This is an optimization exercise on Yosys and OpenROAD, whose aim is small area, a short achievable clock period and few clock cycles, not a production implementation.
At most, simulation tests tie the RTL to the original design; equivalence was not proved.
Some runs may be left out. An edit can pass the tests and still lose a function that they never use.
No functional check of the RTL was part of runs 1 to 7, 12 and 13.

`flow/run.sh`:
```
#!/bin/bash
# synth_recipe.tcl (not shown) runs the flow's synth.tcl, then flattens the netlist and writes it again
# the make line also repeats each setting of config.mk as NAME=value (left out here)
make -C /OpenROAD-flow-scripts/flow DESIGN_CONFIG=/design/flow/config.mk WORK_HOME=/design/flow/orfs CLKGATE_MAP_FILE= SYNTH_SCRIPT=/design/flow/synth_recipe.tcl finish
```
`flow/config.mk`:
```
export PLATFORM = sky130hd
export DESIGN_NAME = complex_mean_square
export DESIGN_NICKNAME = complex_mean_square
export VERILOG_FILES = /design/flow/design.v
export SDC_FILE = /design/flow/constraint.sdc
export NUM_CORES = 4
export LEC_CHECK = 0
export CAP_MARGIN = 20
export CORE_MARGIN = 2
export CORE_UTILIZATION = 40
export SLEW_MARGIN = 20
export SYNTH_HIERARCHICAL = 1
export SYNTH_MINIMUM_KEEP_SIZE = 0
```
`flow/constraint.sdc`:
```
create_clock -name core_clock -period 13.5 [get_ports {i_clk}]
set_input_delay 2.7000 -clock core_clock [delete_from_list [all_inputs] [get_ports {i_clk}]]
set_output_delay 2.7000 -clock core_clock [all_outputs]
set_load 0.01 [all_outputs]
```
`flow/design.v`:
```
module csa_fa (
    input  a,
    input  b,
    input  c,
    output s,
    output co
);
    assign s  = a ^ b ^ c;
    assign co = (a & b) | (a & c) | (b & c);
endmodule
module csa_ha (
    input  a,
    input  b,
    output s,
    output co
);
    assign s  = a ^ b;
    assign co = a & b;
endmodule
module complex_adder_subtractor #(
    parameter WIDTH=32
) (
    input [WIDTH-1:0] a,
    input [WIDTH-1:0] b,
    input addNotSub,
    output reg [WIDTH-1:0] result
);
    always @(*) begin
        if (addNotSub) begin
            result[WIDTH-1:WIDTH/2] = a[WIDTH-1:WIDTH/2] + b[WIDTH-1:WIDTH/2];
            result[WIDTH/2-1:0] = a[WIDTH/2-1:0] + b[WIDTH/2-1:0];
        end else begin
            result[WIDTH-1:WIDTH/2] = a[WIDTH-1:WIDTH/2] - b[WIDTH-1:WIDTH/2];
            result[WIDTH/2-1:0] = a[WIDTH/2-1:0] - b[WIDTH/2-1:0];
        end
    end
endmodule
module complex_multiplier (
    input  [31:0] a,
    output [63:0] result
);
    wire [15:0] x = a[15:0];
    wire [15:0] y = a[31:16];
    wire r_0 = ~(x[0] & x[11] ^ x[1] & x[10]);
    wire r_1 = x[0] & x[11] | x[1] & x[10];
    wire r_2 = ~(x[0] & x[12]);
    wire r_3 = ~(x[0] & x[13] ^ x[1] & x[12]);
    wire r_4 = x[0] & x[13] | x[1] & x[12];
    wire r_5, r_6;
    csa_fa r_fa2 (.a(x[2] & x[11]), .b(x[3] & x[10]), .c(x[4] & x[9]), .s(r_5), .co(r_6));
    wire r_7, r_8;
    csa_ha r_ha1 (.a(x[5] & x[8]), .b(x[6] & x[7]), .s(r_7), .co(r_8));
    wire r_9 = ~(x[0] & x[14] ^ x[1] & x[13]);
    wire r_10 = x[0] & x[14] | x[1] & x[13];
    wire r_11, r_12;
    csa_fa r_fa4 (.a(x[2] & x[12]), .b(x[3] & x[11]), .c(x[4] & x[10]), .s(r_11), .co(r_12));
    wire r_13, r_14;
    csa_ha r_ha2 (.a(x[5] & x[9]), .b(x[6] & x[8]), .s(r_13), .co(r_14));
    wire r_15 = ~(~(x[0] & x[15]) ^ x[1] & x[14]);
    wire r_16 = ~(x[0] & x[15]) | x[1] & x[14];
    wire r_17, r_18;
    csa_fa r_fa6 (.a(x[2] & x[13]), .b(x[3] & x[12]), .c(x[4] & x[11]), .s(r_17), .co(r_18));
    wire r_19, r_20;
    csa_fa r_fa7 (.a(x[5] & x[10]), .b(x[6] & x[9]), .c(x[7] & x[8]), .s(r_19), .co(r_20));
    wire r_21, r_22;
    csa_fa r_fa8 (.a(x[8]), .b(y[0] & y[15]), .c(~(y[1] & y[14])), .s(r_21), .co(r_22));
    wire r_23, r_24;
    csa_ha r_ha3 (.a(~(y[2] & y[13])), .b(~(y[3] & y[12])), .s(r_23), .co(r_24));
    wire r_25, r_26;
    csa_fa r_fa9 (.a(~(x[1] & x[15])), .b(x[2] & x[14]), .c(x[3] & x[13]), .s(r_25), .co(r_26));
    wire r_27, r_28;
    csa_fa r_fa10 (.a(x[4] & x[12]), .b(x[5] & x[11]), .c(x[6] & x[10]), .s(r_27), .co(r_28));
    wire r_29, r_30;
    csa_fa r_fa11 (.a(x[7] & x[9]), .b(y[1] & y[15]), .c(~(y[2] & y[14])), .s(r_29), .co(r_30));
    wire r_31, r_32;
    csa_fa r_fa12 (.a(~(x[2] & x[15])), .b(x[3] & x[14]), .c(x[4] & x[13]), .s(r_31), .co(r_32));
    wire r_33, r_34;
    csa_fa r_fa13 (.a(x[5] & x[12]), .b(x[6] & x[11]), .c(x[7] & x[10]), .s(r_33), .co(r_34));
    wire r_35, r_36;
    csa_fa r_fa14 (.a(x[8] & x[9]), .b(x[9]), .c(y[2] & y[15]), .s(r_35), .co(r_36));
    wire r_37, r_38;
    csa_fa r_fa15 (.a(~(x[3] & x[15])), .b(x[4] & x[14]), .c(x[5] & x[13]), .s(r_37), .co(r_38));
    wire r_39, r_40;
    csa_fa r_fa16 (.a(~(x[4] & x[15])), .b(x[5] & x[14]), .c(x[6] & x[13]), .s(r_39), .co(r_40));
    wire r_41 = ~(x[0] & x[7] ^ x[1] & x[6]);
    wire r_42 = x[0] & x[7] | x[1] & x[6];
    wire r_43 = ~(x[0] & x[8]);
    wire r_44 = ~(x[0] & x[9] ^ x[1] & x[8]);
    wire r_45 = x[0] & x[9] | x[1] & x[8];
    wire r_46, r_47;
    csa_fa r_fa19 (.a(x[2] & x[7]), .b(x[3] & x[6]), .c(x[4] & x[5]), .s(r_46), .co(r_47));
    wire r_48, r_49;
    csa_ha r_ha5 (.a(x[5]), .b(~(y[0] & y[9])), .s(r_48), .co(r_49));
    wire r_50 = ~(x[0] & x[10] ^ x[1] & x[9]);
    wire r_51 = x[0] & x[10] | x[1] & x[9];
    wire r_52, r_53;
    csa_fa r_fa21 (.a(x[2] & x[8]), .b(x[3] & x[7]), .c(x[4] & x[6]), .s(r_52), .co(r_53));
    wire r_54, r_55;
    csa_ha r_ha6 (.a(~(y[0] & y[10])), .b(~(y[1] & y[9])), .s(r_54), .co(r_55));
    wire r_56, r_57;
    csa_fa r_fa22 (.a(x[2] & x[9]), .b(x[3] & x[8]), .c(x[4] & x[7]), .s(r_56), .co(r_57));
    wire r_58, r_59;
    csa_fa r_fa23 (.a(x[5] & x[6]), .b(x[6]), .c(~(y[0] & y[11])), .s(r_58), .co(r_59));
    wire r_60, r_61;
    csa_fa r_fa24 (.a(~(y[1] & y[10])), .b(~(y[2] & y[9])), .c(~(y[3] & y[8])), .s(r_60), .co(r_61));
    wire r_62, r_63;
    csa_ha r_ha7 (.a(~(y[4] & y[7])), .b(~(y[5] & y[6])), .s(r_62), .co(r_63));
    wire r_64, r_65;
    csa_fa r_fa25 (.a(x[1] & x[11]), .b(x[2] & x[10]), .c(x[3] & x[9]), .s(r_64), .co(r_65));
    wire r_66, r_67;
    csa_fa r_fa26 (.a(x[4] & x[8]), .b(x[5] & x[7]), .c(~(y[0] & y[12])), .s(r_66), .co(r_67));
    wire r_68, r_69;
    csa_fa r_fa27 (.a(~(y[1] & y[11])), .b(~(y[2] & y[10])), .c(~(y[3] & y[9])), .s(r_68), .co(r_69));
    wire r_70, r_71;
    csa_fa r_fa28 (.a(~(y[4] & y[8])), .b(~(y[5] & y[7])), .c(r_2), .s(r_70), .co(r_71));
    wire r_72, r_73;
    csa_fa r_fa29 (.a(x[7]), .b(~(y[0] & y[13])), .c(~(y[1] & y[12])), .s(r_72), .co(r_73));
    wire r_74, r_75;
    csa_fa r_fa30 (.a(~(y[2] & y[11])), .b(~(y[3] & y[10])), .c(~(y[4] & y[9])), .s(r_74), .co(r_75));
    wire r_76, r_77;
    csa_fa r_fa31 (.a(~(y[5] & y[8])), .b(~(y[6] & y[7])), .c(~(y[7])), .s(r_76), .co(r_77));
    wire r_78, r_79;
    csa_fa r_fa32 (.a(x[0] & x[12]), .b(r_7), .c(r_3), .s(r_78), .co(r_79));
    wire r_80, r_81;
    csa_fa r_fa33 (.a(~(y[0] & y[14])), .b(~(y[1] & y[13])), .c(~(y[2] & y[12])), .s(r_80), .co(r_81));
    wire r_82, r_83;
    csa_fa r_fa34 (.a(~(y[3] & y[11])), .b(~(y[4] & y[10])), .c(~(y[5] & y[9])), .s(r_82), .co(r_83));
    wire r_84, r_85;
    csa_fa r_fa35 (.a(~(y[6] & y[8])), .b(r_8), .c(r_13), .s(r_84), .co(r_85));
    wire r_86, r_87;
    csa_fa r_fa36 (.a(r_4), .b(r_6), .c(r_9), .s(r_86), .co(r_87));
    wire r_88, r_89;
    csa_fa r_fa37 (.a(~(y[4] & y[11])), .b(~(y[5] & y[10])), .c(~(y[6] & y[9])), .s(r_88), .co(r_89));
    wire r_90, r_91;
    csa_fa r_fa38 (.a(~(y[7] & y[8])), .b(~(y[8])), .c(r_14), .s(r_90), .co(r_91));
    wire r_92, r_93;
    csa_fa r_fa39 (.a(r_23), .b(r_10), .c(r_12), .s(r_92), .co(r_93));
    wire r_94, r_95;
    csa_fa r_fa40 (.a(r_15), .b(r_17), .c(r_19), .s(r_94), .co(r_95));
    wire r_96, r_97;
    csa_fa r_fa41 (.a(~(y[3] & y[13])), .b(~(y[4] & y[12])), .c(~(y[5] & y[11])), .s(r_96), .co(r_97));
    wire r_98, r_99;
    csa_fa r_fa42 (.a(~(y[6] & y[10])), .b(~(y[7] & y[9])), .c(r_24), .s(r_98), .co(r_99));
    wire r_100, r_101;
    csa_fa r_fa43 (.a(r_16), .b(r_18), .c(r_20), .s(r_100), .co(r_101));
    wire r_102, r_103;
    csa_fa r_fa44 (.a(r_22), .b(r_25), .c(r_27), .s(r_102), .co(r_103));
    wire r_104, r_105;
    csa_fa r_fa45 (.a(~(y[3] & y[14])), .b(~(y[4] & y[13])), .c(~(y[5] & y[12])), .s(r_104), .co(r_105));
    wire r_106, r_107;
    csa_fa r_fa46 (.a(~(y[6] & y[11])), .b(~(y[7] & y[10])), .c(~(y[8] & y[9])), .s(r_106), .co(r_107));
    wire r_108, r_109;
    csa_fa r_fa47 (.a(~(y[9])), .b(r_26), .c(r_28), .s(r_108), .co(r_109));
    wire r_110, r_111;
    csa_fa r_fa48 (.a(r_30), .b(r_31), .c(r_33), .s(r_110), .co(r_111));
    wire r_112, r_113;
    csa_fa r_fa49 (.a(x[6] & x[12]), .b(x[7] & x[11]), .c(x[8] & x[10]), .s(r_112), .co(r_113));
    wire r_114, r_115;
    csa_fa r_fa50 (.a(y[3] & y[15]), .b(~(y[4] & y[14])), .c(~(y[5] & y[13])), .s(r_114), .co(r_115));
    wire r_116, r_117;
    csa_fa r_fa51 (.a(~(y[6] & y[12])), .b(~(y[7] & y[11])), .c(~(y[8] & y[10])), .s(r_116), .co(r_117));
    wire r_118, r_119;
    csa_fa r_fa52 (.a(r_32), .b(r_34), .c(r_36), .s(r_118), .co(r_119));
    wire r_120, r_121;
    csa_fa r_fa53 (.a(x[7] & x[12]), .b(x[8] & x[11]), .c(x[9] & x[10]), .s(r_120), .co(r_121));
    wire r_122, r_123;
    csa_fa r_fa54 (.a(x[10]), .b(y[4] & y[15]), .c(~(y[5] & y[14])), .s(r_122), .co(r_123));
    wire r_124, r_125;
    csa_fa r_fa55 (.a(~(y[6] & y[13])), .b(~(y[7] & y[12])), .c(~(y[8] & y[11])), .s(r_124), .co(r_125));
    wire r_126, r_127;
    csa_fa r_fa56 (.a(~(y[9] & y[10])), .b(~(y[10])), .c(r_38), .s(r_126), .co(r_127));
    wire r_128, r_129;
    csa_fa r_fa57 (.a(~(x[5] & x[15])), .b(x[6] & x[14]), .c(x[7] & x[13]), .s(r_128), .co(r_129));
    wire r_130, r_131;
    csa_fa r_fa58 (.a(x[8] & x[12]), .b(x[9] & x[11]), .c(y[5] & y[15]), .s(r_130), .co(r_131));
    wire r_132, r_133;
    csa_fa r_fa59 (.a(~(y[6] & y[14])), .b(~(y[7] & y[13])), .c(~(y[8] & y[12])), .s(r_132), .co(r_133));
    wire r_134, r_135;
    csa_fa r_fa60 (.a(~(x[6] & x[15])), .b(x[7] & x[14]), .c(x[8] & x[13]), .s(r_134), .co(r_135));
    wire r_136, r_137;
    csa_fa r_fa61 (.a(x[9] & x[12]), .b(x[10] & x[11]), .c(x[11]), .s(r_136), .co(r_137));
    wire r_138, r_139;
    csa_fa r_fa62 (.a(y[6] & y[15]), .b(~(y[7] & y[14])), .c(~(y[8] & y[13])), .s(r_138), .co(r_139));
    wire r_140, r_141;
    csa_fa r_fa63 (.a(~(x[7] & x[15])), .b(x[8] & x[14]), .c(x[9] & x[13]), .s(r_140), .co(r_141));
    wire r_142, r_143;
    csa_fa r_fa64 (.a(~(x[8] & x[15])), .b(x[9] & x[14]), .c(x[10] & x[13]), .s(r_142), .co(r_143));
    wire r_144 = ~(x[0] & x[3]);
    wire r_145 = ~(x[0] & x[5] ^ x[1] & x[4]);
    wire r_146 = x[0] & x[5] | x[1] & x[4];
    wire r_147, r_148;
    csa_ha r_ha9 (.a(x[2] & x[3]), .b(x[3]), .s(r_147), .co(r_148));
    wire r_149 = ~(x[0] & x[6] ^ x[1] & x[5]);
    wire r_150 = x[0] & x[6] | x[1] & x[5];
    wire r_151, r_152;
    csa_ha r_ha10 (.a(x[2] & x[4]), .b(~(y[0] & y[6])), .s(r_151), .co(r_152));
    wire r_153, r_154;
    csa_fa r_fa67 (.a(x[2] & x[5]), .b(x[3] & x[4]), .c(x[4]), .s(r_153), .co(r_154));
    wire r_155, r_156;
    csa_fa r_fa68 (.a(~(y[0] & y[7])), .b(~(y[1] & y[6])), .c(~(y[2] & y[5])), .s(r_155), .co(r_156));
    wire r_157, r_158;
    csa_ha r_ha11 (.a(~(y[3] & y[4])), .b(~(y[4])), .s(r_157), .co(r_158));
    wire r_159, r_160;
    csa_fa r_fa69 (.a(x[1] & x[7]), .b(x[2] & x[6]), .c(x[3] & x[5]), .s(r_159), .co(r_160));
    wire r_161, r_162;
    csa_fa r_fa70 (.a(~(y[0] & y[8])), .b(~(y[1] & y[7])), .c(~(y[2] & y[6])), .s(r_161), .co(r_162));
    wire r_163, r_164;
    csa_fa r_fa71 (.a(~(y[3] & y[5])), .b(r_43), .c(r_42), .s(r_163), .co(r_164));
    wire r_165, r_166;
    csa_fa r_fa72 (.a(~(y[1] & y[8])), .b(~(y[2] & y[7])), .c(~(y[3] & y[6])), .s(r_165), .co(r_166));
    wire r_167, r_168;
    csa_fa r_fa73 (.a(~(y[4] & y[5])), .b(~(y[5])), .c(x[0] & x[8]), .s(r_167), .co(r_168));
    wire r_169, r_170;
    csa_fa r_fa74 (.a(r_48), .b(r_44), .c(r_46), .s(r_169), .co(r_170));
    wire r_171, r_172;
    csa_fa r_fa75 (.a(~(y[2] & y[8])), .b(~(y[3] & y[7])), .c(~(y[4] & y[6])), .s(r_171), .co(r_172));
    wire r_173, r_174;
    csa_fa r_fa76 (.a(r_49), .b(r_54), .c(r_45), .s(r_173), .co(r_174));
    wire r_175, r_176;
    csa_fa r_fa77 (.a(r_47), .b(r_50), .c(r_52), .s(r_175), .co(r_176));
    wire r_177, r_178;
    csa_fa r_fa78 (.a(~(y[6])), .b(r_55), .c(r_62), .s(r_177), .co(r_178));
    wire r_179, r_180;
    csa_fa r_fa79 (.a(r_51), .b(r_53), .c(r_0), .s(r_179), .co(r_180));
    wire r_181, r_182;
    csa_fa r_fa80 (.a(r_56), .b(r_58), .c(r_60), .s(r_181), .co(r_182));
    wire r_183, r_184;
    csa_fa r_fa81 (.a(r_63), .b(r_1), .c(r_57), .s(r_183), .co(r_184));
    wire r_185, r_186;
    csa_fa r_fa82 (.a(r_59), .b(r_61), .c(r_64), .s(r_185), .co(r_186));
    wire r_187, r_188;
    csa_fa r_fa83 (.a(r_66), .b(r_68), .c(r_70), .s(r_187), .co(r_188));
    wire r_189, r_190;
    csa_fa r_fa84 (.a(r_65), .b(r_67), .c(r_69), .s(r_189), .co(r_190));
    wire r_191, r_192;
    csa_fa r_fa85 (.a(r_5), .b(r_72), .c(r_74), .s(r_191), .co(r_192));
    wire r_193, r_194;
    csa_fa r_fa86 (.a(r_76), .b(r_71), .c(r_78), .s(r_193), .co(r_194));
    wire r_195, r_196;
    csa_fa r_fa87 (.a(r_73), .b(r_75), .c(r_77), .s(r_195), .co(r_196));
    wire r_197, r_198;
    csa_fa r_fa88 (.a(r_11), .b(r_80), .c(r_82), .s(r_197), .co(r_198));
    wire r_199, r_200;
    csa_fa r_fa89 (.a(r_84), .b(r_79), .c(r_86), .s(r_199), .co(r_200));
    wire r_201, r_202;
    csa_fa r_fa90 (.a(r_81), .b(r_83), .c(r_21), .s(r_201), .co(r_202));
    wire r_203, r_204;
    csa_fa r_fa91 (.a(r_88), .b(r_90), .c(r_85), .s(r_203), .co(r_204));
    wire r_205, r_206;
    csa_fa r_fa92 (.a(r_87), .b(r_92), .c(r_94), .s(r_205), .co(r_206));
    wire r_207, r_208;
    csa_fa r_fa93 (.a(r_89), .b(r_29), .c(r_96), .s(r_207), .co(r_208));
    wire r_209, r_210;
    csa_fa r_fa94 (.a(r_91), .b(r_98), .c(r_93), .s(r_209), .co(r_210));
    wire r_211, r_212;
    csa_fa r_fa95 (.a(r_95), .b(r_100), .c(r_102), .s(r_211), .co(r_212));
    wire r_213, r_214;
    csa_fa r_fa96 (.a(r_97), .b(r_35), .c(r_104), .s(r_213), .co(r_214));
    wire r_215, r_216;
    csa_fa r_fa97 (.a(r_106), .b(r_99), .c(r_101), .s(r_215), .co(r_216));
    wire r_217, r_218;
    csa_fa r_fa98 (.a(r_103), .b(r_108), .c(r_110), .s(r_217), .co(r_218));
    wire r_219, r_220;
    csa_fa r_fa99 (.a(r_105), .b(r_107), .c(r_37), .s(r_219), .co(r_220));
    wire r_221, r_222;
    csa_fa r_fa100 (.a(r_112), .b(r_114), .c(r_116), .s(r_221), .co(r_222));
    wire r_223, r_224;
    csa_fa r_fa101 (.a(r_109), .b(r_111), .c(r_118), .s(r_223), .co(r_224));
    wire r_225, r_226;
    csa_fa r_fa102 (.a(r_113), .b(r_115), .c(r_117), .s(r_225), .co(r_226));
    wire r_227, r_228;
    csa_fa r_fa103 (.a(r_39), .b(r_120), .c(r_122), .s(r_227), .co(r_228));
    wire r_229, r_230;
    csa_fa r_fa104 (.a(r_124), .b(r_119), .c(r_126), .s(r_229), .co(r_230));
    wire r_231, r_232;
    csa_fa r_fa105 (.a(~(y[9] & y[11])), .b(r_40), .c(r_121), .s(r_231), .co(r_232));
    wire r_233, r_234;
    csa_fa r_fa106 (.a(r_123), .b(r_125), .c(r_128), .s(r_233), .co(r_234));
    wire r_235, r_236;
    csa_fa r_fa107 (.a(r_130), .b(r_132), .c(r_127), .s(r_235), .co(r_236));
    wire r_237, r_238;
    csa_fa r_fa108 (.a(~(y[9] & y[12])), .b(~(y[10] & y[11])), .c(~(y[11])), .s(r_237), .co(r_238));
    wire r_239, r_240;
    csa_fa r_fa109 (.a(r_129), .b(r_131), .c(r_133), .s(r_239), .co(r_240));
    wire r_241, r_242;
    csa_fa r_fa110 (.a(r_134), .b(r_136), .c(r_138), .s(r_241), .co(r_242));
    wire r_243, r_244;
    csa_fa r_fa111 (.a(x[10] & x[12]), .b(y[7] & y[15]), .c(~(y[8] & y[14])), .s(r_243), .co(r_244));
    wire r_245, r_246;
    csa_fa r_fa112 (.a(~(y[9] & y[13])), .b(~(y[10] & y[12])), .c(r_135), .s(r_245), .co(r_246));
    wire r_247, r_248;
    csa_fa r_fa113 (.a(r_137), .b(r_139), .c(r_140), .s(r_247), .co(r_248));
    wire r_249, r_250;
    csa_fa r_fa114 (.a(x[11] & x[12]), .b(x[12]), .c(y[8] & y[15]), .s(r_249), .co(r_250));
    wire r_251, r_252;
    csa_fa r_fa115 (.a(~(y[9] & y[14])), .b(~(y[10] & y[13])), .c(~(y[11] & y[12])), .s(r_251), .co(r_252));
    wire r_253, r_254;
    csa_fa r_fa116 (.a(~(y[12])), .b(r_141), .c(r_142), .s(r_253), .co(r_254));
    wire r_255, r_256;
    csa_fa r_fa117 (.a(~(x[9] & x[15])), .b(x[10] & x[14]), .c(x[11] & x[13]), .s(r_255), .co(r_256));
    wire r_257, r_258;
    csa_fa r_fa118 (.a(y[9] & y[15]), .b(~(y[10] & y[14])), .c(~(y[11] & y[13])), .s(r_257), .co(r_258));
    wire r_259, r_260;
    csa_fa r_fa119 (.a(~(x[10] & x[15])), .b(x[11] & x[14]), .c(x[12] & x[13]), .s(r_259), .co(r_260));
    wire r_261, r_262;
    csa_fa r_fa120 (.a(x[13]), .b(y[10] & y[15]), .c(~(y[11] & y[14])), .s(r_261), .co(r_262));
    wire r_263 = ~(x[0] & x[1]);
    wire r_264, r_265;
    csa_fa r_fa121 (.a(x[1] & x[2]), .b(x[2]), .c(~(y[0] & y[3])), .s(r_264), .co(r_265));
    wire r_266 = ~(x[0] & x[4] ^ x[1] & x[3]);
    wire r_267 = x[0] & x[4] | x[1] & x[3];
    wire r_268, r_269;
    csa_ha r_ha13 (.a(~(y[0] & y[4])), .b(~(y[1] & y[3])), .s(r_268), .co(r_269));
    wire r_270, r_271;
    csa_fa r_fa123 (.a(~(y[0] & y[5])), .b(~(y[1] & y[4])), .c(~(y[2] & y[3])), .s(r_270), .co(r_271));
    wire r_272, r_273;
    csa_fa r_fa124 (.a(~(y[3])), .b(r_147), .c(r_145), .s(r_272), .co(r_273));
    wire r_274, r_275;
    csa_fa r_fa125 (.a(~(y[1] & y[5])), .b(~(y[2] & y[4])), .c(r_148), .s(r_274), .co(r_275));
    wire r_276, r_277;
    csa_fa r_fa126 (.a(r_151), .b(r_146), .c(r_149), .s(r_276), .co(r_277));
    wire r_278, r_279;
    csa_fa r_fa127 (.a(r_152), .b(r_157), .c(r_150), .s(r_278), .co(r_279));
    wire r_280, r_281;
    csa_fa r_fa128 (.a(r_41), .b(r_153), .c(r_155), .s(r_280), .co(r_281));
    wire r_282, r_283;
    csa_fa r_fa129 (.a(r_158), .b(r_154), .c(r_156), .s(r_282), .co(r_283));
    wire r_284, r_285;
    csa_fa r_fa130 (.a(r_159), .b(r_161), .c(r_163), .s(r_284), .co(r_285));
    wire r_286, r_287;
    csa_fa r_fa131 (.a(r_160), .b(r_162), .c(r_165), .s(r_286), .co(r_287));
    wire r_288, r_289;
    csa_fa r_fa132 (.a(r_167), .b(r_164), .c(r_169), .s(r_288), .co(r_289));
    wire r_290, r_291;
    csa_fa r_fa133 (.a(r_166), .b(r_171), .c(r_168), .s(r_290), .co(r_291));
    wire r_292, r_293;
    csa_fa r_fa134 (.a(r_170), .b(r_173), .c(r_175), .s(r_292), .co(r_293));
    wire r_294, r_295;
    csa_fa r_fa135 (.a(r_172), .b(r_177), .c(r_174), .s(r_294), .co(r_295));
    wire r_296, r_297;
    csa_fa r_fa136 (.a(r_176), .b(r_179), .c(r_181), .s(r_296), .co(r_297));
    wire r_298, r_299;
    csa_fa r_fa137 (.a(r_178), .b(r_180), .c(r_182), .s(r_298), .co(r_299));
    wire r_300, r_301;
    csa_fa r_fa138 (.a(r_183), .b(r_185), .c(r_187), .s(r_300), .co(r_301));
    wire r_302, r_303;
    csa_fa r_fa139 (.a(r_184), .b(r_186), .c(r_189), .s(r_302), .co(r_303));
    wire r_304, r_305;
    csa_fa r_fa140 (.a(r_191), .b(r_188), .c(r_193), .s(r_304), .co(r_305));
    wire r_306, r_307;
    csa_fa r_fa141 (.a(r_190), .b(r_192), .c(r_195), .s(r_306), .co(r_307));
    wire r_308, r_309;
    csa_fa r_fa142 (.a(r_197), .b(r_194), .c(r_199), .s(r_308), .co(r_309));
    wire r_310, r_311;
    csa_fa r_fa143 (.a(r_196), .b(r_198), .c(r_201), .s(r_310), .co(r_311));
    wire r_312, r_313;
    csa_fa r_fa144 (.a(r_203), .b(r_200), .c(r_205), .s(r_312), .co(r_313));
    wire r_314, r_315;
    csa_fa r_fa145 (.a(r_202), .b(r_207), .c(r_204), .s(r_314), .co(r_315));
    wire r_316, r_317;
    csa_fa r_fa146 (.a(r_209), .b(r_206), .c(r_211), .s(r_316), .co(r_317));
    wire r_318, r_319;
    csa_fa r_fa147 (.a(r_208), .b(r_213), .c(r_210), .s(r_318), .co(r_319));
    wire r_320, r_321;
    csa_fa r_fa148 (.a(r_215), .b(r_212), .c(r_217), .s(r_320), .co(r_321));
    wire r_322, r_323;
    csa_fa r_fa149 (.a(r_214), .b(r_219), .c(r_221), .s(r_322), .co(r_323));
    wire r_324, r_325;
    csa_fa r_fa150 (.a(r_216), .b(r_218), .c(r_223), .s(r_324), .co(r_325));
    wire r_326, r_327;
    csa_fa r_fa151 (.a(r_220), .b(r_222), .c(r_225), .s(r_326), .co(r_327));
    wire r_328, r_329;
    csa_fa r_fa152 (.a(r_227), .b(r_224), .c(r_229), .s(r_328), .co(r_329));
    wire r_330, r_331;
    csa_fa r_fa153 (.a(r_226), .b(r_228), .c(r_231), .s(r_330), .co(r_331));
    wire r_332, r_333;
    csa_fa r_fa154 (.a(r_233), .b(r_230), .c(r_235), .s(r_332), .co(r_333));
    wire r_334, r_335;
    csa_fa r_fa155 (.a(r_237), .b(r_232), .c(r_234), .s(r_334), .co(r_335));
    wire r_336, r_337;
    csa_fa r_fa156 (.a(r_239), .b(r_241), .c(r_236), .s(r_336), .co(r_337));
    wire r_338, r_339;
    csa_fa r_fa157 (.a(r_238), .b(r_243), .c(r_240), .s(r_338), .co(r_339));
    wire r_340, r_341;
    csa_fa r_fa158 (.a(r_242), .b(r_245), .c(r_247), .s(r_340), .co(r_341));
    wire r_342, r_343;
    csa_fa r_fa159 (.a(r_244), .b(r_249), .c(r_251), .s(r_342), .co(r_343));
    wire r_344, r_345;
    csa_fa r_fa160 (.a(r_246), .b(r_248), .c(r_253), .s(r_344), .co(r_345));
    wire r_346, r_347;
    csa_fa r_fa161 (.a(r_143), .b(r_250), .c(r_252), .s(r_346), .co(r_347));
    wire r_348, r_349;
    csa_fa r_fa162 (.a(r_255), .b(r_257), .c(r_254), .s(r_348), .co(r_349));
    wire r_350, r_351;
    csa_fa r_fa163 (.a(~(y[12] & y[13])), .b(~(y[13])), .c(r_256), .s(r_350), .co(r_351));
    wire r_352, r_353;
    csa_fa r_fa164 (.a(r_258), .b(r_259), .c(r_261), .s(r_352), .co(r_353));
    wire r_354, r_355;
    csa_fa r_fa165 (.a(~(x[11] & x[15])), .b(x[12] & x[14]), .c(y[11] & y[15]), .s(r_354), .co(r_355));
    wire r_356, r_357;
    csa_fa r_fa166 (.a(~(y[12] & y[14])), .b(r_260), .c(r_262), .s(r_356), .co(r_357));
    wire r_358, r_359;
    csa_fa r_fa167 (.a(~(x[12] & x[15])), .b(x[13] & x[14]), .c(x[14]), .s(r_358), .co(r_359));
    wire r_360, r_361;
    csa_fa r_fa168 (.a(y[12] & y[15]), .b(~(y[13] & y[14])), .c(~(y[14])), .s(r_360), .co(r_361));
    wire r_362, r_363;
    csa_ha r_ha14 (.a(x[1]), .b(~(y[0] & y[1])), .s(r_362), .co(r_363));
    wire r_364 = ~(x[0] & x[2] ^ ~(y[0] & y[2]));
    wire r_365 = x[0] & x[2] | ~(y[0] & y[2]);
    wire r_366, r_367;
    csa_fa r_fa170 (.a(~(y[1] & y[2])), .b(~(y[2])), .c(r_144), .s(r_366), .co(r_367));
    wire r_368, r_369;
    csa_fa r_fa171 (.a(x[0] & x[3]), .b(r_268), .c(r_265), .s(r_368), .co(r_369));
    wire r_370, r_371;
    csa_fa r_fa172 (.a(r_269), .b(r_267), .c(r_270), .s(r_370), .co(r_371));
    wire r_372, r_373;
    csa_fa r_fa173 (.a(r_271), .b(r_274), .c(r_273), .s(r_372), .co(r_373));
    wire r_374, r_375;
    csa_fa r_fa174 (.a(r_275), .b(r_277), .c(r_278), .s(r_374), .co(r_375));
    wire r_376, r_377;
    csa_fa r_fa175 (.a(r_279), .b(r_281), .c(r_282), .s(r_376), .co(r_377));
    wire r_378, r_379;
    csa_fa r_fa176 (.a(r_283), .b(r_286), .c(r_285), .s(r_378), .co(r_379));
    wire r_380, r_381;
    csa_fa r_fa177 (.a(r_287), .b(r_290), .c(r_289), .s(r_380), .co(r_381));
    wire r_382, r_383;
    csa_fa r_fa178 (.a(r_291), .b(r_294), .c(r_293), .s(r_382), .co(r_383));
    wire r_384, r_385;
    csa_fa r_fa179 (.a(r_295), .b(r_297), .c(r_298), .s(r_384), .co(r_385));
    wire r_386, r_387;
    csa_fa r_fa180 (.a(r_299), .b(r_302), .c(r_301), .s(r_386), .co(r_387));
    wire r_388, r_389;
    csa_fa r_fa181 (.a(r_303), .b(r_306), .c(r_305), .s(r_388), .co(r_389));
    wire r_390, r_391;
    csa_fa r_fa182 (.a(r_307), .b(r_310), .c(r_309), .s(r_390), .co(r_391));
    wire r_392, r_393;
    csa_fa r_fa183 (.a(r_311), .b(r_314), .c(r_313), .s(r_392), .co(r_393));
    wire r_394, r_395;
    csa_fa r_fa184 (.a(r_315), .b(r_318), .c(r_317), .s(r_394), .co(r_395));
    wire r_396, r_397;
    csa_fa r_fa185 (.a(r_322), .b(r_319), .c(r_324), .s(r_396), .co(r_397));
    wire r_398, r_399;
    csa_fa r_fa186 (.a(r_323), .b(r_326), .c(r_325), .s(r_398), .co(r_399));
    wire r_400, r_401;
    csa_fa r_fa187 (.a(r_327), .b(r_330), .c(r_329), .s(r_400), .co(r_401));
    wire r_402, r_403;
    csa_fa r_fa188 (.a(r_331), .b(r_334), .c(r_333), .s(r_402), .co(r_403));
    wire r_404, r_405;
    csa_fa r_fa189 (.a(r_335), .b(r_338), .c(r_340), .s(r_404), .co(r_405));
    wire r_406, r_407;
    csa_fa r_fa190 (.a(r_342), .b(r_339), .c(r_341), .s(r_406), .co(r_407));
    wire r_408, r_409;
    csa_fa r_fa191 (.a(r_343), .b(r_346), .c(r_345), .s(r_408), .co(r_409));
    wire r_410, r_411;
    csa_fa r_fa192 (.a(r_347), .b(r_350), .c(r_352), .s(r_410), .co(r_411));
    wire r_412, r_413;
    csa_fa r_fa193 (.a(r_354), .b(r_351), .c(r_353), .s(r_412), .co(r_413));
    wire r_414, r_415;
    csa_fa r_fa194 (.a(r_355), .b(r_358), .c(r_360), .s(r_414), .co(r_415));
    wire r_416, r_417;
    csa_fa r_fa195 (.a(~(x[13] & x[15])), .b(y[13] & y[15]), .c(r_359), .s(r_416), .co(r_417));
    wire r_418, r_419;
    csa_fa r_fa196 (.a(~(x[14] & x[15])), .b(x[15]), .c(y[14] & y[15]), .s(r_418), .co(r_419));
    wire r_420 = ~(x[0]);
    wire r_421, r_422;
    csa_ha r_ha16 (.a(~(y[1])), .b(r_263), .s(r_421), .co(r_422));
    wire r_423, r_424;
    csa_fa r_fa197 (.a(x[0] & x[1]), .b(r_363), .c(r_364), .s(r_423), .co(r_424));
    wire r_425, r_426;
    csa_fa r_fa198 (.a(r_365), .b(r_264), .c(r_366), .s(r_425), .co(r_426));
    wire r_427, r_428;
    csa_fa r_fa199 (.a(r_266), .b(r_367), .c(r_368), .s(r_427), .co(r_428));
    wire r_429, r_430;
    csa_fa r_fa200 (.a(r_369), .b(r_272), .c(r_370), .s(r_429), .co(r_430));
    wire r_431, r_432;
    csa_fa r_fa201 (.a(r_371), .b(r_276), .c(r_372), .s(r_431), .co(r_432));
    wire r_433, r_434;
    csa_fa r_fa202 (.a(r_280), .b(r_373), .c(r_374), .s(r_433), .co(r_434));
    wire r_435, r_436;
    csa_fa r_fa203 (.a(r_375), .b(r_284), .c(r_376), .s(r_435), .co(r_436));
    wire r_437, r_438;
    csa_fa r_fa204 (.a(r_377), .b(r_288), .c(r_378), .s(r_437), .co(r_438));
    wire r_439, r_440;
    csa_fa r_fa205 (.a(r_292), .b(r_379), .c(r_380), .s(r_439), .co(r_440));
    wire r_441, r_442;
    csa_fa r_fa206 (.a(r_296), .b(r_381), .c(r_382), .s(r_441), .co(r_442));
    wire r_443, r_444;
    csa_fa r_fa207 (.a(r_300), .b(r_383), .c(r_384), .s(r_443), .co(r_444));
    wire r_445, r_446;
    csa_fa r_fa208 (.a(r_385), .b(r_304), .c(r_386), .s(r_445), .co(r_446));
    wire r_447, r_448;
    csa_fa r_fa209 (.a(r_308), .b(r_387), .c(r_388), .s(r_447), .co(r_448));
    wire r_449, r_450;
    csa_fa r_fa210 (.a(r_312), .b(r_389), .c(r_390), .s(r_449), .co(r_450));
    wire r_451, r_452;
    csa_fa r_fa211 (.a(r_316), .b(r_391), .c(r_392), .s(r_451), .co(r_452));
    wire r_453, r_454;
    csa_fa r_fa212 (.a(r_320), .b(r_393), .c(r_394), .s(r_453), .co(r_454));
    wire r_455, r_456;
    csa_fa r_fa213 (.a(r_321), .b(r_395), .c(r_396), .s(r_455), .co(r_456));
    wire r_457, r_458;
    csa_fa r_fa214 (.a(r_328), .b(r_397), .c(r_398), .s(r_457), .co(r_458));
    wire r_459, r_460;
    csa_fa r_fa215 (.a(r_332), .b(r_399), .c(r_400), .s(r_459), .co(r_460));
    wire r_461, r_462;
    csa_fa r_fa216 (.a(r_336), .b(r_401), .c(r_402), .s(r_461), .co(r_462));
    wire r_463, r_464;
    csa_fa r_fa217 (.a(r_337), .b(r_404), .c(r_403), .s(r_463), .co(r_464));
    wire r_465, r_466;
    csa_fa r_fa218 (.a(r_344), .b(r_406), .c(r_405), .s(r_465), .co(r_466));
    wire r_467, r_468;
    csa_fa r_fa219 (.a(r_348), .b(r_407), .c(r_408), .s(r_467), .co(r_468));
    wire r_469, r_470;
    csa_fa r_fa220 (.a(r_349), .b(r_410), .c(r_409), .s(r_469), .co(r_470));
    wire r_471, r_472;
    csa_fa r_fa221 (.a(r_356), .b(r_411), .c(r_412), .s(r_471), .co(r_472));
    wire r_473, r_474;
    csa_fa r_fa222 (.a(r_357), .b(r_414), .c(r_413), .s(r_473), .co(r_474));
    wire r_475, r_476;
    csa_fa r_fa223 (.a(r_361), .b(r_415), .c(r_416), .s(r_475), .co(r_476));
    wire r_477, r_478;
    csa_fa r_fa224 (.a(~(y[15])), .b(r_418), .c(r_417), .s(r_477), .co(r_478));
    wire i_0, i_1;
    csa_ha i_ha0 (.a(x[0] & y[13]), .b(x[1] & y[12]), .s(i_0), .co(i_1));
    wire i_2, i_3;
    csa_fa i_fa0 (.a(x[0] & y[14]), .b(x[1] & y[13]), .c(x[2] & y[12]), .s(i_2), .co(i_3));
    wire i_4, i_5;
    csa_ha i_ha1 (.a(x[3] & y[11]), .b(x[4] & y[10]), .s(i_4), .co(i_5));
    wire i_6, i_7;
    csa_fa i_fa1 (.a(~(x[0] & y[15])), .b(x[1] & y[14]), .c(x[2] & y[13]), .s(i_6), .co(i_7));
    wire i_8, i_9;
    csa_fa i_fa2 (.a(x[3] & y[12]), .b(x[4] & y[11]), .c(x[5] & y[10]), .s(i_8), .co(i_9));
    wire i_10, i_11;
    csa_ha i_ha2 (.a(x[6] & y[9]), .b(x[7] & y[8]), .s(i_10), .co(i_11));
    wire i_12 = ~(~(x[1] & y[15]) ^ x[2] & y[14]);
    wire i_13 = ~(x[1] & y[15]) | x[2] & y[14];
    wire i_14, i_15;
    csa_fa i_fa4 (.a(x[3] & y[13]), .b(x[4] & y[12]), .c(x[5] & y[11]), .s(i_14), .co(i_15));
    wire i_16, i_17;
    csa_fa i_fa5 (.a(x[6] & y[10]), .b(x[7] & y[9]), .c(x[8] & y[8]), .s(i_16), .co(i_17));
    wire i_18, i_19;
    csa_fa i_fa6 (.a(~(x[2] & y[15])), .b(x[3] & y[14]), .c(x[4] & y[13]), .s(i_18), .co(i_19));
    wire i_20, i_21;
    csa_fa i_fa7 (.a(x[5] & y[12]), .b(x[6] & y[11]), .c(x[7] & y[10]), .s(i_20), .co(i_21));
    wire i_22, i_23;
    csa_fa i_fa8 (.a(~(x[3] & y[15])), .b(x[4] & y[14]), .c(x[5] & y[13]), .s(i_22), .co(i_23));
    wire i_24, i_25;
    csa_ha i_ha3 (.a(x[0] & y[9]), .b(x[1] & y[8]), .s(i_24), .co(i_25));
    wire i_26, i_27;
    csa_fa i_fa9 (.a(x[0] & y[10]), .b(x[1] & y[9]), .c(x[2] & y[8]), .s(i_26), .co(i_27));
    wire i_28, i_29;
    csa_ha i_ha4 (.a(x[3] & y[7]), .b(x[4] & y[6]), .s(i_28), .co(i_29));
    wire i_30, i_31;
    csa_fa i_fa10 (.a(x[0] & y[11]), .b(x[1] & y[10]), .c(x[2] & y[9]), .s(i_30), .co(i_31));
    wire i_32, i_33;
    csa_fa i_fa11 (.a(x[3] & y[8]), .b(x[4] & y[7]), .c(x[5] & y[6]), .s(i_32), .co(i_33));
    wire i_34, i_35;
    csa_ha i_ha5 (.a(x[6] & y[5]), .b(x[7] & y[4]), .s(i_34), .co(i_35));
    wire i_36, i_37;
    csa_fa i_fa12 (.a(x[0] & y[12]), .b(x[1] & y[11]), .c(x[2] & y[10]), .s(i_36), .co(i_37));
    wire i_38, i_39;
    csa_fa i_fa13 (.a(x[3] & y[9]), .b(x[4] & y[8]), .c(x[5] & y[7]), .s(i_38), .co(i_39));
    wire i_40, i_41;
    csa_fa i_fa14 (.a(x[6] & y[6]), .b(x[7] & y[5]), .c(x[8] & y[4]), .s(i_40), .co(i_41));
    wire i_42, i_43;
    csa_ha i_ha6 (.a(x[9] & y[3]), .b(x[10] & y[2]), .s(i_42), .co(i_43));
    wire i_44, i_45;
    csa_fa i_fa15 (.a(x[2] & y[11]), .b(x[3] & y[10]), .c(x[4] & y[9]), .s(i_44), .co(i_45));
    wire i_46, i_47;
    csa_fa i_fa16 (.a(x[5] & y[8]), .b(x[6] & y[7]), .c(x[7] & y[6]), .s(i_46), .co(i_47));
    wire i_48, i_49;
    csa_fa i_fa17 (.a(x[8] & y[5]), .b(x[9] & y[4]), .c(x[10] & y[3]), .s(i_48), .co(i_49));
    wire i_50, i_51;
    csa_fa i_fa18 (.a(x[11] & y[2]), .b(x[12] & y[1]), .c(x[13] & y[0]), .s(i_50), .co(i_51));
    wire i_52, i_53;
    csa_fa i_fa19 (.a(x[5] & y[9]), .b(x[6] & y[8]), .c(x[7] & y[7]), .s(i_52), .co(i_53));
    wire i_54, i_55;
    csa_fa i_fa20 (.a(x[8] & y[6]), .b(x[9] & y[5]), .c(x[10] & y[4]), .s(i_54), .co(i_55));
    wire i_56, i_57;
    csa_fa i_fa21 (.a(x[11] & y[3]), .b(x[12] & y[2]), .c(x[13] & y[1]), .s(i_56), .co(i_57));
    wire i_58, i_59;
    csa_fa i_fa22 (.a(x[14] & y[0]), .b(i_1), .c(i_4), .s(i_58), .co(i_59));
    wire i_60, i_61;
    csa_fa i_fa23 (.a(x[8] & y[7]), .b(x[9] & y[6]), .c(x[10] & y[5]), .s(i_60), .co(i_61));
    wire i_62, i_63;
    csa_fa i_fa24 (.a(x[11] & y[4]), .b(x[12] & y[3]), .c(x[13] & y[2]), .s(i_62), .co(i_63));
    wire i_64, i_65;
    csa_fa i_fa25 (.a(x[14] & y[1]), .b(~(x[15] & y[0])), .c(i_5), .s(i_64), .co(i_65));
    wire i_66, i_67;
    csa_fa i_fa26 (.a(i_10), .b(i_3), .c(i_6), .s(i_66), .co(i_67));
    wire i_68, i_69;
    csa_fa i_fa27 (.a(x[9] & y[7]), .b(x[10] & y[6]), .c(x[11] & y[5]), .s(i_68), .co(i_69));
    wire i_70, i_71;
    csa_fa i_fa28 (.a(x[12] & y[4]), .b(x[13] & y[3]), .c(x[14] & y[2]), .s(i_70), .co(i_71));
    wire i_72, i_73;
    csa_fa i_fa29 (.a(~(x[15] & y[1])), .b(i_11), .c(i_7), .s(i_72), .co(i_73));
    wire i_74, i_75;
    csa_fa i_fa30 (.a(i_9), .b(i_12), .c(i_14), .s(i_74), .co(i_75));
    wire i_76, i_77;
    csa_fa i_fa31 (.a(x[8] & y[9]), .b(x[9] & y[8]), .c(x[10] & y[7]), .s(i_76), .co(i_77));
    wire i_78, i_79;
    csa_fa i_fa32 (.a(x[11] & y[6]), .b(x[12] & y[5]), .c(x[13] & y[4]), .s(i_78), .co(i_79));
    wire i_80, i_81;
    csa_fa i_fa33 (.a(x[14] & y[3]), .b(~(x[15] & y[2])), .c(i_13), .s(i_80), .co(i_81));
    wire i_82, i_83;
    csa_fa i_fa34 (.a(i_15), .b(i_17), .c(i_18), .s(i_82), .co(i_83));
    wire i_84, i_85;
    csa_fa i_fa35 (.a(x[6] & y[12]), .b(x[7] & y[11]), .c(x[8] & y[10]), .s(i_84), .co(i_85));
    wire i_86, i_87;
    csa_fa i_fa36 (.a(x[9] & y[9]), .b(x[10] & y[8]), .c(x[11] & y[7]), .s(i_86), .co(i_87));
    wire i_88, i_89;
    csa_fa i_fa37 (.a(x[12] & y[6]), .b(x[13] & y[5]), .c(x[14] & y[4]), .s(i_88), .co(i_89));
    wire i_90, i_91;
    csa_fa i_fa38 (.a(~(x[15] & y[3])), .b(i_19), .c(i_21), .s(i_90), .co(i_91));
    wire i_92, i_93;
    csa_fa i_fa39 (.a(~(x[4] & y[15])), .b(x[5] & y[14]), .c(x[6] & y[13]), .s(i_92), .co(i_93));
    wire i_94, i_95;
    csa_fa i_fa40 (.a(x[7] & y[12]), .b(x[8] & y[11]), .c(x[9] & y[10]), .s(i_94), .co(i_95));
    wire i_96, i_97;
    csa_fa i_fa41 (.a(x[10] & y[9]), .b(x[11] & y[8]), .c(x[12] & y[7]), .s(i_96), .co(i_97));
    wire i_98, i_99;
    csa_fa i_fa42 (.a(x[13] & y[6]), .b(x[14] & y[5]), .c(~(x[15] & y[4])), .s(i_98), .co(i_99));
    wire i_100, i_101;
    csa_fa i_fa43 (.a(~(x[5] & y[15])), .b(x[6] & y[14]), .c(x[7] & y[13]), .s(i_100), .co(i_101));
    wire i_102, i_103;
    csa_fa i_fa44 (.a(x[8] & y[12]), .b(x[9] & y[11]), .c(x[10] & y[10]), .s(i_102), .co(i_103));
    wire i_104, i_105;
    csa_fa i_fa45 (.a(x[11] & y[9]), .b(x[12] & y[8]), .c(x[13] & y[7]), .s(i_104), .co(i_105));
    wire i_106, i_107;
    csa_fa i_fa46 (.a(~(x[6] & y[15])), .b(x[7] & y[14]), .c(x[8] & y[13]), .s(i_106), .co(i_107));
    wire i_108, i_109;
    csa_fa i_fa47 (.a(x[9] & y[12]), .b(x[10] & y[11]), .c(x[11] & y[10]), .s(i_108), .co(i_109));
    wire i_110, i_111;
    csa_fa i_fa48 (.a(~(x[7] & y[15])), .b(x[8] & y[14]), .c(x[9] & y[13]), .s(i_110), .co(i_111));
    wire i_112, i_113;
    csa_ha i_ha7 (.a(x[0] & y[6]), .b(x[1] & y[5]), .s(i_112), .co(i_113));
    wire i_114, i_115;
    csa_fa i_fa49 (.a(x[0] & y[7]), .b(x[1] & y[6]), .c(x[2] & y[5]), .s(i_114), .co(i_115));
    wire i_116, i_117;
    csa_ha i_ha8 (.a(x[3] & y[4]), .b(x[4] & y[3]), .s(i_116), .co(i_117));
    wire i_118, i_119;
    csa_fa i_fa50 (.a(x[0] & y[8]), .b(x[1] & y[7]), .c(x[2] & y[6]), .s(i_118), .co(i_119));
    wire i_120, i_121;
    csa_fa i_fa51 (.a(x[3] & y[5]), .b(x[4] & y[4]), .c(x[5] & y[3]), .s(i_120), .co(i_121));
    wire i_122, i_123;
    csa_ha i_ha9 (.a(x[6] & y[2]), .b(x[7] & y[1]), .s(i_122), .co(i_123));
    wire i_124, i_125;
    csa_fa i_fa52 (.a(x[2] & y[7]), .b(x[3] & y[6]), .c(x[4] & y[5]), .s(i_124), .co(i_125));
    wire i_126, i_127;
    csa_fa i_fa53 (.a(x[5] & y[4]), .b(x[6] & y[3]), .c(x[7] & y[2]), .s(i_126), .co(i_127));
    wire i_128, i_129;
    csa_fa i_fa54 (.a(x[8] & y[1]), .b(x[9] & y[0]), .c(i_24), .s(i_128), .co(i_129));
    wire i_130, i_131;
    csa_fa i_fa55 (.a(x[5] & y[5]), .b(x[6] & y[4]), .c(x[7] & y[3]), .s(i_130), .co(i_131));
    wire i_132, i_133;
    csa_fa i_fa56 (.a(x[8] & y[2]), .b(x[9] & y[1]), .c(x[10] & y[0]), .s(i_132), .co(i_133));
    wire i_134, i_135;
    csa_fa i_fa57 (.a(i_25), .b(i_28), .c(i_26), .s(i_134), .co(i_135));
    wire i_136, i_137;
    csa_fa i_fa58 (.a(x[8] & y[3]), .b(x[9] & y[2]), .c(x[10] & y[1]), .s(i_136), .co(i_137));
    wire i_138, i_139;
    csa_fa i_fa59 (.a(x[11] & y[0]), .b(i_29), .c(i_34), .s(i_138), .co(i_139));
    wire i_140, i_141;
    csa_fa i_fa60 (.a(i_27), .b(i_30), .c(i_32), .s(i_140), .co(i_141));
    wire i_142, i_143;
    csa_fa i_fa61 (.a(x[11] & y[1]), .b(x[12] & y[0]), .c(i_35), .s(i_142), .co(i_143));
    wire i_144, i_145;
    csa_fa i_fa62 (.a(i_42), .b(i_31), .c(i_33), .s(i_144), .co(i_145));
    wire i_146, i_147;
    csa_fa i_fa63 (.a(i_36), .b(i_38), .c(i_40), .s(i_146), .co(i_147));
    wire i_148, i_149;
    csa_fa i_fa64 (.a(i_43), .b(i_0), .c(i_37), .s(i_148), .co(i_149));
    wire i_150, i_151;
    csa_fa i_fa65 (.a(i_39), .b(i_41), .c(i_44), .s(i_150), .co(i_151));
    wire i_152, i_153;
    csa_fa i_fa66 (.a(i_46), .b(i_48), .c(i_50), .s(i_152), .co(i_153));
    wire i_154, i_155;
    csa_fa i_fa67 (.a(i_45), .b(i_47), .c(i_49), .s(i_154), .co(i_155));
    wire i_156, i_157;
    csa_fa i_fa68 (.a(i_51), .b(i_2), .c(i_52), .s(i_156), .co(i_157));
    wire i_158, i_159;
    csa_fa i_fa69 (.a(i_54), .b(i_56), .c(i_58), .s(i_158), .co(i_159));
    wire i_160, i_161;
    csa_fa i_fa70 (.a(i_53), .b(i_55), .c(i_57), .s(i_160), .co(i_161));
    wire i_162, i_163;
    csa_fa i_fa71 (.a(i_8), .b(i_60), .c(i_62), .s(i_162), .co(i_163));
    wire i_164, i_165;
    csa_fa i_fa72 (.a(i_64), .b(i_59), .c(i_66), .s(i_164), .co(i_165));
    wire i_166, i_167;
    csa_fa i_fa73 (.a(i_61), .b(i_63), .c(i_16), .s(i_166), .co(i_167));
    wire i_168, i_169;
    csa_fa i_fa74 (.a(i_68), .b(i_70), .c(i_65), .s(i_168), .co(i_169));
    wire i_170, i_171;
    csa_fa i_fa75 (.a(i_67), .b(i_72), .c(i_74), .s(i_170), .co(i_171));
    wire i_172, i_173;
    csa_fa i_fa76 (.a(i_69), .b(i_71), .c(i_20), .s(i_172), .co(i_173));
    wire i_174, i_175;
    csa_fa i_fa77 (.a(i_76), .b(i_78), .c(i_73), .s(i_174), .co(i_175));
    wire i_176, i_177;
    csa_fa i_fa78 (.a(i_75), .b(i_80), .c(i_82), .s(i_176), .co(i_177));
    wire i_178, i_179;
    csa_fa i_fa79 (.a(i_77), .b(i_79), .c(i_22), .s(i_178), .co(i_179));
    wire i_180, i_181;
    csa_fa i_fa80 (.a(i_84), .b(i_86), .c(i_88), .s(i_180), .co(i_181));
    wire i_182, i_183;
    csa_fa i_fa81 (.a(i_81), .b(i_83), .c(i_90), .s(i_182), .co(i_183));
    wire i_184, i_185;
    csa_fa i_fa82 (.a(i_23), .b(i_85), .c(i_87), .s(i_184), .co(i_185));
    wire i_186, i_187;
    csa_fa i_fa83 (.a(i_89), .b(i_92), .c(i_94), .s(i_186), .co(i_187));
    wire i_188, i_189;
    csa_fa i_fa84 (.a(i_96), .b(i_98), .c(i_91), .s(i_188), .co(i_189));
    wire i_190, i_191;
    csa_fa i_fa85 (.a(x[14] & y[6]), .b(~(x[15] & y[5])), .c(i_93), .s(i_190), .co(i_191));
    wire i_192, i_193;
    csa_fa i_fa86 (.a(i_95), .b(i_97), .c(i_99), .s(i_192), .co(i_193));
    wire i_194, i_195;
    csa_fa i_fa87 (.a(i_100), .b(i_102), .c(i_104), .s(i_194), .co(i_195));
    wire i_196, i_197;
    csa_fa i_fa88 (.a(x[12] & y[9]), .b(x[13] & y[8]), .c(x[14] & y[7]), .s(i_196), .co(i_197));
    wire i_198, i_199;
    csa_fa i_fa89 (.a(~(x[15] & y[6])), .b(i_101), .c(i_103), .s(i_198), .co(i_199));
    wire i_200, i_201;
    csa_fa i_fa90 (.a(i_105), .b(i_106), .c(i_108), .s(i_200), .co(i_201));
    wire i_202, i_203;
    csa_fa i_fa91 (.a(x[10] & y[12]), .b(x[11] & y[11]), .c(x[12] & y[10]), .s(i_202), .co(i_203));
    wire i_204, i_205;
    csa_fa i_fa92 (.a(x[13] & y[9]), .b(x[14] & y[8]), .c(~(x[15] & y[7])), .s(i_204), .co(i_205));
    wire i_206, i_207;
    csa_fa i_fa93 (.a(i_107), .b(i_109), .c(i_110), .s(i_206), .co(i_207));
    wire i_208, i_209;
    csa_fa i_fa94 (.a(~(x[8] & y[15])), .b(x[9] & y[14]), .c(x[10] & y[13]), .s(i_208), .co(i_209));
    wire i_210, i_211;
    csa_fa i_fa95 (.a(x[11] & y[12]), .b(x[12] & y[11]), .c(x[13] & y[10]), .s(i_210), .co(i_211));
    wire i_212, i_213;
    csa_fa i_fa96 (.a(x[14] & y[9]), .b(~(x[15] & y[8])), .c(i_111), .s(i_212), .co(i_213));
    wire i_214, i_215;
    csa_fa i_fa97 (.a(~(x[9] & y[15])), .b(x[10] & y[14]), .c(x[11] & y[13]), .s(i_214), .co(i_215));
    wire i_216, i_217;
    csa_fa i_fa98 (.a(x[12] & y[12]), .b(x[13] & y[11]), .c(x[14] & y[10]), .s(i_216), .co(i_217));
    wire i_218, i_219;
    csa_fa i_fa99 (.a(~(x[10] & y[15])), .b(x[11] & y[14]), .c(x[12] & y[13]), .s(i_218), .co(i_219));
    wire i_220, i_221;
    csa_ha i_ha10 (.a(x[0] & y[4]), .b(x[1] & y[3]), .s(i_220), .co(i_221));
    wire i_222, i_223;
    csa_fa i_fa100 (.a(x[0] & y[5]), .b(x[1] & y[4]), .c(x[2] & y[3]), .s(i_222), .co(i_223));
    wire i_224, i_225;
    csa_ha i_ha11 (.a(x[3] & y[2]), .b(x[4] & y[1]), .s(i_224), .co(i_225));
    wire i_226, i_227;
    csa_fa i_fa101 (.a(x[2] & y[4]), .b(x[3] & y[3]), .c(x[4] & y[2]), .s(i_226), .co(i_227));
    wire i_228, i_229;
    csa_fa i_fa102 (.a(x[5] & y[1]), .b(x[6] & y[0]), .c(i_112), .s(i_228), .co(i_229));
    wire i_230, i_231;
    csa_fa i_fa103 (.a(x[5] & y[2]), .b(x[6] & y[1]), .c(x[7] & y[0]), .s(i_230), .co(i_231));
    wire i_232, i_233;
    csa_fa i_fa104 (.a(i_113), .b(i_116), .c(i_114), .s(i_232), .co(i_233));
    wire i_234, i_235;
    csa_fa i_fa105 (.a(x[8] & y[0]), .b(i_117), .c(i_122), .s(i_234), .co(i_235));
    wire i_236, i_237;
    csa_fa i_fa106 (.a(i_115), .b(i_118), .c(i_120), .s(i_236), .co(i_237));
    wire i_238, i_239;
    csa_fa i_fa107 (.a(i_123), .b(i_119), .c(i_121), .s(i_238), .co(i_239));
    wire i_240, i_241;
    csa_fa i_fa108 (.a(i_124), .b(i_126), .c(i_128), .s(i_240), .co(i_241));
    wire i_242, i_243;
    csa_fa i_fa109 (.a(i_125), .b(i_127), .c(i_130), .s(i_242), .co(i_243));
    wire i_244, i_245;
    csa_fa i_fa110 (.a(i_132), .b(i_129), .c(i_134), .s(i_244), .co(i_245));
    wire i_246, i_247;
    csa_fa i_fa111 (.a(i_131), .b(i_133), .c(i_136), .s(i_246), .co(i_247));
    wire i_248, i_249;
    csa_fa i_fa112 (.a(i_138), .b(i_135), .c(i_140), .s(i_248), .co(i_249));
    wire i_250, i_251;
    csa_fa i_fa113 (.a(i_137), .b(i_142), .c(i_139), .s(i_250), .co(i_251));
    wire i_252, i_253;
    csa_fa i_fa114 (.a(i_141), .b(i_144), .c(i_146), .s(i_252), .co(i_253));
    wire i_254, i_255;
    csa_fa i_fa115 (.a(i_143), .b(i_145), .c(i_147), .s(i_254), .co(i_255));
    wire i_256, i_257;
    csa_fa i_fa116 (.a(i_148), .b(i_150), .c(i_152), .s(i_256), .co(i_257));
    wire i_258, i_259;
    csa_fa i_fa117 (.a(i_149), .b(i_151), .c(i_153), .s(i_258), .co(i_259));
    wire i_260, i_261;
    csa_fa i_fa118 (.a(i_154), .b(i_156), .c(i_158), .s(i_260), .co(i_261));
    wire i_262, i_263;
    csa_fa i_fa119 (.a(i_155), .b(i_157), .c(i_160), .s(i_262), .co(i_263));
    wire i_264, i_265;
    csa_fa i_fa120 (.a(i_162), .b(i_159), .c(i_164), .s(i_264), .co(i_265));
    wire i_266, i_267;
    csa_fa i_fa121 (.a(i_161), .b(i_163), .c(i_166), .s(i_266), .co(i_267));
    wire i_268, i_269;
    csa_fa i_fa122 (.a(i_168), .b(i_165), .c(i_170), .s(i_268), .co(i_269));
    wire i_270, i_271;
    csa_fa i_fa123 (.a(i_167), .b(i_172), .c(i_169), .s(i_270), .co(i_271));
    wire i_272, i_273;
    csa_fa i_fa124 (.a(i_174), .b(i_171), .c(i_176), .s(i_272), .co(i_273));
    wire i_274, i_275;
    csa_fa i_fa125 (.a(i_173), .b(i_178), .c(i_180), .s(i_274), .co(i_275));
    wire i_276, i_277;
    csa_fa i_fa126 (.a(i_175), .b(i_177), .c(i_182), .s(i_276), .co(i_277));
    wire i_278, i_279;
    csa_fa i_fa127 (.a(i_179), .b(i_181), .c(i_184), .s(i_278), .co(i_279));
    wire i_280, i_281;
    csa_fa i_fa128 (.a(i_186), .b(i_183), .c(i_188), .s(i_280), .co(i_281));
    wire i_282, i_283;
    csa_fa i_fa129 (.a(i_185), .b(i_187), .c(i_190), .s(i_282), .co(i_283));
    wire i_284, i_285;
    csa_fa i_fa130 (.a(i_192), .b(i_194), .c(i_189), .s(i_284), .co(i_285));
    wire i_286, i_287;
    csa_fa i_fa131 (.a(i_196), .b(i_191), .c(i_193), .s(i_286), .co(i_287));
    wire i_288, i_289;
    csa_fa i_fa132 (.a(i_195), .b(i_198), .c(i_200), .s(i_288), .co(i_289));
    wire i_290, i_291;
    csa_fa i_fa133 (.a(i_197), .b(i_202), .c(i_204), .s(i_290), .co(i_291));
    wire i_292, i_293;
    csa_fa i_fa134 (.a(i_199), .b(i_201), .c(i_206), .s(i_292), .co(i_293));
    wire i_294, i_295;
    csa_fa i_fa135 (.a(i_203), .b(i_205), .c(i_208), .s(i_294), .co(i_295));
    wire i_296, i_297;
    csa_fa i_fa136 (.a(i_210), .b(i_207), .c(i_212), .s(i_296), .co(i_297));
    wire i_298, i_299;
    csa_fa i_fa137 (.a(~(x[15] & y[9])), .b(i_209), .c(i_211), .s(i_298), .co(i_299));
    wire i_300, i_301;
    csa_fa i_fa138 (.a(i_214), .b(i_216), .c(i_213), .s(i_300), .co(i_301));
    wire i_302, i_303;
    csa_fa i_fa139 (.a(x[13] & y[12]), .b(x[14] & y[11]), .c(~(x[15] & y[10])), .s(i_302), .co(i_303));
    wire i_304, i_305;
    csa_fa i_fa140 (.a(i_215), .b(i_217), .c(i_218), .s(i_304), .co(i_305));
    wire i_306, i_307;
    csa_fa i_fa141 (.a(~(x[11] & y[15])), .b(x[12] & y[14]), .c(x[13] & y[13]), .s(i_306), .co(i_307));
    wire i_308, i_309;
    csa_fa i_fa142 (.a(x[14] & y[12]), .b(~(x[15] & y[11])), .c(i_219), .s(i_308), .co(i_309));
    wire i_310, i_311;
    csa_fa i_fa143 (.a(~(x[12] & y[15])), .b(x[13] & y[14]), .c(x[14] & y[13]), .s(i_310), .co(i_311));
    wire i_312, i_313;
    csa_ha i_ha12 (.a(x[0] & y[3]), .b(x[1] & y[2]), .s(i_312), .co(i_313));
    wire i_314, i_315;
    csa_fa i_fa144 (.a(x[2] & y[2]), .b(x[3] & y[1]), .c(x[4] & y[0]), .s(i_314), .co(i_315));
    wire i_316, i_317;
    csa_fa i_fa145 (.a(x[5] & y[0]), .b(i_221), .c(i_224), .s(i_316), .co(i_317));
    wire i_318, i_319;
    csa_fa i_fa146 (.a(i_225), .b(i_223), .c(i_226), .s(i_318), .co(i_319));
    wire i_320, i_321;
    csa_fa i_fa147 (.a(i_227), .b(i_230), .c(i_229), .s(i_320), .co(i_321));
    wire i_322, i_323;
    csa_fa i_fa148 (.a(i_231), .b(i_234), .c(i_233), .s(i_322), .co(i_323));
    wire i_324, i_325;
    csa_fa i_fa149 (.a(i_235), .b(i_237), .c(i_238), .s(i_324), .co(i_325));
    wire i_326, i_327;
    csa_fa i_fa150 (.a(i_239), .b(i_242), .c(i_241), .s(i_326), .co(i_327));
    wire i_328, i_329;
    csa_fa i_fa151 (.a(i_243), .b(i_246), .c(i_245), .s(i_328), .co(i_329));
    wire i_330, i_331;
    csa_fa i_fa152 (.a(i_247), .b(i_250), .c(i_249), .s(i_330), .co(i_331));
    wire i_332, i_333;
    csa_fa i_fa153 (.a(i_251), .b(i_253), .c(i_254), .s(i_332), .co(i_333));
    wire i_334, i_335;
    csa_fa i_fa154 (.a(i_255), .b(i_257), .c(i_258), .s(i_334), .co(i_335));
    wire i_336, i_337;
    csa_fa i_fa155 (.a(i_259), .b(i_262), .c(i_261), .s(i_336), .co(i_337));
    wire i_338, i_339;
    csa_fa i_fa156 (.a(i_263), .b(i_266), .c(i_265), .s(i_338), .co(i_339));
    wire i_340, i_341;
    csa_fa i_fa157 (.a(i_267), .b(i_270), .c(i_269), .s(i_340), .co(i_341));
    wire i_342, i_343;
    csa_fa i_fa158 (.a(i_274), .b(i_271), .c(i_276), .s(i_342), .co(i_343));
    wire i_344, i_345;
    csa_fa i_fa159 (.a(i_275), .b(i_278), .c(i_277), .s(i_344), .co(i_345));
    wire i_346, i_347;
    csa_fa i_fa160 (.a(i_279), .b(i_282), .c(i_281), .s(i_346), .co(i_347));
    wire i_348, i_349;
    csa_fa i_fa161 (.a(i_283), .b(i_286), .c(i_288), .s(i_348), .co(i_349));
    wire i_350, i_351;
    csa_fa i_fa162 (.a(i_290), .b(i_287), .c(i_289), .s(i_350), .co(i_351));
    wire i_352, i_353;
    csa_fa i_fa163 (.a(i_291), .b(i_294), .c(i_293), .s(i_352), .co(i_353));
    wire i_354, i_355;
    csa_fa i_fa164 (.a(i_295), .b(i_298), .c(i_297), .s(i_354), .co(i_355));
    wire i_356, i_357;
    csa_fa i_fa165 (.a(i_302), .b(i_299), .c(i_304), .s(i_356), .co(i_357));
    wire i_358, i_359;
    csa_fa i_fa166 (.a(i_303), .b(i_306), .c(i_305), .s(i_358), .co(i_359));
    wire i_360, i_361;
    csa_fa i_fa167 (.a(~(x[15] & y[12])), .b(i_307), .c(i_310), .s(i_360), .co(i_361));
    wire i_362, i_363;
    csa_fa i_fa168 (.a(~(x[13] & y[15])), .b(x[14] & y[14]), .c(~(x[15] & y[13])), .s(i_362), .co(i_363));
    wire i_364, i_365;
    csa_ha i_ha13 (.a(x[0] & y[2]), .b(x[1] & y[1]), .s(i_364), .co(i_365));
    wire i_366, i_367;
    csa_fa i_fa169 (.a(x[2] & y[1]), .b(x[3] & y[0]), .c(i_312), .s(i_366), .co(i_367));
    wire i_368, i_369;
    csa_fa i_fa170 (.a(i_313), .b(i_220), .c(i_314), .s(i_368), .co(i_369));
    wire i_370, i_371;
    csa_fa i_fa171 (.a(i_315), .b(i_222), .c(i_316), .s(i_370), .co(i_371));
    wire i_372, i_373;
    csa_fa i_fa172 (.a(i_317), .b(i_228), .c(i_318), .s(i_372), .co(i_373));
    wire i_374, i_375;
    csa_fa i_fa173 (.a(i_319), .b(i_232), .c(i_320), .s(i_374), .co(i_375));
    wire i_376, i_377;
    csa_fa i_fa174 (.a(i_236), .b(i_321), .c(i_322), .s(i_376), .co(i_377));
    wire i_378, i_379;
    csa_fa i_fa175 (.a(i_240), .b(i_323), .c(i_324), .s(i_378), .co(i_379));
    wire i_380, i_381;
    csa_fa i_fa176 (.a(i_325), .b(i_244), .c(i_326), .s(i_380), .co(i_381));
    wire i_382, i_383;
    csa_fa i_fa177 (.a(i_248), .b(i_327), .c(i_328), .s(i_382), .co(i_383));
    wire i_384, i_385;
    csa_fa i_fa178 (.a(i_252), .b(i_329), .c(i_330), .s(i_384), .co(i_385));
    wire i_386, i_387;
    csa_fa i_fa179 (.a(i_256), .b(i_331), .c(i_332), .s(i_386), .co(i_387));
    wire i_388, i_389;
    csa_fa i_fa180 (.a(i_260), .b(i_333), .c(i_334), .s(i_388), .co(i_389));
    wire i_390, i_391;
    csa_fa i_fa181 (.a(i_335), .b(i_264), .c(i_336), .s(i_390), .co(i_391));
    wire i_392, i_393;
    csa_fa i_fa182 (.a(i_268), .b(i_337), .c(i_338), .s(i_392), .co(i_393));
    wire i_394, i_395;
    csa_fa i_fa183 (.a(i_272), .b(i_339), .c(i_340), .s(i_394), .co(i_395));
    wire i_396, i_397;
    csa_fa i_fa184 (.a(i_273), .b(i_341), .c(i_342), .s(i_396), .co(i_397));
    wire i_398, i_399;
    csa_fa i_fa185 (.a(i_280), .b(i_343), .c(i_344), .s(i_398), .co(i_399));
    wire i_400, i_401;
    csa_fa i_fa186 (.a(i_284), .b(i_345), .c(i_346), .s(i_400), .co(i_401));
    wire i_402, i_403;
    csa_fa i_fa187 (.a(i_285), .b(i_348), .c(i_347), .s(i_402), .co(i_403));
    wire i_404, i_405;
    csa_fa i_fa188 (.a(i_292), .b(i_350), .c(i_349), .s(i_404), .co(i_405));
    wire i_406, i_407;
    csa_fa i_fa189 (.a(i_296), .b(i_351), .c(i_352), .s(i_406), .co(i_407));
    wire i_408, i_409;
    csa_fa i_fa190 (.a(i_300), .b(i_353), .c(i_354), .s(i_408), .co(i_409));
    wire i_410, i_411;
    csa_fa i_fa191 (.a(i_301), .b(i_356), .c(i_355), .s(i_410), .co(i_411));
    wire i_412, i_413;
    csa_fa i_fa192 (.a(i_308), .b(i_357), .c(i_358), .s(i_412), .co(i_413));
    wire i_414, i_415;
    csa_fa i_fa193 (.a(i_309), .b(i_360), .c(i_359), .s(i_414), .co(i_415));
    wire i_416, i_417;
    csa_fa i_fa194 (.a(i_311), .b(i_362), .c(i_361), .s(i_416), .co(i_417));
    wire i_418, i_419;
    csa_fa i_fa195 (.a(~(x[14] & y[15])), .b(~(x[15] & y[14])), .c(i_363), .s(i_418), .co(i_419));
    assign result[31:0]  = {r_419, r_476, r_475, r_472, r_471, r_468, r_466, r_465, r_463, r_460, r_458, r_456, r_454, r_452, r_450, r_448, r_446, r_444, r_442, r_440, r_438, r_436, r_434, r_432, r_430, r_428, r_426, r_424, r_422, r_362, 1'b1, ~(y[0])} + {r_478, r_477, r_474, r_473, r_470, r_469, r_467, r_464, r_462, r_461, r_459, r_457, r_455, r_453, r_451, r_449, r_447, r_445, r_443, r_441, r_439, r_437, r_435, r_433, r_431, r_429, r_427, r_425, r_423, r_421, x[0], r_420};
    assign result[63:32] = {x[15] & y[15], i_418, i_416, i_413, i_412, i_409, i_407, i_405, i_404, i_402, i_399, i_397, i_395, i_393, i_391, i_389, i_387, i_385, i_383, i_381, i_379, i_377, i_375, i_373, i_371, i_369, i_367, i_365, x[2] & y[0], x[0] & y[1], x[0] & y[0], 1'b0} + {i_419, i_417, i_415, i_414, i_411, i_410, i_408, i_406, i_403, i_401, i_400, i_398, i_396, i_394, i_392, i_390, i_388, i_386, i_384, i_382, i_380, i_378, i_376, i_374, i_372, i_370, i_368, i_366, i_364, x[1] & y[0], 1'b0, 1'b0};
endmodule
module complex_mean_square (
    input wire i_clk,
    input wire i_arst,
    input wire i_en,
    input wire [2:0] i_log2_samples,
    input wire        i_valid,
    input wire [31:0] i_y,
    input wire [31:0] i_y_hat,
    output reg        o_valid,
    output reg [63:0] o_data
);
    reg        busy_r;       
    reg        skip_r;       
    reg        take_en_r;    
    reg  [6:0] cnt_r;        
    reg  [2:0] k_r;          
    reg        first1_r, last1_r, first2_r, last2_r;
    wire       start = ~busy_r & i_en;
    wire       take  = take_en_r & i_valid;
    wire [6:0] n_m1  = ~(7'h7f << k_r);
    wire       last  = take & (cnt_r == n_m1);
    always @(posedge i_clk or posedge i_arst) begin
        if (i_arst) begin
            busy_r    <= 1'b0;
            skip_r    <= 1'b0;
            take_en_r <= 1'b0;
            first1_r  <= 1'b0;
            last1_r   <= 1'b0;
            first2_r  <= 1'b0;
            last2_r   <= 1'b0;
            o_valid   <= 1'b0;
        end else begin
            if (start) begin
                busy_r <= 1'b1;
                skip_r <= 1'b1;
            end
            if (skip_r) begin
                skip_r    <= 1'b0;
                take_en_r <= 1'b1;
            end
            if (last)
                take_en_r <= 1'b0;
            first1_r <= take & (cnt_r == 7'd0);
            last1_r  <= last;
            first2_r <= first1_r;
            last2_r  <= last1_r;
            o_valid  <= last2_r;
            if (last2_r)
                busy_r <= 1'b0;
        end
    end
    always @(posedge i_clk) begin
        if (start) begin
            k_r   <= i_log2_samples;
            cnt_r <= 7'd0;
        end else if (take) begin
            cnt_r <= cnt_r + 7'd1;
        end
    end
    wire [15:0] diff_re = i_y[15:0]  - i_y_hat[15:0];
    wire [15:0] diff_im = i_y[31:16] - i_y_hat[31:16];
    wire [31:0] diff    = {diff_im, diff_re};
    reg [31:0] d1_r;
    always @(posedge i_clk)
        d1_r <= take ? diff : 32'd0;
    wire [63:0] sq;
    complex_multiplier cpow_calculator (
        .a(d1_r),
        .result(sq)
    );
    reg [63:0] p2_r;
    always @(posedge i_clk)
        p2_r <= sq;
    wire [31:0] sum_re = (first2_r ? 32'd0 : o_data[31:0])  + p2_r[31:0];
    wire [31:0] sum_im = (first2_r ? 32'd0 : o_data[63:32]) + p2_r[63:32];
    wire [2:0]  sh     = last2_r ? k_r : 3'd0;
    always @(posedge i_clk) begin
        o_data[31:0]  <= $signed(sum_re) >>> sh;
        o_data[63:32] <= $signed(sum_im) >>> sh;
    end
endmodule
```
==> impl_metrics.json, run 1 <==
{
  "dpl.hpwl_um": 55000,
  "postRouteAntennaNets": 0,
  "wl_met2_um": 33800,
  "drc": 0,
  "hold_slack_ns": 0.351,
  "die_area_sq_mm": 0.0688,
  "grt_overflow_total": 0,
  "io_pins": 136,
  "cts_inserted_buffers": 17,
  "synth-seq-area-share_pct": 13.6,
  "r2r-start": "d1_r[2]$_SDFF_PN0_",
  "slew_headroom_pct": 26.7,
  "slew_violations": 0,
  "wl_met3_um": 4760,
  "synth_flop_cell": "dfxtp_1",
  "crit_end": "p2_r[63]$_DFF_P_",
  "grt_max_degree": 67,
  "drtPass1Iterations": 6,
  "muxShareOfSynthArea_pct": 2.38,
  "drive_gt1_share_pct": 4.48,
  "final.setup.worst_slack_ns": 7.33,
  "synth_top_family_by_area": "adder cells",
  "post_drt_wl_per_cell_um": 19.0,
  "viasPerCell": 5.58,
  "synth_compound_area_share_pct": 14.9,
  "cp_max_fo": 32,
  "nets": 3637,
  "rsz0062_at_grt": "no",
  "critPathTopFamily": "adder cells",
  "drt-met1-wl_um": 32500,
  "hold_buffers": 0,
  "hp-start": "last1_r$_DFF_PP0_",
  "drv_cap": 0,
  "crit_cells": 15,
  "tightest_slew_ns": 1.10,
  "status": "no timing/DRC/antenna violations",
  "cts-root-buf": "clkbuf_16"
}
[run 1: Yosys cell counts, types with 6 or more instances]
| cell | instances | share of area, % |
|---|---|---|
| o31ai_1 | 11 | 0.31 |
| o211ai_1 | 21 | 0.59 |
| or3_1 | 7 | 0.16 |
| nor2b_1 | 79 | 1.9 |
| nor2_1 | 187 | 2.6 |
| xor2_1 | 54 | 1.8 |
| fa_1 | 414 | 31 |
| dfxtp_1 | 167 | 13 |
| a31oi_1 | 22 | 0.52 |
| nand2b_1 | 17 | 0.40 |
| xnor2_1 | 78 | 2.6 |
| inv_1 | 121 | 1.7 |
| clkbuf_1 | 154 | 2.2 |
| a21oi_1 | 151 | 2.8 |
| ha_1 | 193 | 9.1 |
| mux2i_1 | 50 | 1.9 |
| nor3_1 | 39 | 0.73 |
| a31o_2 | 7 | 0.23 |
| buf_1 | 11 | 0.15 |
| a21boi_0 | 9 | 0.25 |
| nand3_1 | 38 | 0.71 |
| a211oi_1 | 22 | 0.62 |
| mux2_2 | 10 | 0.42 |
| dfrtp_1 | 8 | 0.75 |
| a21o_1 | 70 | 2.0 |
| and2_1 | 308 | 7.2 |
| o22ai_1 | 10 | 0.23 |
| nand2_1 | 341 | 4.8 |
| o21a_1 | 20 | 0.56 |
| a221oi_1 | 7 | 0.23 |
| o21ai_1 | 10 | 0.19 |
| and3_1 | 18 | 0.42 |
| o21bai_1 | 16 | 0.45 |
| nor4_1 | 7 | 0.16 |
| buf_2 | 9 | 0.17 |
| nand4_1 | 16 | 0.38 |
| o21ai_0 | 116 | 2.2 |
| o2111ai_1 | 6 | 0.20 |
[run 1: sequential cells by signal, summed over array words and instances (netlist names)]
register and count:
p2_r 64, o_valid 1, first1_r 1, o_data 64, k_r 3, last2_r 1
cnt_r 7, d1_r 32, last1_r 1, take_en_r 1, first2_r 1, skip_r 1
busy_r 1
[run 1: final cells by class]
cell class / count / share of cell area, %
Clock buffer: 20 / 1.56
Clock inverter: 12 / 0.406
Inverter: 121 / 1.55
Multi-Input combinational cell: 2472 / 74.9
Sequential cell: 178 / 12.4
Tap cell: 864 / 3.70
Timing Repair Buffer: 169 / 5.49
[run 1: per-layer routing]
layer | global-route usage [%] | up-vias
li1 | - | 9930
met1 | 29.3 | 10600
met2 | 34.9 | 745
met3 | 3.54 | 110
met4 | 6.42 | 0
met5 | 0 | -
**Run 1: metal 1**

Scale: 2 px per um. Supply wires on this layer in gray.
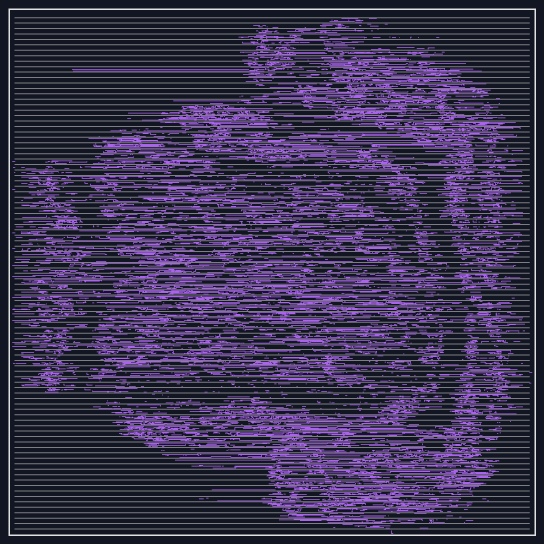
main direction = horizontal
nets with wire on the layer = 3267

**Run 1: metal 2**

Scale: 2 px per um. Cells faint in the background.
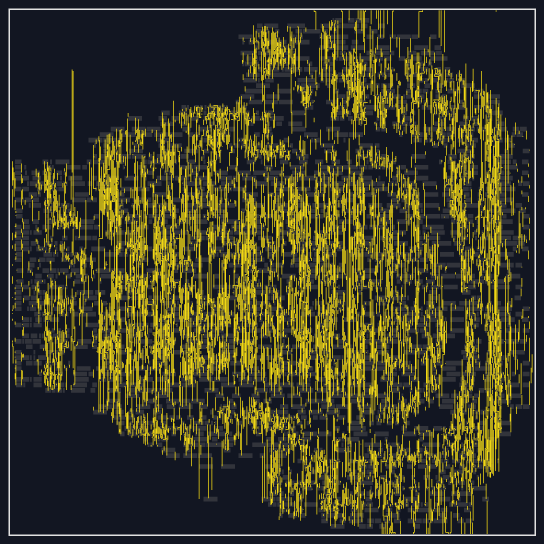
share of all routed wire = 46%
longest straight run = 147 um
main direction = vertical
nets with wire on the layer = 3155
wire length on this layer = 33.8 mm

**Run 1: met3 routing**

Scale: 2 px per um.
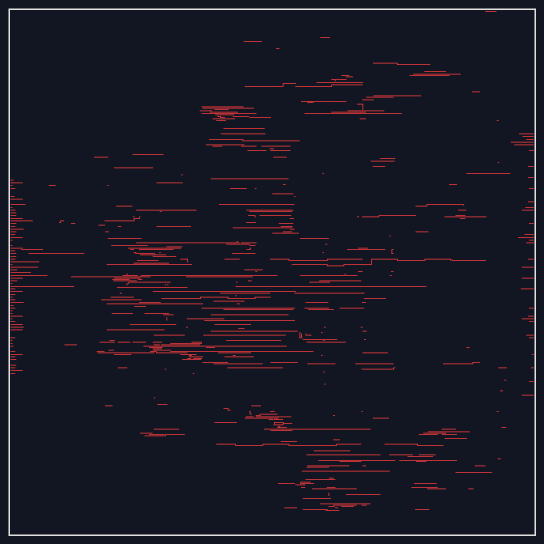
main direction = horizontal
nets with wire on the layer = 287
longest straight run = 95.2 um

==> run 2: changes to the inputs <==
--- a/flow/design.v
+++ b/flow/design.v
@@ -38,5 +38,5 @@
 module complex_multiplier (
     input  [31:0] a,
-    output [63:0] result
+    output [31:0] re_s, re_c, im_s, im_c
 );
     wire [15:0] x = a[15:0];
@@ -941,6 +941,8 @@
     wire i_418, i_419;
     csa_fa i_fa195 (.a(~(x[14] & y[15])), .b(~(x[15] & y[14])), .c(i_363), .s(i_418), .co(i_419));
-    assign result[31:0]  = {r_419, r_476, r_475, r_472, r_471, r_468, r_466, r_465, r_463, r_460, r_458, r_456, r_454, r_452, r_450, r_448, r_446, r_444, r_442, r_440, r_438, r_436, r_434, r_432, r_430, r_428, r_426, r_424, r_422, r_362, 1'b1, ~(y[0])} + {r_478, r_477, r_474, r_473, r_470, r_469, r_467, r_464, r_462, r_461, r_459, r_457, r_455, r_453, r_451, r_449, r_447, r_445, r_443, r_441, r_439, r_437, r_435, r_433, r_431, r_429, r_427, r_425, r_423, r_421, x[0], r_420};
-    assign result[63:32] = {x[15] & y[15], i_418, i_416, i_413, i_412, i_409, i_407, i_405, i_404, i_402, i_399, i_397, i_395, i_393, i_391, i_389, i_387, i_385, i_383, i_381, i_379, i_377, i_375, i_373, i_371, i_369, i_367, i_365, x[2] & y[0], x[0] & y[1], x[0] & y[0], 1'b0} + {i_419, i_417, i_415, i_414, i_411, i_410, i_408, i_406, i_403, i_401, i_400, i_398, i_396, i_394, i_392, i_390, i_388, i_386, i_384, i_382, i_380, i_378, i_376, i_374, i_372, i_370, i_368, i_366, i_364, x[1] & y[0], 1'b0, 1'b0};
+    assign re_s = {r_419, r_476, r_475, r_472, r_471, r_468, r_466, r_465, r_463, r_460, r_458, r_456, r_454, r_452, r_450, r_448, r_446, r_444, r_442, r_440, r_438, r_436, r_434, r_432, r_430, r_428, r_426, r_424, r_422, r_362, 1'b1, ~(y[0])};
+    assign re_c = {r_478, r_477, r_474, r_473, r_470, r_469, r_467, r_464, r_462, r_461, r_459, r_457, r_455, r_453, r_451, r_449, r_447, r_445, r_443, r_441, r_439, r_437, r_435, r_433, r_431, r_429, r_427, r_425, r_423, r_421, x[0], r_420};
+    assign im_s = {x[15] & y[15], i_418, i_416, i_413, i_412, i_409, i_407, i_405, i_404, i_402, i_399, i_397, i_395, i_393, i_391, i_389, i_387, i_385, i_383, i_381, i_379, i_377, i_375, i_373, i_371, i_369, i_367, i_365, x[2] & y[0], x[0] & y[1], x[0] & y[0], 1'b0};
+    assign im_c = {i_419, i_417, i_415, i_414, i_411, i_410, i_408, i_406, i_403, i_401, i_400, i_398, i_396, i_394, i_392, i_390, i_388, i_386, i_384, i_382, i_380, i_378, i_376, i_374, i_372, i_370, i_368, i_366, i_364, x[1] & y[0], 1'b0, 1'b0};
 endmodule
 module complex_mean_square (
@@ -1009,14 +1011,30 @@
     always @(posedge i_clk)
         d1_r <= take ? diff : 32'd0;
-    wire [63:0] sq;
+    wire [31:0] re_s, re_c, im_s, im_c;
     complex_multiplier cpow_calculator (
         .a(d1_r),
-        .result(sq)
+        .re_s(re_s), .re_c(re_c), .im_s(im_s), .im_c(im_c)
     );
-    reg [63:0] p2_r;
-    always @(posedge i_clk)
-        p2_r <= sq;
-    wire [31:0] sum_re = (first2_r ? 32'd0 : o_data[31:0])  + p2_r[31:0];
-    wire [31:0] sum_im = (first2_r ? 32'd0 : o_data[63:32]) + p2_r[63:32];
+    reg [31:0] re_s2_r, re_c2_r, im_s2_r, im_c2_r;
+    always @(posedge i_clk) begin
+        re_s2_r <= re_s;
+        re_c2_r <= re_c;
+        im_s2_r <= im_s;
+        im_c2_r <= im_c;
+    end
+    wire [31:0] acc_re = first2_r ? 32'd0 : o_data[31:0];
+    wire [31:0] acc_im = first2_r ? 32'd0 : o_data[63:32];
+    wire [31:0] cs_re_s, cs_re_c, cs_im_s, cs_im_c;
+    genvar gi;
+    generate
+        for (gi = 0; gi < 32; gi = gi + 1) begin : g_csa
+            csa_fa fa_re (.a(acc_re[gi]), .b(re_s2_r[gi]), .c(re_c2_r[gi]),
+                          .s(cs_re_s[gi]), .co(cs_re_c[gi]));
+            csa_fa fa_im (.a(acc_im[gi]), .b(im_s2_r[gi]), .c(im_c2_r[gi]),
+                          .s(cs_im_s[gi]), .co(cs_im_c[gi]));
+        end
+    endgenerate
+    wire [31:0] sum_re = cs_re_s + {cs_re_c[30:0], 1'b0};
+    wire [31:0] sum_im = cs_im_s + {cs_im_c[30:0], 1'b0};
     wire [2:0]  sh     = last2_r ? k_r : 3'd0;
     always @(posedge i_clk) begin
**Run 2: met4 routing**

Scale: 1.5 px per um. Supply wires on this layer in gray.
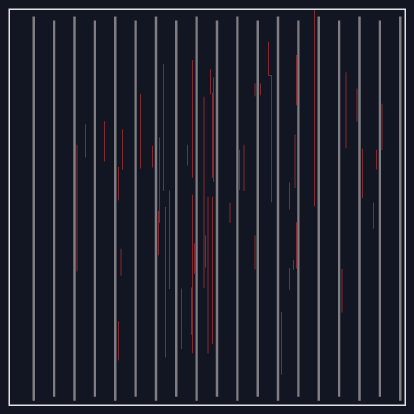
share of all routed wire = 3.1%
longest straight run = 131 um
main direction = vertical
nets with wire on the layer = 31

**Run 2: metal 1**

Scale: 2 px per um. Supply wires on this layer in gray.
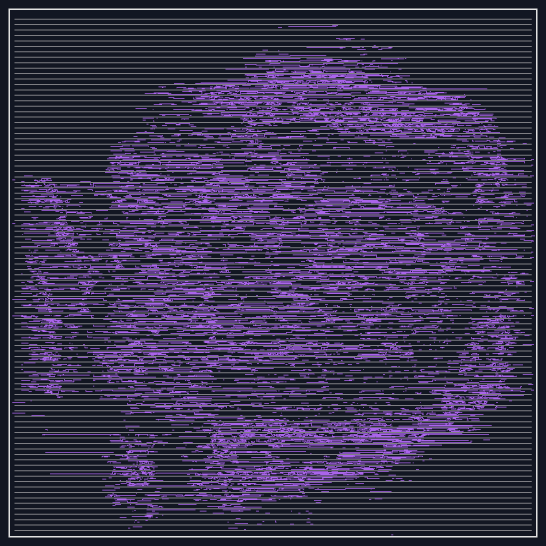
longest straight run = 51.5 um
nets with wire on the layer = 2918
main direction = horizontal
wire length on this layer = 29.4 mm
share of all routed wire = 43%

**Run 2: met3 routing**

Scale: 2 px per um.
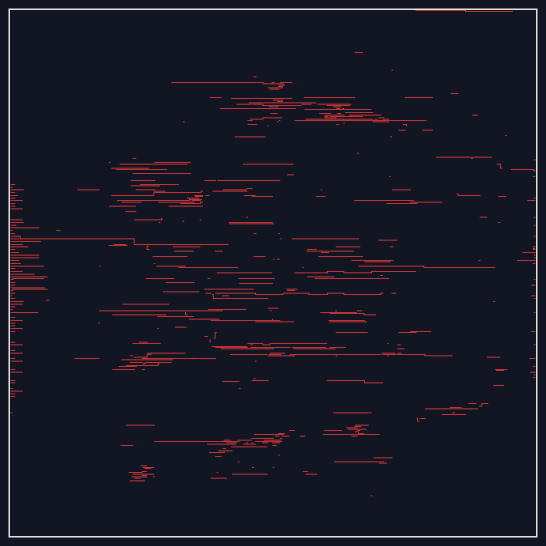
wire length on this layer = 3950 um
nets with wire on the layer = 243
share of all routed wire = 5.8%
longest straight run = 65.8 um

**Run 2: metal 2**

Scale: 2 px per um. Cells faint in the background.
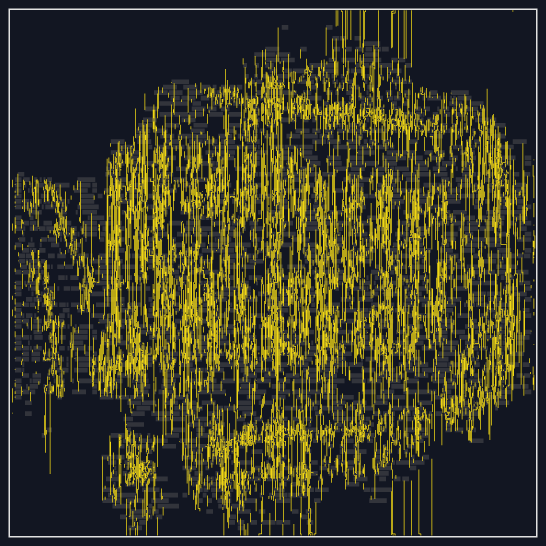
longest straight run = 68.3 um
share of all routed wire = 48%

==> impl_metrics.json, run 2 <==
{
  "crit_chain": "clkdlybuf4s50_1 -> inv_1 -> ha_1 -> nor2b_1 -> o21ai_0 -> a21boi_0 -> o21ai_0 -> a21oi_1 -> a41o_1 -> o41ai_1 -> o21a_1 -> or4b_2 -> nand3_1",
  "largest_register": "o_data",
  "cp_max_fo": 3,
  "dpl.hpwl_um": 49100,
  "final.setup.worst_slack_ns": 8.36,
  "status": "no timing/DRC/antenna violations",
  "cts-root-buf": "clkbuf_16",
  "post_drt_wl_per_cell_um": 19.4,
  "fillers": 6309,
  "synth_top_area_cell": "fa_1",
  "nets": 3310,
  "drc": 0,
  "cts_inserted_buffers": 30,
  "grt_overflow_total": 0,
  "synth_flop_cell": "dfxtp_1",
  "row_count": 94,
  "synth_common_cells": "477 x fa_1, 343 x and2_1, 323 x nand2_1",
  "rsz0062_at_grt": "no",
  "io_pins": 136,
  "synth_top_area_share_pct": 35.6,
  "wl_met3_um": 3950,
  "die_x_um": 263,
  "slew_headroom_pct": 40.2,
  "muxShareOfSynthArea_pct": 3.03,
  "routabilityCongestion": 0.929,
  "slew_violations": 0,
  "postRouteAntennaNets": 0,
  "drive_gt1_share_pct": 5.20,
  "die_area_sq_mm": 0.0692,
  "drtPass1Iterations": 5,
  "synth_area_leaders": "fa_1 36%, dfxtp_1 17%, and2_1 8.0%, ha_1 6.1%, nand2_1 4.5%",
  "synth-seq-area-share_pct": 18.3,
  "wl_met2_um": 32700,
  "cts_tree": "yes",
  "synth_most_common_cell": "fa_1",
  "hold_buffers": 0,
  "largest_reg_flops": 64,
  "viasPerCell": 5.38,
  "grt_max_degree": 63,
  "fp.coreArea_sq_mm": 0.0661,
  "drt-met1-wl_um": 29400,
  "drv_cap": 0,
  "tightest_slew_ns": 0.897,
  "synth_compound_area_share_pct": 8.88,
  "critPathTopFamily": "compound AO/OA/AOI/OAI gates",
  "synth_top_family_by_area": "adder cells"
}
run 2: worst reg2reg max path, delay by kind of cell, from the launching register on:
family	cells	cell delay (ns)
adders and majority gates	2	0.88
and+or+nand+nor	2	0.23
xor gates and xnor gates	1	0.30
AOI/OAI and AO/OA	8	2.33
buffers and inverters	2	0.84
DFF	1	0.34
run 2: worst paths after layout:
check	start	endpoint	slack (ns)	cells after the start
setup / recovery	i_y_hat[17]	d1_r[31]$_SDFF_PN0_	8.36	13
hold / removal	last1_r$_DFF_PP0_	last2_r$_DFF_PP0_	0.35	0
setup reg to reg	first2_r$_DFF_PP0_	o_data[54]$_DFF_P_	8.46	15
hold reg to reg	last1_r$_DFF_PP0_	last2_r$_DFF_PP0_	0.35	0
max in group asynchronous	i_arst	first2_r$_DFF_PP0_	10.89	2
min in group asynchronous	i_arst	busy_r$_DFFE_PP0P_	2.36	2
run 2: metal layers:
layer | up-vias | GRT usage (%)
li1 | 8505 | -
met1 | 9623 | 26.4
met2 | 678 | 34.0
met3 | 114 | 2.61
met4 | 0 | 6.22
met5 | - | 0
run 2: kinds of logic (layout without fill, tap and decap cells):
| family | after synthesis | in the layout |
|---|---|---|
| xor+xnor | 76 | 76 |
| buf+inv | 375 | 328 |
| compound gates | 359 | 359 |
| simple gates | 961 | 961 |
| fa+ha+maj | 607 | 607 |
| flops | 242 | 242 |
| other cells | 2 | 4 |
| mux | 78 | 78 |
run 2: Yosys stat by module, one instance, submodules excluded:
module | flip-flops and latches | times used
complex_mean_square | 242 | 1
complex_multiplier | 0 | 1
csa_fa | 0 | 473
csa_ha | 0 | 26
run 2: stage by stage:
step	area, sq um	cells	hold slack, ns	utilization [%]
after floorplan	26800	2702	0.331	-
after global placement	28000	3464	0.334	42.3
after detailed placement	28000	3464	0.336	42.3
after CTS	29000	3519	0.350	43.9
after global routing	29000	3519	0.356	43.9
final	29000	3519	0.350	43.9
run 2: layout make-up:
class | count | area [sq um] | area share [%]
multi-input combinational | 2085 | 20000 | 68.8
sequential | 242 | 4920 | 17.0
timing repair buffer | 173 | 1640 | 5.64
tap | 864 | 1080 | 3.72
clock buffer | 41 | 852 | 2.94
inverter | 100 | 375 | 1.29
clock inverter | 14 | 190 | 0.655
## Run 3: files that changed since run 2, shown whole
==> flow/design.v <==
module csa_fa (
    input  a,
    input  b,
    input  c,
    output s,
    output co
);
    assign s  = a ^ b ^ c;
    assign co = (a & b) | (a & c) | (b & c);
endmodule
module csa_ha (
    input  a,
    input  b,
    output s,
    output co
);
    assign s  = a ^ b;
    assign co = a & b;
endmodule
module sub16 (
    input  [15:0] a,
    input  [15:0] b,
    output [15:0] d
);
    wire [15:0] nb = ~b;
    wire [15:0] p  = a ^ nb;
    wire [15:0] g  = {a[15:1] & nb[15:1], a[0] | nb[0]};
    wire [15:0] g1, p1, g2, p2, g3, p3, g4;
    genvar i;
    generate
        for (i = 0; i < 16; i = i + 1) begin : l
            if (i >= 1) begin
                assign g1[i] = g[i] | p[i] & g[i-1];
                assign p1[i] = p[i] & p[i-1];
            end else begin
                assign g1[i] = g[i];
                assign p1[i] = p[i];
            end
            if (i >= 2) begin
                assign g2[i] = g1[i] | p1[i] & g1[i-2];
                assign p2[i] = p1[i] & p1[i-2];
            end else begin
                assign g2[i] = g1[i];
                assign p2[i] = p1[i];
            end
            if (i >= 4) begin
                assign g3[i] = g2[i] | p2[i] & g2[i-4];
                assign p3[i] = p2[i] & p2[i-4];
            end else begin
                assign g3[i] = g2[i];
                assign p3[i] = p2[i];
            end
            if (i >= 8)
                assign g4[i] = g3[i] | p3[i] & g3[i-8];
            else
                assign g4[i] = g3[i];
        end
    endgenerate
    assign d = p ^ {g4[14:0], 1'b1};
endmodule
module complex_adder_subtractor #(
    parameter WIDTH=32
) (
    input [WIDTH-1:0] a,
    input [WIDTH-1:0] b,
    input addNotSub,
    output reg [WIDTH-1:0] result
);
    always @(*) begin
        if (addNotSub) begin
            result[WIDTH-1:WIDTH/2] = a[WIDTH-1:WIDTH/2] + b[WIDTH-1:WIDTH/2];
            result[WIDTH/2-1:0] = a[WIDTH/2-1:0] + b[WIDTH/2-1:0];
        end else begin
            result[WIDTH-1:WIDTH/2] = a[WIDTH-1:WIDTH/2] - b[WIDTH-1:WIDTH/2];
            result[WIDTH/2-1:0] = a[WIDTH/2-1:0] - b[WIDTH/2-1:0];
        end
    end
endmodule
module complex_multiplier (
    input  [31:0] na,
    output [31:0] re_s, re_c, im_s, im_c
);
    wire [15:0] nx = na[15:0];
    wire [15:0] ny = na[31:16];
    wire r_0 = ~(nx[0] | nx[1]);
    wire r_1 = ~(nx[0] | nx[2]);
    wire r_2 = ~(nx[0] | nx[3]);
    wire r_3 = ~(nx[0] | nx[4]);
    wire r_4 = ~(nx[0] | nx[5]);
    wire r_5 = ~(nx[0] | nx[6]);
    wire r_6 = ~(nx[0] | nx[7]);
    wire r_7 = ~(nx[0] | nx[8]);
    wire r_8 = ~(nx[0] | nx[9]);
    wire r_9 = ~(nx[0] | nx[10]);
    wire r_10 = ~(nx[0] | nx[11]);
    wire r_11 = ~(nx[0] | nx[12]);
    wire r_12 = ~(nx[0] | nx[13]);
    wire r_13 = ~(nx[0] | nx[14]);
    wire r_14 = ~(nx[0] | nx[15]);
    wire r_15 = ~(nx[1] | nx[2]);
    wire r_16 = ~(nx[1] | nx[3]);
    wire r_17 = ~(nx[1] | nx[4]);
    wire r_18 = ~(nx[1] | nx[5]);
    wire r_19 = ~(nx[1] | nx[6]);
    wire r_20 = ~(nx[1] | nx[7]);
    wire r_21 = ~(nx[1] | nx[8]);
    wire r_22 = ~(nx[1] | nx[9]);
    wire r_23 = ~(nx[1] | nx[10]);
    wire r_24 = ~(nx[1] | nx[11]);
    wire r_25 = ~(nx[1] | nx[12]);
    wire r_26 = ~(nx[1] | nx[13]);
    wire r_27 = ~(nx[1] | nx[14]);
    wire r_28 = ~(nx[1] | nx[15]);
    wire r_29 = ~(nx[2] | nx[3]);
    wire r_30 = ~(nx[2] | nx[4]);
    wire r_31 = ~(nx[2] | nx[5]);
    wire r_32 = ~(nx[2] | nx[6]);
    wire r_33 = ~(nx[2] | nx[7]);
    wire r_34 = ~(nx[2] | nx[8]);
    wire r_35 = ~(nx[2] | nx[9]);
    wire r_36 = ~(nx[2] | nx[10]);
    wire r_37 = ~(nx[2] | nx[11]);
    wire r_38 = ~(nx[2] | nx[12]);
    wire r_39 = ~(nx[2] | nx[13]);
    wire r_40 = ~(nx[2] | nx[14]);
    wire r_41 = ~(nx[2] | nx[15]);
    wire r_42 = ~(nx[3] | nx[4]);
    wire r_43 = ~(nx[3] | nx[5]);
    wire r_44 = ~(nx[3] | nx[6]);
    wire r_45 = ~(nx[3] | nx[7]);
    wire r_46 = ~(nx[3] | nx[8]);
    wire r_47 = ~(nx[3] | nx[9]);
    wire r_48 = ~(nx[3] | nx[10]);
    wire r_49 = ~(nx[3] | nx[11]);
    wire r_50 = ~(nx[3] | nx[12]);
    wire r_51 = ~(nx[3] | nx[13]);
    wire r_52 = ~(nx[3] | nx[14]);
    wire r_53 = ~(nx[3] | nx[15]);
    wire r_54 = ~(nx[4] | nx[5]);
    wire r_55 = ~(nx[4] | nx[6]);
    wire r_56 = ~(nx[4] | nx[7]);
    wire r_57 = ~(nx[4] | nx[8]);
    wire r_58 = ~(nx[4] | nx[9]);
    wire r_59 = ~(nx[4] | nx[10]);
    wire r_60 = ~(nx[4] | nx[11]);
    wire r_61 = ~(nx[4] | nx[12]);
    wire r_62 = ~(nx[4] | nx[13]);
    wire r_63 = ~(nx[4] | nx[14]);
    wire r_64 = ~(nx[4] | nx[15]);
    wire r_65 = ~(nx[5] | nx[6]);
    wire r_66 = ~(nx[5] | nx[7]);
    wire r_67 = ~(nx[5] | nx[8]);
    wire r_68 = ~(nx[5] | nx[9]);
    wire r_69 = ~(nx[5] | nx[10]);
    wire r_70 = ~(nx[5] | nx[11]);
    wire r_71 = ~(nx[5] | nx[12]);
    wire r_72 = ~(nx[5] | nx[13]);
    wire r_73 = ~(nx[5] | nx[14]);
    wire r_74 = ~(nx[5] | nx[15]);
    wire r_75 = ~(nx[6] | nx[7]);
    wire r_76 = ~(nx[6] | nx[8]);
    wire r_77 = ~(nx[6] | nx[9]);
    wire r_78 = ~(nx[6] | nx[10]);
    wire r_79 = ~(nx[6] | nx[11]);
    wire r_80 = ~(nx[6] | nx[12]);
    wire r_81 = ~(nx[6] | nx[13]);
    wire r_82 = ~(nx[6] | nx[14]);
    wire r_83 = ~(nx[6] | nx[15]);
    wire r_84 = ~(nx[7] | nx[8]);
    wire r_85 = ~(nx[7] | nx[9]);
    wire r_86 = ~(nx[7] | nx[10]);
    wire r_87 = ~(nx[7] | nx[11]);
    wire r_88 = ~(nx[7] | nx[12]);
    wire r_89 = ~(nx[7] | nx[13]);
    wire r_90 = ~(nx[7] | nx[14]);
    wire r_91 = ~(nx[7] | nx[15]);
    wire r_92 = ~(nx[8] | nx[9]);
    wire r_93 = ~(nx[8] | nx[10]);
    wire r_94 = ~(nx[8] | nx[11]);
    wire r_95 = ~(nx[8] | nx[12]);
    wire r_96 = ~(nx[8] | nx[13]);
    wire r_97 = ~(nx[8] | nx[14]);
    wire r_98 = ~(nx[8] | nx[15]);
    wire r_99 = ~(nx[9] | nx[10]);
    wire r_100 = ~(nx[9] | nx[11]);
    wire r_101 = ~(nx[9] | nx[12]);
    wire r_102 = ~(nx[9] | nx[13]);
    wire r_103 = ~(nx[9] | nx[14]);
    wire r_104 = ~(nx[9] | nx[15]);
    wire r_105 = ~(nx[10] | nx[11]);
    wire r_106 = ~(nx[10] | nx[12]);
    wire r_107 = ~(nx[10] | nx[13]);
    wire r_108 = ~(nx[10] | nx[14]);
    wire r_109 = ~(nx[10] | nx[15]);
    wire r_110 = ~(nx[11] | nx[12]);
    wire r_111 = ~(nx[11] | nx[13]);
    wire r_112 = ~(nx[11] | nx[14]);
    wire r_113 = ~(nx[11] | nx[15]);
    wire r_114 = ~(nx[12] | nx[13]);
    wire r_115 = ~(nx[12] | nx[14]);
    wire r_116 = ~(nx[12] | nx[15]);
    wire r_117 = ~(nx[13] | nx[14]);
    wire r_118 = ~(nx[13] | nx[15]);
    wire r_119 = ~(nx[14] | nx[15]);
    wire r_120 = ~(ny[0] | ny[1]);
    wire r_121 = ~(ny[0] | ny[2]);
    wire r_122 = ~(ny[0] | ny[3]);
    wire r_123 = ~(ny[0] | ny[4]);
    wire r_124 = ~(ny[0] | ny[5]);
    wire r_125 = ~(ny[0] | ny[6]);
    wire r_126 = ~(ny[0] | ny[7]);
    wire r_127 = ~(ny[0] | ny[8]);
    wire r_128 = ~(ny[0] | ny[9]);
    wire r_129 = ~(ny[0] | ny[10]);
    wire r_130 = ~(ny[0] | ny[11]);
    wire r_131 = ~(ny[0] | ny[12]);
    wire r_132 = ~(ny[0] | ny[13]);
    wire r_133 = ~(ny[0] | ny[14]);
    wire r_134 = ~(ny[0] | ny[15]);
    wire r_135 = ~(ny[1] | ny[2]);
    wire r_136 = ~(ny[1] | ny[3]);
    wire r_137 = ~(ny[1] | ny[4]);
    wire r_138 = ~(ny[1] | ny[5]);
    wire r_139 = ~(ny[1] | ny[6]);
    wire r_140 = ~(ny[1] | ny[7]);
    wire r_141 = ~(ny[1] | ny[8]);
    wire r_142 = ~(ny[1] | ny[9]);
    wire r_143 = ~(ny[1] | ny[10]);
    wire r_144 = ~(ny[1] | ny[11]);
    wire r_145 = ~(ny[1] | ny[12]);
    wire r_146 = ~(ny[1] | ny[13]);
    wire r_147 = ~(ny[1] | ny[14]);
    wire r_148 = ~(ny[1] | ny[15]);
    wire r_149 = ~(ny[2] | ny[3]);
    wire r_150 = ~(ny[2] | ny[4]);
    wire r_151 = ~(ny[2] | ny[5]);
    wire r_152 = ~(ny[2] | ny[6]);
    wire r_153 = ~(ny[2] | ny[7]);
    wire r_154 = ~(ny[2] | ny[8]);
    wire r_155 = ~(ny[2] | ny[9]);
    wire r_156 = ~(ny[2] | ny[10]);
    wire r_157 = ~(ny[2] | ny[11]);
    wire r_158 = ~(ny[2] | ny[12]);
    wire r_159 = ~(ny[2] | ny[13]);
    wire r_160 = ~(ny[2] | ny[14]);
    wire r_161 = ~(ny[2] | ny[15]);
    wire r_162 = ~(ny[3] | ny[4]);
    wire r_163 = ~(ny[3] | ny[5]);
    wire r_164 = ~(ny[3] | ny[6]);
    wire r_165 = ~(ny[3] | ny[7]);
    wire r_166 = ~(ny[3] | ny[8]);
    wire r_167 = ~(ny[3] | ny[9]);
    wire r_168 = ~(ny[3] | ny[10]);
    wire r_169 = ~(ny[3] | ny[11]);
    wire r_170 = ~(ny[3] | ny[12]);
    wire r_171 = ~(ny[3] | ny[13]);
    wire r_172 = ~(ny[3] | ny[14]);
    wire r_173 = ~(ny[3] | ny[15]);
    wire r_174 = ~(ny[4] | ny[5]);
    wire r_175 = ~(ny[4] | ny[6]);
    wire r_176 = ~(ny[4] | ny[7]);
    wire r_177 = ~(ny[4] | ny[8]);
    wire r_178 = ~(ny[4] | ny[9]);
    wire r_179 = ~(ny[4] | ny[10]);
    wire r_180 = ~(ny[4] | ny[11]);
    wire r_181 = ~(ny[4] | ny[12]);
    wire r_182 = ~(ny[4] | ny[13]);
    wire r_183 = ~(ny[4] | ny[14]);
    wire r_184 = ~(ny[4] | ny[15]);
    wire r_185 = ~(ny[5] | ny[6]);
    wire r_186 = ~(ny[5] | ny[7]);
    wire r_187 = ~(ny[5] | ny[8]);
    wire r_188 = ~(ny[5] | ny[9]);
    wire r_189 = ~(ny[5] | ny[10]);
    wire r_190 = ~(ny[5] | ny[11]);
    wire r_191 = ~(ny[5] | ny[12]);
    wire r_192 = ~(ny[5] | ny[13]);
    wire r_193 = ~(ny[5] | ny[14]);
    wire r_194 = ~(ny[5] | ny[15]);
    wire r_195 = ~(ny[6] | ny[7]);
    wire r_196 = ~(ny[6] | ny[8]);
    wire r_197 = ~(ny[6] | ny[9]);
    wire r_198 = ~(ny[6] | ny[10]);
    wire r_199 = ~(ny[6] | ny[11]);
    wire r_200 = ~(ny[6] | ny[12]);
    wire r_201 = ~(ny[6] | ny[13]);
    wire r_202 = ~(ny[6] | ny[14]);
    wire r_203 = ~(ny[6] | ny[15]);
    wire r_204 = ~(ny[7] | ny[8]);
    wire r_205 = ~(ny[7] | ny[9]);
    wire r_206 = ~(ny[7] | ny[10]);
    wire r_207 = ~(ny[7] | ny[11]);
    wire r_208 = ~(ny[7] | ny[12]);
    wire r_209 = ~(ny[7] | ny[13]);
    wire r_210 = ~(ny[7] | ny[14]);
    wire r_211 = ~(ny[7] | ny[15]);
    wire r_212 = ~(ny[8] | ny[9]);
    wire r_213 = ~(ny[8] | ny[10]);
    wire r_214 = ~(ny[8] | ny[11]);
    wire r_215 = ~(ny[8] | ny[12]);
    wire r_216 = ~(ny[8] | ny[13]);
    wire r_217 = ~(ny[8] | ny[14]);
    wire r_218 = ~(ny[8] | ny[15]);
    wire r_219 = ~(ny[9] | ny[10]);
    wire r_220 = ~(ny[9] | ny[11]);
    wire r_221 = ~(ny[9] | ny[12]);
    wire r_222 = ~(ny[9] | ny[13]);
    wire r_223 = ~(ny[9] | ny[14]);
    wire r_224 = ~(ny[9] | ny[15]);
    wire r_225 = ~(ny[10] | ny[11]);
    wire r_226 = ~(ny[10] | ny[12]);
    wire r_227 = ~(ny[10] | ny[13]);
    wire r_228 = ~(ny[10] | ny[14]);
    wire r_229 = ~(ny[10] | ny[15]);
    wire r_230 = ~(ny[11] | ny[12]);
    wire r_231 = ~(ny[11] | ny[13]);
    wire r_232 = ~(ny[11] | ny[14]);
    wire r_233 = ~(ny[11] | ny[15]);
    wire r_234 = ~(ny[12] | ny[13]);
    wire r_235 = ~(ny[12] | ny[14]);
    wire r_236 = ~(ny[12] | ny[15]);
    wire r_237 = ~(ny[13] | ny[14]);
    wire r_238 = ~(ny[13] | ny[15]);
    wire r_239 = ~(ny[14] | ny[15]);
    wire r_240 = ~(r_10 ^ r_23);
    wire r_241 = r_10 | r_23;
    wire r_242 = ~(r_12 ^ r_25);
    wire r_243 = r_12 | r_25;
    wire r_244, r_245;
    csa_fa r_fa0 (.a(r_37), .b(r_48), .c(r_58), .s(r_244), .co(r_245));
    wire r_246, r_247;
    csa_ha r_ha0 (.a(r_67), .b(r_75), .s(r_246), .co(r_247));
    wire r_248 = ~(r_13 ^ r_26);
    wire r_249 = r_13 | r_26;
    wire r_250, r_251;
    csa_fa r_fa1 (.a(r_38), .b(r_49), .c(r_59), .s(r_250), .co(r_251));
    wire r_252, r_253;
    csa_ha r_ha1 (.a(r_68), .b(r_76), .s(r_252), .co(r_253));
    wire r_254 = ~(r_27 ^ r_39);
    wire r_255 = r_27 | r_39;
    wire r_256, r_257;
    csa_fa r_fa2 (.a(r_14), .b(nx[8]), .c(r_147), .s(r_256), .co(r_257));
    wire r_258, r_259;
    csa_fa r_fa3 (.a(r_50), .b(r_60), .c(r_69), .s(r_258), .co(r_259));
    wire r_260, r_261;
    csa_fa r_fa4 (.a(r_77), .b(r_84), .c(r_134), .s(r_260), .co(r_261));
    wire r_262 = r_159 ^ r_170;
    wire r_263 = ~(r_159 | r_170);
    wire r_264, r_265;
    csa_fa r_fa5 (.a(r_28), .b(r_160), .c(r_171), .s(r_264), .co(r_265));
    wire r_266, r_267;
    csa_fa r_fa6 (.a(r_40), .b(r_51), .c(r_61), .s(r_266), .co(r_267));
    wire r_268, r_269;
    csa_fa r_fa7 (.a(r_70), .b(r_78), .c(r_85), .s(r_268), .co(r_269));
    wire r_270, r_271;
    csa_fa r_fa8 (.a(r_41), .b(nx[9]), .c(r_172), .s(r_270), .co(r_271));
    wire r_272, r_273;
    csa_fa r_fa9 (.a(r_52), .b(r_62), .c(r_71), .s(r_272), .co(r_273));
    wire r_274, r_275;
    csa_fa r_fa10 (.a(r_79), .b(r_86), .c(r_92), .s(r_274), .co(r_275));
    wire r_276, r_277;
    csa_fa r_fa11 (.a(r_53), .b(r_183), .c(r_192), .s(r_276), .co(r_277));
    wire r_278, r_279;
    csa_fa r_fa12 (.a(r_64), .b(nx[10]), .c(r_193), .s(r_278), .co(r_279));
    wire r_280 = ~(r_6 ^ r_19);
    wire r_281 = r_6 | r_19;
    wire r_282 = ~(r_8 ^ r_21);
    wire r_283 = r_8 | r_21;
    wire r_284, r_285;
    csa_fa r_fa13 (.a(r_33), .b(r_44), .c(r_54), .s(r_284), .co(r_285));
    wire r_286 = nx[5] ^ r_128;
    wire r_287 = ~(nx[5] | r_128);
    wire r_288 = ~(r_9 ^ r_22);
    wire r_289 = r_9 | r_22;
    wire r_290, r_291;
    csa_fa r_fa14 (.a(r_34), .b(r_45), .c(r_55), .s(r_290), .co(r_291));
    wire r_292 = r_129 ^ r_142;
    wire r_293 = ~(r_129 | r_142);
    wire r_294, r_295;
    csa_fa r_fa15 (.a(r_35), .b(r_46), .c(r_56), .s(r_294), .co(r_295));
    wire r_296, r_297;
    csa_fa r_fa16 (.a(nx[6]), .b(r_130), .c(r_143), .s(r_296), .co(r_297));
    wire r_298, r_299;
    csa_fa r_fa17 (.a(r_155), .b(r_166), .c(r_176), .s(r_298), .co(r_299));
    wire r_300, r_301;
    csa_ha r_ha5 (.a(r_65), .b(ny[6]), .s(r_300), .co(r_301));
    wire r_302, r_303;
    csa_fa r_fa18 (.a(r_24), .b(r_36), .c(r_47), .s(r_302), .co(r_303));
    wire r_304, r_305;
    csa_fa r_fa19 (.a(r_131), .b(r_144), .c(r_156), .s(r_304), .co(r_305));
    wire r_306, r_307;
    csa_fa r_fa20 (.a(r_167), .b(r_177), .c(r_186), .s(r_306), .co(r_307));
    wire r_308, r_309;
    csa_fa r_fa21 (.a(r_57), .b(r_66), .c(r_241), .s(r_308), .co(r_309));
    wire r_310, r_311;
    csa_fa r_fa22 (.a(nx[7]), .b(r_132), .c(r_145), .s(r_310), .co(r_311));
    wire r_312, r_313;
    csa_fa r_fa23 (.a(r_157), .b(r_168), .c(r_178), .s(r_312), .co(r_313));
    wire r_314, r_315;
    csa_fa r_fa24 (.a(r_187), .b(r_195), .c(~ny[7]), .s(r_314), .co(r_315));
    wire r_316, r_317;
    csa_fa r_fa25 (.a(r_11), .b(r_246), .c(r_242), .s(r_316), .co(r_317));
    wire r_318, r_319;
    csa_fa r_fa26 (.a(r_133), .b(r_146), .c(r_158), .s(r_318), .co(r_319));
    wire r_320, r_321;
    csa_fa r_fa27 (.a(r_169), .b(r_179), .c(r_188), .s(r_320), .co(r_321));
    wire r_322, r_323;
    csa_fa r_fa28 (.a(r_247), .b(r_252), .c(r_243), .s(r_322), .co(r_323));
    wire r_324, r_325;
    csa_fa r_fa29 (.a(r_245), .b(r_248), .c(r_250), .s(r_324), .co(r_325));
    wire r_326, r_327;
    csa_fa r_fa30 (.a(r_180), .b(r_189), .c(r_197), .s(r_326), .co(r_327));
    wire r_328, r_329;
    csa_fa r_fa31 (.a(ny[8]), .b(r_253), .c(r_262), .s(r_328), .co(r_329));
    wire r_330, r_331;
    csa_fa r_fa32 (.a(r_249), .b(r_251), .c(r_254), .s(r_330), .co(r_331));
    wire r_332, r_333;
    csa_fa r_fa33 (.a(r_204), .b(r_256), .c(~r_258), .s(r_332), .co(r_333));
    wire r_334, r_335;
    csa_fa r_fa34 (.a(r_181), .b(r_190), .c(r_198), .s(r_334), .co(r_335));
    wire r_336, r_337;
    csa_fa r_fa35 (.a(r_148), .b(~r_205), .c(r_263), .s(r_336), .co(r_337));
    wire r_338, r_339;
    csa_fa r_fa36 (.a(r_255), .b(r_259), .c(r_261), .s(r_338), .co(r_339));
    wire r_340, r_341;
    csa_fa r_fa37 (.a(r_257), .b(r_264), .c(~r_266), .s(r_340), .co(r_341));
    wire r_342, r_343;
    csa_fa r_fa38 (.a(r_182), .b(r_191), .c(r_199), .s(r_342), .co(r_343));
    wire r_344, r_345;
    csa_fa r_fa39 (.a(~r_161), .b(r_206), .c(r_212), .s(r_344), .co(r_345));
    wire r_346, r_347;
    csa_fa r_fa40 (.a(ny[9]), .b(r_267), .c(r_269), .s(r_346), .co(r_347));
    wire r_348, r_349;
    csa_fa r_fa41 (.a(r_265), .b(r_270), .c(~r_272), .s(r_348), .co(r_349));
    wire r_350, r_351;
    csa_fa r_fa42 (.a(r_63), .b(r_72), .c(r_80), .s(r_350), .co(r_351));
    wire r_352, r_353;
    csa_fa r_fa43 (.a(r_87), .b(r_93), .c(r_173), .s(r_352), .co(r_353));
    wire r_354, r_355;
    csa_fa r_fa44 (.a(r_200), .b(r_207), .c(r_213), .s(r_354), .co(r_355));
    wire r_356, r_357;
    csa_fa r_fa45 (.a(~r_271), .b(r_273), .c(r_275), .s(r_356), .co(r_357));
    wire r_358, r_359;
    csa_fa r_fa46 (.a(r_73), .b(r_81), .c(r_88), .s(r_358), .co(r_359));
    wire r_360, r_361;
    csa_fa r_fa47 (.a(r_94), .b(r_99), .c(r_184), .s(r_360), .co(r_361));
    wire r_362, r_363;
    csa_fa r_fa48 (.a(r_201), .b(r_208), .c(r_214), .s(r_362), .co(r_363));
    wire r_364, r_365;
    csa_fa r_fa49 (.a(r_219), .b(r_277), .c(r_278), .s(r_364), .co(r_365));
    wire r_366, r_367;
    csa_fa r_fa50 (.a(r_74), .b(r_202), .c(r_209), .s(r_366), .co(r_367));
    wire r_368, r_369;
    csa_fa r_fa51 (.a(r_82), .b(r_89), .c(r_95), .s(r_368), .co(r_369));
    wire r_370, r_371;
    csa_fa r_fa52 (.a(r_100), .b(r_194), .c(~r_215), .s(r_370), .co(r_371));
    wire r_372, r_373;
    csa_fa r_fa53 (.a(r_83), .b(nx[11]), .c(r_210), .s(r_372), .co(r_373));
    wire r_374, r_375;
    csa_fa r_fa54 (.a(r_90), .b(r_96), .c(r_101), .s(r_374), .co(r_375));
    wire r_376, r_377;
    csa_fa r_fa55 (.a(r_105), .b(r_203), .c(ny[11]), .s(r_376), .co(r_377));
    wire r_378, r_379;
    csa_fa r_fa56 (.a(r_91), .b(r_217), .c(r_222), .s(r_378), .co(r_379));
    wire r_380, r_381;
    csa_fa r_fa57 (.a(r_98), .b(nx[12]), .c(r_223), .s(r_380), .co(r_381));
    wire r_382 = ~(r_4 ^ r_17);
    wire r_383 = r_4 | r_17;
    wire r_384, r_385;
    csa_ha r_ha6 (.a(r_29), .b(ny[3]), .s(r_384), .co(r_385));
    wire r_386 = ~(r_5 ^ r_18);
    wire r_387 = r_5 | r_18;
    wire r_388 = r_125 ^ r_138;
    wire r_389 = ~(r_125 | r_138);
    wire r_390, r_391;
    csa_fa r_fa58 (.a(r_31), .b(r_42), .c(ny[4]), .s(r_390), .co(r_391));
    wire r_392, r_393;
    csa_fa r_fa59 (.a(nx[4]), .b(r_126), .c(r_139), .s(r_392), .co(r_393));
    wire r_394 = r_151 ^ r_162;
    wire r_395 = ~(r_151 | r_162);
    wire r_396, r_397;
    csa_fa r_fa60 (.a(r_20), .b(r_32), .c(r_43), .s(r_396), .co(r_397));
    wire r_398, r_399;
    csa_fa r_fa61 (.a(r_127), .b(r_140), .c(r_152), .s(r_398), .co(r_399));
    wire r_400, r_401;
    csa_fa r_fa62 (.a(r_163), .b(r_7), .c(~r_281), .s(r_400), .co(r_401));
    wire r_402, r_403;
    csa_fa r_fa63 (.a(r_141), .b(r_153), .c(r_164), .s(r_402), .co(r_403));
    wire r_404, r_405;
    csa_fa r_fa64 (.a(ny[5]), .b(r_7), .c(r_286), .s(r_404), .co(r_405));
    wire r_406, r_407;
    csa_fa r_fa65 (.a(~r_174), .b(r_282), .c(r_284), .s(r_406), .co(r_407));
    wire r_408, r_409;
    csa_fa r_fa66 (.a(r_154), .b(r_165), .c(r_175), .s(r_408), .co(r_409));
    wire r_410, r_411;
    csa_fa r_fa67 (.a(r_287), .b(r_292), .c(r_283), .s(r_410), .co(r_411));
    wire r_412, r_413;
    csa_fa r_fa68 (.a(r_285), .b(r_288), .c(r_290), .s(r_412), .co(r_413));
    wire r_414, r_415;
    csa_fa r_fa69 (.a(r_185), .b(r_296), .c(r_298), .s(r_414), .co(r_415));
    wire r_416, r_417;
    csa_fa r_fa70 (.a(r_293), .b(r_300), .c(r_289), .s(r_416), .co(r_417));
    wire r_418, r_419;
    csa_fa r_fa71 (.a(r_291), .b(r_240), .c(r_294), .s(r_418), .co(r_419));
    wire r_420, r_421;
    csa_fa r_fa72 (.a(r_301), .b(r_295), .c(r_302), .s(r_420), .co(r_421));
    wire r_422, r_423;
    csa_fa r_fa73 (.a(r_11), .b(r_297), .c(r_299), .s(r_422), .co(r_423));
    wire r_424, r_425;
    csa_fa r_fa74 (.a(r_304), .b(r_306), .c(~r_308), .s(r_424), .co(r_425));
    wire r_426, r_427;
    csa_fa r_fa75 (.a(r_305), .b(r_307), .c(r_310), .s(r_426), .co(r_427));
    wire r_428, r_429;
    csa_fa r_fa76 (.a(r_303), .b(r_244), .c(~r_312), .s(r_428), .co(r_429));
    wire r_430, r_431;
    csa_fa r_fa77 (.a(~r_314), .b(r_309), .c(r_316), .s(r_430), .co(r_431));
    wire r_432, r_433;
    csa_fa r_fa78 (.a(r_196), .b(r_311), .c(r_313), .s(r_432), .co(r_433));
    wire r_434, r_435;
    csa_fa r_fa79 (.a(r_315), .b(r_318), .c(r_320), .s(r_434), .co(r_435));
    wire r_436, r_437;
    csa_fa r_fa80 (.a(r_317), .b(r_322), .c(r_324), .s(r_436), .co(r_437));
    wire r_438, r_439;
    csa_fa r_fa81 (.a(r_319), .b(r_321), .c(r_326), .s(r_438), .co(r_439));
    wire r_440, r_441;
    csa_fa r_fa82 (.a(r_260), .b(r_328), .c(r_323), .s(r_440), .co(r_441));
    wire r_442, r_443;
    csa_fa r_fa83 (.a(r_325), .b(r_330), .c(~r_332), .s(r_442), .co(r_443));
    wire r_444, r_445;
    csa_fa r_fa84 (.a(r_327), .b(~r_268), .c(r_334), .s(r_444), .co(r_445));
    wire r_446, r_447;
    csa_fa r_fa85 (.a(r_336), .b(r_329), .c(r_331), .s(r_446), .co(r_447));
    wire r_448, r_449;
    csa_fa r_fa86 (.a(r_333), .b(~r_338), .c(r_340), .s(r_448), .co(r_449));
    wire r_450, r_451;
    csa_fa r_fa87 (.a(r_335), .b(r_342), .c(r_344), .s(r_450), .co(r_451));
    wire r_452, r_453;
    csa_fa r_fa88 (.a(r_274), .b(r_337), .c(r_339), .s(r_452), .co(r_453));
    wire r_454, r_455;
    csa_fa r_fa89 (.a(r_341), .b(~r_346), .c(r_348), .s(r_454), .co(r_455));
    wire r_456, r_457;
    csa_fa r_fa90 (.a(r_343), .b(r_345), .c(r_276), .s(r_456), .co(r_457));
    wire r_458, r_459;
    csa_fa r_fa91 (.a(r_350), .b(r_352), .c(~r_354), .s(r_458), .co(r_459));
    wire r_460, r_461;
    csa_fa r_fa92 (.a(r_347), .b(~r_349), .c(r_356), .s(r_460), .co(r_461));
    wire r_462, r_463;
    csa_fa r_fa93 (.a(ny[10]), .b(r_351), .c(r_353), .s(r_462), .co(r_463));
    wire r_464, r_465;
    csa_fa r_fa94 (.a(~r_355), .b(r_358), .c(r_360), .s(r_464), .co(r_465));
    wire r_466, r_467;
    csa_fa r_fa95 (.a(r_362), .b(~r_357), .c(r_364), .s(r_466), .co(r_467));
    wire r_468, r_469;
    csa_fa r_fa96 (.a(r_220), .b(r_279), .c(r_363), .s(r_468), .co(r_469));
    wire r_470, r_471;
    csa_fa r_fa97 (.a(r_359), .b(r_361), .c(r_368), .s(r_470), .co(r_471));
    wire r_472, r_473;
    csa_fa r_fa98 (.a(r_366), .b(~r_370), .c(r_365), .s(r_472), .co(r_473));
    wire r_474, r_475;
    csa_fa r_fa99 (.a(r_216), .b(r_221), .c(r_225), .s(r_474), .co(r_475));
    wire r_476, r_477;
    csa_fa r_fa100 (.a(r_369), .b(r_371), .c(r_374), .s(r_476), .co(r_477));
    wire r_478, r_479;
    csa_fa r_fa101 (.a(r_367), .b(r_372), .c(~r_376), .s(r_478), .co(r_479));
    wire r_480, r_481;
    csa_fa r_fa102 (.a(r_97), .b(r_102), .c(r_106), .s(r_480), .co(r_481));
    wire r_482, r_483;
    csa_fa r_fa103 (.a(r_211), .b(r_375), .c(r_377), .s(r_482), .co(r_483));
    wire r_484, r_485;
    csa_fa r_fa104 (.a(r_226), .b(r_373), .c(r_378), .s(r_484), .co(r_485));
    wire r_486, r_487;
    csa_fa r_fa105 (.a(r_103), .b(r_107), .c(r_110), .s(r_486), .co(r_487));
    wire r_488, r_489;
    csa_fa r_fa106 (.a(~r_218), .b(r_227), .c(r_230), .s(r_488), .co(r_489));
    wire r_490, r_491;
    csa_fa r_fa107 (.a(~ny[12]), .b(r_379), .c(r_380), .s(r_490), .co(r_491));
    wire r_492, r_493;
    csa_fa r_fa108 (.a(r_104), .b(r_228), .c(r_231), .s(r_492), .co(r_493));
    wire r_494, r_495;
    csa_fa r_fa109 (.a(r_108), .b(r_111), .c(r_224), .s(r_494), .co(r_495));
    wire r_496, r_497;
    csa_fa r_fa110 (.a(r_109), .b(nx[13]), .c(r_232), .s(r_496), .co(r_497));
    wire r_498, r_499;
    csa_fa r_fa111 (.a(r_112), .b(r_114), .c(r_229), .s(r_498), .co(r_499));
    wire r_500, r_501;
    csa_fa r_fa112 (.a(nx[2]), .b(r_122), .c(r_135), .s(r_500), .co(r_501));
    wire r_502 = ~(r_3 ^ r_16);
    wire r_503 = r_3 | r_16;
    wire r_504 = r_123 ^ r_136;
    wire r_505 = ~(r_123 | r_136);
    wire r_506, r_507;
    csa_fa r_fa113 (.a(nx[3]), .b(r_124), .c(r_137), .s(r_506), .co(r_507));
    wire r_508, r_509;
    csa_fa r_fa114 (.a(~r_149), .b(r_384), .c(r_382), .s(r_508), .co(r_509));
    wire r_510, r_511;
    csa_fa r_fa115 (.a(r_30), .b(r_385), .c(r_388), .s(r_510), .co(r_511));
    wire r_512, r_513;
    csa_fa r_fa116 (.a(~r_150), .b(r_383), .c(r_386), .s(r_512), .co(r_513));
    wire r_514, r_515;
    csa_fa r_fa117 (.a(r_389), .b(r_394), .c(r_387), .s(r_514), .co(r_515));
    wire r_516, r_517;
    csa_fa r_fa118 (.a(r_280), .b(r_390), .c(~r_392), .s(r_516), .co(r_517));
    wire r_518, r_519;
    csa_fa r_fa119 (.a(r_395), .b(r_391), .c(r_396), .s(r_518), .co(r_519));
    wire r_520, r_521;
    csa_fa r_fa120 (.a(r_393), .b(r_398), .c(r_400), .s(r_520), .co(r_521));
    wire r_522, r_523;
    csa_fa r_fa121 (.a(~r_397), .b(r_399), .c(r_402), .s(r_522), .co(r_523));
    wire r_524, r_525;
    csa_fa r_fa122 (.a(r_404), .b(~r_401), .c(r_406), .s(r_524), .co(r_525));
    wire r_526, r_527;
    csa_fa r_fa123 (.a(r_405), .b(r_407), .c(r_410), .s(r_526), .co(r_527));
    wire r_528, r_529;
    csa_fa r_fa124 (.a(r_403), .b(r_408), .c(~r_412), .s(r_528), .co(r_529));
    wire r_530, r_531;
    csa_fa r_fa125 (.a(r_411), .b(r_413), .c(r_416), .s(r_530), .co(r_531));
    wire r_532, r_533;
    csa_fa r_fa126 (.a(r_409), .b(r_414), .c(~r_418), .s(r_532), .co(r_533));
    wire r_534, r_535;
    csa_fa r_fa127 (.a(r_417), .b(r_419), .c(r_420), .s(r_534), .co(r_535));
    wire r_536, r_537;
    csa_fa r_fa128 (.a(r_415), .b(r_422), .c(r_424), .s(r_536), .co(r_537));
    wire r_538, r_539;
    csa_fa r_fa129 (.a(r_423), .b(~r_421), .c(r_426), .s(r_538), .co(r_539));
    wire r_540, r_541;
    csa_fa r_fa130 (.a(r_428), .b(~r_425), .c(r_430), .s(r_540), .co(r_541));
    wire r_542, r_543;
    csa_fa r_fa131 (.a(r_427), .b(r_432), .c(r_434), .s(r_542), .co(r_543));
    wire r_544, r_545;
    csa_fa r_fa132 (.a(r_429), .b(r_431), .c(r_436), .s(r_544), .co(r_545));
    wire r_546, r_547;
    csa_fa r_fa133 (.a(r_433), .b(r_435), .c(r_438), .s(r_546), .co(r_547));
    wire r_548, r_549;
    csa_fa r_fa134 (.a(r_440), .b(r_437), .c(r_442), .s(r_548), .co(r_549));
    wire r_550, r_551;
    csa_fa r_fa135 (.a(r_439), .b(r_444), .c(r_448), .s(r_550), .co(r_551));
    wire r_552, r_553;
    csa_fa r_fa136 (.a(r_441), .b(r_443), .c(r_446), .s(r_552), .co(r_553));
    wire r_554, r_555;
    csa_fa r_fa137 (.a(r_445), .b(r_450), .c(r_449), .s(r_554), .co(r_555));
    wire r_556, r_557;
    csa_fa r_fa138 (.a(r_447), .b(r_452), .c(~r_454), .s(r_556), .co(r_557));
    wire r_558, r_559;
    csa_fa r_fa139 (.a(r_451), .b(r_456), .c(~r_458), .s(r_558), .co(r_559));
    wire r_560, r_561;
    csa_fa r_fa140 (.a(r_453), .b(~r_455), .c(r_460), .s(r_560), .co(r_561));
    wire r_562, r_563;
    csa_fa r_fa141 (.a(r_459), .b(r_462), .c(r_464), .s(r_562), .co(r_563));
    wire r_564, r_565;
    csa_fa r_fa142 (.a(r_457), .b(~r_461), .c(r_466), .s(r_564), .co(r_565));
    wire r_566, r_567;
    csa_fa r_fa143 (.a(r_463), .b(r_465), .c(r_470), .s(r_566), .co(r_567));
    wire r_568, r_569;
    csa_fa r_fa144 (.a(r_468), .b(r_467), .c(r_472), .s(r_568), .co(r_569));
    wire r_570, r_571;
    csa_fa r_fa145 (.a(r_474), .b(r_469), .c(r_478), .s(r_570), .co(r_571));
    wire r_572, r_573;
    csa_fa r_fa146 (.a(r_471), .b(r_476), .c(~r_473), .s(r_572), .co(r_573));
    wire r_574, r_575;
    csa_fa r_fa147 (.a(r_475), .b(r_479), .c(r_484), .s(r_574), .co(r_575));
    wire r_576, r_577;
    csa_fa r_fa148 (.a(r_480), .b(r_477), .c(r_482), .s(r_576), .co(r_577));
    wire r_578, r_579;
    csa_fa r_fa149 (.a(r_481), .b(r_486), .c(~r_488), .s(r_578), .co(r_579));
    wire r_580, r_581;
    csa_fa r_fa150 (.a(~r_483), .b(r_485), .c(r_490), .s(r_580), .co(r_581));
    wire r_582, r_583;
    csa_fa r_fa151 (.a(r_381), .b(r_489), .c(r_492), .s(r_582), .co(r_583));
    wire r_584, r_585;
    csa_fa r_fa152 (.a(r_487), .b(r_494), .c(~r_491), .s(r_584), .co(r_585));
    wire r_586, r_587;
    csa_fa r_fa153 (.a(r_234), .b(r_493), .c(r_496), .s(r_586), .co(r_587));
    wire r_588, r_589;
    csa_fa r_fa154 (.a(ny[13]), .b(r_495), .c(r_498), .s(r_588), .co(r_589));
    wire r_590, r_591;
    csa_fa r_fa155 (.a(~r_113), .b(r_115), .c(r_233), .s(r_590), .co(r_591));
    wire r_592, r_593;
    csa_fa r_fa156 (.a(r_235), .b(r_497), .c(~r_499), .s(r_592), .co(r_593));
    wire r_594, r_595;
    csa_fa r_fa157 (.a(r_116), .b(nx[14]), .c(r_237), .s(r_594), .co(r_595));
    wire r_596, r_597;
    csa_fa r_fa158 (.a(r_117), .b(r_236), .c(ny[14]), .s(r_596), .co(r_597));
    wire r_598 = nx[1] ^ r_120;
    wire r_599 = ~(nx[1] | r_120);
    wire r_600 = ~(r_1 ^ ~r_121);
    wire r_601 = r_1 | ~r_121;
    wire r_602, r_603;
    csa_fa r_fa159 (.a(r_15), .b(ny[2]), .c(~r_2), .s(r_602), .co(r_603));
    wire r_604, r_605;
    csa_fa r_fa160 (.a(r_2), .b(r_504), .c(r_502), .s(r_604), .co(r_605));
    wire r_606, r_607;
    csa_fa r_fa161 (.a(r_505), .b(r_503), .c(~r_506), .s(r_606), .co(r_607));
    wire r_608, r_609;
    csa_fa r_fa162 (.a(r_510), .b(r_509), .c(r_512), .s(r_608), .co(r_609));
    wire r_610, r_611;
    csa_fa r_fa163 (.a(r_511), .b(r_513), .c(r_514), .s(r_610), .co(r_611));
    wire r_612, r_613;
    csa_fa r_fa164 (.a(r_515), .b(r_517), .c(r_518), .s(r_612), .co(r_613));
    wire r_614, r_615;
    csa_fa r_fa165 (.a(~r_519), .b(r_522), .c(r_521), .s(r_614), .co(r_615));
    wire r_616, r_617;
    csa_fa r_fa166 (.a(~r_523), .b(r_525), .c(r_526), .s(r_616), .co(r_617));
    wire r_618, r_619;
    csa_fa r_fa167 (.a(r_527), .b(~r_529), .c(r_530), .s(r_618), .co(r_619));
    wire r_620, r_621;
    csa_fa r_fa168 (.a(r_531), .b(~r_533), .c(r_534), .s(r_620), .co(r_621));
    wire r_622, r_623;
    csa_fa r_fa169 (.a(~r_535), .b(r_538), .c(r_537), .s(r_622), .co(r_623));
    wire r_624, r_625;
    csa_fa r_fa170 (.a(r_539), .b(r_542), .c(~r_541), .s(r_624), .co(r_625));
    wire r_626, r_627;
    csa_fa r_fa171 (.a(r_543), .b(r_546), .c(~r_545), .s(r_626), .co(r_627));
    wire r_628, r_629;
    csa_fa r_fa172 (.a(~r_547), .b(r_552), .c(r_549), .s(r_628), .co(r_629));
    wire r_630, r_631;
    csa_fa r_fa173 (.a(~r_553), .b(r_554), .c(r_551), .s(r_630), .co(r_631));
    wire r_632, r_633;
    csa_fa r_fa174 (.a(r_558), .b(r_555), .c(~r_560), .s(r_632), .co(r_633));
    wire r_634, r_635;
    csa_fa r_fa175 (.a(~r_559), .b(r_562), .c(r_561), .s(r_634), .co(r_635));
    wire r_636, r_637;
    csa_fa r_fa176 (.a(r_563), .b(r_566), .c(~r_568), .s(r_636), .co(r_637));
    wire r_638, r_639;
    csa_fa r_fa177 (.a(~r_567), .b(r_570), .c(r_569), .s(r_638), .co(r_639));
    wire r_640, r_641;
    csa_fa r_fa178 (.a(r_571), .b(~r_576), .c(r_574), .s(r_640), .co(r_641));
    wire r_642, r_643;
    csa_fa r_fa179 (.a(r_578), .b(r_577), .c(~r_575), .s(r_642), .co(r_643));
    wire r_644, r_645;
    csa_fa r_fa180 (.a(~r_579), .b(r_582), .c(r_581), .s(r_644), .co(r_645));
    wire r_646, r_647;
    csa_fa r_fa181 (.a(r_583), .b(r_586), .c(~r_588), .s(r_646), .co(r_647));
    wire r_648, r_649;
    csa_fa r_fa182 (.a(r_590), .b(~r_587), .c(r_589), .s(r_648), .co(r_649));
    wire r_650, r_651;
    csa_fa r_fa183 (.a(r_591), .b(~r_594), .c(r_596), .s(r_650), .co(r_651));
    wire r_652, r_653;
    csa_fa r_fa184 (.a(r_118), .b(~r_238), .c(r_595), .s(r_652), .co(r_653));
    wire r_654, r_655;
    csa_fa r_fa185 (.a(r_119), .b(nx[15]), .c(~r_239), .s(r_654), .co(r_655));
    wire r_656, r_657;
    csa_ha r_ha11 (.a(ny[1]), .b(r_598), .s(r_656), .co(r_657));
    wire r_658, r_659;
    csa_fa r_fa186 (.a(r_0), .b(r_599), .c(r_600), .s(r_658), .co(r_659));
    wire r_660, r_661;
    csa_fa r_fa187 (.a(r_601), .b(~r_500), .c(r_602), .s(r_660), .co(r_661));
    wire r_662, r_663;
    csa_fa r_fa188 (.a(~r_501), .b(r_603), .c(r_604), .s(r_662), .co(r_663));
    wire r_664, r_665;
    csa_fa r_fa189 (.a(r_605), .b(r_508), .c(r_606), .s(r_664), .co(r_665));
    wire r_666, r_667;
    csa_fa r_fa190 (.a(~r_507), .b(r_607), .c(r_608), .s(r_666), .co(r_667));
    wire r_668, r_669;
    csa_fa r_fa191 (.a(r_516), .b(r_609), .c(r_610), .s(r_668), .co(r_669));
    wire r_670, r_671;
    csa_fa r_fa192 (.a(r_611), .b(~r_520), .c(r_612), .s(r_670), .co(r_671));
    wire r_672, r_673;
    csa_fa r_fa193 (.a(r_613), .b(r_524), .c(~r_614), .s(r_672), .co(r_673));
    wire r_674, r_675;
    csa_fa r_fa194 (.a(r_528), .b(r_615), .c(~r_616), .s(r_674), .co(r_675));
    wire r_676, r_677;
    csa_fa r_fa195 (.a(~r_532), .b(r_617), .c(r_618), .s(r_676), .co(r_677));
    wire r_678, r_679;
    csa_fa r_fa196 (.a(r_619), .b(~r_536), .c(r_620), .s(r_678), .co(r_679));
    wire r_680, r_681;
    csa_fa r_fa197 (.a(r_621), .b(r_540), .c(~r_622), .s(r_680), .co(r_681));
    wire r_682, r_683;
    csa_fa r_fa198 (.a(~r_544), .b(r_623), .c(r_624), .s(r_682), .co(r_683));
    wire r_684, r_685;
    csa_fa r_fa199 (.a(~r_548), .b(r_625), .c(r_626), .s(r_684), .co(r_685));
    wire r_686, r_687;
    csa_fa r_fa200 (.a(r_550), .b(r_627), .c(~r_628), .s(r_686), .co(r_687));
    wire r_688, r_689;
    csa_fa r_fa201 (.a(r_556), .b(r_629), .c(~r_630), .s(r_688), .co(r_689));
    wire r_690, r_691;
    csa_fa r_fa202 (.a(~r_557), .b(r_631), .c(r_632), .s(r_690), .co(r_691));
    wire r_692, r_693;
    csa_fa r_fa203 (.a(r_564), .b(r_633), .c(~r_634), .s(r_692), .co(r_693));
    wire r_694, r_695;
    csa_fa r_fa204 (.a(~r_565), .b(r_635), .c(r_636), .s(r_694), .co(r_695));
    wire r_696, r_697;
    csa_fa r_fa205 (.a(r_572), .b(r_637), .c(~r_638), .s(r_696), .co(r_697));
    wire r_698, r_699;
    csa_fa r_fa206 (.a(~r_573), .b(r_640), .c(r_639), .s(r_698), .co(r_699));
    wire r_700, r_701;
    csa_fa r_fa207 (.a(r_580), .b(~r_642), .c(r_641), .s(r_700), .co(r_701));
    wire r_702, r_703;
    csa_fa r_fa208 (.a(r_584), .b(r_643), .c(~r_644), .s(r_702), .co(r_703));
    wire r_704, r_705;
    csa_fa r_fa209 (.a(~r_585), .b(r_646), .c(r_645), .s(r_704), .co(r_705));
    wire r_706, r_707;
    csa_fa r_fa210 (.a(r_592), .b(r_647), .c(~r_648), .s(r_706), .co(r_707));
    wire r_708, r_709;
    csa_fa r_fa211 (.a(~r_593), .b(r_650), .c(r_649), .s(r_708), .co(r_709));
    wire r_710, r_711;
    csa_fa r_fa212 (.a(r_597), .b(r_651), .c(~r_652), .s(r_710), .co(r_711));
    wire r_712, r_713;
    csa_fa r_fa213 (.a(~ny[15]), .b(r_654), .c(r_653), .s(r_712), .co(r_713));
    wire i_0 = ~(nx[0] | ny[0]);
    wire i_1 = ~(nx[0] | ny[1]);
    wire i_2 = ~(nx[0] | ny[2]);
    wire i_3 = ~(nx[0] | ny[3]);
    wire i_4 = ~(nx[0] | ny[4]);
    wire i_5 = ~(nx[0] | ny[5]);
    wire i_6 = ~(nx[0] | ny[6]);
    wire i_7 = ~(nx[0] | ny[7]);
    wire i_8 = ~(nx[0] | ny[8]);
    wire i_9 = ~(nx[0] | ny[9]);
    wire i_10 = ~(nx[0] | ny[10]);
    wire i_11 = ~(nx[0] | ny[11]);
    wire i_12 = ~(nx[0] | ny[12]);
    wire i_13 = ~(nx[0] | ny[13]);
    wire i_14 = ~(nx[0] | ny[14]);
    wire i_15 = ~(nx[0] | ny[15]);
    wire i_16 = ~(nx[1] | ny[0]);
    wire i_17 = ~(nx[1] | ny[1]);
    wire i_18 = ~(nx[1] | ny[2]);
    wire i_19 = ~(nx[1] | ny[3]);
    wire i_20 = ~(nx[1] | ny[4]);
    wire i_21 = ~(nx[1] | ny[5]);
    wire i_22 = ~(nx[1] | ny[6]);
    wire i_23 = ~(nx[1] | ny[7]);
    wire i_24 = ~(nx[1] | ny[8]);
    wire i_25 = ~(nx[1] | ny[9]);
    wire i_26 = ~(nx[1] | ny[10]);
    wire i_27 = ~(nx[1] | ny[11]);
    wire i_28 = ~(nx[1] | ny[12]);
    wire i_29 = ~(nx[1] | ny[13]);
    wire i_30 = ~(nx[1] | ny[14]);
    wire i_31 = ~(nx[1] | ny[15]);
    wire i_32 = ~(nx[2] | ny[0]);
    wire i_33 = ~(nx[2] | ny[1]);
    wire i_34 = ~(nx[2] | ny[2]);
    wire i_35 = ~(nx[2] | ny[3]);
    wire i_36 = ~(nx[2] | ny[4]);
    wire i_37 = ~(nx[2] | ny[5]);
    wire i_38 = ~(nx[2] | ny[6]);
    wire i_39 = ~(nx[2] | ny[7]);
    wire i_40 = ~(nx[2] | ny[8]);
    wire i_41 = ~(nx[2] | ny[9]);
    wire i_42 = ~(nx[2] | ny[10]);
    wire i_43 = ~(nx[2] | ny[11]);
    wire i_44 = ~(nx[2] | ny[12]);
    wire i_45 = ~(nx[2] | ny[13]);
    wire i_46 = ~(nx[2] | ny[14]);
    wire i_47 = ~(nx[2] | ny[15]);
    wire i_48 = ~(nx[3] | ny[0]);
    wire i_49 = ~(nx[3] | ny[1]);
    wire i_50 = ~(nx[3] | ny[2]);
    wire i_51 = ~(nx[3] | ny[3]);
    wire i_52 = ~(nx[3] | ny[4]);
    wire i_53 = ~(nx[3] | ny[5]);
    wire i_54 = ~(nx[3] | ny[6]);
    wire i_55 = ~(nx[3] | ny[7]);
    wire i_56 = ~(nx[3] | ny[8]);
    wire i_57 = ~(nx[3] | ny[9]);
    wire i_58 = ~(nx[3] | ny[10]);
    wire i_59 = ~(nx[3] | ny[11]);
    wire i_60 = ~(nx[3] | ny[12]);
    wire i_61 = ~(nx[3] | ny[13]);
    wire i_62 = ~(nx[3] | ny[14]);
    wire i_63 = ~(nx[3] | ny[15]);
    wire i_64 = ~(nx[4] | ny[0]);
    wire i_65 = ~(nx[4] | ny[1]);
    wire i_66 = ~(nx[4] | ny[2]);
    wire i_67 = ~(nx[4] | ny[3]);
    wire i_68 = ~(nx[4] | ny[4]);
    wire i_69 = ~(nx[4] | ny[5]);
    wire i_70 = ~(nx[4] | ny[6]);
    wire i_71 = ~(nx[4] | ny[7]);
    wire i_72 = ~(nx[4] | ny[8]);
    wire i_73 = ~(nx[4] | ny[9]);
    wire i_74 = ~(nx[4] | ny[10]);
    wire i_75 = ~(nx[4] | ny[11]);
    wire i_76 = ~(nx[4] | ny[12]);
    wire i_77 = ~(nx[4] | ny[13]);
    wire i_78 = ~(nx[4] | ny[14]);
    wire i_79 = ~(nx[4] | ny[15]);
    wire i_80 = ~(nx[5] | ny[0]);
    wire i_81 = ~(nx[5] | ny[1]);
    wire i_82 = ~(nx[5] | ny[2]);
    wire i_83 = ~(nx[5] | ny[3]);
    wire i_84 = ~(nx[5] | ny[4]);
    wire i_85 = ~(nx[5] | ny[5]);
    wire i_86 = ~(nx[5] | ny[6]);
    wire i_87 = ~(nx[5] | ny[7]);
    wire i_88 = ~(nx[5] | ny[8]);
    wire i_89 = ~(nx[5] | ny[9]);
    wire i_90 = ~(nx[5] | ny[10]);
    wire i_91 = ~(nx[5] | ny[11]);
    wire i_92 = ~(nx[5] | ny[12]);
    wire i_93 = ~(nx[5] | ny[13]);
    wire i_94 = ~(nx[5] | ny[14]);
    wire i_95 = ~(nx[5] | ny[15]);
    wire i_96 = ~(nx[6] | ny[0]);
    wire i_97 = ~(nx[6] | ny[1]);
    wire i_98 = ~(nx[6] | ny[2]);
    wire i_99 = ~(nx[6] | ny[3]);
    wire i_100 = ~(nx[6] | ny[4]);
    wire i_101 = ~(nx[6] | ny[5]);
    wire i_102 = ~(nx[6] | ny[6]);
    wire i_103 = ~(nx[6] | ny[7]);
    wire i_104 = ~(nx[6] | ny[8]);
    wire i_105 = ~(nx[6] | ny[9]);
    wire i_106 = ~(nx[6] | ny[10]);
    wire i_107 = ~(nx[6] | ny[11]);
    wire i_108 = ~(nx[6] | ny[12]);
    wire i_109 = ~(nx[6] | ny[13]);
    wire i_110 = ~(nx[6] | ny[14]);
    wire i_111 = ~(nx[6] | ny[15]);
    wire i_112 = ~(nx[7] | ny[0]);
    wire i_113 = ~(nx[7] | ny[1]);
    wire i_114 = ~(nx[7] | ny[2]);
    wire i_115 = ~(nx[7] | ny[3]);
    wire i_116 = ~(nx[7] | ny[4]);
    wire i_117 = ~(nx[7] | ny[5]);
    wire i_118 = ~(nx[7] | ny[6]);
    wire i_119 = ~(nx[7] | ny[7]);
    wire i_120 = ~(nx[7] | ny[8]);
    wire i_121 = ~(nx[7] | ny[9]);
    wire i_122 = ~(nx[7] | ny[10]);
    wire i_123 = ~(nx[7] | ny[11]);
    wire i_124 = ~(nx[7] | ny[12]);
    wire i_125 = ~(nx[7] | ny[13]);
    wire i_126 = ~(nx[7] | ny[14]);
    wire i_127 = ~(nx[7] | ny[15]);
    wire i_128 = ~(nx[8] | ny[0]);
    wire i_129 = ~(nx[8] | ny[1]);
    wire i_130 = ~(nx[8] | ny[2]);
    wire i_131 = ~(nx[8] | ny[3]);
    wire i_132 = ~(nx[8] | ny[4]);
    wire i_133 = ~(nx[8] | ny[5]);
    wire i_134 = ~(nx[8] | ny[6]);
    wire i_135 = ~(nx[8] | ny[7]);
    wire i_136 = ~(nx[8] | ny[8]);
    wire i_137 = ~(nx[8] | ny[9]);
    wire i_138 = ~(nx[8] | ny[10]);
    wire i_139 = ~(nx[8] | ny[11]);
    wire i_140 = ~(nx[8] | ny[12]);
    wire i_141 = ~(nx[8] | ny[13]);
    wire i_142 = ~(nx[8] | ny[14]);
    wire i_143 = ~(nx[8] | ny[15]);
    wire i_144 = ~(nx[9] | ny[0]);
    wire i_145 = ~(nx[9] | ny[1]);
    wire i_146 = ~(nx[9] | ny[2]);
    wire i_147 = ~(nx[9] | ny[3]);
    wire i_148 = ~(nx[9] | ny[4]);
    wire i_149 = ~(nx[9] | ny[5]);
    wire i_150 = ~(nx[9] | ny[6]);
    wire i_151 = ~(nx[9] | ny[7]);
    wire i_152 = ~(nx[9] | ny[8]);
    wire i_153 = ~(nx[9] | ny[9]);
    wire i_154 = ~(nx[9] | ny[10]);
    wire i_155 = ~(nx[9] | ny[11]);
    wire i_156 = ~(nx[9] | ny[12]);
    wire i_157 = ~(nx[9] | ny[13]);
    wire i_158 = ~(nx[9] | ny[14]);
    wire i_159 = ~(nx[9] | ny[15]);
    wire i_160 = ~(nx[10] | ny[0]);
    wire i_161 = ~(nx[10] | ny[1]);
    wire i_162 = ~(nx[10] | ny[2]);
    wire i_163 = ~(nx[10] | ny[3]);
    wire i_164 = ~(nx[10] | ny[4]);
    wire i_165 = ~(nx[10] | ny[5]);
    wire i_166 = ~(nx[10] | ny[6]);
    wire i_167 = ~(nx[10] | ny[7]);
    wire i_168 = ~(nx[10] | ny[8]);
    wire i_169 = ~(nx[10] | ny[9]);
    wire i_170 = ~(nx[10] | ny[10]);
    wire i_171 = ~(nx[10] | ny[11]);
    wire i_172 = ~(nx[10] | ny[12]);
    wire i_173 = ~(nx[10] | ny[13]);
    wire i_174 = ~(nx[10] | ny[14]);
    wire i_175 = ~(nx[10] | ny[15]);
    wire i_176 = ~(nx[11] | ny[0]);
    wire i_177 = ~(nx[11] | ny[1]);
    wire i_178 = ~(nx[11] | ny[2]);
    wire i_179 = ~(nx[11] | ny[3]);
    wire i_180 = ~(nx[11] | ny[4]);
    wire i_181 = ~(nx[11] | ny[5]);
    wire i_182 = ~(nx[11] | ny[6]);
    wire i_183 = ~(nx[11] | ny[7]);
    wire i_184 = ~(nx[11] | ny[8]);
    wire i_185 = ~(nx[11] | ny[9]);
    wire i_186 = ~(nx[11] | ny[10]);
    wire i_187 = ~(nx[11] | ny[11]);
    wire i_188 = ~(nx[11] | ny[12]);
    wire i_189 = ~(nx[11] | ny[13]);
    wire i_190 = ~(nx[11] | ny[14]);
    wire i_191 = ~(nx[11] | ny[15]);
    wire i_192 = ~(nx[12] | ny[0]);
    wire i_193 = ~(nx[12] | ny[1]);
    wire i_194 = ~(nx[12] | ny[2]);
    wire i_195 = ~(nx[12] | ny[3]);
    wire i_196 = ~(nx[12] | ny[4]);
    wire i_197 = ~(nx[12] | ny[5]);
    wire i_198 = ~(nx[12] | ny[6]);
    wire i_199 = ~(nx[12] | ny[7]);
    wire i_200 = ~(nx[12] | ny[8]);
    wire i_201 = ~(nx[12] | ny[9]);
    wire i_202 = ~(nx[12] | ny[10]);
    wire i_203 = ~(nx[12] | ny[11]);
    wire i_204 = ~(nx[12] | ny[12]);
    wire i_205 = ~(nx[12] | ny[13]);
    wire i_206 = ~(nx[12] | ny[14]);
    wire i_207 = ~(nx[12] | ny[15]);
    wire i_208 = ~(nx[13] | ny[0]);
    wire i_209 = ~(nx[13] | ny[1]);
    wire i_210 = ~(nx[13] | ny[2]);
    wire i_211 = ~(nx[13] | ny[3]);
    wire i_212 = ~(nx[13] | ny[4]);
    wire i_213 = ~(nx[13] | ny[5]);
    wire i_214 = ~(nx[13] | ny[6]);
    wire i_215 = ~(nx[13] | ny[7]);
    wire i_216 = ~(nx[13] | ny[8]);
    wire i_217 = ~(nx[13] | ny[9]);
    wire i_218 = ~(nx[13] | ny[10]);
    wire i_219 = ~(nx[13] | ny[11]);
    wire i_220 = ~(nx[13] | ny[12]);
    wire i_221 = ~(nx[13] | ny[13]);
    wire i_222 = ~(nx[13] | ny[14]);
    wire i_223 = ~(nx[13] | ny[15]);
    wire i_224 = ~(nx[14] | ny[0]);
    wire i_225 = ~(nx[14] | ny[1]);
    wire i_226 = ~(nx[14] | ny[2]);
    wire i_227 = ~(nx[14] | ny[3]);
    wire i_228 = ~(nx[14] | ny[4]);
    wire i_229 = ~(nx[14] | ny[5]);
    wire i_230 = ~(nx[14] | ny[6]);
    wire i_231 = ~(nx[14] | ny[7]);
    wire i_232 = ~(nx[14] | ny[8]);
    wire i_233 = ~(nx[14] | ny[9]);
    wire i_234 = ~(nx[14] | ny[10]);
    wire i_235 = ~(nx[14] | ny[11]);
    wire i_236 = ~(nx[14] | ny[12]);
    wire i_237 = ~(nx[14] | ny[13]);
    wire i_238 = ~(nx[14] | ny[14]);
    wire i_239 = ~(nx[14] | ny[15]);
    wire i_240 = ~(nx[15] | ny[0]);
    wire i_241 = ~(nx[15] | ny[1]);
    wire i_242 = ~(nx[15] | ny[2]);
    wire i_243 = ~(nx[15] | ny[3]);
    wire i_244 = ~(nx[15] | ny[4]);
    wire i_245 = ~(nx[15] | ny[5]);
    wire i_246 = ~(nx[15] | ny[6]);
    wire i_247 = ~(nx[15] | ny[7]);
    wire i_248 = ~(nx[15] | ny[8]);
    wire i_249 = ~(nx[15] | ny[9]);
    wire i_250 = ~(nx[15] | ny[10]);
    wire i_251 = ~(nx[15] | ny[11]);
    wire i_252 = ~(nx[15] | ny[12]);
    wire i_253 = ~(nx[15] | ny[13]);
    wire i_254 = ~(nx[15] | ny[14]);
    wire i_255 = ~(nx[15] | ny[15]);
    wire i_256, i_257;
    csa_ha i_ha0 (.a(i_13), .b(i_28), .s(i_256), .co(i_257));
    wire i_258, i_259;
    csa_fa i_fa0 (.a(i_14), .b(i_29), .c(i_44), .s(i_258), .co(i_259));
    wire i_260, i_261;
    csa_ha i_ha1 (.a(i_59), .b(i_74), .s(i_260), .co(i_261));
    wire i_262, i_263;
    csa_fa i_fa1 (.a(i_30), .b(i_45), .c(i_60), .s(i_262), .co(i_263));
    wire i_264, i_265;
    csa_fa i_fa2 (.a(i_75), .b(i_90), .c(i_105), .s(i_264), .co(i_265));
    wire i_266 = i_15 ^ i_240;
    wire i_267 = ~(i_15 | i_240);
    wire i_268 = ~(i_46 ^ i_61);
    wire i_269 = i_46 | i_61;
    wire i_270, i_271;
    csa_fa i_fa3 (.a(i_76), .b(i_91), .c(i_106), .s(i_270), .co(i_271));
    wire i_272, i_273;
    csa_fa i_fa4 (.a(i_121), .b(i_136), .c(i_151), .s(i_272), .co(i_273));
    wire i_274, i_275;
    csa_fa i_fa5 (.a(i_62), .b(i_77), .c(i_92), .s(i_274), .co(i_275));
    wire i_276, i_277;
    csa_fa i_fa6 (.a(i_107), .b(i_122), .c(i_137), .s(i_276), .co(i_277));
    wire i_278, i_279;
    csa_fa i_fa7 (.a(i_78), .b(i_93), .c(i_108), .s(i_278), .co(i_279));
    wire i_280, i_281;
    csa_ha i_ha3 (.a(i_9), .b(i_24), .s(i_280), .co(i_281));
    wire i_282, i_283;
    csa_fa i_fa8 (.a(i_10), .b(i_25), .c(i_40), .s(i_282), .co(i_283));
    wire i_284, i_285;
    csa_ha i_ha4 (.a(i_55), .b(i_70), .s(i_284), .co(i_285));
    wire i_286, i_287;
    csa_fa i_fa9 (.a(i_11), .b(i_26), .c(i_41), .s(i_286), .co(i_287));
    wire i_288, i_289;
    csa_fa i_fa10 (.a(i_56), .b(i_71), .c(i_86), .s(i_288), .co(i_289));
    wire i_290, i_291;
    csa_ha i_ha5 (.a(i_101), .b(i_116), .s(i_290), .co(i_291));
    wire i_292, i_293;
    csa_fa i_fa11 (.a(i_12), .b(i_27), .c(i_42), .s(i_292), .co(i_293));
    wire i_294, i_295;
    csa_fa i_fa12 (.a(i_57), .b(i_72), .c(i_87), .s(i_294), .co(i_295));
    wire i_296, i_297;
    csa_fa i_fa13 (.a(i_102), .b(i_117), .c(i_132), .s(i_296), .co(i_297));
    wire i_298, i_299;
    csa_ha i_ha6 (.a(i_147), .b(i_162), .s(i_298), .co(i_299));
    wire i_300, i_301;
    csa_fa i_fa14 (.a(i_43), .b(i_58), .c(i_73), .s(i_300), .co(i_301));
    wire i_302, i_303;
    csa_fa i_fa15 (.a(i_88), .b(i_103), .c(i_118), .s(i_302), .co(i_303));
    wire i_304, i_305;
    csa_fa i_fa16 (.a(i_133), .b(i_148), .c(i_163), .s(i_304), .co(i_305));
    wire i_306, i_307;
    csa_fa i_fa17 (.a(i_178), .b(i_193), .c(i_208), .s(i_306), .co(i_307));
    wire i_308, i_309;
    csa_fa i_fa18 (.a(i_89), .b(i_104), .c(i_119), .s(i_308), .co(i_309));
    wire i_310, i_311;
    csa_fa i_fa19 (.a(i_134), .b(i_149), .c(i_164), .s(i_310), .co(i_311));
    wire i_312, i_313;
    csa_fa i_fa20 (.a(i_179), .b(i_194), .c(i_209), .s(i_312), .co(i_313));
    wire i_314, i_315;
    csa_fa i_fa21 (.a(i_224), .b(i_257), .c(i_260), .s(i_314), .co(i_315));
    wire i_316, i_317;
    csa_fa i_fa22 (.a(i_120), .b(i_135), .c(i_150), .s(i_316), .co(i_317));
    wire i_318, i_319;
    csa_fa i_fa23 (.a(i_165), .b(i_180), .c(i_195), .s(i_318), .co(i_319));
    wire i_320, i_321;
    csa_fa i_fa24 (.a(i_210), .b(i_225), .c(i_261), .s(i_320), .co(i_321));
    wire i_322, i_323;
    csa_fa i_fa25 (.a(i_266), .b(i_259), .c(i_262), .s(i_322), .co(i_323));
    wire i_324, i_325;
    csa_fa i_fa26 (.a(i_166), .b(i_181), .c(i_196), .s(i_324), .co(i_325));
    wire i_326, i_327;
    csa_fa i_fa27 (.a(~i_31), .b(i_211), .c(i_226), .s(i_326), .co(i_327));
    wire i_328, i_329;
    csa_fa i_fa28 (.a(i_267), .b(i_263), .c(i_265), .s(i_328), .co(i_329));
    wire i_330, i_331;
    csa_fa i_fa29 (.a(i_268), .b(i_270), .c(i_272), .s(i_330), .co(i_331));
    wire i_332, i_333;
    csa_fa i_fa30 (.a(i_152), .b(i_167), .c(i_182), .s(i_332), .co(i_333));
    wire i_334, i_335;
    csa_fa i_fa31 (.a(i_197), .b(i_212), .c(i_227), .s(i_334), .co(i_335));
    wire i_336, i_337;
    csa_fa i_fa32 (.a(i_269), .b(i_271), .c(i_273), .s(i_336), .co(i_337));
    wire i_338, i_339;
    csa_fa i_fa33 (.a(i_47), .b(i_242), .c(~i_274), .s(i_338), .co(i_339));
    wire i_340, i_341;
    csa_fa i_fa34 (.a(i_123), .b(i_138), .c(i_153), .s(i_340), .co(i_341));
    wire i_342, i_343;
    csa_fa i_fa35 (.a(i_168), .b(i_183), .c(i_198), .s(i_342), .co(i_343));
    wire i_344, i_345;
    csa_fa i_fa36 (.a(~i_63), .b(i_213), .c(i_228), .s(i_344), .co(i_345));
    wire i_346, i_347;
    csa_fa i_fa37 (.a(i_275), .b(i_277), .c(i_278), .s(i_346), .co(i_347));
    wire i_348, i_349;
    csa_fa i_fa38 (.a(i_94), .b(i_109), .c(i_124), .s(i_348), .co(i_349));
    wire i_350, i_351;
    csa_fa i_fa39 (.a(i_139), .b(i_154), .c(i_169), .s(i_350), .co(i_351));
    wire i_352, i_353;
    csa_fa i_fa40 (.a(i_184), .b(i_199), .c(i_214), .s(i_352), .co(i_353));
    wire i_354, i_355;
    csa_fa i_fa41 (.a(i_79), .b(~i_229), .c(i_244), .s(i_354), .co(i_355));
    wire i_356, i_357;
    csa_fa i_fa42 (.a(i_110), .b(i_125), .c(i_140), .s(i_356), .co(i_357));
    wire i_358, i_359;
    csa_fa i_fa43 (.a(i_155), .b(i_170), .c(i_185), .s(i_358), .co(i_359));
    wire i_360, i_361;
    csa_fa i_fa44 (.a(i_200), .b(i_215), .c(i_230), .s(i_360), .co(i_361));
    wire i_362, i_363;
    csa_fa i_fa45 (.a(i_126), .b(i_141), .c(i_156), .s(i_362), .co(i_363));
    wire i_364, i_365;
    csa_fa i_fa46 (.a(i_171), .b(i_186), .c(i_201), .s(i_364), .co(i_365));
    wire i_366, i_367;
    csa_fa i_fa47 (.a(i_142), .b(i_157), .c(i_172), .s(i_366), .co(i_367));
    wire i_368, i_369;
    csa_ha i_ha7 (.a(i_6), .b(i_21), .s(i_368), .co(i_369));
    wire i_370, i_371;
    csa_fa i_fa48 (.a(i_7), .b(i_22), .c(i_37), .s(i_370), .co(i_371));
    wire i_372, i_373;
    csa_ha i_ha8 (.a(i_52), .b(i_67), .s(i_372), .co(i_373));
    wire i_374, i_375;
    csa_fa i_fa49 (.a(i_8), .b(i_23), .c(i_38), .s(i_374), .co(i_375));
    wire i_376, i_377;
    csa_fa i_fa50 (.a(i_53), .b(i_68), .c(i_83), .s(i_376), .co(i_377));
    wire i_378, i_379;
    csa_ha i_ha9 (.a(i_98), .b(i_113), .s(i_378), .co(i_379));
    wire i_380, i_381;
    csa_fa i_fa51 (.a(i_39), .b(i_54), .c(i_69), .s(i_380), .co(i_381));
    wire i_382, i_383;
    csa_fa i_fa52 (.a(i_84), .b(i_99), .c(i_114), .s(i_382), .co(i_383));
    wire i_384, i_385;
    csa_fa i_fa53 (.a(i_129), .b(i_144), .c(i_280), .s(i_384), .co(i_385));
    wire i_386, i_387;
    csa_fa i_fa54 (.a(i_85), .b(i_100), .c(i_115), .s(i_386), .co(i_387));
    wire i_388, i_389;
    csa_fa i_fa55 (.a(i_130), .b(i_145), .c(i_160), .s(i_388), .co(i_389));
    wire i_390, i_391;
    csa_fa i_fa56 (.a(i_281), .b(i_284), .c(i_282), .s(i_390), .co(i_391));
    wire i_392, i_393;
    csa_fa i_fa57 (.a(i_131), .b(i_146), .c(i_161), .s(i_392), .co(i_393));
    wire i_394, i_395;
    csa_fa i_fa58 (.a(i_176), .b(i_285), .c(i_290), .s(i_394), .co(i_395));
    wire i_396, i_397;
    csa_fa i_fa59 (.a(i_283), .b(i_286), .c(i_288), .s(i_396), .co(i_397));
    wire i_398, i_399;
    csa_fa i_fa60 (.a(i_177), .b(i_192), .c(i_291), .s(i_398), .co(i_399));
    wire i_400, i_401;
    csa_fa i_fa61 (.a(i_298), .b(i_287), .c(i_289), .s(i_400), .co(i_401));
    wire i_402, i_403;
    csa_fa i_fa62 (.a(i_292), .b(i_294), .c(i_296), .s(i_402), .co(i_403));
    wire i_404, i_405;
    csa_fa i_fa63 (.a(i_299), .b(i_256), .c(i_293), .s(i_404), .co(i_405));
    wire i_406, i_407;
    csa_fa i_fa64 (.a(i_295), .b(i_297), .c(i_300), .s(i_406), .co(i_407));
    wire i_408, i_409;
    csa_fa i_fa65 (.a(i_302), .b(i_304), .c(i_306), .s(i_408), .co(i_409));
    wire i_410, i_411;
    csa_fa i_fa66 (.a(i_301), .b(i_303), .c(i_305), .s(i_410), .co(i_411));
    wire i_412, i_413;
    csa_fa i_fa67 (.a(i_307), .b(i_258), .c(i_308), .s(i_412), .co(i_413));
    wire i_414, i_415;
    csa_fa i_fa68 (.a(i_310), .b(i_312), .c(i_314), .s(i_414), .co(i_415));
    wire i_416, i_417;
    csa_fa i_fa69 (.a(i_309), .b(i_311), .c(i_313), .s(i_416), .co(i_417));
    wire i_418, i_419;
    csa_fa i_fa70 (.a(i_264), .b(i_316), .c(i_318), .s(i_418), .co(i_419));
    wire i_420, i_421;
    csa_fa i_fa71 (.a(i_320), .b(i_315), .c(i_322), .s(i_420), .co(i_421));
    wire i_422, i_423;
    csa_fa i_fa72 (.a(i_317), .b(i_319), .c(i_324), .s(i_422), .co(i_423));
    wire i_424, i_425;
    csa_fa i_fa73 (.a(~i_241), .b(i_326), .c(i_321), .s(i_424), .co(i_425));
    wire i_426, i_427;
    csa_fa i_fa74 (.a(i_323), .b(i_328), .c(i_330), .s(i_426), .co(i_427));
    wire i_428, i_429;
    csa_fa i_fa75 (.a(i_325), .b(i_327), .c(i_276), .s(i_428), .co(i_429));
    wire i_430, i_431;
    csa_fa i_fa76 (.a(i_332), .b(i_334), .c(i_329), .s(i_430), .co(i_431));
    wire i_432, i_433;
    csa_fa i_fa77 (.a(i_331), .b(i_336), .c(~i_338), .s(i_432), .co(i_433));
    wire i_434, i_435;
    csa_fa i_fa78 (.a(i_333), .b(i_335), .c(i_340), .s(i_434), .co(i_435));
    wire i_436, i_437;
    csa_fa i_fa79 (.a(~i_243), .b(i_342), .c(i_344), .s(i_436), .co(i_437));
    wire i_438, i_439;
    csa_fa i_fa80 (.a(i_337), .b(~i_339), .c(i_346), .s(i_438), .co(i_439));
    wire i_440, i_441;
    csa_fa i_fa81 (.a(i_279), .b(i_341), .c(i_343), .s(i_440), .co(i_441));
    wire i_442, i_443;
    csa_fa i_fa82 (.a(i_345), .b(i_348), .c(i_350), .s(i_442), .co(i_443));
    wire i_444, i_445;
    csa_fa i_fa83 (.a(i_352), .b(~i_354), .c(i_347), .s(i_444), .co(i_445));
    wire i_446, i_447;
    csa_fa i_fa84 (.a(i_95), .b(i_245), .c(i_355), .s(i_446), .co(i_447));
    wire i_448, i_449;
    csa_fa i_fa85 (.a(i_349), .b(i_351), .c(i_353), .s(i_448), .co(i_449));
    wire i_450, i_451;
    csa_fa i_fa86 (.a(i_356), .b(i_358), .c(i_360), .s(i_450), .co(i_451));
    wire i_452, i_453;
    csa_fa i_fa87 (.a(~i_111), .b(i_216), .c(i_231), .s(i_452), .co(i_453));
    wire i_454, i_455;
    csa_fa i_fa88 (.a(i_357), .b(i_359), .c(i_361), .s(i_454), .co(i_455));
    wire i_456, i_457;
    csa_fa i_fa89 (.a(~i_246), .b(i_362), .c(i_364), .s(i_456), .co(i_457));
    wire i_458, i_459;
    csa_fa i_fa90 (.a(i_187), .b(i_202), .c(i_217), .s(i_458), .co(i_459));
    wire i_460, i_461;
    csa_fa i_fa91 (.a(i_127), .b(~i_232), .c(i_247), .s(i_460), .co(i_461));
    wire i_462, i_463;
    csa_fa i_fa92 (.a(i_363), .b(i_365), .c(i_366), .s(i_462), .co(i_463));
    wire i_464, i_465;
    csa_fa i_fa93 (.a(i_158), .b(i_173), .c(i_188), .s(i_464), .co(i_465));
    wire i_466, i_467;
    csa_fa i_fa94 (.a(i_203), .b(i_218), .c(i_233), .s(i_466), .co(i_467));
    wire i_468, i_469;
    csa_fa i_fa95 (.a(i_143), .b(i_248), .c(~i_367), .s(i_468), .co(i_469));
    wire i_470, i_471;
    csa_fa i_fa96 (.a(i_174), .b(i_189), .c(i_204), .s(i_470), .co(i_471));
    wire i_472, i_473;
    csa_fa i_fa97 (.a(~i_159), .b(i_219), .c(i_234), .s(i_472), .co(i_473));
    wire i_474, i_475;
    csa_fa i_fa98 (.a(i_190), .b(i_205), .c(i_220), .s(i_474), .co(i_475));
    wire i_476, i_477;
    csa_ha i_ha10 (.a(i_4), .b(i_19), .s(i_476), .co(i_477));
    wire i_478, i_479;
    csa_fa i_fa99 (.a(i_5), .b(i_20), .c(i_35), .s(i_478), .co(i_479));
    wire i_480, i_481;
    csa_ha i_ha11 (.a(i_50), .b(i_65), .s(i_480), .co(i_481));
    wire i_482, i_483;
    csa_fa i_fa100 (.a(i_36), .b(i_51), .c(i_66), .s(i_482), .co(i_483));
    wire i_484, i_485;
    csa_fa i_fa101 (.a(i_81), .b(i_96), .c(i_368), .s(i_484), .co(i_485));
    wire i_486, i_487;
    csa_fa i_fa102 (.a(i_82), .b(i_97), .c(i_112), .s(i_486), .co(i_487));
    wire i_488, i_489;
    csa_fa i_fa103 (.a(i_369), .b(i_372), .c(i_370), .s(i_488), .co(i_489));
    wire i_490, i_491;
    csa_fa i_fa104 (.a(i_128), .b(i_373), .c(i_378), .s(i_490), .co(i_491));
    wire i_492, i_493;
    csa_fa i_fa105 (.a(i_371), .b(i_374), .c(i_376), .s(i_492), .co(i_493));
    wire i_494, i_495;
    csa_fa i_fa106 (.a(i_379), .b(i_375), .c(i_377), .s(i_494), .co(i_495));
    wire i_496, i_497;
    csa_fa i_fa107 (.a(i_380), .b(i_382), .c(i_384), .s(i_496), .co(i_497));
    wire i_498, i_499;
    csa_fa i_fa108 (.a(i_381), .b(i_383), .c(i_386), .s(i_498), .co(i_499));
    wire i_500, i_501;
    csa_fa i_fa109 (.a(i_388), .b(i_385), .c(i_390), .s(i_500), .co(i_501));
    wire i_502, i_503;
    csa_fa i_fa110 (.a(i_387), .b(i_389), .c(i_392), .s(i_502), .co(i_503));
    wire i_504, i_505;
    csa_fa i_fa111 (.a(i_394), .b(i_391), .c(i_396), .s(i_504), .co(i_505));
    wire i_506, i_507;
    csa_fa i_fa112 (.a(i_393), .b(i_398), .c(i_395), .s(i_506), .co(i_507));
    wire i_508, i_509;
    csa_fa i_fa113 (.a(i_397), .b(i_400), .c(i_402), .s(i_508), .co(i_509));
    wire i_510, i_511;
    csa_fa i_fa114 (.a(i_399), .b(i_401), .c(i_403), .s(i_510), .co(i_511));
    wire i_512, i_513;
    csa_fa i_fa115 (.a(i_404), .b(i_406), .c(i_408), .s(i_512), .co(i_513));
    wire i_514, i_515;
    csa_fa i_fa116 (.a(i_405), .b(i_407), .c(i_409), .s(i_514), .co(i_515));
    wire i_516, i_517;
    csa_fa i_fa117 (.a(i_410), .b(i_412), .c(i_414), .s(i_516), .co(i_517));
    wire i_518, i_519;
    csa_fa i_fa118 (.a(i_411), .b(i_413), .c(i_416), .s(i_518), .co(i_519));
    wire i_520, i_521;
    csa_fa i_fa119 (.a(i_418), .b(i_415), .c(i_420), .s(i_520), .co(i_521));
    wire i_522, i_523;
    csa_fa i_fa120 (.a(i_417), .b(i_419), .c(i_422), .s(i_522), .co(i_523));
    wire i_524, i_525;
    csa_fa i_fa121 (.a(i_424), .b(i_421), .c(i_426), .s(i_524), .co(i_525));
    wire i_526, i_527;
    csa_fa i_fa122 (.a(i_423), .b(i_428), .c(i_425), .s(i_526), .co(i_527));
    wire i_528, i_529;
    csa_fa i_fa123 (.a(i_430), .b(i_427), .c(i_432), .s(i_528), .co(i_529));
    wire i_530, i_531;
    csa_fa i_fa124 (.a(i_429), .b(i_434), .c(i_436), .s(i_530), .co(i_531));
    wire i_532, i_533;
    csa_fa i_fa125 (.a(i_431), .b(i_433), .c(i_438), .s(i_532), .co(i_533));
    wire i_534, i_535;
    csa_fa i_fa126 (.a(i_435), .b(i_437), .c(i_440), .s(i_534), .co(i_535));
    wire i_536, i_537;
    csa_fa i_fa127 (.a(i_442), .b(i_439), .c(i_444), .s(i_536), .co(i_537));
    wire i_538, i_539;
    csa_fa i_fa128 (.a(i_441), .b(i_443), .c(i_448), .s(i_538), .co(i_539));
    wire i_540, i_541;
    csa_fa i_fa129 (.a(~i_446), .b(i_450), .c(i_445), .s(i_540), .co(i_541));
    wire i_542, i_543;
    csa_fa i_fa130 (.a(i_452), .b(i_449), .c(i_451), .s(i_542), .co(i_543));
    wire i_544, i_545;
    csa_fa i_fa131 (.a(~i_447), .b(i_454), .c(i_456), .s(i_544), .co(i_545));
    wire i_546, i_547;
    csa_fa i_fa132 (.a(i_453), .b(i_458), .c(~i_460), .s(i_546), .co(i_547));
    wire i_548, i_549;
    csa_fa i_fa133 (.a(i_455), .b(i_457), .c(i_462), .s(i_548), .co(i_549));
    wire i_550, i_551;
    csa_fa i_fa134 (.a(i_459), .b(i_464), .c(i_466), .s(i_550), .co(i_551));
    wire i_552, i_553;
    csa_fa i_fa135 (.a(i_461), .b(~i_463), .c(i_468), .s(i_552), .co(i_553));
    wire i_554, i_555;
    csa_fa i_fa136 (.a(i_465), .b(i_467), .c(i_470), .s(i_554), .co(i_555));
    wire i_556, i_557;
    csa_fa i_fa137 (.a(i_249), .b(~i_472), .c(i_469), .s(i_556), .co(i_557));
    wire i_558, i_559;
    csa_fa i_fa138 (.a(i_175), .b(~i_235), .c(i_250), .s(i_558), .co(i_559));
    wire i_560, i_561;
    csa_fa i_fa139 (.a(i_471), .b(i_473), .c(i_474), .s(i_560), .co(i_561));
    wire i_562, i_563;
    csa_fa i_fa140 (.a(i_206), .b(i_221), .c(i_236), .s(i_562), .co(i_563));
    wire i_564, i_565;
    csa_fa i_fa141 (.a(i_191), .b(i_251), .c(~i_475), .s(i_564), .co(i_565));
    wire i_566, i_567;
    csa_fa i_fa142 (.a(~i_207), .b(i_222), .c(i_237), .s(i_566), .co(i_567));
    wire i_568, i_569;
    csa_ha i_ha12 (.a(i_3), .b(i_18), .s(i_568), .co(i_569));
    wire i_570, i_571;
    csa_fa i_fa143 (.a(i_34), .b(i_49), .c(i_64), .s(i_570), .co(i_571));
    wire i_572, i_573;
    csa_fa i_fa144 (.a(i_80), .b(i_477), .c(i_480), .s(i_572), .co(i_573));
    wire i_574, i_575;
    csa_fa i_fa145 (.a(i_481), .b(i_479), .c(i_482), .s(i_574), .co(i_575));
    wire i_576, i_577;
    csa_fa i_fa146 (.a(i_483), .b(i_486), .c(i_485), .s(i_576), .co(i_577));
    wire i_578, i_579;
    csa_fa i_fa147 (.a(i_487), .b(i_490), .c(i_489), .s(i_578), .co(i_579));
    wire i_580, i_581;
    csa_fa i_fa148 (.a(i_491), .b(i_493), .c(i_494), .s(i_580), .co(i_581));
    wire i_582, i_583;
    csa_fa i_fa149 (.a(i_495), .b(i_498), .c(i_497), .s(i_582), .co(i_583));
    wire i_584, i_585;
    csa_fa i_fa150 (.a(i_499), .b(i_502), .c(i_501), .s(i_584), .co(i_585));
    wire i_586, i_587;
    csa_fa i_fa151 (.a(i_503), .b(i_506), .c(i_505), .s(i_586), .co(i_587));
    wire i_588, i_589;
    csa_fa i_fa152 (.a(i_507), .b(i_509), .c(i_510), .s(i_588), .co(i_589));
    wire i_590, i_591;
    csa_fa i_fa153 (.a(i_511), .b(i_513), .c(i_514), .s(i_590), .co(i_591));
    wire i_592, i_593;
    csa_fa i_fa154 (.a(i_515), .b(i_518), .c(i_517), .s(i_592), .co(i_593));
    wire i_594, i_595;
    csa_fa i_fa155 (.a(i_519), .b(i_522), .c(i_521), .s(i_594), .co(i_595));
    wire i_596, i_597;
    csa_fa i_fa156 (.a(i_523), .b(i_526), .c(i_525), .s(i_596), .co(i_597));
    wire i_598, i_599;
    csa_fa i_fa157 (.a(i_530), .b(i_527), .c(i_529), .s(i_598), .co(i_599));
    wire i_600, i_601;
    csa_fa i_fa158 (.a(i_531), .b(i_534), .c(i_536), .s(i_600), .co(i_601));
    wire i_602, i_603;
    csa_fa i_fa159 (.a(i_535), .b(i_538), .c(i_537), .s(i_602), .co(i_603));
    wire i_604, i_605;
    csa_fa i_fa160 (.a(i_539), .b(i_542), .c(i_544), .s(i_604), .co(i_605));
    wire i_606, i_607;
    csa_fa i_fa161 (.a(i_546), .b(i_543), .c(i_545), .s(i_606), .co(i_607));
    wire i_608, i_609;
    csa_fa i_fa162 (.a(i_547), .b(i_550), .c(i_549), .s(i_608), .co(i_609));
    wire i_610, i_611;
    csa_fa i_fa163 (.a(i_551), .b(i_554), .c(~i_553), .s(i_610), .co(i_611));
    wire i_612, i_613;
    csa_fa i_fa164 (.a(~i_558), .b(i_555), .c(i_560), .s(i_612), .co(i_613));
    wire i_614, i_615;
    csa_fa i_fa165 (.a(~i_559), .b(i_562), .c(i_561), .s(i_614), .co(i_615));
    wire i_616, i_617;
    csa_fa i_fa166 (.a(~i_252), .b(i_563), .c(i_566), .s(i_616), .co(i_617));
    wire i_618, i_619;
    csa_fa i_fa167 (.a(i_223), .b(~i_238), .c(i_253), .s(i_618), .co(i_619));
    wire i_620, i_621;
    csa_ha i_ha13 (.a(i_2), .b(i_17), .s(i_620), .co(i_621));
    wire i_622, i_623;
    csa_fa i_fa168 (.a(i_33), .b(i_48), .c(i_568), .s(i_622), .co(i_623));
    wire i_624, i_625;
    csa_fa i_fa169 (.a(i_569), .b(i_476), .c(i_570), .s(i_624), .co(i_625));
    wire i_626, i_627;
    csa_fa i_fa170 (.a(i_571), .b(i_478), .c(i_572), .s(i_626), .co(i_627));
    wire i_628, i_629;
    csa_fa i_fa171 (.a(i_573), .b(i_484), .c(i_574), .s(i_628), .co(i_629));
    wire i_630, i_631;
    csa_fa i_fa172 (.a(i_575), .b(i_488), .c(i_576), .s(i_630), .co(i_631));
    wire i_632, i_633;
    csa_fa i_fa173 (.a(i_492), .b(i_577), .c(i_578), .s(i_632), .co(i_633));
    wire i_634, i_635;
    csa_fa i_fa174 (.a(i_496), .b(i_579), .c(i_580), .s(i_634), .co(i_635));
    wire i_636, i_637;
    csa_fa i_fa175 (.a(i_581), .b(i_500), .c(i_582), .s(i_636), .co(i_637));
    wire i_638, i_639;
    csa_fa i_fa176 (.a(i_504), .b(i_583), .c(i_584), .s(i_638), .co(i_639));
    wire i_640, i_641;
    csa_fa i_fa177 (.a(i_508), .b(i_585), .c(i_586), .s(i_640), .co(i_641));
    wire i_642, i_643;
    csa_fa i_fa178 (.a(i_512), .b(i_587), .c(i_588), .s(i_642), .co(i_643));
    wire i_644, i_645;
    csa_fa i_fa179 (.a(i_516), .b(i_589), .c(i_590), .s(i_644), .co(i_645));
    wire i_646, i_647;
    csa_fa i_fa180 (.a(i_591), .b(i_520), .c(i_592), .s(i_646), .co(i_647));
    wire i_648, i_649;
    csa_fa i_fa181 (.a(i_524), .b(i_593), .c(i_594), .s(i_648), .co(i_649));
    wire i_650, i_651;
    csa_fa i_fa182 (.a(i_528), .b(i_595), .c(i_596), .s(i_650), .co(i_651));
    wire i_652, i_653;
    csa_fa i_fa183 (.a(i_532), .b(i_597), .c(i_598), .s(i_652), .co(i_653));
    wire i_654, i_655;
    csa_fa i_fa184 (.a(i_533), .b(i_599), .c(i_600), .s(i_654), .co(i_655));
    wire i_656, i_657;
    csa_fa i_fa185 (.a(i_540), .b(i_601), .c(i_602), .s(i_656), .co(i_657));
    wire i_658, i_659;
    csa_fa i_fa186 (.a(i_541), .b(i_604), .c(i_603), .s(i_658), .co(i_659));
    wire i_660, i_661;
    csa_fa i_fa187 (.a(i_548), .b(i_606), .c(i_605), .s(i_660), .co(i_661));
    wire i_662, i_663;
    csa_fa i_fa188 (.a(~i_552), .b(i_607), .c(i_608), .s(i_662), .co(i_663));
    wire i_664, i_665;
    csa_fa i_fa189 (.a(~i_556), .b(i_609), .c(i_610), .s(i_664), .co(i_665));
    wire i_666, i_667;
    csa_fa i_fa190 (.a(~i_557), .b(i_612), .c(i_611), .s(i_666), .co(i_667));
    wire i_668, i_669;
    csa_fa i_fa191 (.a(~i_564), .b(i_613), .c(i_614), .s(i_668), .co(i_669));
    wire i_670, i_671;
    csa_fa i_fa192 (.a(~i_565), .b(i_616), .c(i_615), .s(i_670), .co(i_671));
    wire i_672, i_673;
    csa_fa i_fa193 (.a(i_567), .b(~i_618), .c(i_617), .s(i_672), .co(i_673));
    wire i_674, i_675;
    csa_fa i_fa194 (.a(i_239), .b(i_254), .c(i_619), .s(i_674), .co(i_675));
    assign re_s = {~r_655, r_711, r_710, ~r_707, ~r_706, r_703, ~r_701, ~r_700, r_697, r_695, ~r_693, ~r_691, r_689, ~r_687, ~r_685, ~r_683, r_681, r_679, r_677, ~r_675, r_673, r_671, r_669, r_668, r_665, r_663, r_661, r_659, r_657, ~r_0, 1'b1, ~nx[0]};
    assign re_c = {~r_713, ~r_712, r_709, r_708, ~r_705, ~r_704, r_702, ~r_699, ~r_698, r_696, r_694, ~r_692, ~r_690, r_688, ~r_686, ~r_684, ~r_682, r_680, r_678, r_676, ~r_674, r_672, r_670, r_667, r_666, r_664, r_662, r_660, r_658, r_656, ny[0], ~ny[0]};
    assign im_s = {i_255, ~i_674, i_672, i_669, i_668, i_665, i_663, i_661, i_660, i_657, i_655, i_653, i_651, i_649, i_647, i_645, i_643, i_641, i_639, i_637, i_635, i_633, i_631, i_629, i_627, i_625, i_623, i_621, i_32, i_1, i_0, 1'b0};
    assign im_c = {~i_675, i_673, i_671, i_670, i_667, i_666, i_664, i_662, i_659, i_658, i_656, i_654, i_652, i_650, i_648, i_646, i_644, i_642, i_640, i_638, i_636, i_634, i_632, i_630, i_628, i_626, i_624, i_622, i_620, i_16, 1'b0, 1'b0};
endmodule
module complex_mean_square (
    input wire i_clk,
    input wire i_arst,
    input wire i_en,
    input wire [2:0] i_log2_samples,
    input wire        i_valid,
    input wire [31:0] i_y,
    input wire [31:0] i_y_hat,
    output reg        o_valid,
    output reg [63:0] o_data
);
    reg        busy_r;       
    reg        skip_r;       
    reg        take_en_r;    
    reg  [6:0] cnt_r;        
    reg  [2:0] k_r;          
    reg        v1_r;         
    reg        last1_r, last2_r;
    wire       start = ~busy_r & i_en;
    wire       take  = take_en_r & i_valid;
    wire [6:0] n_m1  = ~(7'h7f << k_r);
    wire       last  = take & (cnt_r == n_m1);
    always @(posedge i_clk or posedge i_arst) begin
        if (i_arst) begin
            busy_r    <= 1'b0;
            skip_r    <= 1'b0;
            take_en_r <= 1'b0;
            v1_r      <= 1'b0;
            last1_r   <= 1'b0;
            last2_r   <= 1'b0;
            o_valid   <= 1'b0;
        end else begin
            if (start) begin
                busy_r <= 1'b1;
                skip_r <= 1'b1;
            end
            if (skip_r) begin
                skip_r    <= 1'b0;
                take_en_r <= 1'b1;
            end
            if (last)
                take_en_r <= 1'b0;
            v1_r    <= take;
            last1_r <= last;
            last2_r <= last1_r;
            o_valid <= last2_r;
            if (last2_r)
                busy_r <= 1'b0;
        end
    end
    always @(posedge i_clk) begin
        if (start) begin
            k_r   <= i_log2_samples;
            cnt_r <= 7'd0;
        end else if (take) begin
            cnt_r <= cnt_r + 7'd1;
        end
    end
    wire [15:0] diff_re, diff_im;
    sub16 sub_re (.a(i_y[15:0]),  .b(i_y_hat[15:0]),  .d(diff_re));
    sub16 sub_im (.a(i_y[31:16]), .b(i_y_hat[31:16]), .d(diff_im));
    reg [31:0] nd1_r;
    always @(posedge i_clk)
        nd1_r <= ~{diff_im, diff_re};
    wire [31:0] nd1 = nd1_r | {32{~v1_r}};
    wire [31:0] re_s, re_c, im_s, im_c;
    complex_multiplier cpow_calculator (
        .na(nd1),
        .re_s(re_s), .re_c(re_c), .im_s(im_s), .im_c(im_c)
    );
    reg [31:0] re_s2_r, re_c2_r, im_s2_r, im_c2_r;
    always @(posedge i_clk) begin
        re_s2_r <= re_s;
        re_c2_r <= re_c;
        im_s2_r <= im_s;
        im_c2_r <= im_c;
    end
    wire [31:0] cs_re_s, cs_re_c, cs_im_s, cs_im_c;
    genvar gi;
    generate
        for (gi = 0; gi < 32; gi = gi + 1) begin : g_csa
            csa_fa fa_re (.a(o_data[gi]), .b(re_s2_r[gi]), .c(re_c2_r[gi]),
                          .s(cs_re_s[gi]), .co(cs_re_c[gi]));
            csa_fa fa_im (.a(o_data[32+gi]), .b(im_s2_r[gi]), .c(im_c2_r[gi]),
                          .s(cs_im_s[gi]), .co(cs_im_c[gi]));
        end
    endgenerate
    wire [31:0] sum_re = cs_re_s + {cs_re_c[30:0], 1'b0};
    wire [31:0] sum_im = cs_im_s + {cs_im_c[30:0], 1'b0};
    wire [2:0]  sh     = last2_r ? k_r : 3'd0;
    wire [31:0] res_re = $signed(sum_re) >>> sh;
    wire [31:0] res_im = $signed(sum_im) >>> sh;
    always @(posedge i_clk)
        o_data <= busy_r ? {res_im, res_re} : 64'd0;
endmodule
**Run 3: congestion heat map**

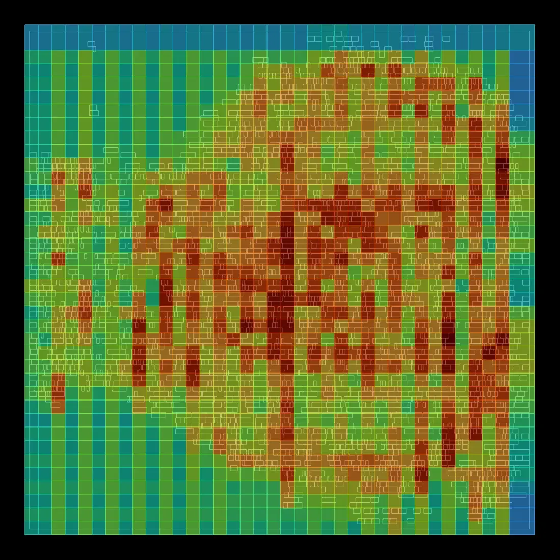
Routed WL per cell: 19.9 um
gr busiest metal: met2

**Run 3: metal 1**

Scale: 2 px per um. Supply wires on this layer in gray.
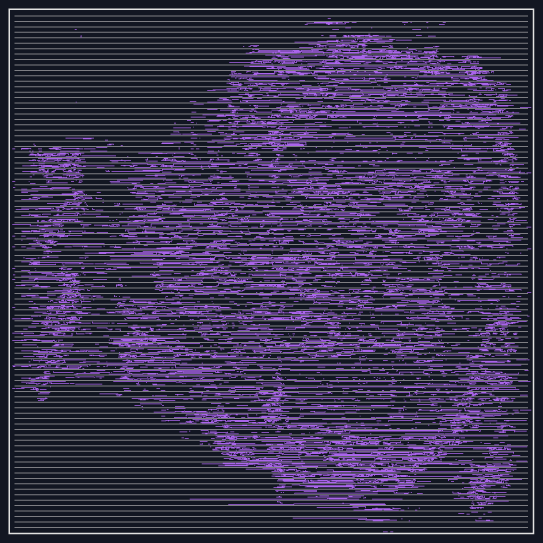
longest straight run = 132 um
wire length on this layer = 29.6 mm
share of all routed wire = 41%

**Run 3: met4 routing**

Scale: 1.5 px per um. Supply wires on this layer in gray.
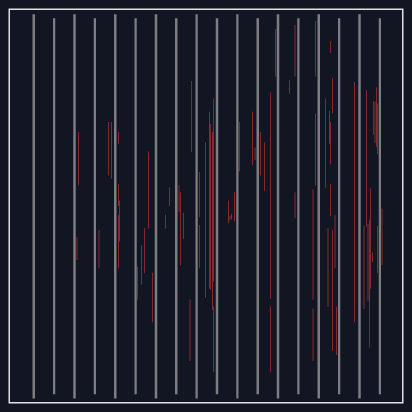
main direction = vertical
longest straight run = 160 um

**Run 3: metal 2**

Scale: 2 px per um. Cells faint in the background.
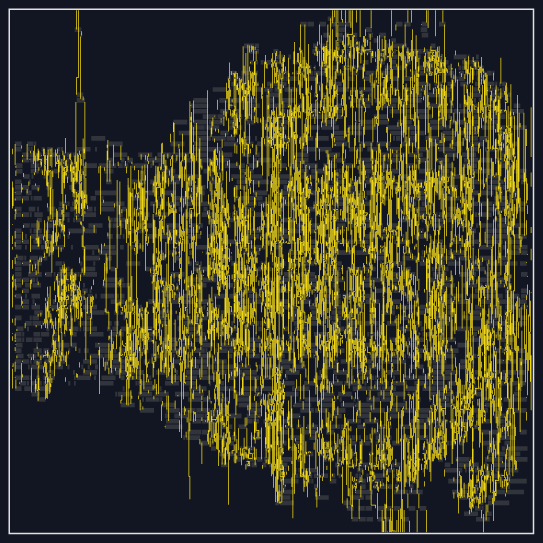
nets with wire on the layer = 2985
wire length on this layer = 35.1 mm
longest straight run = 128 um
share of all routed wire = 49%
main direction = vertical

==> impl_metrics.json, run 3 <==
{
  "drive_gt1_share_pct": 5.26,
  "cts-root-buf": "clkbuf_16",
  "hold_buffers": 0,
  "post_dp_cell_area_sq_mm": 0.0277,
  "synth-seq-area-share_pct": 18.4,
  "status": "no timing/DRC/antenna violations",
  "postRouteAntennaNets": 0,
  "cp_max_fo": 32,
  "post-route-util_pct": 43.9,
  "fp.coreArea_sq_mm": 0.0656,
  "synth_most_common_cell": "nor2_1",
  "synth_top_area_share_pct": 36.0,
  "r2r-start": "v1_r$_DFF_PP0_",
  "dpl.hpwl_um": 53600,
  "viasPerCell": 5.41,
  "tightest_slew_ns": 1.03,
  "worstRegToRegCells": 11,
  "io_pins": 136,
  "fin_area_sq_mm": 0.0288,
  "multi_input_area_sq_mm": 0.0192,
  "seq_area_sq_mm": 0.00489,
  "die_x_um": 261,
  "final.setup.worst_slack_ns": 8.56,
  "hold_slack_ns": 0.366,
  "nets": 3415,
  "synth_flop_cell": "dfxtp_1",
  "holdPathEnd": "last2_r$_DFF_PP0_",
  "largest_register": "o_data",
  "grt_overflow_total": 0,
  "slew_headroom_pct": 31.2
}
[run 3: cell types whose count changed in the layout (fill, tap and decap cells not counted), moves of 16 or more]
cell	delta
or2_1	+60
mux2i_1	-21
o21ai_0	-25
nor2b_1	-72
inv_1	+143
o22ai_1	+31
nor2_1	+423
and2_1	-326
nand2_1	-192
nand2b_1	+16
[run 3: worst max-delay path by stage]
stage / startpoint / endpoint
finish: v1_r$_DFF_PP0_ / re_c2_r[17]$_DFF_P_
global route: v1_r$_DFF_PP0_ / re_c2_r[17]$_DFF_P_
CTS: v1_r$_DFF_PP0_ / re_c2_r[17]$_DFF_P_
detailed placement: i_y_hat[24] / nd1_r[31]$_DFF_P_
global placement: i_y[0] / nd1_r[12]$_DFF_P_
floorplan: i_y_hat[4] / nd1_r[15]$_DFF_P_
[run 3: worst max-delay path, stage by stage, from the launching register on]
cell	delay, ns
dfrtp_1	0.47
buf_4	0.42
nand2b_1	0.62
or2_1	0.44
ha_1	0.32
fa_1	0.46
fa_1	0.44
fa_1	0.54
fa_1	0.52
inv_1	0.05
fa_1	0.47
inv_1	0.04
[run 3: routing by layer]
metal  global-route usage [%]  vias up  share of wire [%]
met5                        0        -                  0
met4                     8.11        0                4.1
met3                     3.06      160                6.4
met2                     37.2      770                 49
met1                     27.9     9908                 41
li1                         -     8776                  -
[run 3: logic make-up (layout without fill, tap and decap cells)]
group / count (synthesis) / after routing / synth area share, %
AO/OA/AOI/OAI: 418 / 418 / 11.0
multiplexers: 50 / 50 / 1.98
other: 2 / 4 / 0.0283
XOR/XNOR: 83 / 83 / 2.74
AND/OR/NAND/NOR: 890 / 890 / 14.6
adder cells (fa/ha/maj): 606 / 606 / 42.1
flip-flops: 241 / 241 / 18.4
buffers and inverters: 503 / 467 / 9.12
[run 3: area by class of cell]
class | instances | area share, %
flip-flops and latches | 241 | 17.0
multi-input cells | 2051 | 66.7
clock inverters | 17 | 0.938
clock buffers | 35 | 2.81
repair buffers | 172 | 5.65
well taps | 864 | 3.75
inverters | 243 | 3.16
[run 3: modules after synthesis (local to each module, per instance)]
module / area, sq um / cells / flip-flops and latches / times used
sub16: 873 / 126 / 0 / 2
csa_ha: 12.5 / 1 / 0 / 18
complex_mean_square: 11000 / 1182 / 241 / 1
complex_multiplier: 4090 / 868 / 0 / 1
csa_fa: 20.0 / 1 / 0 / 473
==> run 4: changes to the inputs <==
--- a/flow/design.v
+++ b/flow/design.v
@@ -1494,5 +1494,4 @@
     reg  [6:0] cnt_r;        
     reg  [2:0] k_r;          
-    reg        v1_r;         
     reg        last1_r, last2_r;
     wire       start = ~busy_r & i_en;
@@ -1505,5 +1504,4 @@
             skip_r    <= 1'b0;
             take_en_r <= 1'b0;
-            v1_r      <= 1'b0;
             last1_r   <= 1'b0;
             last2_r   <= 1'b0;
@@ -1520,5 +1518,4 @@
             if (last)
                 take_en_r <= 1'b0;
-            v1_r    <= take;
             last1_r <= last;
             last2_r <= last1_r;
@@ -1541,9 +1538,8 @@
     reg [31:0] nd1_r;
     always @(posedge i_clk)
-        nd1_r <= ~{diff_im, diff_re};
-    wire [31:0] nd1 = nd1_r | {32{~v1_r}};
+        nd1_r <= take ? ~{diff_im, diff_re} : 32'hffffffff;
     wire [31:0] re_s, re_c, im_s, im_c;
     complex_multiplier cpow_calculator (
-        .na(nd1),
+        .na(nd1_r),
         .re_s(re_s), .re_c(re_c), .im_s(im_s), .im_c(im_c)
     );
**Run 4: metal 2**

Scale: 2 px per um. Cells faint in the background.
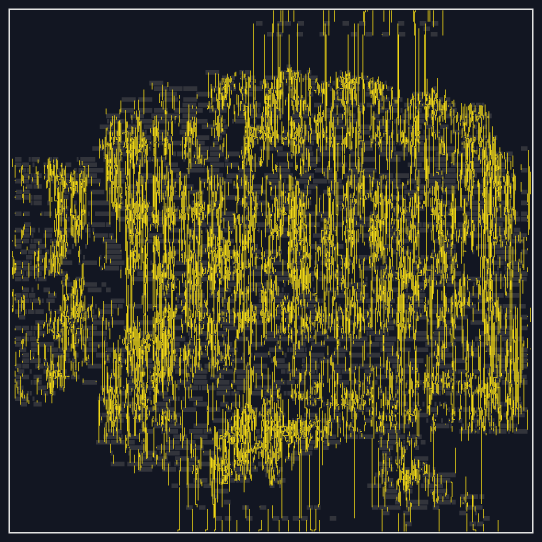
share of all routed wire = 47%
wire length on this layer = 32.8 mm
main direction = vertical

**Run 4: met4 routing**

Scale: 1.5 px per um. Supply wires on this layer in gray.
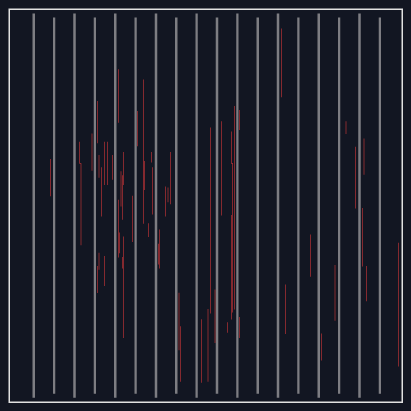
wire length on this layer = 1990 um
main direction = vertical
nets with wire on the layer = 36

**Run 4: metal 1**

Scale: 2 px per um. Supply wires on this layer in gray.
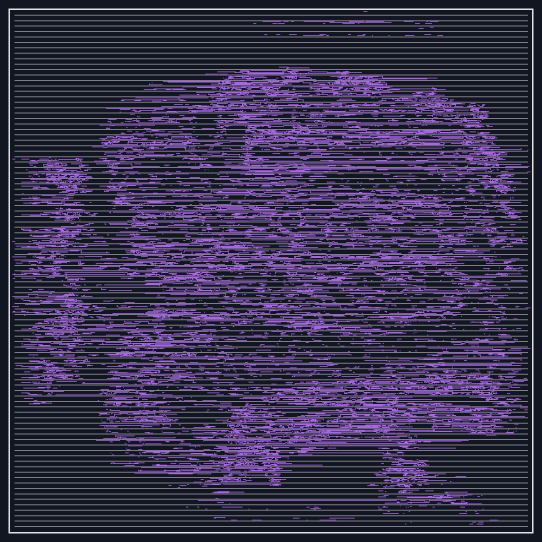
wire length on this layer = 29.3 mm
longest straight run = 117 um

**Run 4: met3 routing**

Scale: 2 px per um.
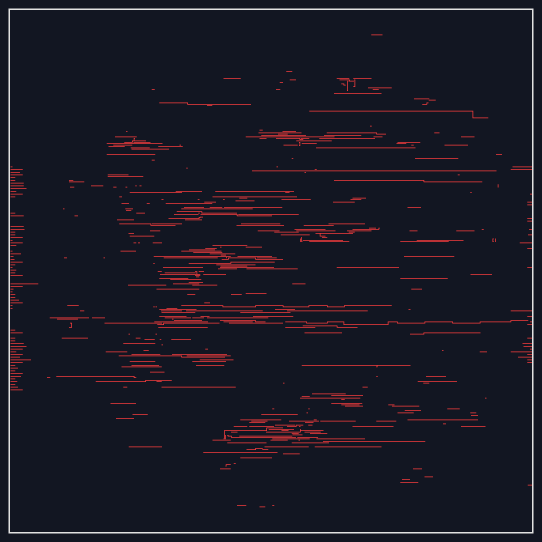
nets with wire on the layer = 248
main direction = horizontal
wire length on this layer = 5010 um
longest straight run = 122 um
share of all routed wire = 7.3%

==> impl_metrics.json, run 4 <==
{
  "post_dp_cell_area_sq_mm": 0.0275,
  "synth_top_area_share_pct": 36.1,
  "status": "no timing/DRC/antenna violations",
  "grt_overflow_total": 0,
  "fp.coreArea_sq_mm": 0.0656,
  "biggestCellCategory": "multi-input gates",
  "multi_input_gates": 2074,
  "hold_buffers": 0,
  "synth_flop_cell": "dfxtp_1",
  "seq_area_sq_mm": 0.00489,
  "sh_seq_area_pct": 17.1,
  "hold_slack_ns": 0.351,
  "fin_area_sq_mm": 0.0286,
  "seq_cell_count": 240,
  "slew_violations": 0,
  "postRouteAntennaNets": 0,
  "multi_input_area_sq_mm": 0.0192,
  "synth_most_common_cell": "nor2_1",
  "synth-seq-area-share_pct": 18.4,
  "clock_cell_area_share_pct": 3.68,
  "tightest_slew_ns": 1.02,
  "slew_headroom_pct": 31.7,
  "nNonClkInverters": 216,
  "clkbuf_count": 35,
  "cts-root-buf": "clkbuf_16",
  "die_x_um": 261,
  "io_pins": 136,
  "n_tap_cell": 864,
  "layout.nonclk_buf_share_pct": 5.36,
  "dpl.hpwl_um": 51100,
  "largest_register": "o_data",
  "signal_buffers": 159,
  "multi_input_area_share_pct": 67.3,
  "viasPerCell": 5.42
}
==> run 4: changes by cell type after synthesis, moves of 6 or more <==
cell	delta
inv_1	-27
nand2_1	+27
nand2b_1	-27
nand3_1	+14
nor2_1	+14
o21a_1	-12
a21o_1	+7
a31oi_1	+7
buf_1	+7
o22ai_1	-7
a211o_1	-6
and2_1	-6
clkbuf_1	-6
==> run 4: layer usage <==
| metal | vias to the layer above | track usage [%] | routed length, um | share of wire, % |
|---|---|---|---|---|
| met3 | 126 | 3.41 | 5010 | 7.3 |
| met5 | - | 0 | 0 | 0 |
| met4 | 0 | 6.11 | 1990 | 2.9 |
| met2 | 790 | 34.8 | 32800 | 47 |
| met1 | 9824 | 27.6 | 29300 | 42 |
| li1 | 8789 | - | - | - |
==> run 4: per-module statistics from Yosys, one instance, submodules excluded <==
module / times used / flip-flops and latches / area [sq um]
complex_mean_square: 1 / 240 / 10900
complex_multiplier: 1 / 0 / 4090
sub16: 2 / 0 / 873
csa_fa: 473 / 0 / 20.0
csa_ha: 18 / 0 / 12.5
==> run 4: cells by family after synthesis <==
logic type               synth area share [%]
adder cells (fa/ha/maj)                  42.3
AND/OR/NAND/NOR                          14.9
multiplexers                             2.07
other                                  0.0284
AO/OA/AOI/OAI                            10.8
flip-flops                               18.4
XOR/XNOR                                 2.69
buffers and inverters                    8.83
==> run 4: final timing paths <==
check	end	cells after the start	from
hold / removal	last2_r$_DFF_PP0_	0	last1_r$_DFF_PP0_
hold reg to reg	last2_r$_DFF_PP0_	0	last1_r$_DFF_PP0_
setup / recovery	o_data[28]$_SDFF_PN0_	13	o_data[1]$_SDFF_PN0_
setup reg to reg	o_data[28]$_SDFF_PN0_	13	o_data[1]$_SDFF_PN0_
max in group asynchronous	skip_r$_DFF_PP0_	2	i_arst
min in group asynchronous	last2_r$_DFF_PP0_	2	i_arst
==> run 4: worst max-delay path, stage by stage (launching register included) <==
cell and delay, ns:
dfxtp_1 0.35, fa_1 0.49, ha_1 0.25, fa_1 0.45, a211oi_2 0.35, o2111ai_1 0.22, a31oi_1 0.44, o221ai_1 0.38
a221o_1 0.44, a21oi_1 0.18, xnor2_1 0.33, nor3_1 0.09, a211o_1 0.27, o21ai_0 0.27
==> run 5: changes to the inputs <==
==> flow/flow/run.sh (new file) <==
#!/bin/bash
# The standard layout, with timing repair aimed at a shorter period than the
# clock's (the constraints are unchanged; only repair_timing's setup margin).
set -euo pipefail
bash standard.sh SETUP_SLACK_MARGIN=9.0 finish > standard_flow.log 2>&1
==> flow/standard.sh (new file) <==
#!/bin/bash
# synth_recipe.tcl (not shown) runs the flow's synth.tcl, then flattens the netlist and writes it again
# the make line also repeats each setting of config.mk as NAME=value (left out here)
make -C /OpenROAD-flow-scripts/flow DESIGN_CONFIG=/design/flow/config.mk WORK_HOME=/design/flow/orfs CLKGATE_MAP_FILE= SYNTH_SCRIPT=/design/flow/synth_recipe.tcl "${@:-finish}"
removed: flow/run.sh
**Run 5: congestion heat map**

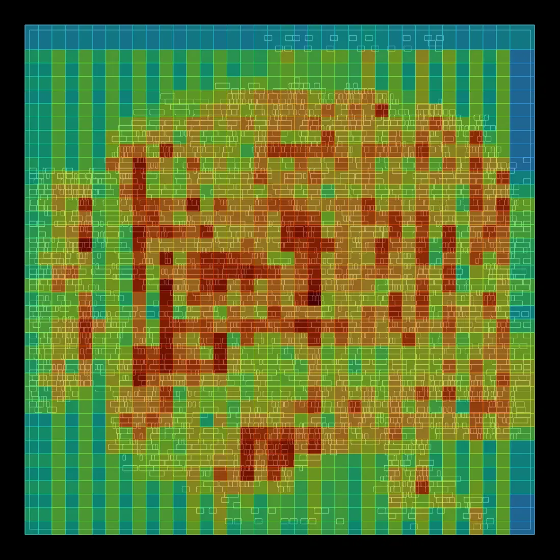
post-layout util: 43.7%
GR Util All Layers: 20.7%
Routed WL per cell: 19.1 um
met2 usage: 34.8%

**Run 5: met4 routing**

Scale: 1.5 px per um. Supply wires on this layer in gray.
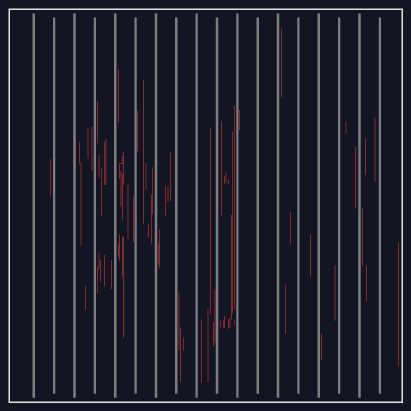
longest straight run = 135 um
wire length on this layer = 2240 um
share of all routed wire = 3.2%

**Run 5: met3 routing**

Scale: 2 px per um.
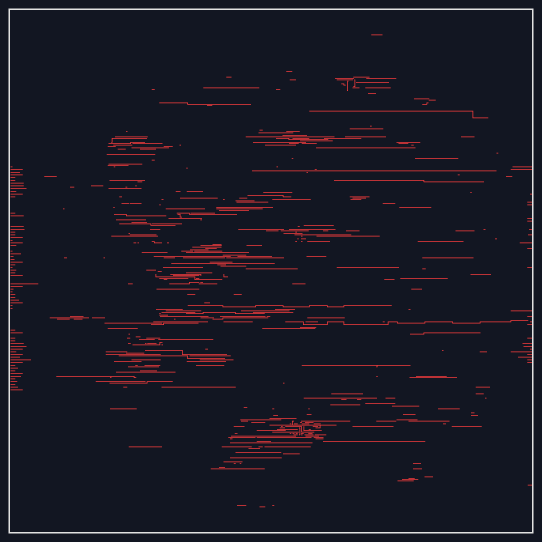
longest straight run = 122 um
wire length on this layer = 4830 um
main direction = horizontal
share of all routed wire = 7.0%

**Run 5: metal 2**

Scale: 2 px per um. Cells faint in the background.
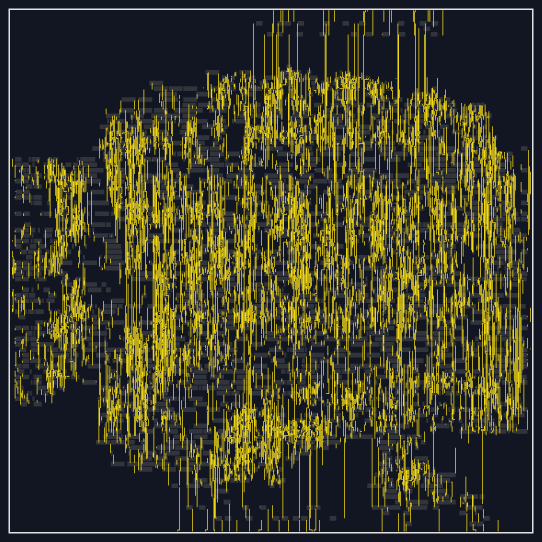
longest straight run = 129 um
nets with wire on the layer = 2960
main direction = vertical
share of all routed wire = 47%

==> impl_metrics.json, run 5 <==
{
  "hp-start": "last1_r$_DFF_PP0_",
  "syn_avg_cell_area_sq_um": 9.46,
  "rrSetupSlack_ns": 9.18,
  "synth_flop_cell": "dfxtp_1",
  "final_hold_viol_count": 0,
  "slew_headroom_pct": 31.2,
  "dpl.hpwl_um": 51100,
  "drc": 0,
  "io_pins": 136,
  "cp_max_fo": 2,
  "die_area_sq_mm": 0.0681,
  "post_dp_cell_area_sq_mm": 0.0275,
  "max_stage_delay_ns": 0.64,
  "critPathSlowestCell": "clkdlybuf4s50_1",
  "row_count": 94,
  "fin_area_sq_mm": 0.0287,
  "synth_adder_area_share_pct": 42.3,
  "holdPathStages": 0,
  "criticalPathCategory": "flop to output port",
  "final_common_cell": "nor2_1",
  "synth_top_area_share_pct": 36.1,
  "synthXorXnorAreaFrac_pct": 2.69,
  "cp_num_buf_inv": 1,
  "worst_r2r_endpoint": "o_data[28]$_SDFF_PN0_",
  "muxShareOfSynthArea_pct": 2.07,
  "r2r-start": "o_data[1]$_SDFF_PN0_",
  "yosys.area_share.simple_pct": 14.9,
  "critPathTopFamily": "buffers and inverters",
  "holdPathEnd": "last2_r$_DFF_PP0_",
  "tightest_slew_ns": 1.03,
  "clkSlewWorstSetupHoldPaths_ns": 0.06,
  "fp.coreArea_sq_mm": 0.0656,
  "viasPerCell": 5.43,
  "grt_pass1_wl_um": 112000,
  "largest_register": "o_data",
  "synth_top_family_by_area": "adder cells",
  "htreeDepth": 1,
  "postRouteAntennaNets": 0,
  "worstRegToRegCells": 13,
  "slew_violations": 0,
  "synth-seq-area-share_pct": 18.4,
  "synth_compound_area_share_pct": 10.8,
  "die_x_um": 261,
  "grt_overflow_total": 0,
  "status": "no timing/DRC/antenna violations",
  "ys_ff_latch": 240,
  "crit_cells": 1,
  "cts-root-buf": "clkbuf_16",
  "crit_chain": "clkdlybuf4s50_1"
}
run 5: changes by cell type in the layout (fill, tap and decap cells not counted), sizes merged:
cell / previous run / this run
buf: 24 / 27
run 5: layer usage:
| layer | routed length, um | GRT usage, % | vias to the layer above |
|---|---|---|---|
| met5 | 0 | 0 | - |
| met2 | 32600 | 34.8 | 783 |
| li1 | - | - | 8788 |
| met3 | 4830 | 3.41 | 159 |
| met4 | 2240 | 6.11 | 0 |
| met1 | 29400 | 27.6 | 9848 |
run 5: how the worst max path moves through the flow:
stage | startpoint | to | slack [ns]
final | o_data[63]$_SDFF_PN0_ | o_data[63] | 9.06
after CTS | o_data[62]$_SDFF_PN0_ | o_data[62] | 9.01
after detailed placement | i_y[0] | nd1_r[14]$_SDFF_PN1_ | 8.52
after global routing | i_y_hat[4] | nd1_r[13]$_SDFF_PN1_ | 8.96
after floorplan | i_y_hat[20] | nd1_r[31]$_SDFF_PN1_ | 9.22
after global placement | i_y[0] | nd1_r[12]$_SDFF_PN1_ | 8.53
run 5: stage by stage:
step	util (%)	worst slack, ns	hold WS, ns	cells
after floorplan	-	9.22	0.331	2794
after global placement	42.0	8.53	0.334	3553
after detailed placement	42.0	8.52	0.341	3553
after CTS	43.6	9.01	0.355	3605
after global routing	43.7	8.96	0.366	3608
final	43.7	9.06	0.351	3608
run 5: final cells by class:
| type | count | area [sq um] |
|---|---|---|
| Multi-Input combinational cell | 2074 | 19300 |
| Tap cell | 864 | 1080 |
| Fill cell | 6291 | 37000 |
| Clock buffer | 35 | 790 |
| Timing Repair Buffer | 162 | 1550 |
| Inverter | 216 | 811 |
| Clock inverter | 17 | 262 |
| Sequential cell | 240 | 4890 |
run 5: what timing repair did:
item | 4_1_cts | 5_1_grt
hold endpoints to repair | 0 | 0
setup buffers | 0 | 3
setup endpoints to repair | 1 | 10
pin swaps | 0 | 2
hold buffers | 0 | 0
cloned | 0 | 0
gates resized for setup | 1 | 6
==> run 6: changes to the inputs <==
==> flow/flow/run.sh (replaced) <==
#!/bin/bash
# The standard layout, with timing repair aimed at a shorter period than the
# clock's: the constraints are unchanged, repair_timing gets a setup margin
# and may resize cells to other footprints.
set -euo pipefail
bash standard.sh SETUP_SLACK_MARGIN=9.5 MATCH_CELL_FOOTPRINT=0 finish > standard_flow.log 2>&1
**Run 6: met3 routing**

Scale: 2 px per um.
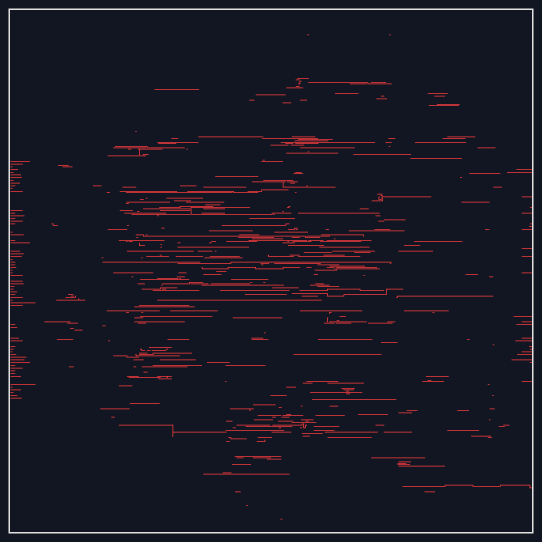
main direction = horizontal
nets with wire on the layer = 246
wire length on this layer = 5060 um
longest straight run = 81.9 um
share of all routed wire = 7.0%

**Run 6: metal 2**

Scale: 2 px per um. Cells faint in the background.
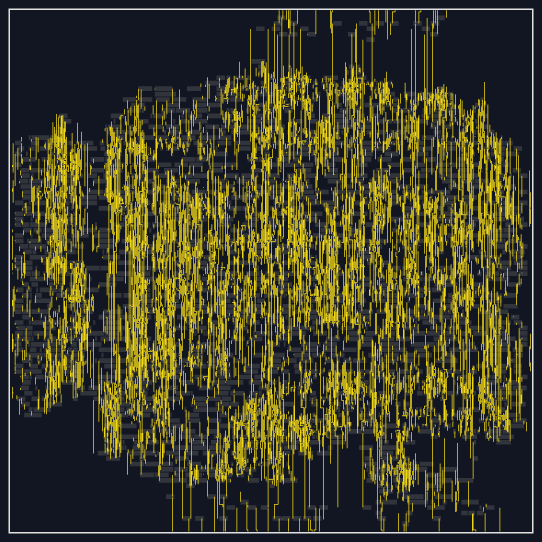
main direction = vertical
wire length on this layer = 35.2 mm

**Run 6: met4 routing**

Scale: 1.5 px per um. Supply wires on this layer in gray.
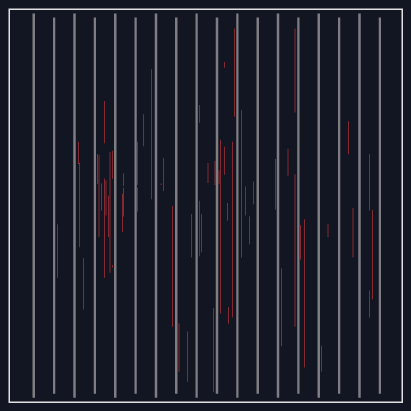
longest straight run = 117 um
nets with wire on the layer = 39
wire length on this layer = 2100 um
share of all routed wire = 2.9%

**Run 6: metal 1**

Scale: 2 px per um. Supply wires on this layer in gray.
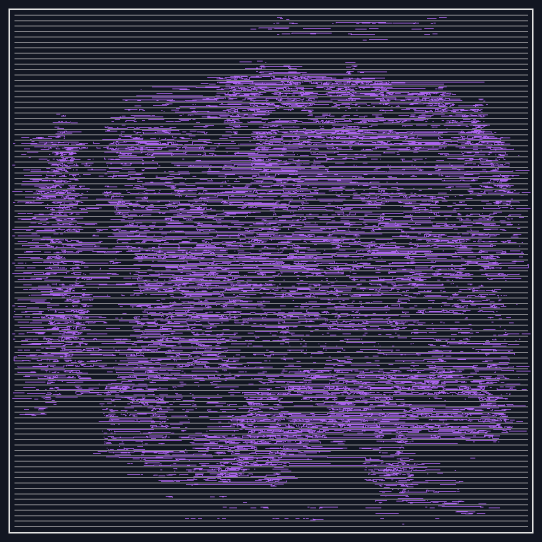
longest straight run = 86.5 um
wire length on this layer = 30.3 mm
nets with wire on the layer = 3057

==> impl_metrics.json, run 6 <==
{
  "status": "no timing/DRC/antenna violations",
  "final_hold_viol_count": 0,
  "crit_chain": "clkdlybuf4s50_1 -> inv_1 -> ha_4 -> a21oi_4 -> nor3_2 -> a211oi_2 -> a221oi_2 -> o311ai_1 -> nand2_1",
  "dpl.hpwl_um": 51100,
  "die_area_sq_mm": 0.0681,
  "die_x_um": 261,
  "crit_end": "nd1_r[15]$_SDFF_PN1_",
  "worst_r2r_endpoint": "o_data[28]$_SDFF_PN0_",
  "track_usage_pct": 21.2,
  "synth-seq-area-share_pct": 18.4,
  "fin_area_sq_mm": 0.0304,
  "largest_register": "o_data",
  "post_dp_cell_area_sq_mm": 0.0277,
  "r2r-start": "o_data[1]$_SDFF_PN0_",
  "grt_pass1_wl_um": 114000,
  "fillers": 6134,
  "clkSlewWorstSetupHoldPaths_ns": 0.06,
  "grt_overflow_total": 0,
  "slew_headroom_pct": 24.3,
  "postRouteAntennaNets": 0,
  "rrSetupSlack_ns": 9.54,
  "post_drt_wl_per_cell_um": 19.8,
  "holdPathEnd": "last2_r$_DFF_PP0_",
  "holdPathStages": 0,
  "hold_buffers": 0,
  "cp_max_fo": 8,
  "dp_slack_ns": 8.50,
  "critPathTopFamily": "compound AO/OA/AOI/OAI gates",
  "slew_violations": 0,
  "fp.coreArea_sq_mm": 0.0656,
  "ys_ff_latch": 240,
  "io_pins": 136,
  "row_count": 94,
  "cp_num_buf_inv": 2,
  "final_common_cell": "nor2_1",
  "syn_avg_cell_area_sq_um": 9.46,
  "max_stage_delay_ns": 0.46,
  "final.setup.worst_slack_ns": 9.53,
  "tightest_slew_ns": 1.13,
  "synth_flop_cell": "dfxtp_1"
}
-- run 6: cell count changes in the layout (fill, tap and decap cells not counted), moves of 16 or more --
cell	before	now
ha_1	129	102
inv_1	216	193
dfxtp_2	20	36
clkdlybuf4s50_1	135	24
buf_4	27	67
dfxtp_1	210	173
inv_2	0	18
ha_4	0	26
dlymetal6s2s_1	0	109
dfxtp_4	1	22
-- run 6: cell type report --
cell class | instances | area [sq um] | area share, %
Timing Repair Buffer | 220 | 2480 | 8.15
Sequential cell | 240 | 4990 | 16.4
Clock buffer | 39 | 835 | 2.75
Inverter | 216 | 833 | 2.74
Tap cell | 864 | 1080 | 3.56
Clock inverter | 13 | 236 | 0.778
Multi-Input combinational cell | 2074 | 19900 | 65.6
-- run 6: stage by stage --
step | utilization [%] | instances | hold slack, ns
final | 46.3 | 3666 | 0.352
after global routing | 46.3 | 3666 | 0.361
after CTS | 45.2 | 3631 | 0.359
after detailed placement | 42.2 | 3552 | 0.345
after global placement | 42.2 | 3552 | 0.332
after floorplan | - | 2794 | 0.331
-- run 6: Yosys stat by module (local to each module, per instance) --
module | cells | area (sq um) | copies in the design
csa_fa | 1 | 20.0 | 473
sub16 | 126 | 873 | 2
csa_ha | 1 | 12.5 | 18
complex_multiplier | 868 | 4090 | 1
complex_mean_square | 1181 | 10900 | 1
-- run 6: kinds of logic (layout without fill, tap and decap cells) --
kind of cell | count (synthesis) | after routing | synth area share (%)
AOI/OAI and AO/OA | 411 | 411 | 10.8
DFF | 240 | 240 | 18.4
muxes | 52 | 52 | 2.07
xor gates and xnor gates | 81 | 81 | 2.69
other | 2 | 4 | 0.0284
and+or+nand+nor | 920 | 920 | 14.9
buffers and inverters | 480 | 488 | 8.83
adders and majority gates | 606 | 606 | 42.3
-- run 6: layer usage --
| metal | wire length (um) | vias to the layer above | track usage [%] |
|---|---|---|---|
| met5 | 0 | - | 0 |
| met4 | 2100 | 0 | 5.95 |
| met3 | 5060 | 132 | 2.50 |
| met2 | 35200 | 806 | 36.3 |
| met1 | 30300 | 10100 | 28.3 |
| li1 | - | 8888 | - |
-- run 6: what timing repair did --
item	in CTS	in global routing
setup buffers	27	35
setup endpoints to repair	119	54
pin swaps	37	47
gates resized for setup	202	93
==> run 7: changes to the inputs <==
--- a/flow/flow/run.sh
+++ b/flow/flow/run.sh
@@ -4,3 +4,3 @@
 # and may resize cells to other footprints.
 set -euo pipefail
-bash standard.sh SETUP_SLACK_MARGIN=9.5 MATCH_CELL_FOOTPRINT=0 finish > standard_flow.log 2>&1
+bash standard.sh SETUP_SLACK_MARGIN=10.0 MATCH_CELL_FOOTPRINT=0 finish > standard_flow.log 2>&1
**Run 7: metal 1**

Scale: 2 px per um. Supply wires on this layer in gray.
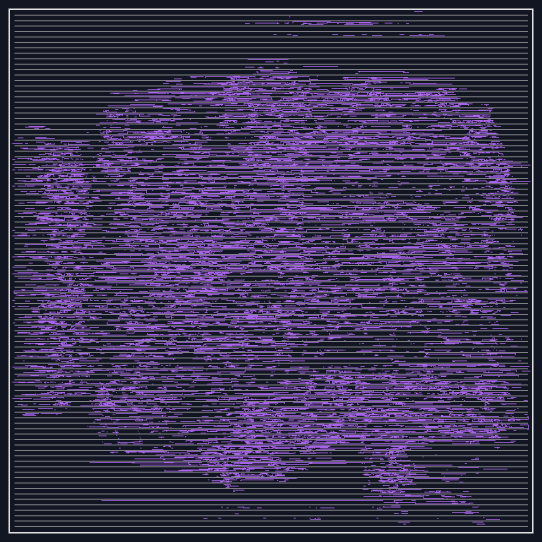
longest straight run = 141 um
main direction = horizontal
wire length on this layer = 33.0 mm
nets with wire on the layer = 3302

**Run 7: metal 2**

Scale: 2 px per um. Cells faint in the background.
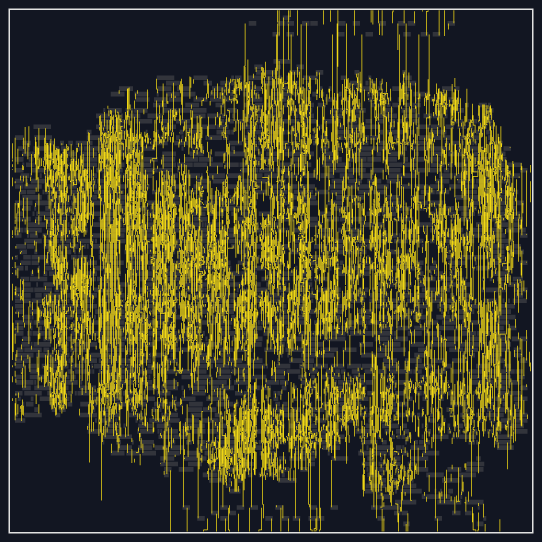
wire length on this layer = 39.1 mm
main direction = vertical

**Run 7: met4 routing**

Scale: 1.5 px per um. Supply wires on this layer in gray.
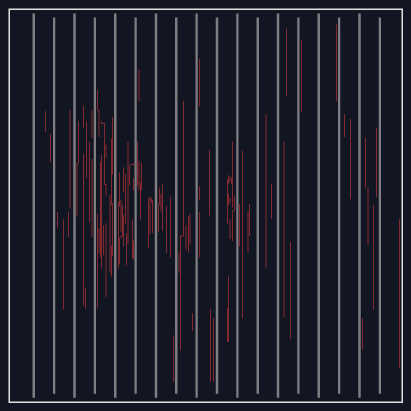
share of all routed wire = 4.2%
nets with wire on the layer = 79
main direction = vertical
longest straight run = 117 um

**Run 7: met3 routing**

Scale: 2 px per um.
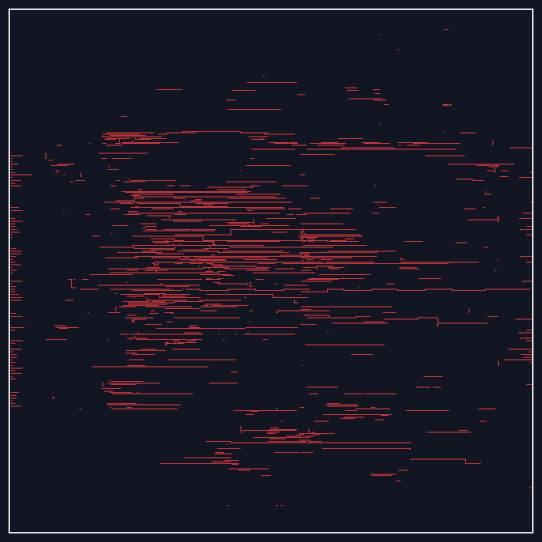
longest straight run = 121 um
main direction = horizontal

==> impl_metrics.json, run 7 <==
{
  "status": "no timing/DRC/antenna violations",
  "io_pins": 136,
  "cts_inserted_buffers": 30,
  "post_cts_buffers": 186,
  "slew_violations": 0,
  "cp_max_fo": 2,
  "synth_area_leaders": "fa_1 36%, dfxtp_1 18%, nor2_1 7.8%, ha_1 6.1%, inv_1 3.1%",
  "die_x_um": 261,
  "drtPass1Iterations": 7,
  "ys_ff_latch": 240,
  "grt_overflow_total": 0,
  "grt_pass1_wl_um": 125000,
  "ys.warnings.count": 7,
  "fp.coreArea_sq_mm": 0.0656,
  "rrSetupSlack_ns": 9.67,
  "syn_area_sq_mm": 0.0264,
  "cts.repair.resized": 656,
  "fmax_mhz": 259,
  "fin_area_sq_mm": 0.0336,
  "report.final.setup_viol": 0,
  "final_hold_viol_count": 0,
  "synth_common_cells": "548 x nor2_1, 477 x fa_1, 231 x dfxtp_1",
  "drt_iter0_markers": 1623,
  "criticalPathCategory": "flop to output port",
  "synth_most_common_cell": "nor2_1",
  "final_cell_mix": "513 x nor2_1, 414 x fa_1, 225 x buf_4",
  "synth-seq-area-share_pct": 18.4,
  "clk_path_buf_depth": 3,
  "drv_cap": 0,
  "synth_top_area_share_pct": 36.1,
  "grt_pass1_vias": 22300,
  "cts-root-buf": "clkbuf_16",
  "dpl.hpwl_um": 51800,
  "postRouteAntennaNets": 0,
  "largest_register": "o_data",
  "post-route-util_pct": 51.2,
  "synth_flop_cell": "dfxtp_1",
  "drc": 0,
  "syn_avg_cell_area_sq_um": 9.46,
  "post_dp_cell_area_sq_mm": 0.0278,
  "die_area_sq_mm": 0.0681,
  "slew_headroom_pct": 26.4,
  "clkSlewWorstSetupHoldPaths_ns": 0.06,
  "post_drt_wl_per_cell_um": 21.2,
  "wl_um": 82500,
  "final_common_cell": "nor2_1",
  "hold_buffers": 0,
  "tightest_slew_ns": 1.10,
  "track_usage_pct": 23.7,
  "viasPerCell": 5.49,
  "skew_ns": 0.0346,
  "fin_setup_tns_ns": 0,
  "row_count": 94
}
[run 7: layer usage]
layer	GRT usage, %	part of all wire [%]	vias to the layer above
li1	-	-	9340
met1	31.3	40	10800
met2	39.3	47	977
met3	4.29	8.3	231
met4	8.22	4.2	0
met5	0	0	-
[run 7: worst max-delay path, cell delays in order, from the launching register on]
cell	delay (ns)
dfxtp_4	0.35
buf_4	0.13
buf_6	0.11
[run 7: path summary, 6_finish.rpt]
kind / cells past startpoint / to / start
worst max register to register: 13 / o_data[27]$_SDFF_PN0_ / o_data[1]$_SDFF_PN0_
worst min-delay path: 0 / last2_r$_DFF_PP0_ / last1_r$_DFF_PP0_
worst min register to register: 0 / last2_r$_DFF_PP0_ / last1_r$_DFF_PP0_
worst max-delay path: 2 / o_data[1] / o_data[1]$_SDFF_PN0_
min in group asynchronous: 2 / last1_r$_DFF_PP0_ / i_arst
max in group asynchronous: 2 / busy_r$_DFFE_PP0P_ / i_arst
[run 7: modules after synthesis (local to each module, per instance)]
module | cells | times used | flops+latches | area [sq um]
complex_multiplier | 868 | 1 | 0 | 4090
csa_fa | 1 | 473 | 0 | 20.0
csa_ha | 1 | 18 | 0 | 12.5
sub16 | 126 | 2 | 0 | 873
complex_mean_square | 1181 | 1 | 240 | 10900
[run 7: kinds of logic after synthesis]
family	synth area share (%)
AOI/OAI and AO/OA	10.8
xor gates and xnor gates	2.69
adders and majority gates	42.3
buffers and inverters	8.83
DFF	18.4
muxes	2.07
other	0.0284
and+or+nand+nor	14.9
[run 7: through the flow]
step / hold slack (ns) / worst slack [ns] / cells
5_1_grt: 0.360 / 9.56 / 3886
4_1_cts: 0.349 / 9.67 / 3790
3_5_place_dp: 0.336 / 8.54 / 3546
6_report: 0.351 / 9.64 / 3886
3_3_place_gp: 0.331 / 8.58 / 3546
2_1_floorplan: 0.331 / 9.34 / 2794
[run 7: final cells by class]
cell class                      instances  area, sq um
Multi-Input combinational cell       2074        20900
Inverter                              216          856
Timing Repair Buffer                  435         4570
Clock inverter                         12         86.3
Sequential cell                       240         5180
Clock buffer                           44          906
Fill cell                            5762        32000
Antenna cell                            1         2.50
Tap cell                              864         1080
## Run 8: large edit since run 7, in outline
flow/design.v: 1570 -> 2083 lines; modules unchanged: 5
  pp_nor: new, 7 lines
  pp_booth: new, 10 lines
  complex_multiplier: edited, 1401 -> 1897 lines
==> module pp_booth as of run 8 <==
module pp_booth (
    input  a,
    input  b,
    input  c,
    input  d,
    input  e,
    output y
);
    assign y = ((a & ~d) | (b & ~e)) ^ c;
endmodule
==> module pp_nor as of run 8 <==
module pp_nor (
    input  a,
    input  b,
    output y
);
    assign y = ~(a | b);
endmodule
==> flow/flow/run.sh (replaced) <==
#!/bin/bash
# The standard layout, with timing repair aimed at a shorter period than the
# clock's: the constraints are unchanged, repair_timing gets a setup margin
# and may resize cells to other footprints, and the buffers that synthesis
# put in are taken out at floorplan (repair puts back those that are needed).
set -euo pipefail
bash standard.sh SETUP_SLACK_MARGIN=9.5 MATCH_CELL_FOOTPRINT=0 REMOVE_ABC_BUFFERS=1 finish > standard_flow.log 2>&1
**Run 8: met3 routing**

Scale: 2 px per um.
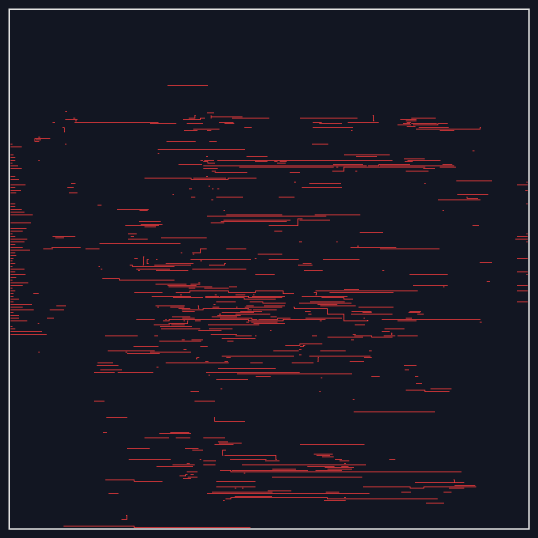
wire length on this layer = 5460 um
share of all routed wire = 7.1%
main direction = horizontal
nets with wire on the layer = 261
longest straight run = 115 um

**Run 8: congestion heat map**

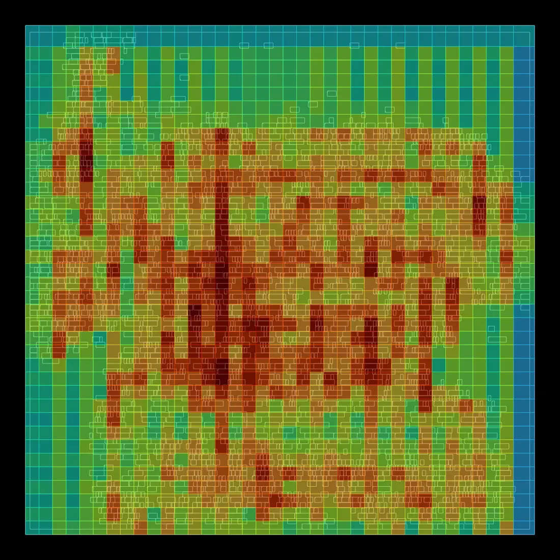
GR Layer Usage met1: 28.4%
GR Util All Layers: 22.6%
Routed WL per cell: 20.8 um

**Run 8: metal 1**

Scale: 2 px per um. Supply wires on this layer in gray.
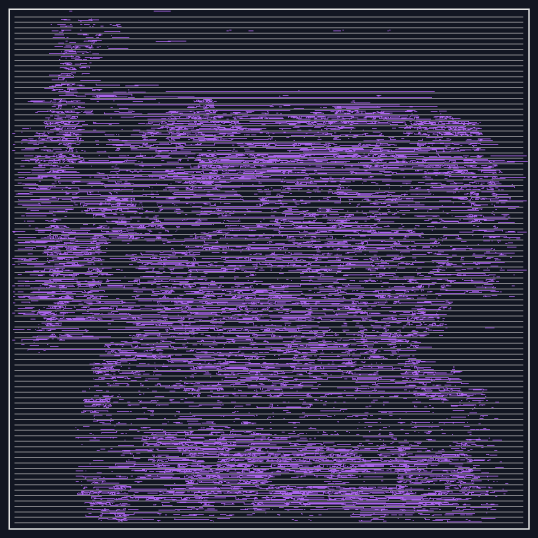
wire length on this layer = 30.6 mm
longest straight run = 134 um
main direction = horizontal
nets with wire on the layer = 3194
share of all routed wire = 40%

**Run 8: met4 routing**

Scale: 1.5 px per um. Supply wires on this layer in gray.
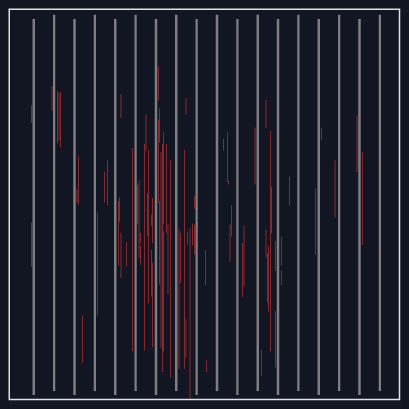
nets with wire on the layer = 54
main direction = vertical
wire length on this layer = 3250 um

==> impl_metrics.json, run 8 <==
{
  "fin_cells": 3720,
  "muxShareOfSynthArea_pct": 2.55,
  "dp.cells": 3603,
  "grtUsageMet3_pct": 3.48,
  "dpl.hpwl_um": 52600,
  "grt_overflow_total": 0,
  "criticalPathCategory": "primary input to flop",
  "die_x_um": 259,
  "final_hold_viol_count": 0,
  "fin_setup_tns_ns": 0,
  "grt_pass1_wl_um": 119000,
  "drv_cap": 0,
  "grt_pass1_vias": 21800,
  "fillers": 6018,
  "final_cell_mix": "590 x nor2_1, 475 x fa_1, 253 x inv_1",
  "post_dp_cell_area_sq_mm": 0.0276,
  "final_common_cell": "nor2_1",
  "drtPass1Iterations": 5,
  "drc": 0,
  "skew_ns": 0.0206,
  "syn_avg_cell_area_sq_um": 9.49,
  "post-route-util_pct": 47.3,
  "syn_area_sq_mm": 0.0260,
  "synth_compound_area_share_pct": 10.1,
  "synth_flop_cell": "dfxtp_1",
  "synth-seq-area-share_pct": 18.7,
  "largest_register": "o_data",
  "postRouteAntennaNets": 0,
  "die_area_sq_mm": 0.0671,
  "dp_slack_ns": 8.49,
  "tightest_slew_ns": 1.08,
  "cp_max_fo": 5,
  "synth_area_leaders": "fa_1 37%, dfxtp_1 18%, nor2_1 8.6%, ha_1 6.2%, inv_1 3.9%",
  "viasPerCell": 5.50,
  "slew_violations": 0,
  "synth_adder_area_share_pct": 42.9,
  "fin_area_sq_mm": 0.0304,
  "hold_buffers": 0,
  "clk_path_buf_depth": 3,
  "final.setup.worst_slack_ns": 9.43,
  "wl_um": 77200,
  "status": "no timing/DRC/antenna violations",
  "cts-root-buf": "clkbuf_16",
  "synth_top_area_share_pct": 36.7,
  "synth_most_common_cell": "nor2_1",
  "grt_util_met2_pct": 39.0,
  "synthXorXnorAreaFrac_pct": 2.85,
  "ys_ff_latch": 240,
  "synth_top_family_by_area": "adder cells",
  "clkSlewWorstSetupHoldPaths_ns": 0.06,
  "report.final.setup_viol": 0,
  "drt_iter0_markers": 1436
}
Testbench counts for the RTL of run 8, summed over its fixed seeds: cycles 15,043.
## run 8: cell count changes after synthesis, moves of 15 or more
| cell | change |
|---|---|
| buf_2 | -100 |
| mux2i_1 | +15 |
| nor2_1 | +47 |
| inv_1 | +53 |
| a21o_1 | -17 |
| or2_1 | -57 |
## run 8: layer usage
metal / vias to the layer above / share of wire, % / wire, um
li1: 9032 / - / -
met1: 10400 / 40 / 30600
met2: 846 / 49 / 37900
met3: 177 / 7.1 / 5460
met4: 0 / 4.2 / 3250
met5: - / 0 / 0
## run 8: critical path: stages
cell and delay, ns:
clkdlybuf4s50_1 0.41, xnor2_1 0.60, mux2_2 0.43, a221oi_2 0.22
o311ai_2 0.15, nand2_1 0.08
## run 8: final timing paths
kind | from | end | slack, ns | cells after the start
max reg2reg | nd1_r[8]$_SDFF_PN1_ | re_c2_r[17]$_DFF_P_ | 9.61 | 10
max in group asynchronous | i_arst | take_en_r$_DFFE_PP0P_ | 10.97 | 2
min in group asynchronous | i_arst | skip_r$_DFF_PP0_ | 2.33 | 2
min reg2reg | last1_r$_DFF_PP0_ | last2_r$_DFF_PP0_ | 0.37 | 0
min | last1_r$_DFF_PP0_ | last2_r$_DFF_PP0_ | 0.37 | 0
max | i_y[15] | nd1_r[15]$_SDFF_PN1_ | 9.43 | 6
## run 8: modules after synthesis (local to each module, per instance)
module / cells inside / times used / cell area (sq um) / flops+latches
csa_fa: 1 / 473 / 20.0 / 0
csa_ha: 1 / 18 / 12.5 / 0
complex_mean_square: 1167 / 1 / 10900 / 240
complex_multiplier: 336 / 1 / 1810 / 0
sub16: 126 / 2 / 873 / 0
pp_nor: 1 / 496 / 3.75 / 0
## run 8: area by class of cell
class	count	area, sq um	share of cell area [%]
clock buffer	33	761	2.50
timing repair buffer	229	2660	8.74
tap	855	1070	3.52
inverter	269	1010	3.32
antenna	1	2.50	0.00822
sequential	240	4950	16.3
multi-input combinational	2072	19800	65.0
clock inverter	21	201	0.662
## run 8: repair_timing
action,CTS,global route
buffers inserted,32,25
endpoints found under the setup margin,127,54
cloned,0,5
pin swaps,45,46
gates resized for setup,212,126
==> run 9: changes to the inputs <==
==> flow/flow/run.sh (replaced) <==
#!/bin/bash
# The standard layout, with timing repair aimed at a shorter period than the
# clock's: the constraints are unchanged, repair_timing gets a setup margin
# and may resize cells to other footprints; the ports get plain buffers.
set -euo pipefail
bash standard.sh SETUP_SLACK_MARGIN=9.5 MATCH_CELL_FOOTPRINT=0 \
  "BUFFER_PORTS_ARGS=-buffer_cell sky130_fd_sc_hd__buf_2" finish > standard_flow.log 2>&1
**Run 9: metal 1**

Scale: 2 px per um. Supply wires on this layer in gray.
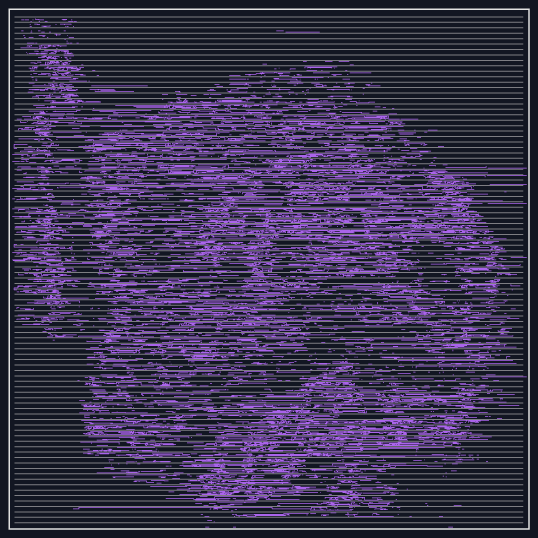
wire length on this layer = 31.1 mm
nets with wire on the layer = 3151
share of all routed wire = 42%
main direction = horizontal
longest straight run = 96.6 um

**Run 9: met4 routing**

Scale: 1.5 px per um. Supply wires on this layer in gray.
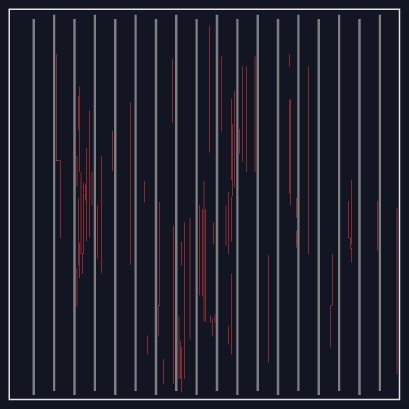
share of all routed wire = 4.2%
nets with wire on the layer = 43
main direction = vertical

**Run 9: met3 routing**

Scale: 2 px per um.
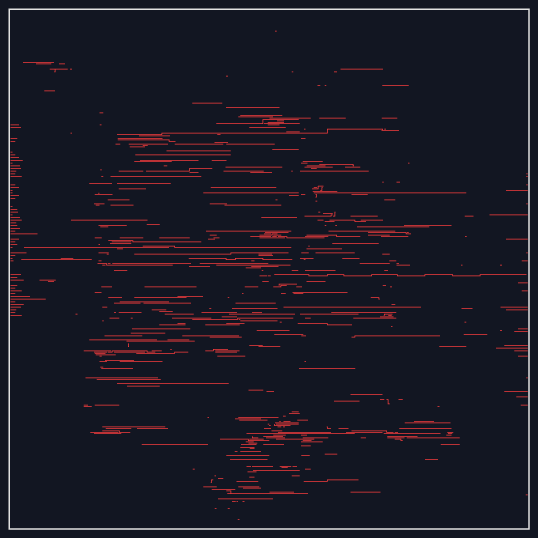
longest straight run = 82.8 um
share of all routed wire = 7.4%
main direction = horizontal

**Run 9: metal 2**

Scale: 2 px per um. Cells faint in the background.
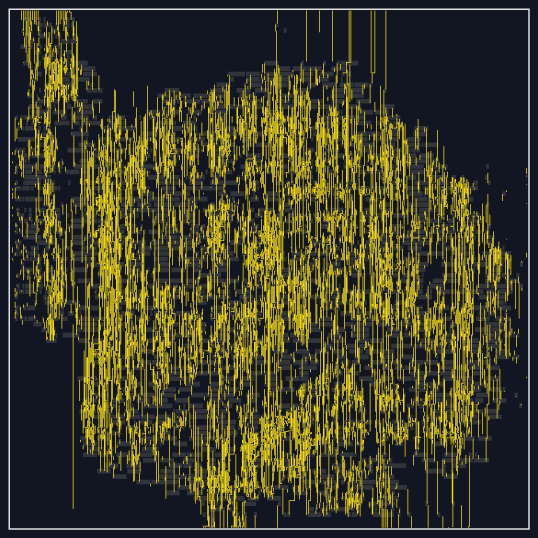
wire length on this layer = 34.4 mm
longest straight run = 92.1 um
main direction = vertical

==> impl_metrics.json, run 9 <==
{
  "final_hold_viol_count": 0,
  "status": "no timing/DRC/antenna violations",
  "drt_iter0_markers": 1666,
  "drv_cap": 0,
  "fin_setup_tns_ns": 0,
  "final.setup.worst_slack_ns": 9.53,
  "clk_path_buf_depth": 3,
  "max_stage_delay_ns": 0.48,
  "syn_avg_cell_area_sq_um": 9.49,
  "clkSlewWorstSetupHoldPaths_ns": 0.06,
  "grt_pass1_vias": 21200,
  "wl_met2_um": 34400,
  "dp_slack_ns": 9.00,
  "report.final.setup_viol": 0,
  "slew_violations": 0,
  "die_x_um": 259,
  "post_drt_wl_per_cell_um": 20.1,
  "crit_chain": "buf_2",
  "final_cell_mix": "594 x nor2_1, 473 x fa_1, 265 x inv_1",
  "final_common_cell": "nor2_1",
  "hold_buffers": 0,
  "cp_max_fo": 2,
  "grtUsageMet3_pct": 2.86,
  "routed.top_layer": "met4",
  "cts-root-buf": "clkbuf_16",
  "synth_area_leaders": "fa_1 37%, dfxtp_1 18%, nor2_1 8.6%, ha_1 6.2%, inv_1 3.9%",
  "largest_register": "o_data",
  "synth-seq-area-share_pct": 18.7,
  "use_met1_pct": 29.6,
  "cp_num_buf_inv": 1,
  "track_usage_pct": 21.7,
  "synth_most_common_cell": "nor2_1",
  "synth_flop_cell": "dfxtp_1",
  "criticalPathCategory": "flop to output port",
  "skew_ns": 0.0199,
  "synth_top_area_share_pct": 36.7,
  "postRouteAntennaNets": 0,
  "critPathSlowestCell": "dfxtp_1"
}
-- run 9: cell counts after synthesis --
No cell type changed its count.
-- run 9: logic make-up after synthesis --
logic type      count (synthesis)  share of synthesized area [%]
compound gates                387                           10.1
xor+xnor                       83                           2.85
fa+ha+maj                     606                           42.9
buf+inv                       432                           8.12
flops                         240                           18.7
mux                            65                           2.55
other cells                     2                         0.0288
simple gates                  927                           14.8
-- run 9: per-module statistics from Yosys (local to each module, per instance) --
module               cells  area, sq um  copies in the design  flops+latches
csa_ha                   1         12.5                    18              0
csa_fa                   1         20.0                   473              0
sub16                  126          873                     2              0
pp_nor                   1         3.75                   496              0
complex_multiplier     336         1810                     1              0
complex_mean_square   1167        10900                     1            240
-- run 9: worst paths after layout --
path	from	end	slack, ns	cells past startpoint
hold / removal	last1_r$_DFF_PP0_	last2_r$_DFF_PP0_	0.36	0
setup / recovery	o_data[29]$_SDFF_PN0_	o_data[29]	9.53	1
setup reg to reg	nd1_r[24]$_SDFF_PN1_	im_c2_r[18]$_DFF_P_	9.60	8
min in group asynchronous	i_arst	last1_r$_DFF_PP0_	2.02	2
hold reg to reg	last1_r$_DFF_PP0_	last2_r$_DFF_PP0_	0.36	0
max in group asynchronous	i_arst	last2_r$_DFF_PP0_	11.28	2
-- run 9: repair_timing --
item / CTS / global route
gates cloned: 0 / 1
setup buffers: 2 / 25
endpoints found under the setup margin: 36 / 44
pin swaps: 5 / 31
resized for setup: 25 / 54
-- run 9: worst reg2reg max path, stage by stage (launching register included) --
cell and delay (ns):
dfxtp_1 0.33, buf_4 0.51, nor2_1 0.17, fa_1 0.55, fa_1 0.43, fa_1 0.47, fa_1 0.41, fa_1 0.52
fa_1 0.41
-- run 9: metrics by stage --
step	hold slack (ns)	utilization [%]	std cells
after floorplan	0.331	-	2744
after global placement	0.341	42.1	3603
after detailed placement	0.348	42.1	3603
after CTS	0.361	43.9	3656
after global routing	0.366	44.9	3682
final	0.357	44.9	3682
-- run 9: area by class of cell --
cell class,count,area [sq um]
Inverter,269,1030
Fill cell,6164,35500
Tap cell,855,1070
Multi-Input combinational cell,2072,19500
Clock buffer,42,877
Timing Repair Buffer,195,1360
Sequential cell,240,4920
Clock inverter,9,131
==> run 10: changes to the inputs <==
--- a/flow/config.mk
+++ b/flow/config.mk
@@ -9,4 +9,5 @@
 export CORE_MARGIN = 2
 export CORE_UTILIZATION = 40
+export CTS_BUF_LIST = sky130_fd_sc_hd__clkbuf_4
 export SLEW_MARGIN = 20
 export SYNTH_HIERARCHICAL = 1
**Run 10: congestion heat map**

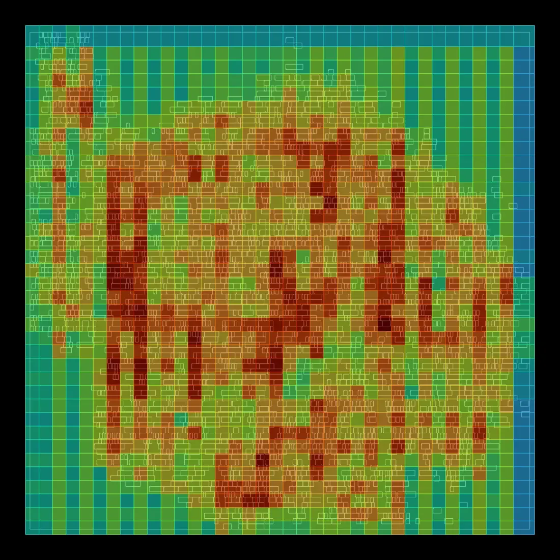
met3 usage in global routing: 3.73%
post-layout util: 46.3%
met2 usage: 36.2%
Routed WL per cell: 19.7 um

**Run 10: metal 2**

Scale: 2 px per um. Cells faint in the background.
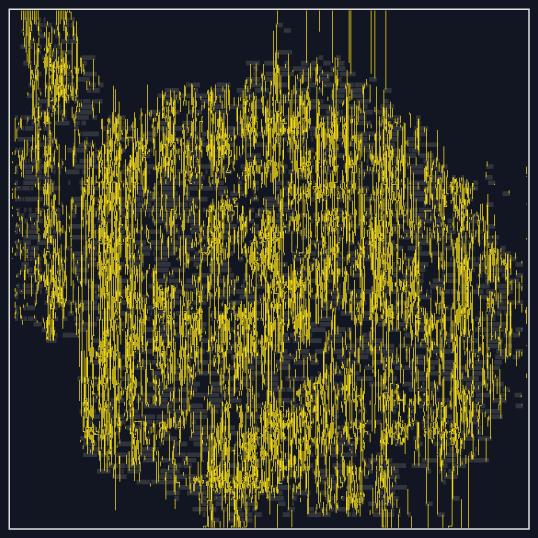
main direction = vertical
share of all routed wire = 47%
longest straight run = 81.6 um
nets with wire on the layer = 3065

**Run 10: met4 routing**

Scale: 1.5 px per um. Supply wires on this layer in gray.
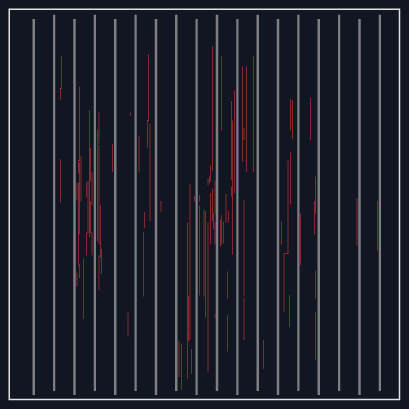
longest straight run = 104 um
main direction = vertical
nets with wire on the layer = 53

**Run 10: metal 1**

Scale: 2 px per um. Supply wires on this layer in gray.
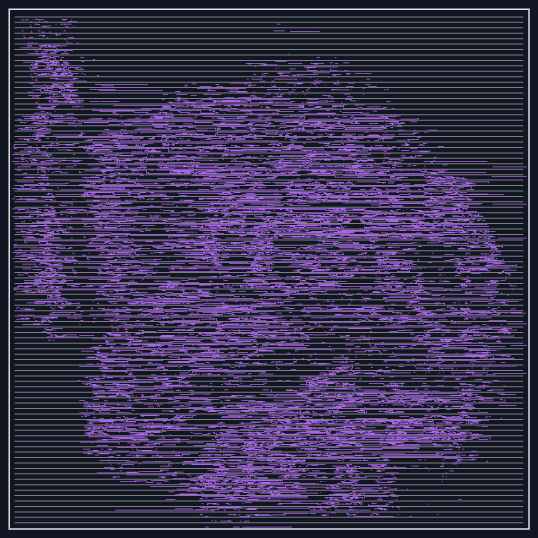
wire length on this layer = 31.0 mm
longest straight run = 74.5 um

==> impl_metrics.json, run 10 <==
{
  "max_stage_delay_ns": 0.37,
  "fillers": 6142,
  "final_hold_viol_count": 0,
  "report.final.setup_viol": 0,
  "synth_flop_cell": "dfxtp_1",
  "cp_num_buf_inv": 1,
  "holdPathEnd": "last2_r$_DFF_PP0_",
  "largest_register": "o_data",
  "status": "no timing/DRC/antenna violations",
  "drv_cap": 0,
  "synth_area_leaders": "fa_1 37%, dfxtp_1 18%, nor2_1 8.6%, ha_1 6.2%, inv_1 3.9%",
  "grt_pass1_vias": 21900,
  "post_cts_buffers": 53,
  "syn_avg_cell_area_sq_um": 9.49,
  "synth_top_area_share_pct": 36.7,
  "synth-seq-area-share_pct": 18.7,
  "multi_input_area_sq_mm": 0.0195,
  "track_usage_pct": 22.3,
  "cp_max_fo": 2,
  "critPathSlowestCell": "dfxtp_4",
  "worstRegToRegCells": 12,
  "die_x_um": 259,
  "hp-start": "last1_r$_DFF_PP0_",
  "crit_chain": "buf_6",
  "slew_violations": 0,
  "synth_most_common_cell": "nor2_1",
  "routed.top_layer": "met4",
  "skew_ns": 0.0903,
  "criticalPathCategory": "flop to output port",
  "dp.cells": 3603,
  "holdPathStages": 0,
  "clkSlewWorstSetupHoldPaths_ns": 0.08,
  "drt_iter0_markers": 1625,
  "final_common_cell": "nor2_1"
}
[run 10: final cells by class]
cell class / count / area share (%)
Clock buffer: 96 / 2.42
Sequential cell: 240 / 17.1
Antenna cell: 1 / 0.00840
Inverter: 269 / 3.46
Multi-Input combinational cell: 2072 / 65.5
Tap cell: 855 / 3.59
Clock inverter: 30 / 0.643
Timing Repair Buffer: 247 / 7.27
[run 10: metrics by stage]
step | setup slack (ns) | hold slack, ns | cell area (sq um) | utilization [%]
2_1_floorplan | 9.34 | 0.331 | 26200 | -
4_1_cts | 9.39 | 0.357 | 29100 | 45.2
5_1_grt | 9.42 | 0.364 | 29800 | 46.3
3_3_place_gp | 9.01 | 0.341 | 27100 | 42.1
3_5_place_dp | 9.00 | 0.348 | 27100 | 42.1
6_report | 9.49 | 0.351 | 29800 | 46.3
[run 10: cells by family (layout without fill, tap and decap cells)]
group / Yosys count / count (layout) / synth area share [%]
other cells: 2 / 5 / 0.0288
flops: 240 / 240 / 18.7
fa+ha+maj: 606 / 606 / 42.9
compound gates: 387 / 387 / 10.1
xor+xnor: 83 / 83 / 2.85
buf+inv: 432 / 642 / 8.12
mux: 65 / 65 / 2.55
simple gates: 927 / 927 / 14.8
[run 10: per-module statistics from Yosys (local to each module, per instance)]
module,cells inside,area (sq um)
pp_nor,1,3.75
csa_ha,1,12.5
complex_multiplier,336,1810
complex_mean_square,1167,10900
sub16,126,873
csa_fa,1,20.0
[run 10: worst max path at each step]
stage                     slack, ns             startpoint              endpoint
final                          9.49  o_data[61]$_SDFF_PN0_            o_data[61]
after CTS                      9.39  o_data[44]$_SDFF_PN0_            o_data[44]
after floorplan                9.34                 i_y[0]  nd1_r[12]$_SDFF_PN1_
after global placement         9.01                 i_y[0]  nd1_r[12]$_SDFF_PN1_
after detailed placement       9.00                 i_y[0]  nd1_r[12]$_SDFF_PN1_
after global routing           9.42      o_valid$_DFF_PP0_               o_valid
[run 10: layer usage]
layer | global-route usage (%) | up-vias
met5 | 0 | -
met4 | 8.51 | 0
met3 | 3.73 | 199
met2 | 36.2 | 957
met1 | 29.8 | 10300
li1 | - | 9195
==> run 11: changes to the inputs <==
==> flow/flow/run.sh (replaced) <==
#!/bin/bash
# The standard layout, with timing repair aimed at a shorter period than the
# clock's: the constraints are unchanged, repair_timing gets a setup margin
# and may resize cells to other footprints.
set -euo pipefail
bash standard.sh SETUP_SLACK_MARGIN=9.5 MATCH_CELL_FOOTPRINT=0 finish > standard_flow.log 2>&1
--- a/flow/config.mk
+++ b/flow/config.mk
@@ -9,5 +9,4 @@
 export CORE_MARGIN = 2
 export CORE_UTILIZATION = 40
-export CTS_BUF_LIST = sky130_fd_sc_hd__clkbuf_4
 export SLEW_MARGIN = 20
 export SYNTH_HIERARCHICAL = 1
**Run 11: congestion heat map**

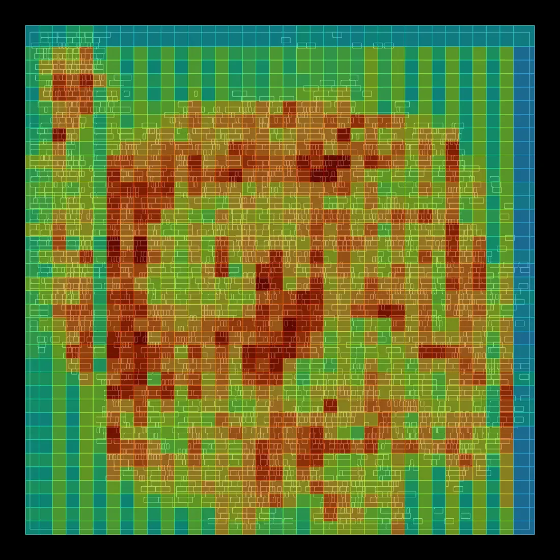
met2 usage: 35.0%
met3 usage in global routing: 2.99%

**Run 11: metal 2**

Scale: 2 px per um. Cells faint in the background.
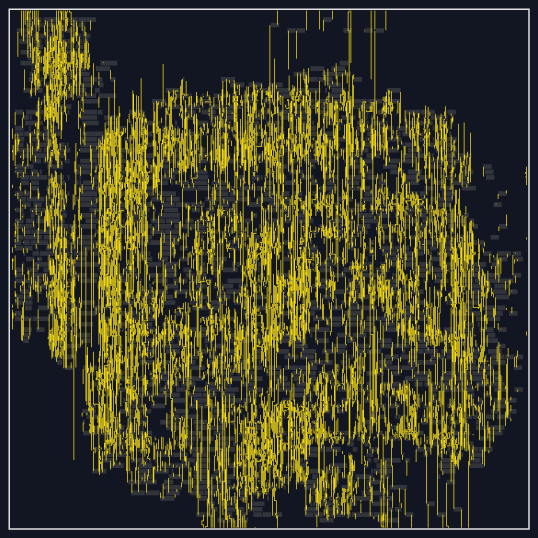
nets with wire on the layer = 3056
share of all routed wire = 46%
longest straight run = 92.3 um
main direction = vertical

**Run 11: met4 routing**

Scale: 1.5 px per um. Supply wires on this layer in gray.
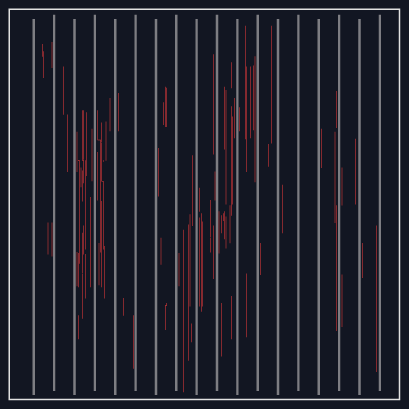
nets with wire on the layer = 58
wire length on this layer = 3420 um

**Run 11: metal 1**

Scale: 2 px per um. Supply wires on this layer in gray.
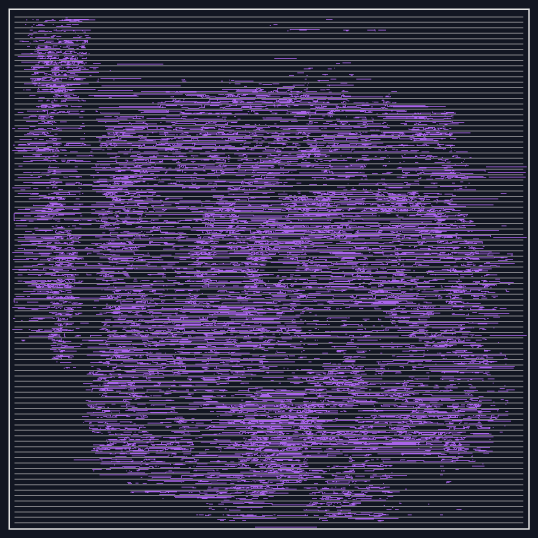
main direction = horizontal
share of all routed wire = 42%
nets with wire on the layer = 3212
longest straight run = 70.4 um
wire length on this layer = 31.7 mm

==> impl_metrics.json, run 11 <==
{
  "synthXorXnorAreaFrac_pct": 2.85,
  "synth_top_family_by_area": "adder cells",
  "status": "no timing/DRC/antenna violations",
  "hold_slack_ns": 0.351,
  "synth_most_common_cell": "nor2_1",
  "use_met1_pct": 29.8,
  "grt-busiest-layer": "met2",
  "post_drt_wl_per_cell_um": 20.3,
  "fin_area_sq_mm": 0.0306,
  "cp_max_fo": 6,
  "synth_compound_area_share_pct": 10.1,
  "synth_adder_area_share_pct": 42.9,
  "yosys.area_share.simple_pct": 14.8,
  "synth_area_leaders": "fa_1 37%, dfxtp_1 18%, nor2_1 8.6%, ha_1 6.2%, inv_1 3.9%",
  "die_x_um": 259,
  "synth-seq-area-share_pct": 18.7,
  "holdPathStages": 0,
  "drv_cap": 0,
  "num_antenna_cells": 0,
  "post_dp_cell_area_sq_mm": 0.0277,
  "clkSlewWorstSetupHoldPaths_ns": 0.06,
  "hp-start": "last1_r$_DFF_PP0_",
  "criticalPathCategory": "primary input to flop",
  "drt_iter0_markers": 1647,
  "dp_slack_ns": 8.54,
  "dp.cells": 3595,
  "routed.top_layer": "met4",
  "largest_register": "o_data",
  "skew_ns": 0.0185,
  "muxShareOfSynthArea_pct": 2.55,
  "slew_violations": 0
}
==> run 11: changes by cell type in the layout (fill, tap and decap cells not counted), moves of 8 or more <==
cell / change
ha_4: +19
buf_4: -8
dfxtp_4: -31
inv_1: -18
clkbuf_4: -96
clkbuf_16: +30
dlymetal6s2s_1: +107
buf_2: -72
ha_1: -20
inv_2: +17
clkinv_1: -14
buf_6: -68
clkdlybuf4s50_1: +26
dfxtp_1: +31
==> run 11: worst max path at each step <==
stage,start,end,slack [ns],cells after the start
floorplan,i_y[0],nd1_r[12]$_SDFF_PN1_,9.34,9
CTS,o_data[29]$_SDFF_PN0_,o_data[29],9.21,1
global placement,i_y[0],nd1_r[12]$_SDFF_PN1_,8.55,10
detailed placement,i_y[0],nd1_r[12]$_SDFF_PN1_,8.54,10
global route,o_data[33]$_SDFF_PN0_,o_data[54]$_SDFF_PN0_,9.44,12
finish,i_y_hat[29],nd1_r[31]$_SDFF_PN1_,9.52,9
==> run 11: area by class of cell <==
type                       count  area, sq um
sequential                   240         4980
inverter                     269         1030
clock buffer                  42          877
timing repair buffer         237         2640
clock inverter                12          196
tap                          855         1070
fill                        5897        33800
multi-input combinational   2072        19800
==> run 11: repair_timing <==
item,in CTS,in global routing
cloned,0,1
hold buffers,0,0
gates resized for setup,199,87
buffers inserted,31,46
pin swaps,47,53
setup endpoints to repair,118,49
==> run 11: worst max-delay path, cell delays in order <==
cell and delay (ns):
clkdlybuf4s50_1 0.45, inv_1 0.04, ha_2 0.38, inv_1 0.13, nor3_4 0.25, a211oi_2 0.10, a221oi_2 0.25, o311ai_1 0.13
nand2_1 0.07
==> run 11: modules after synthesis, one instance, submodules excluded <==
module               flops+latches  cells  copies in the design
complex_mean_square            240   1167                     1
complex_multiplier               0    336                     1
csa_fa                           0      1                   473
csa_ha                           0      1                    18
pp_nor                           0      1                   496
sub16                            0    126                     2
==> run 11: cell families after synthesis <==
family | count (synthesis)
buffers and inverters | 432
DFF | 240
and+or+nand+nor | 927
muxes | 65
xor gates and xnor gates | 83
other | 2
adders and majority gates | 606
AOI/OAI and AO/OA | 387
==> run 12: changes to the inputs <==
--- a/flow/design.v
+++ b/flow/design.v
@@ -18,4 +18,36 @@
     assign co = a & b;
 endmodule
+module add_sk #(
+    parameter W = 32
+) (
+    input  [W-1:0] a,
+    input  [W-1:0] b,
+    input          ci,
+    output [W-1:0] s
+);
+    localparam L = $clog2(W);
+    wire [W-1:0] p = a ^ b;
+    wire [W-1:0] g = a & b;
+    wire [W-1:0] gg [0:L];
+    wire [W-1:0] pp [0:L];
+    assign gg[0] = {g[W-1:1], g[0] | p[0] & ci};
+    assign pp[0] = p;
+    genvar l, i;
+    generate
+        for (l = 0; l < L; l = l + 1) begin : lv
+            for (i = 0; i < W; i = i + 1) begin : bt
+                if ((i >> l) & 1) begin
+                    localparam integer J = ((i >> l) << l) - 1;
+                    assign gg[l+1][i] = gg[l][i] | pp[l][i] & gg[l][J];
+                    assign pp[l+1][i] = pp[l][i] & pp[l][J];
+                end else begin
+                    assign gg[l+1][i] = gg[l][i];
+                    assign pp[l+1][i] = pp[l][i];
+                end
+            end
+        end
+    endgenerate
+    assign s = p ^ {gg[L][W-2:0], ci};
+endmodule
 module sub16 (
     input  [15:0] a,
@@ -2074,6 +2106,7 @@
         end
     endgenerate
-    wire [31:0] sum_re = cs_re_s + {cs_re_c[30:0], 1'b0};
-    wire [31:0] sum_im = cs_im_s + {cs_im_c[30:0], 1'b0};
+    wire [31:0] sum_re, sum_im;
+    add_sk #(.W(32)) add_re (.a(cs_re_s), .b({cs_re_c[30:0], 1'b0}), .ci(1'b0), .s(sum_re));
+    add_sk #(.W(32)) add_im (.a(cs_im_s), .b({cs_im_c[30:0], 1'b0}), .ci(1'b0), .s(sum_im));
     wire [2:0]  sh     = last2_r ? k_r : 3'd0;
     wire [31:0] res_re = $signed(sum_re) >>> sh;
==> flow/flow/run.sh (replaced) <==
#!/bin/bash
# The standard layout, with timing repair aimed at a shorter period than the
# clock's: the constraints are unchanged, repair_timing gets a setup margin
# and may resize cells to other footprints; the ports get plain buffers.
set -euo pipefail
bash standard.sh SETUP_SLACK_MARGIN=9.5 MATCH_CELL_FOOTPRINT=0 \
  "BUFFER_PORTS_ARGS=-buffer_cell sky130_fd_sc_hd__buf_2" finish > standard_flow.log 2>&1
**Run 12: met4 routing**

Scale: 1.5 px per um. Supply wires on this layer in gray.
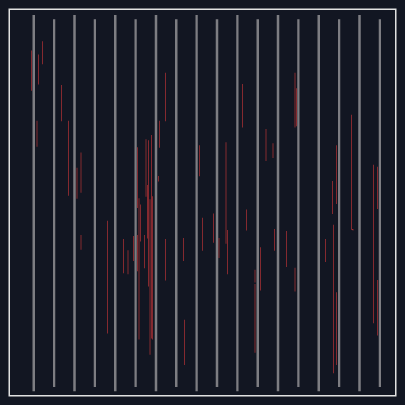
wire length on this layer = 2080 um
share of all routed wire = 3.2%
main direction = vertical

**Run 12: met3 routing**

Scale: 2 px per um.
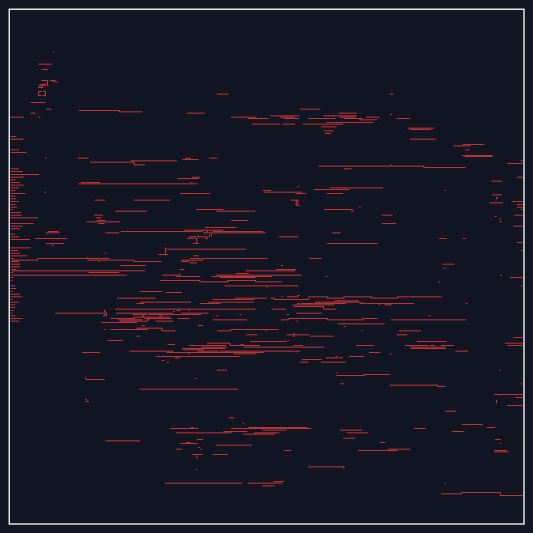
longest straight run = 69.9 um
share of all routed wire = 6.3%
main direction = horizontal

**Run 12: metal 1**

Scale: 2 px per um. Supply wires on this layer in gray.
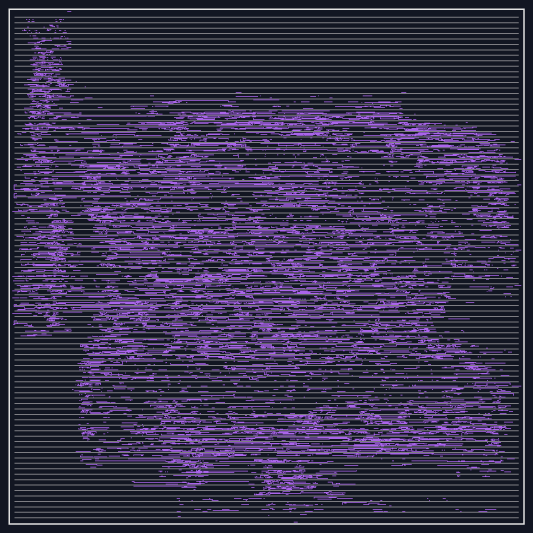
share of all routed wire = 40%
main direction = horizontal

**Run 12: metal 2**

Scale: 2 px per um. Cells faint in the background.
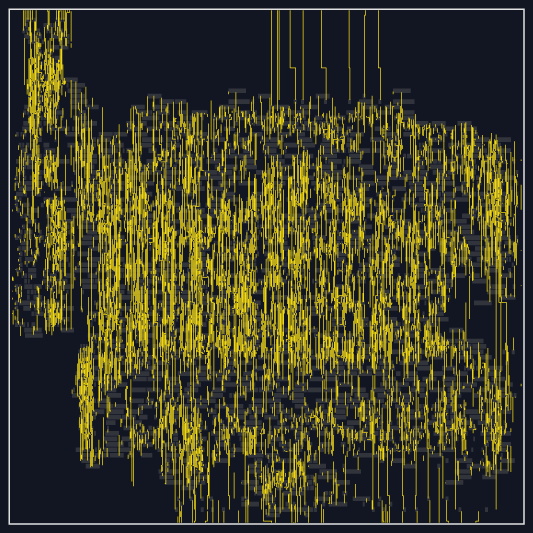
nets with wire on the layer = 2864
share of all routed wire = 50%
longest straight run = 89.6 um
main direction = vertical
wire length on this layer = 32.5 mm

==> impl_metrics.json, run 12 <==
{
  "cp_max_fo": 2,
  "r2r-start": "nd1_r[17]$_SDFF_PN1_",
  "synth-edff-count": 3,
  "wl_um": 64700,
  "largest_register": "o_data",
  "skew_ns": 0.0218,
  "synth-seq-area-share_pct": 19.1,
  "critPathSlowestCell": "dfxtp_1",
  "post_drt_wl_per_cell_um": 18.8,
  "synth_area_leaders": "fa_1 38%, dfxtp_1 18%, nor2_1 8.0%, ha_1 6.2%, mux4_2 5.1%",
  "ys.warnings.count": 8,
  "crit_cells": 1,
  "die_x_um": 257,
  "holdPathStages": 0,
  "grt_pass1_wl_um": 104000,
  "insertion_delay_ns": 0.59,
  "cts_tree": "yes",
  "cp-startpoint": "o_data[22]$_SDFF_PN0_",
  "initial_core_util_pct": 40.5,
  "cts-root-buf": "clkbuf_16",
  "die_h_um": 257,
  "portBuffers": 135,
  "dp_slack_ns": 8.98,
  "max_stage_delay_ns": 0.47,
  "crit_chain": "buf_2",
  "cp_num_buf_inv": 1,
  "synth_common_cells": "544 x nor2_1, 487 x fa_1, 288 x inv_1",
  "synth_most_common_cell": "nor2_1",
  "final_cell_mix": "543 x nor2_1, 482 x fa_1, 284 x inv_1",
  "synth_top_area_cell": "fa_1",
  "drive_gt1_share_pct": 15.3,
  "largest_reg_flops": 64,
  "ys_ff_latch": 240,
  "grt_max_degree": 66,
  "hp-start": "last1_r$_DFF_PP0_",
  "nets": 3255,
  "drv_cap": 0,
  "slew_headroom_pct": 33.4,
  "status": "no timing/DRC/antenna violations",
  "tightest_slew_ns": 0.988,
  "wl_met2_um": 32500,
  "routed.top_layer": "met4",
  "critPathTopFamily": "flip-flops",
  "clkSlewWorstSetupHoldPaths_ns": 0.06,
  "criticalPathCategory": "flop to output port",
  "slew_violations": 0,
  "wl_met3_um": 4070,
  "num_antenna_cells": 0,
  "drt_iter0_markers": 1275
}
## run 12: changes by cell type in the layout (fill, tap and decap cells not counted), moves of 37 or more
| cell | delta |
|---|---|
| a21oi_1 | -37 |
| buf_2 | +135 |
| buf_4 | -66 |
| dlymetal6s2s_1 | -107 |
| inv_1 | +37 |
| mux2i_1 | -50 |
| mux4_2 | +58 |
| nor2_1 | -49 |
| o21ai_0 | -46 |
## run 12: worst paths after layout
check / end / slack [ns]
setup / recovery: o_data[22] / 9.55
hold / removal: last2_r$_DFF_PP0_ / 0.35
setup reg to reg: re_c2_r[17]$_DFF_P_ / 9.62
hold reg to reg: last2_r$_DFF_PP0_ / 0.35
max in group asynchronous: busy_r$_DFFE_PP0P_ / 11.26
min in group asynchronous: o_valid$_DFF_PP0_ / 2.03
## run 12: layout make-up
class / count / area, sq um
sequential: 240 / 4940
tap: 846 / 1060
multi-input combinational: 1839 / 18900
fill: 6079 / 34800
timing repair buffer: 171 / 1180
clock inverter: 16 / 193
clock buffer: 40 / 911
inverter: 288 / 1110
## run 12: through the flow
step | hold slack (ns) | cell area [sq um] | std cells | util (%)
after floorplan | 0.331 | 25700 | 2514 | -
after global placement | 0.332 | 26700 | 3372 | 42.3
after detailed placement | 0.336 | 26700 | 3372 | 42.3
after CTS | 0.349 | 27800 | 3428 | 44.1
after global routing | 0.361 | 28300 | 3440 | 44.9
final | 0.347 | 28300 | 3440 | 44.9
## run 12: routing by layer
metal	global-route usage (%)	up-vias
li1	-	7985
met3	3.05	128
met1	24.9	9406
met2	34.8	671
met4	6.17	0
met5	0	-
## run 12: kinds of logic after synthesis
group | share of synthesized area (%)
other | 0.0441
AND/OR/NAND/NOR | 13.1
buffers and inverters | 8.14
XOR/XNOR | 2.61
flip-flops | 19.1
adder cells (fa/ha/maj) | 44.4
multiplexers | 5.40
AO/OA/AOI/OAI | 7.20
## run 12: timing repair
action	CTS	global route
gates resized for setup	18	53
pin swaps	0	19
endpoints found under the hold margin	0	0
setup buffers	0	10
gates cloned	0	2
hold buffers	0	0
endpoints found under the setup margin	24	65
==> run 13: changes to the inputs <==
--- a/flow/config.mk
+++ b/flow/config.mk
@@ -8,5 +8,5 @@
 export CAP_MARGIN = 20
 export CORE_MARGIN = 2
-export CORE_UTILIZATION = 40
+export CORE_UTILIZATION = 60
 export SLEW_MARGIN = 20
 export SYNTH_HIERARCHICAL = 1
**Run 13: met3 routing**

Scale: 2 px per um.
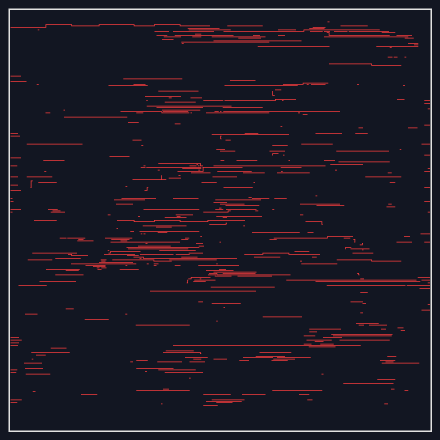
nets with wire on the layer = 195
main direction = horizontal

**Run 13: met4 routing**

Scale: 2 px per um. Supply wires on this layer in gray.
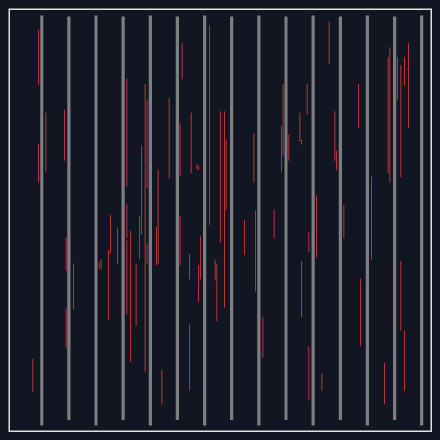
nets with wire on the layer = 46
wire length on this layer = 2200 um
main direction = vertical

**Run 13: congestion heat map**

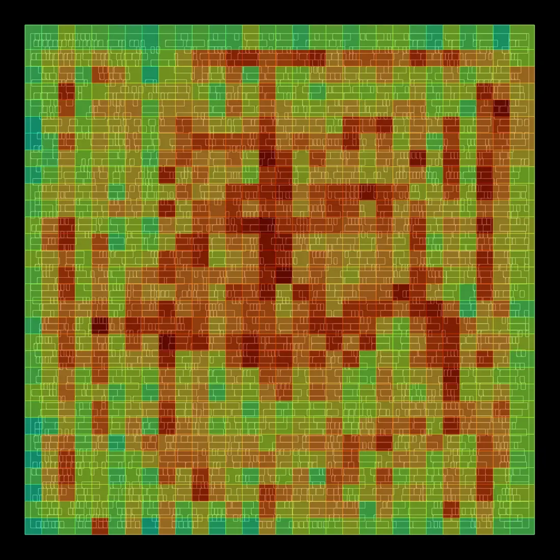
GR Layer Usage met1: 38.7%
post-layout util: 66.3%
met3 usage in global routing: 4.59%
met2 usage: 52.0%
Routed WL per cell: 20.4 um

**Run 13: metal 2**

Scale: 3 px per um. Cells faint in the background.
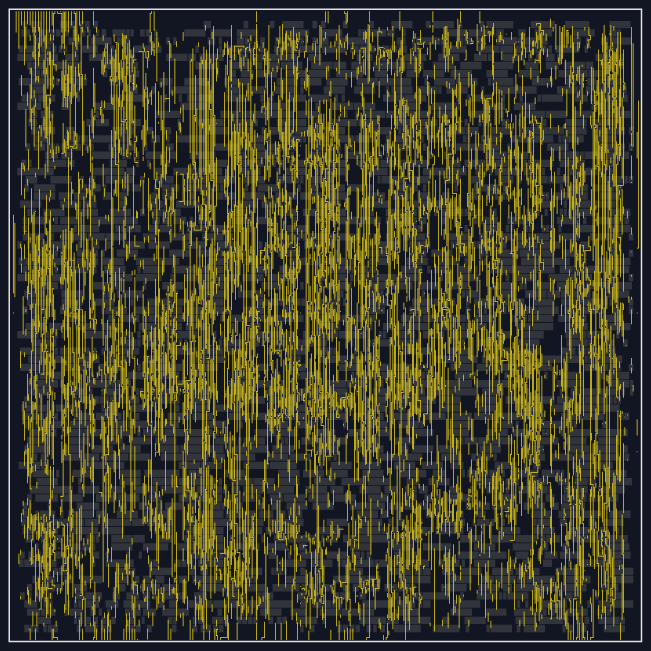
wire length on this layer = 32.0 mm
longest straight run = 98.9 um
main direction = vertical

==> impl_metrics.json, run 13 <==
{
  "drv_cap": 0,
  "clkSlewWorstSetupHoldPaths_ns": 0.06,
  "hold_slack_ns": 0.350,
  "ys_ff_latch": 240,
  "fin_area_sq_mm": 0.0278,
  "synth_most_common_cell": "nor2_1",
  "cp_max_fo": 32,
  "cts-root-buf": "clkbuf_16",
  "multi_input_area_sq_mm": 0.0189,
  "synth_area_leaders": "fa_1 38%, dfxtp_1 18%, nor2_1 8.0%, ha_1 6.2%, mux4_2 5.1%",
  "rrSetupSlack_ns": 9.58,
  "largest_register": "o_data",
  "holdPathStages": 0,
  "dp.cells": 3065,
  "status": "no timing/DRC/antenna violations",
  "slew_violations": 0,
  "die_h_um": 210,
  "largest_reg_flops": 64,
  "holdPathEnd": "last2_r$_DFF_PP0_",
  "synth-seq-area-share_pct": 19.1,
  "wl_um": 64000,
  "cp-startpoint": "nd1_r[13]$_SDFF_PN1_",
  "hp-start": "last1_r$_DFF_PP0_",
  "die_x_um": 210,
  "portBuffers": 135,
  "worst_r2r_endpoint": "re_c2_r[19]$_DFF_P_",
  "synth-edff-count": 3
}
## run 13: cell counts after synthesis
No cell type changed its count.
## run 13: what timing repair did
item                                    4_1_cts  5_1_grt
resized for setup                            21       49
hold buffers                                  0        0
endpoints found under the setup margin       36       49
gates cloned                                  0        2
pin swaps                                     4       18
buffers inserted                              3       11
## run 13: logic make-up after synthesis
logic type,Yosys count,share of synthesized area (%)
xor gates and xnor gates,76,2.61
AOI/OAI and AO/OA,246,7.20
muxes,65,5.40
DFF,240,19.1
other,3,0.0441
buffers and inverters,435,8.14
adders and majority gates,614,44.4
and+or+nand+nor,830,13.1
## run 13: final cells by class
class	count	share of cell area [%]
Multi-Input combinational cell	1839	67.9
Sequential cell	240	17.7
Timing Repair Buffer	175	4.24
Inverter	288	3.98
Clock buffer	37	2.94
Tap cell	539	2.42
Clock inverter	15	0.755
## run 13: per-layer routing
layer / track usage (%) / up-vias / share of wire, %
li1: - / 7997 / -
met1: 38.7 / 9288 / 39
met2: 52.0 / 735 / 50
met3: 4.59 / 170 / 7.1
met4: 10.4 / 0 / 3.4
met5: 0 / - / 0
## run 13: how the worst max path moves through the flow
| stage | slack, ns | depth (start not counted) | end |
|---|---|---|---|
| finish | 9.58 | 12 | re_c2_r[19]$_DFF_P_ |
| global route | 9.48 | 15 | o_data[29]$_SDFF_PN0_ |
| CTS | 9.50 | 14 | o_data[26]$_SDFF_PN0_ |
| detailed placement | 9.02 | 9 | nd1_r[29]$_SDFF_PN1_ |
| global placement | 9.04 | 9 | nd1_r[29]$_SDFF_PN1_ |
| floorplan | 9.34 | 9 | nd1_r[28]$_SDFF_PN1_ |
## run 13: modules after synthesis, one instance, submodules excluded, excerpt
| module | flip-flops and latches | cell area [sq um] | cells | times used |
|---|---|---|---|---|
| complex_mean_square | 240 | 7850 | 624 | 1 |
| complex_multiplier | 0 | 1810 | 336 | 1 |
| csa_fa | 0 | 20.0 | 1 | 473 |
| csa_ha | 0 | 12.5 | 1 | 18 |
| pp_nor | 0 | 3.75 | 1 | 496 |
| sub16 | 0 | 873 | 126 | 2 |
## run 13: worst max-delay path: cells and delay by family (launching register included)
family        cells  cell delay, ns
fa+ha+maj         6            2.78
buf+inv           5            0.54
flops             1            0.31
simple gates      1            0.13

[re-timing with driven ports]
In the flow no input, the clock included, has a driving cell. The finished layouts below were timed again as built, in two steps. Step 1, drivers: a clkbuf_16 drives i_clk and a buf_2 each remaining input, both assumed. Step 2 also shifts input and output timing later by t, the mid clock arrival at the registers, as if the neighbouring blocks saw the same clock. a / b / c = no drivers / after step 1 / after step 2; a / b = the first two.
run | shift t [ns] | slack for setup (ns) | latest minus earliest clock arrival (ns)
run 1 | 0.565 | 7.332 / 7.332 / 7.332 | 0.019 / 0.019
run 2 | 0.645 | 8.365 / 8.404 / 7.759 | 0.030 / 0.029
run 3 | 0.641 | 8.565 / 8.565 / 8.418 | 0.022 / 0.023
run 4 | 0.637 | 8.890 / 8.890 / 8.502 | 0.019 / 0.018
run 5 | 0.638 | 9.059 / 9.003 / 8.509 | 0.018 / 0.018
run 6 | 0.625 | 9.535 / 9.530 / 8.947 | 0.019 / 0.019
run 7 | 0.639 | 9.642 / 9.587 / 9.048 | 0.036 / 0.036
run 8 | 0.637 | 9.430 / 9.463 / 8.827 | 0.021 / 0.021
run 9 | 0.633 | 9.526 / 9.470 / 9.016 | 0.022 / 0.023
run 10 | 0.843 | 9.485 / 9.427 / 9.014 | 0.090 / 0.090
run 11 | 0.633 | 9.519 / 9.519 / 8.917 | 0.019 / 0.019
run 12 | 0.638 | 9.548 / 9.486 / 8.983 | 0.022 / 0.022
run 13 | 0.624 | 9.582 / 9.542 / 9.009 | 0.010 / 0.010
After both steps every run listed still meets setup and hold. For run 2, which loses most, drivers alone change the setup slack by +0.039 ns; drivers and shift together by -0.606 ns.
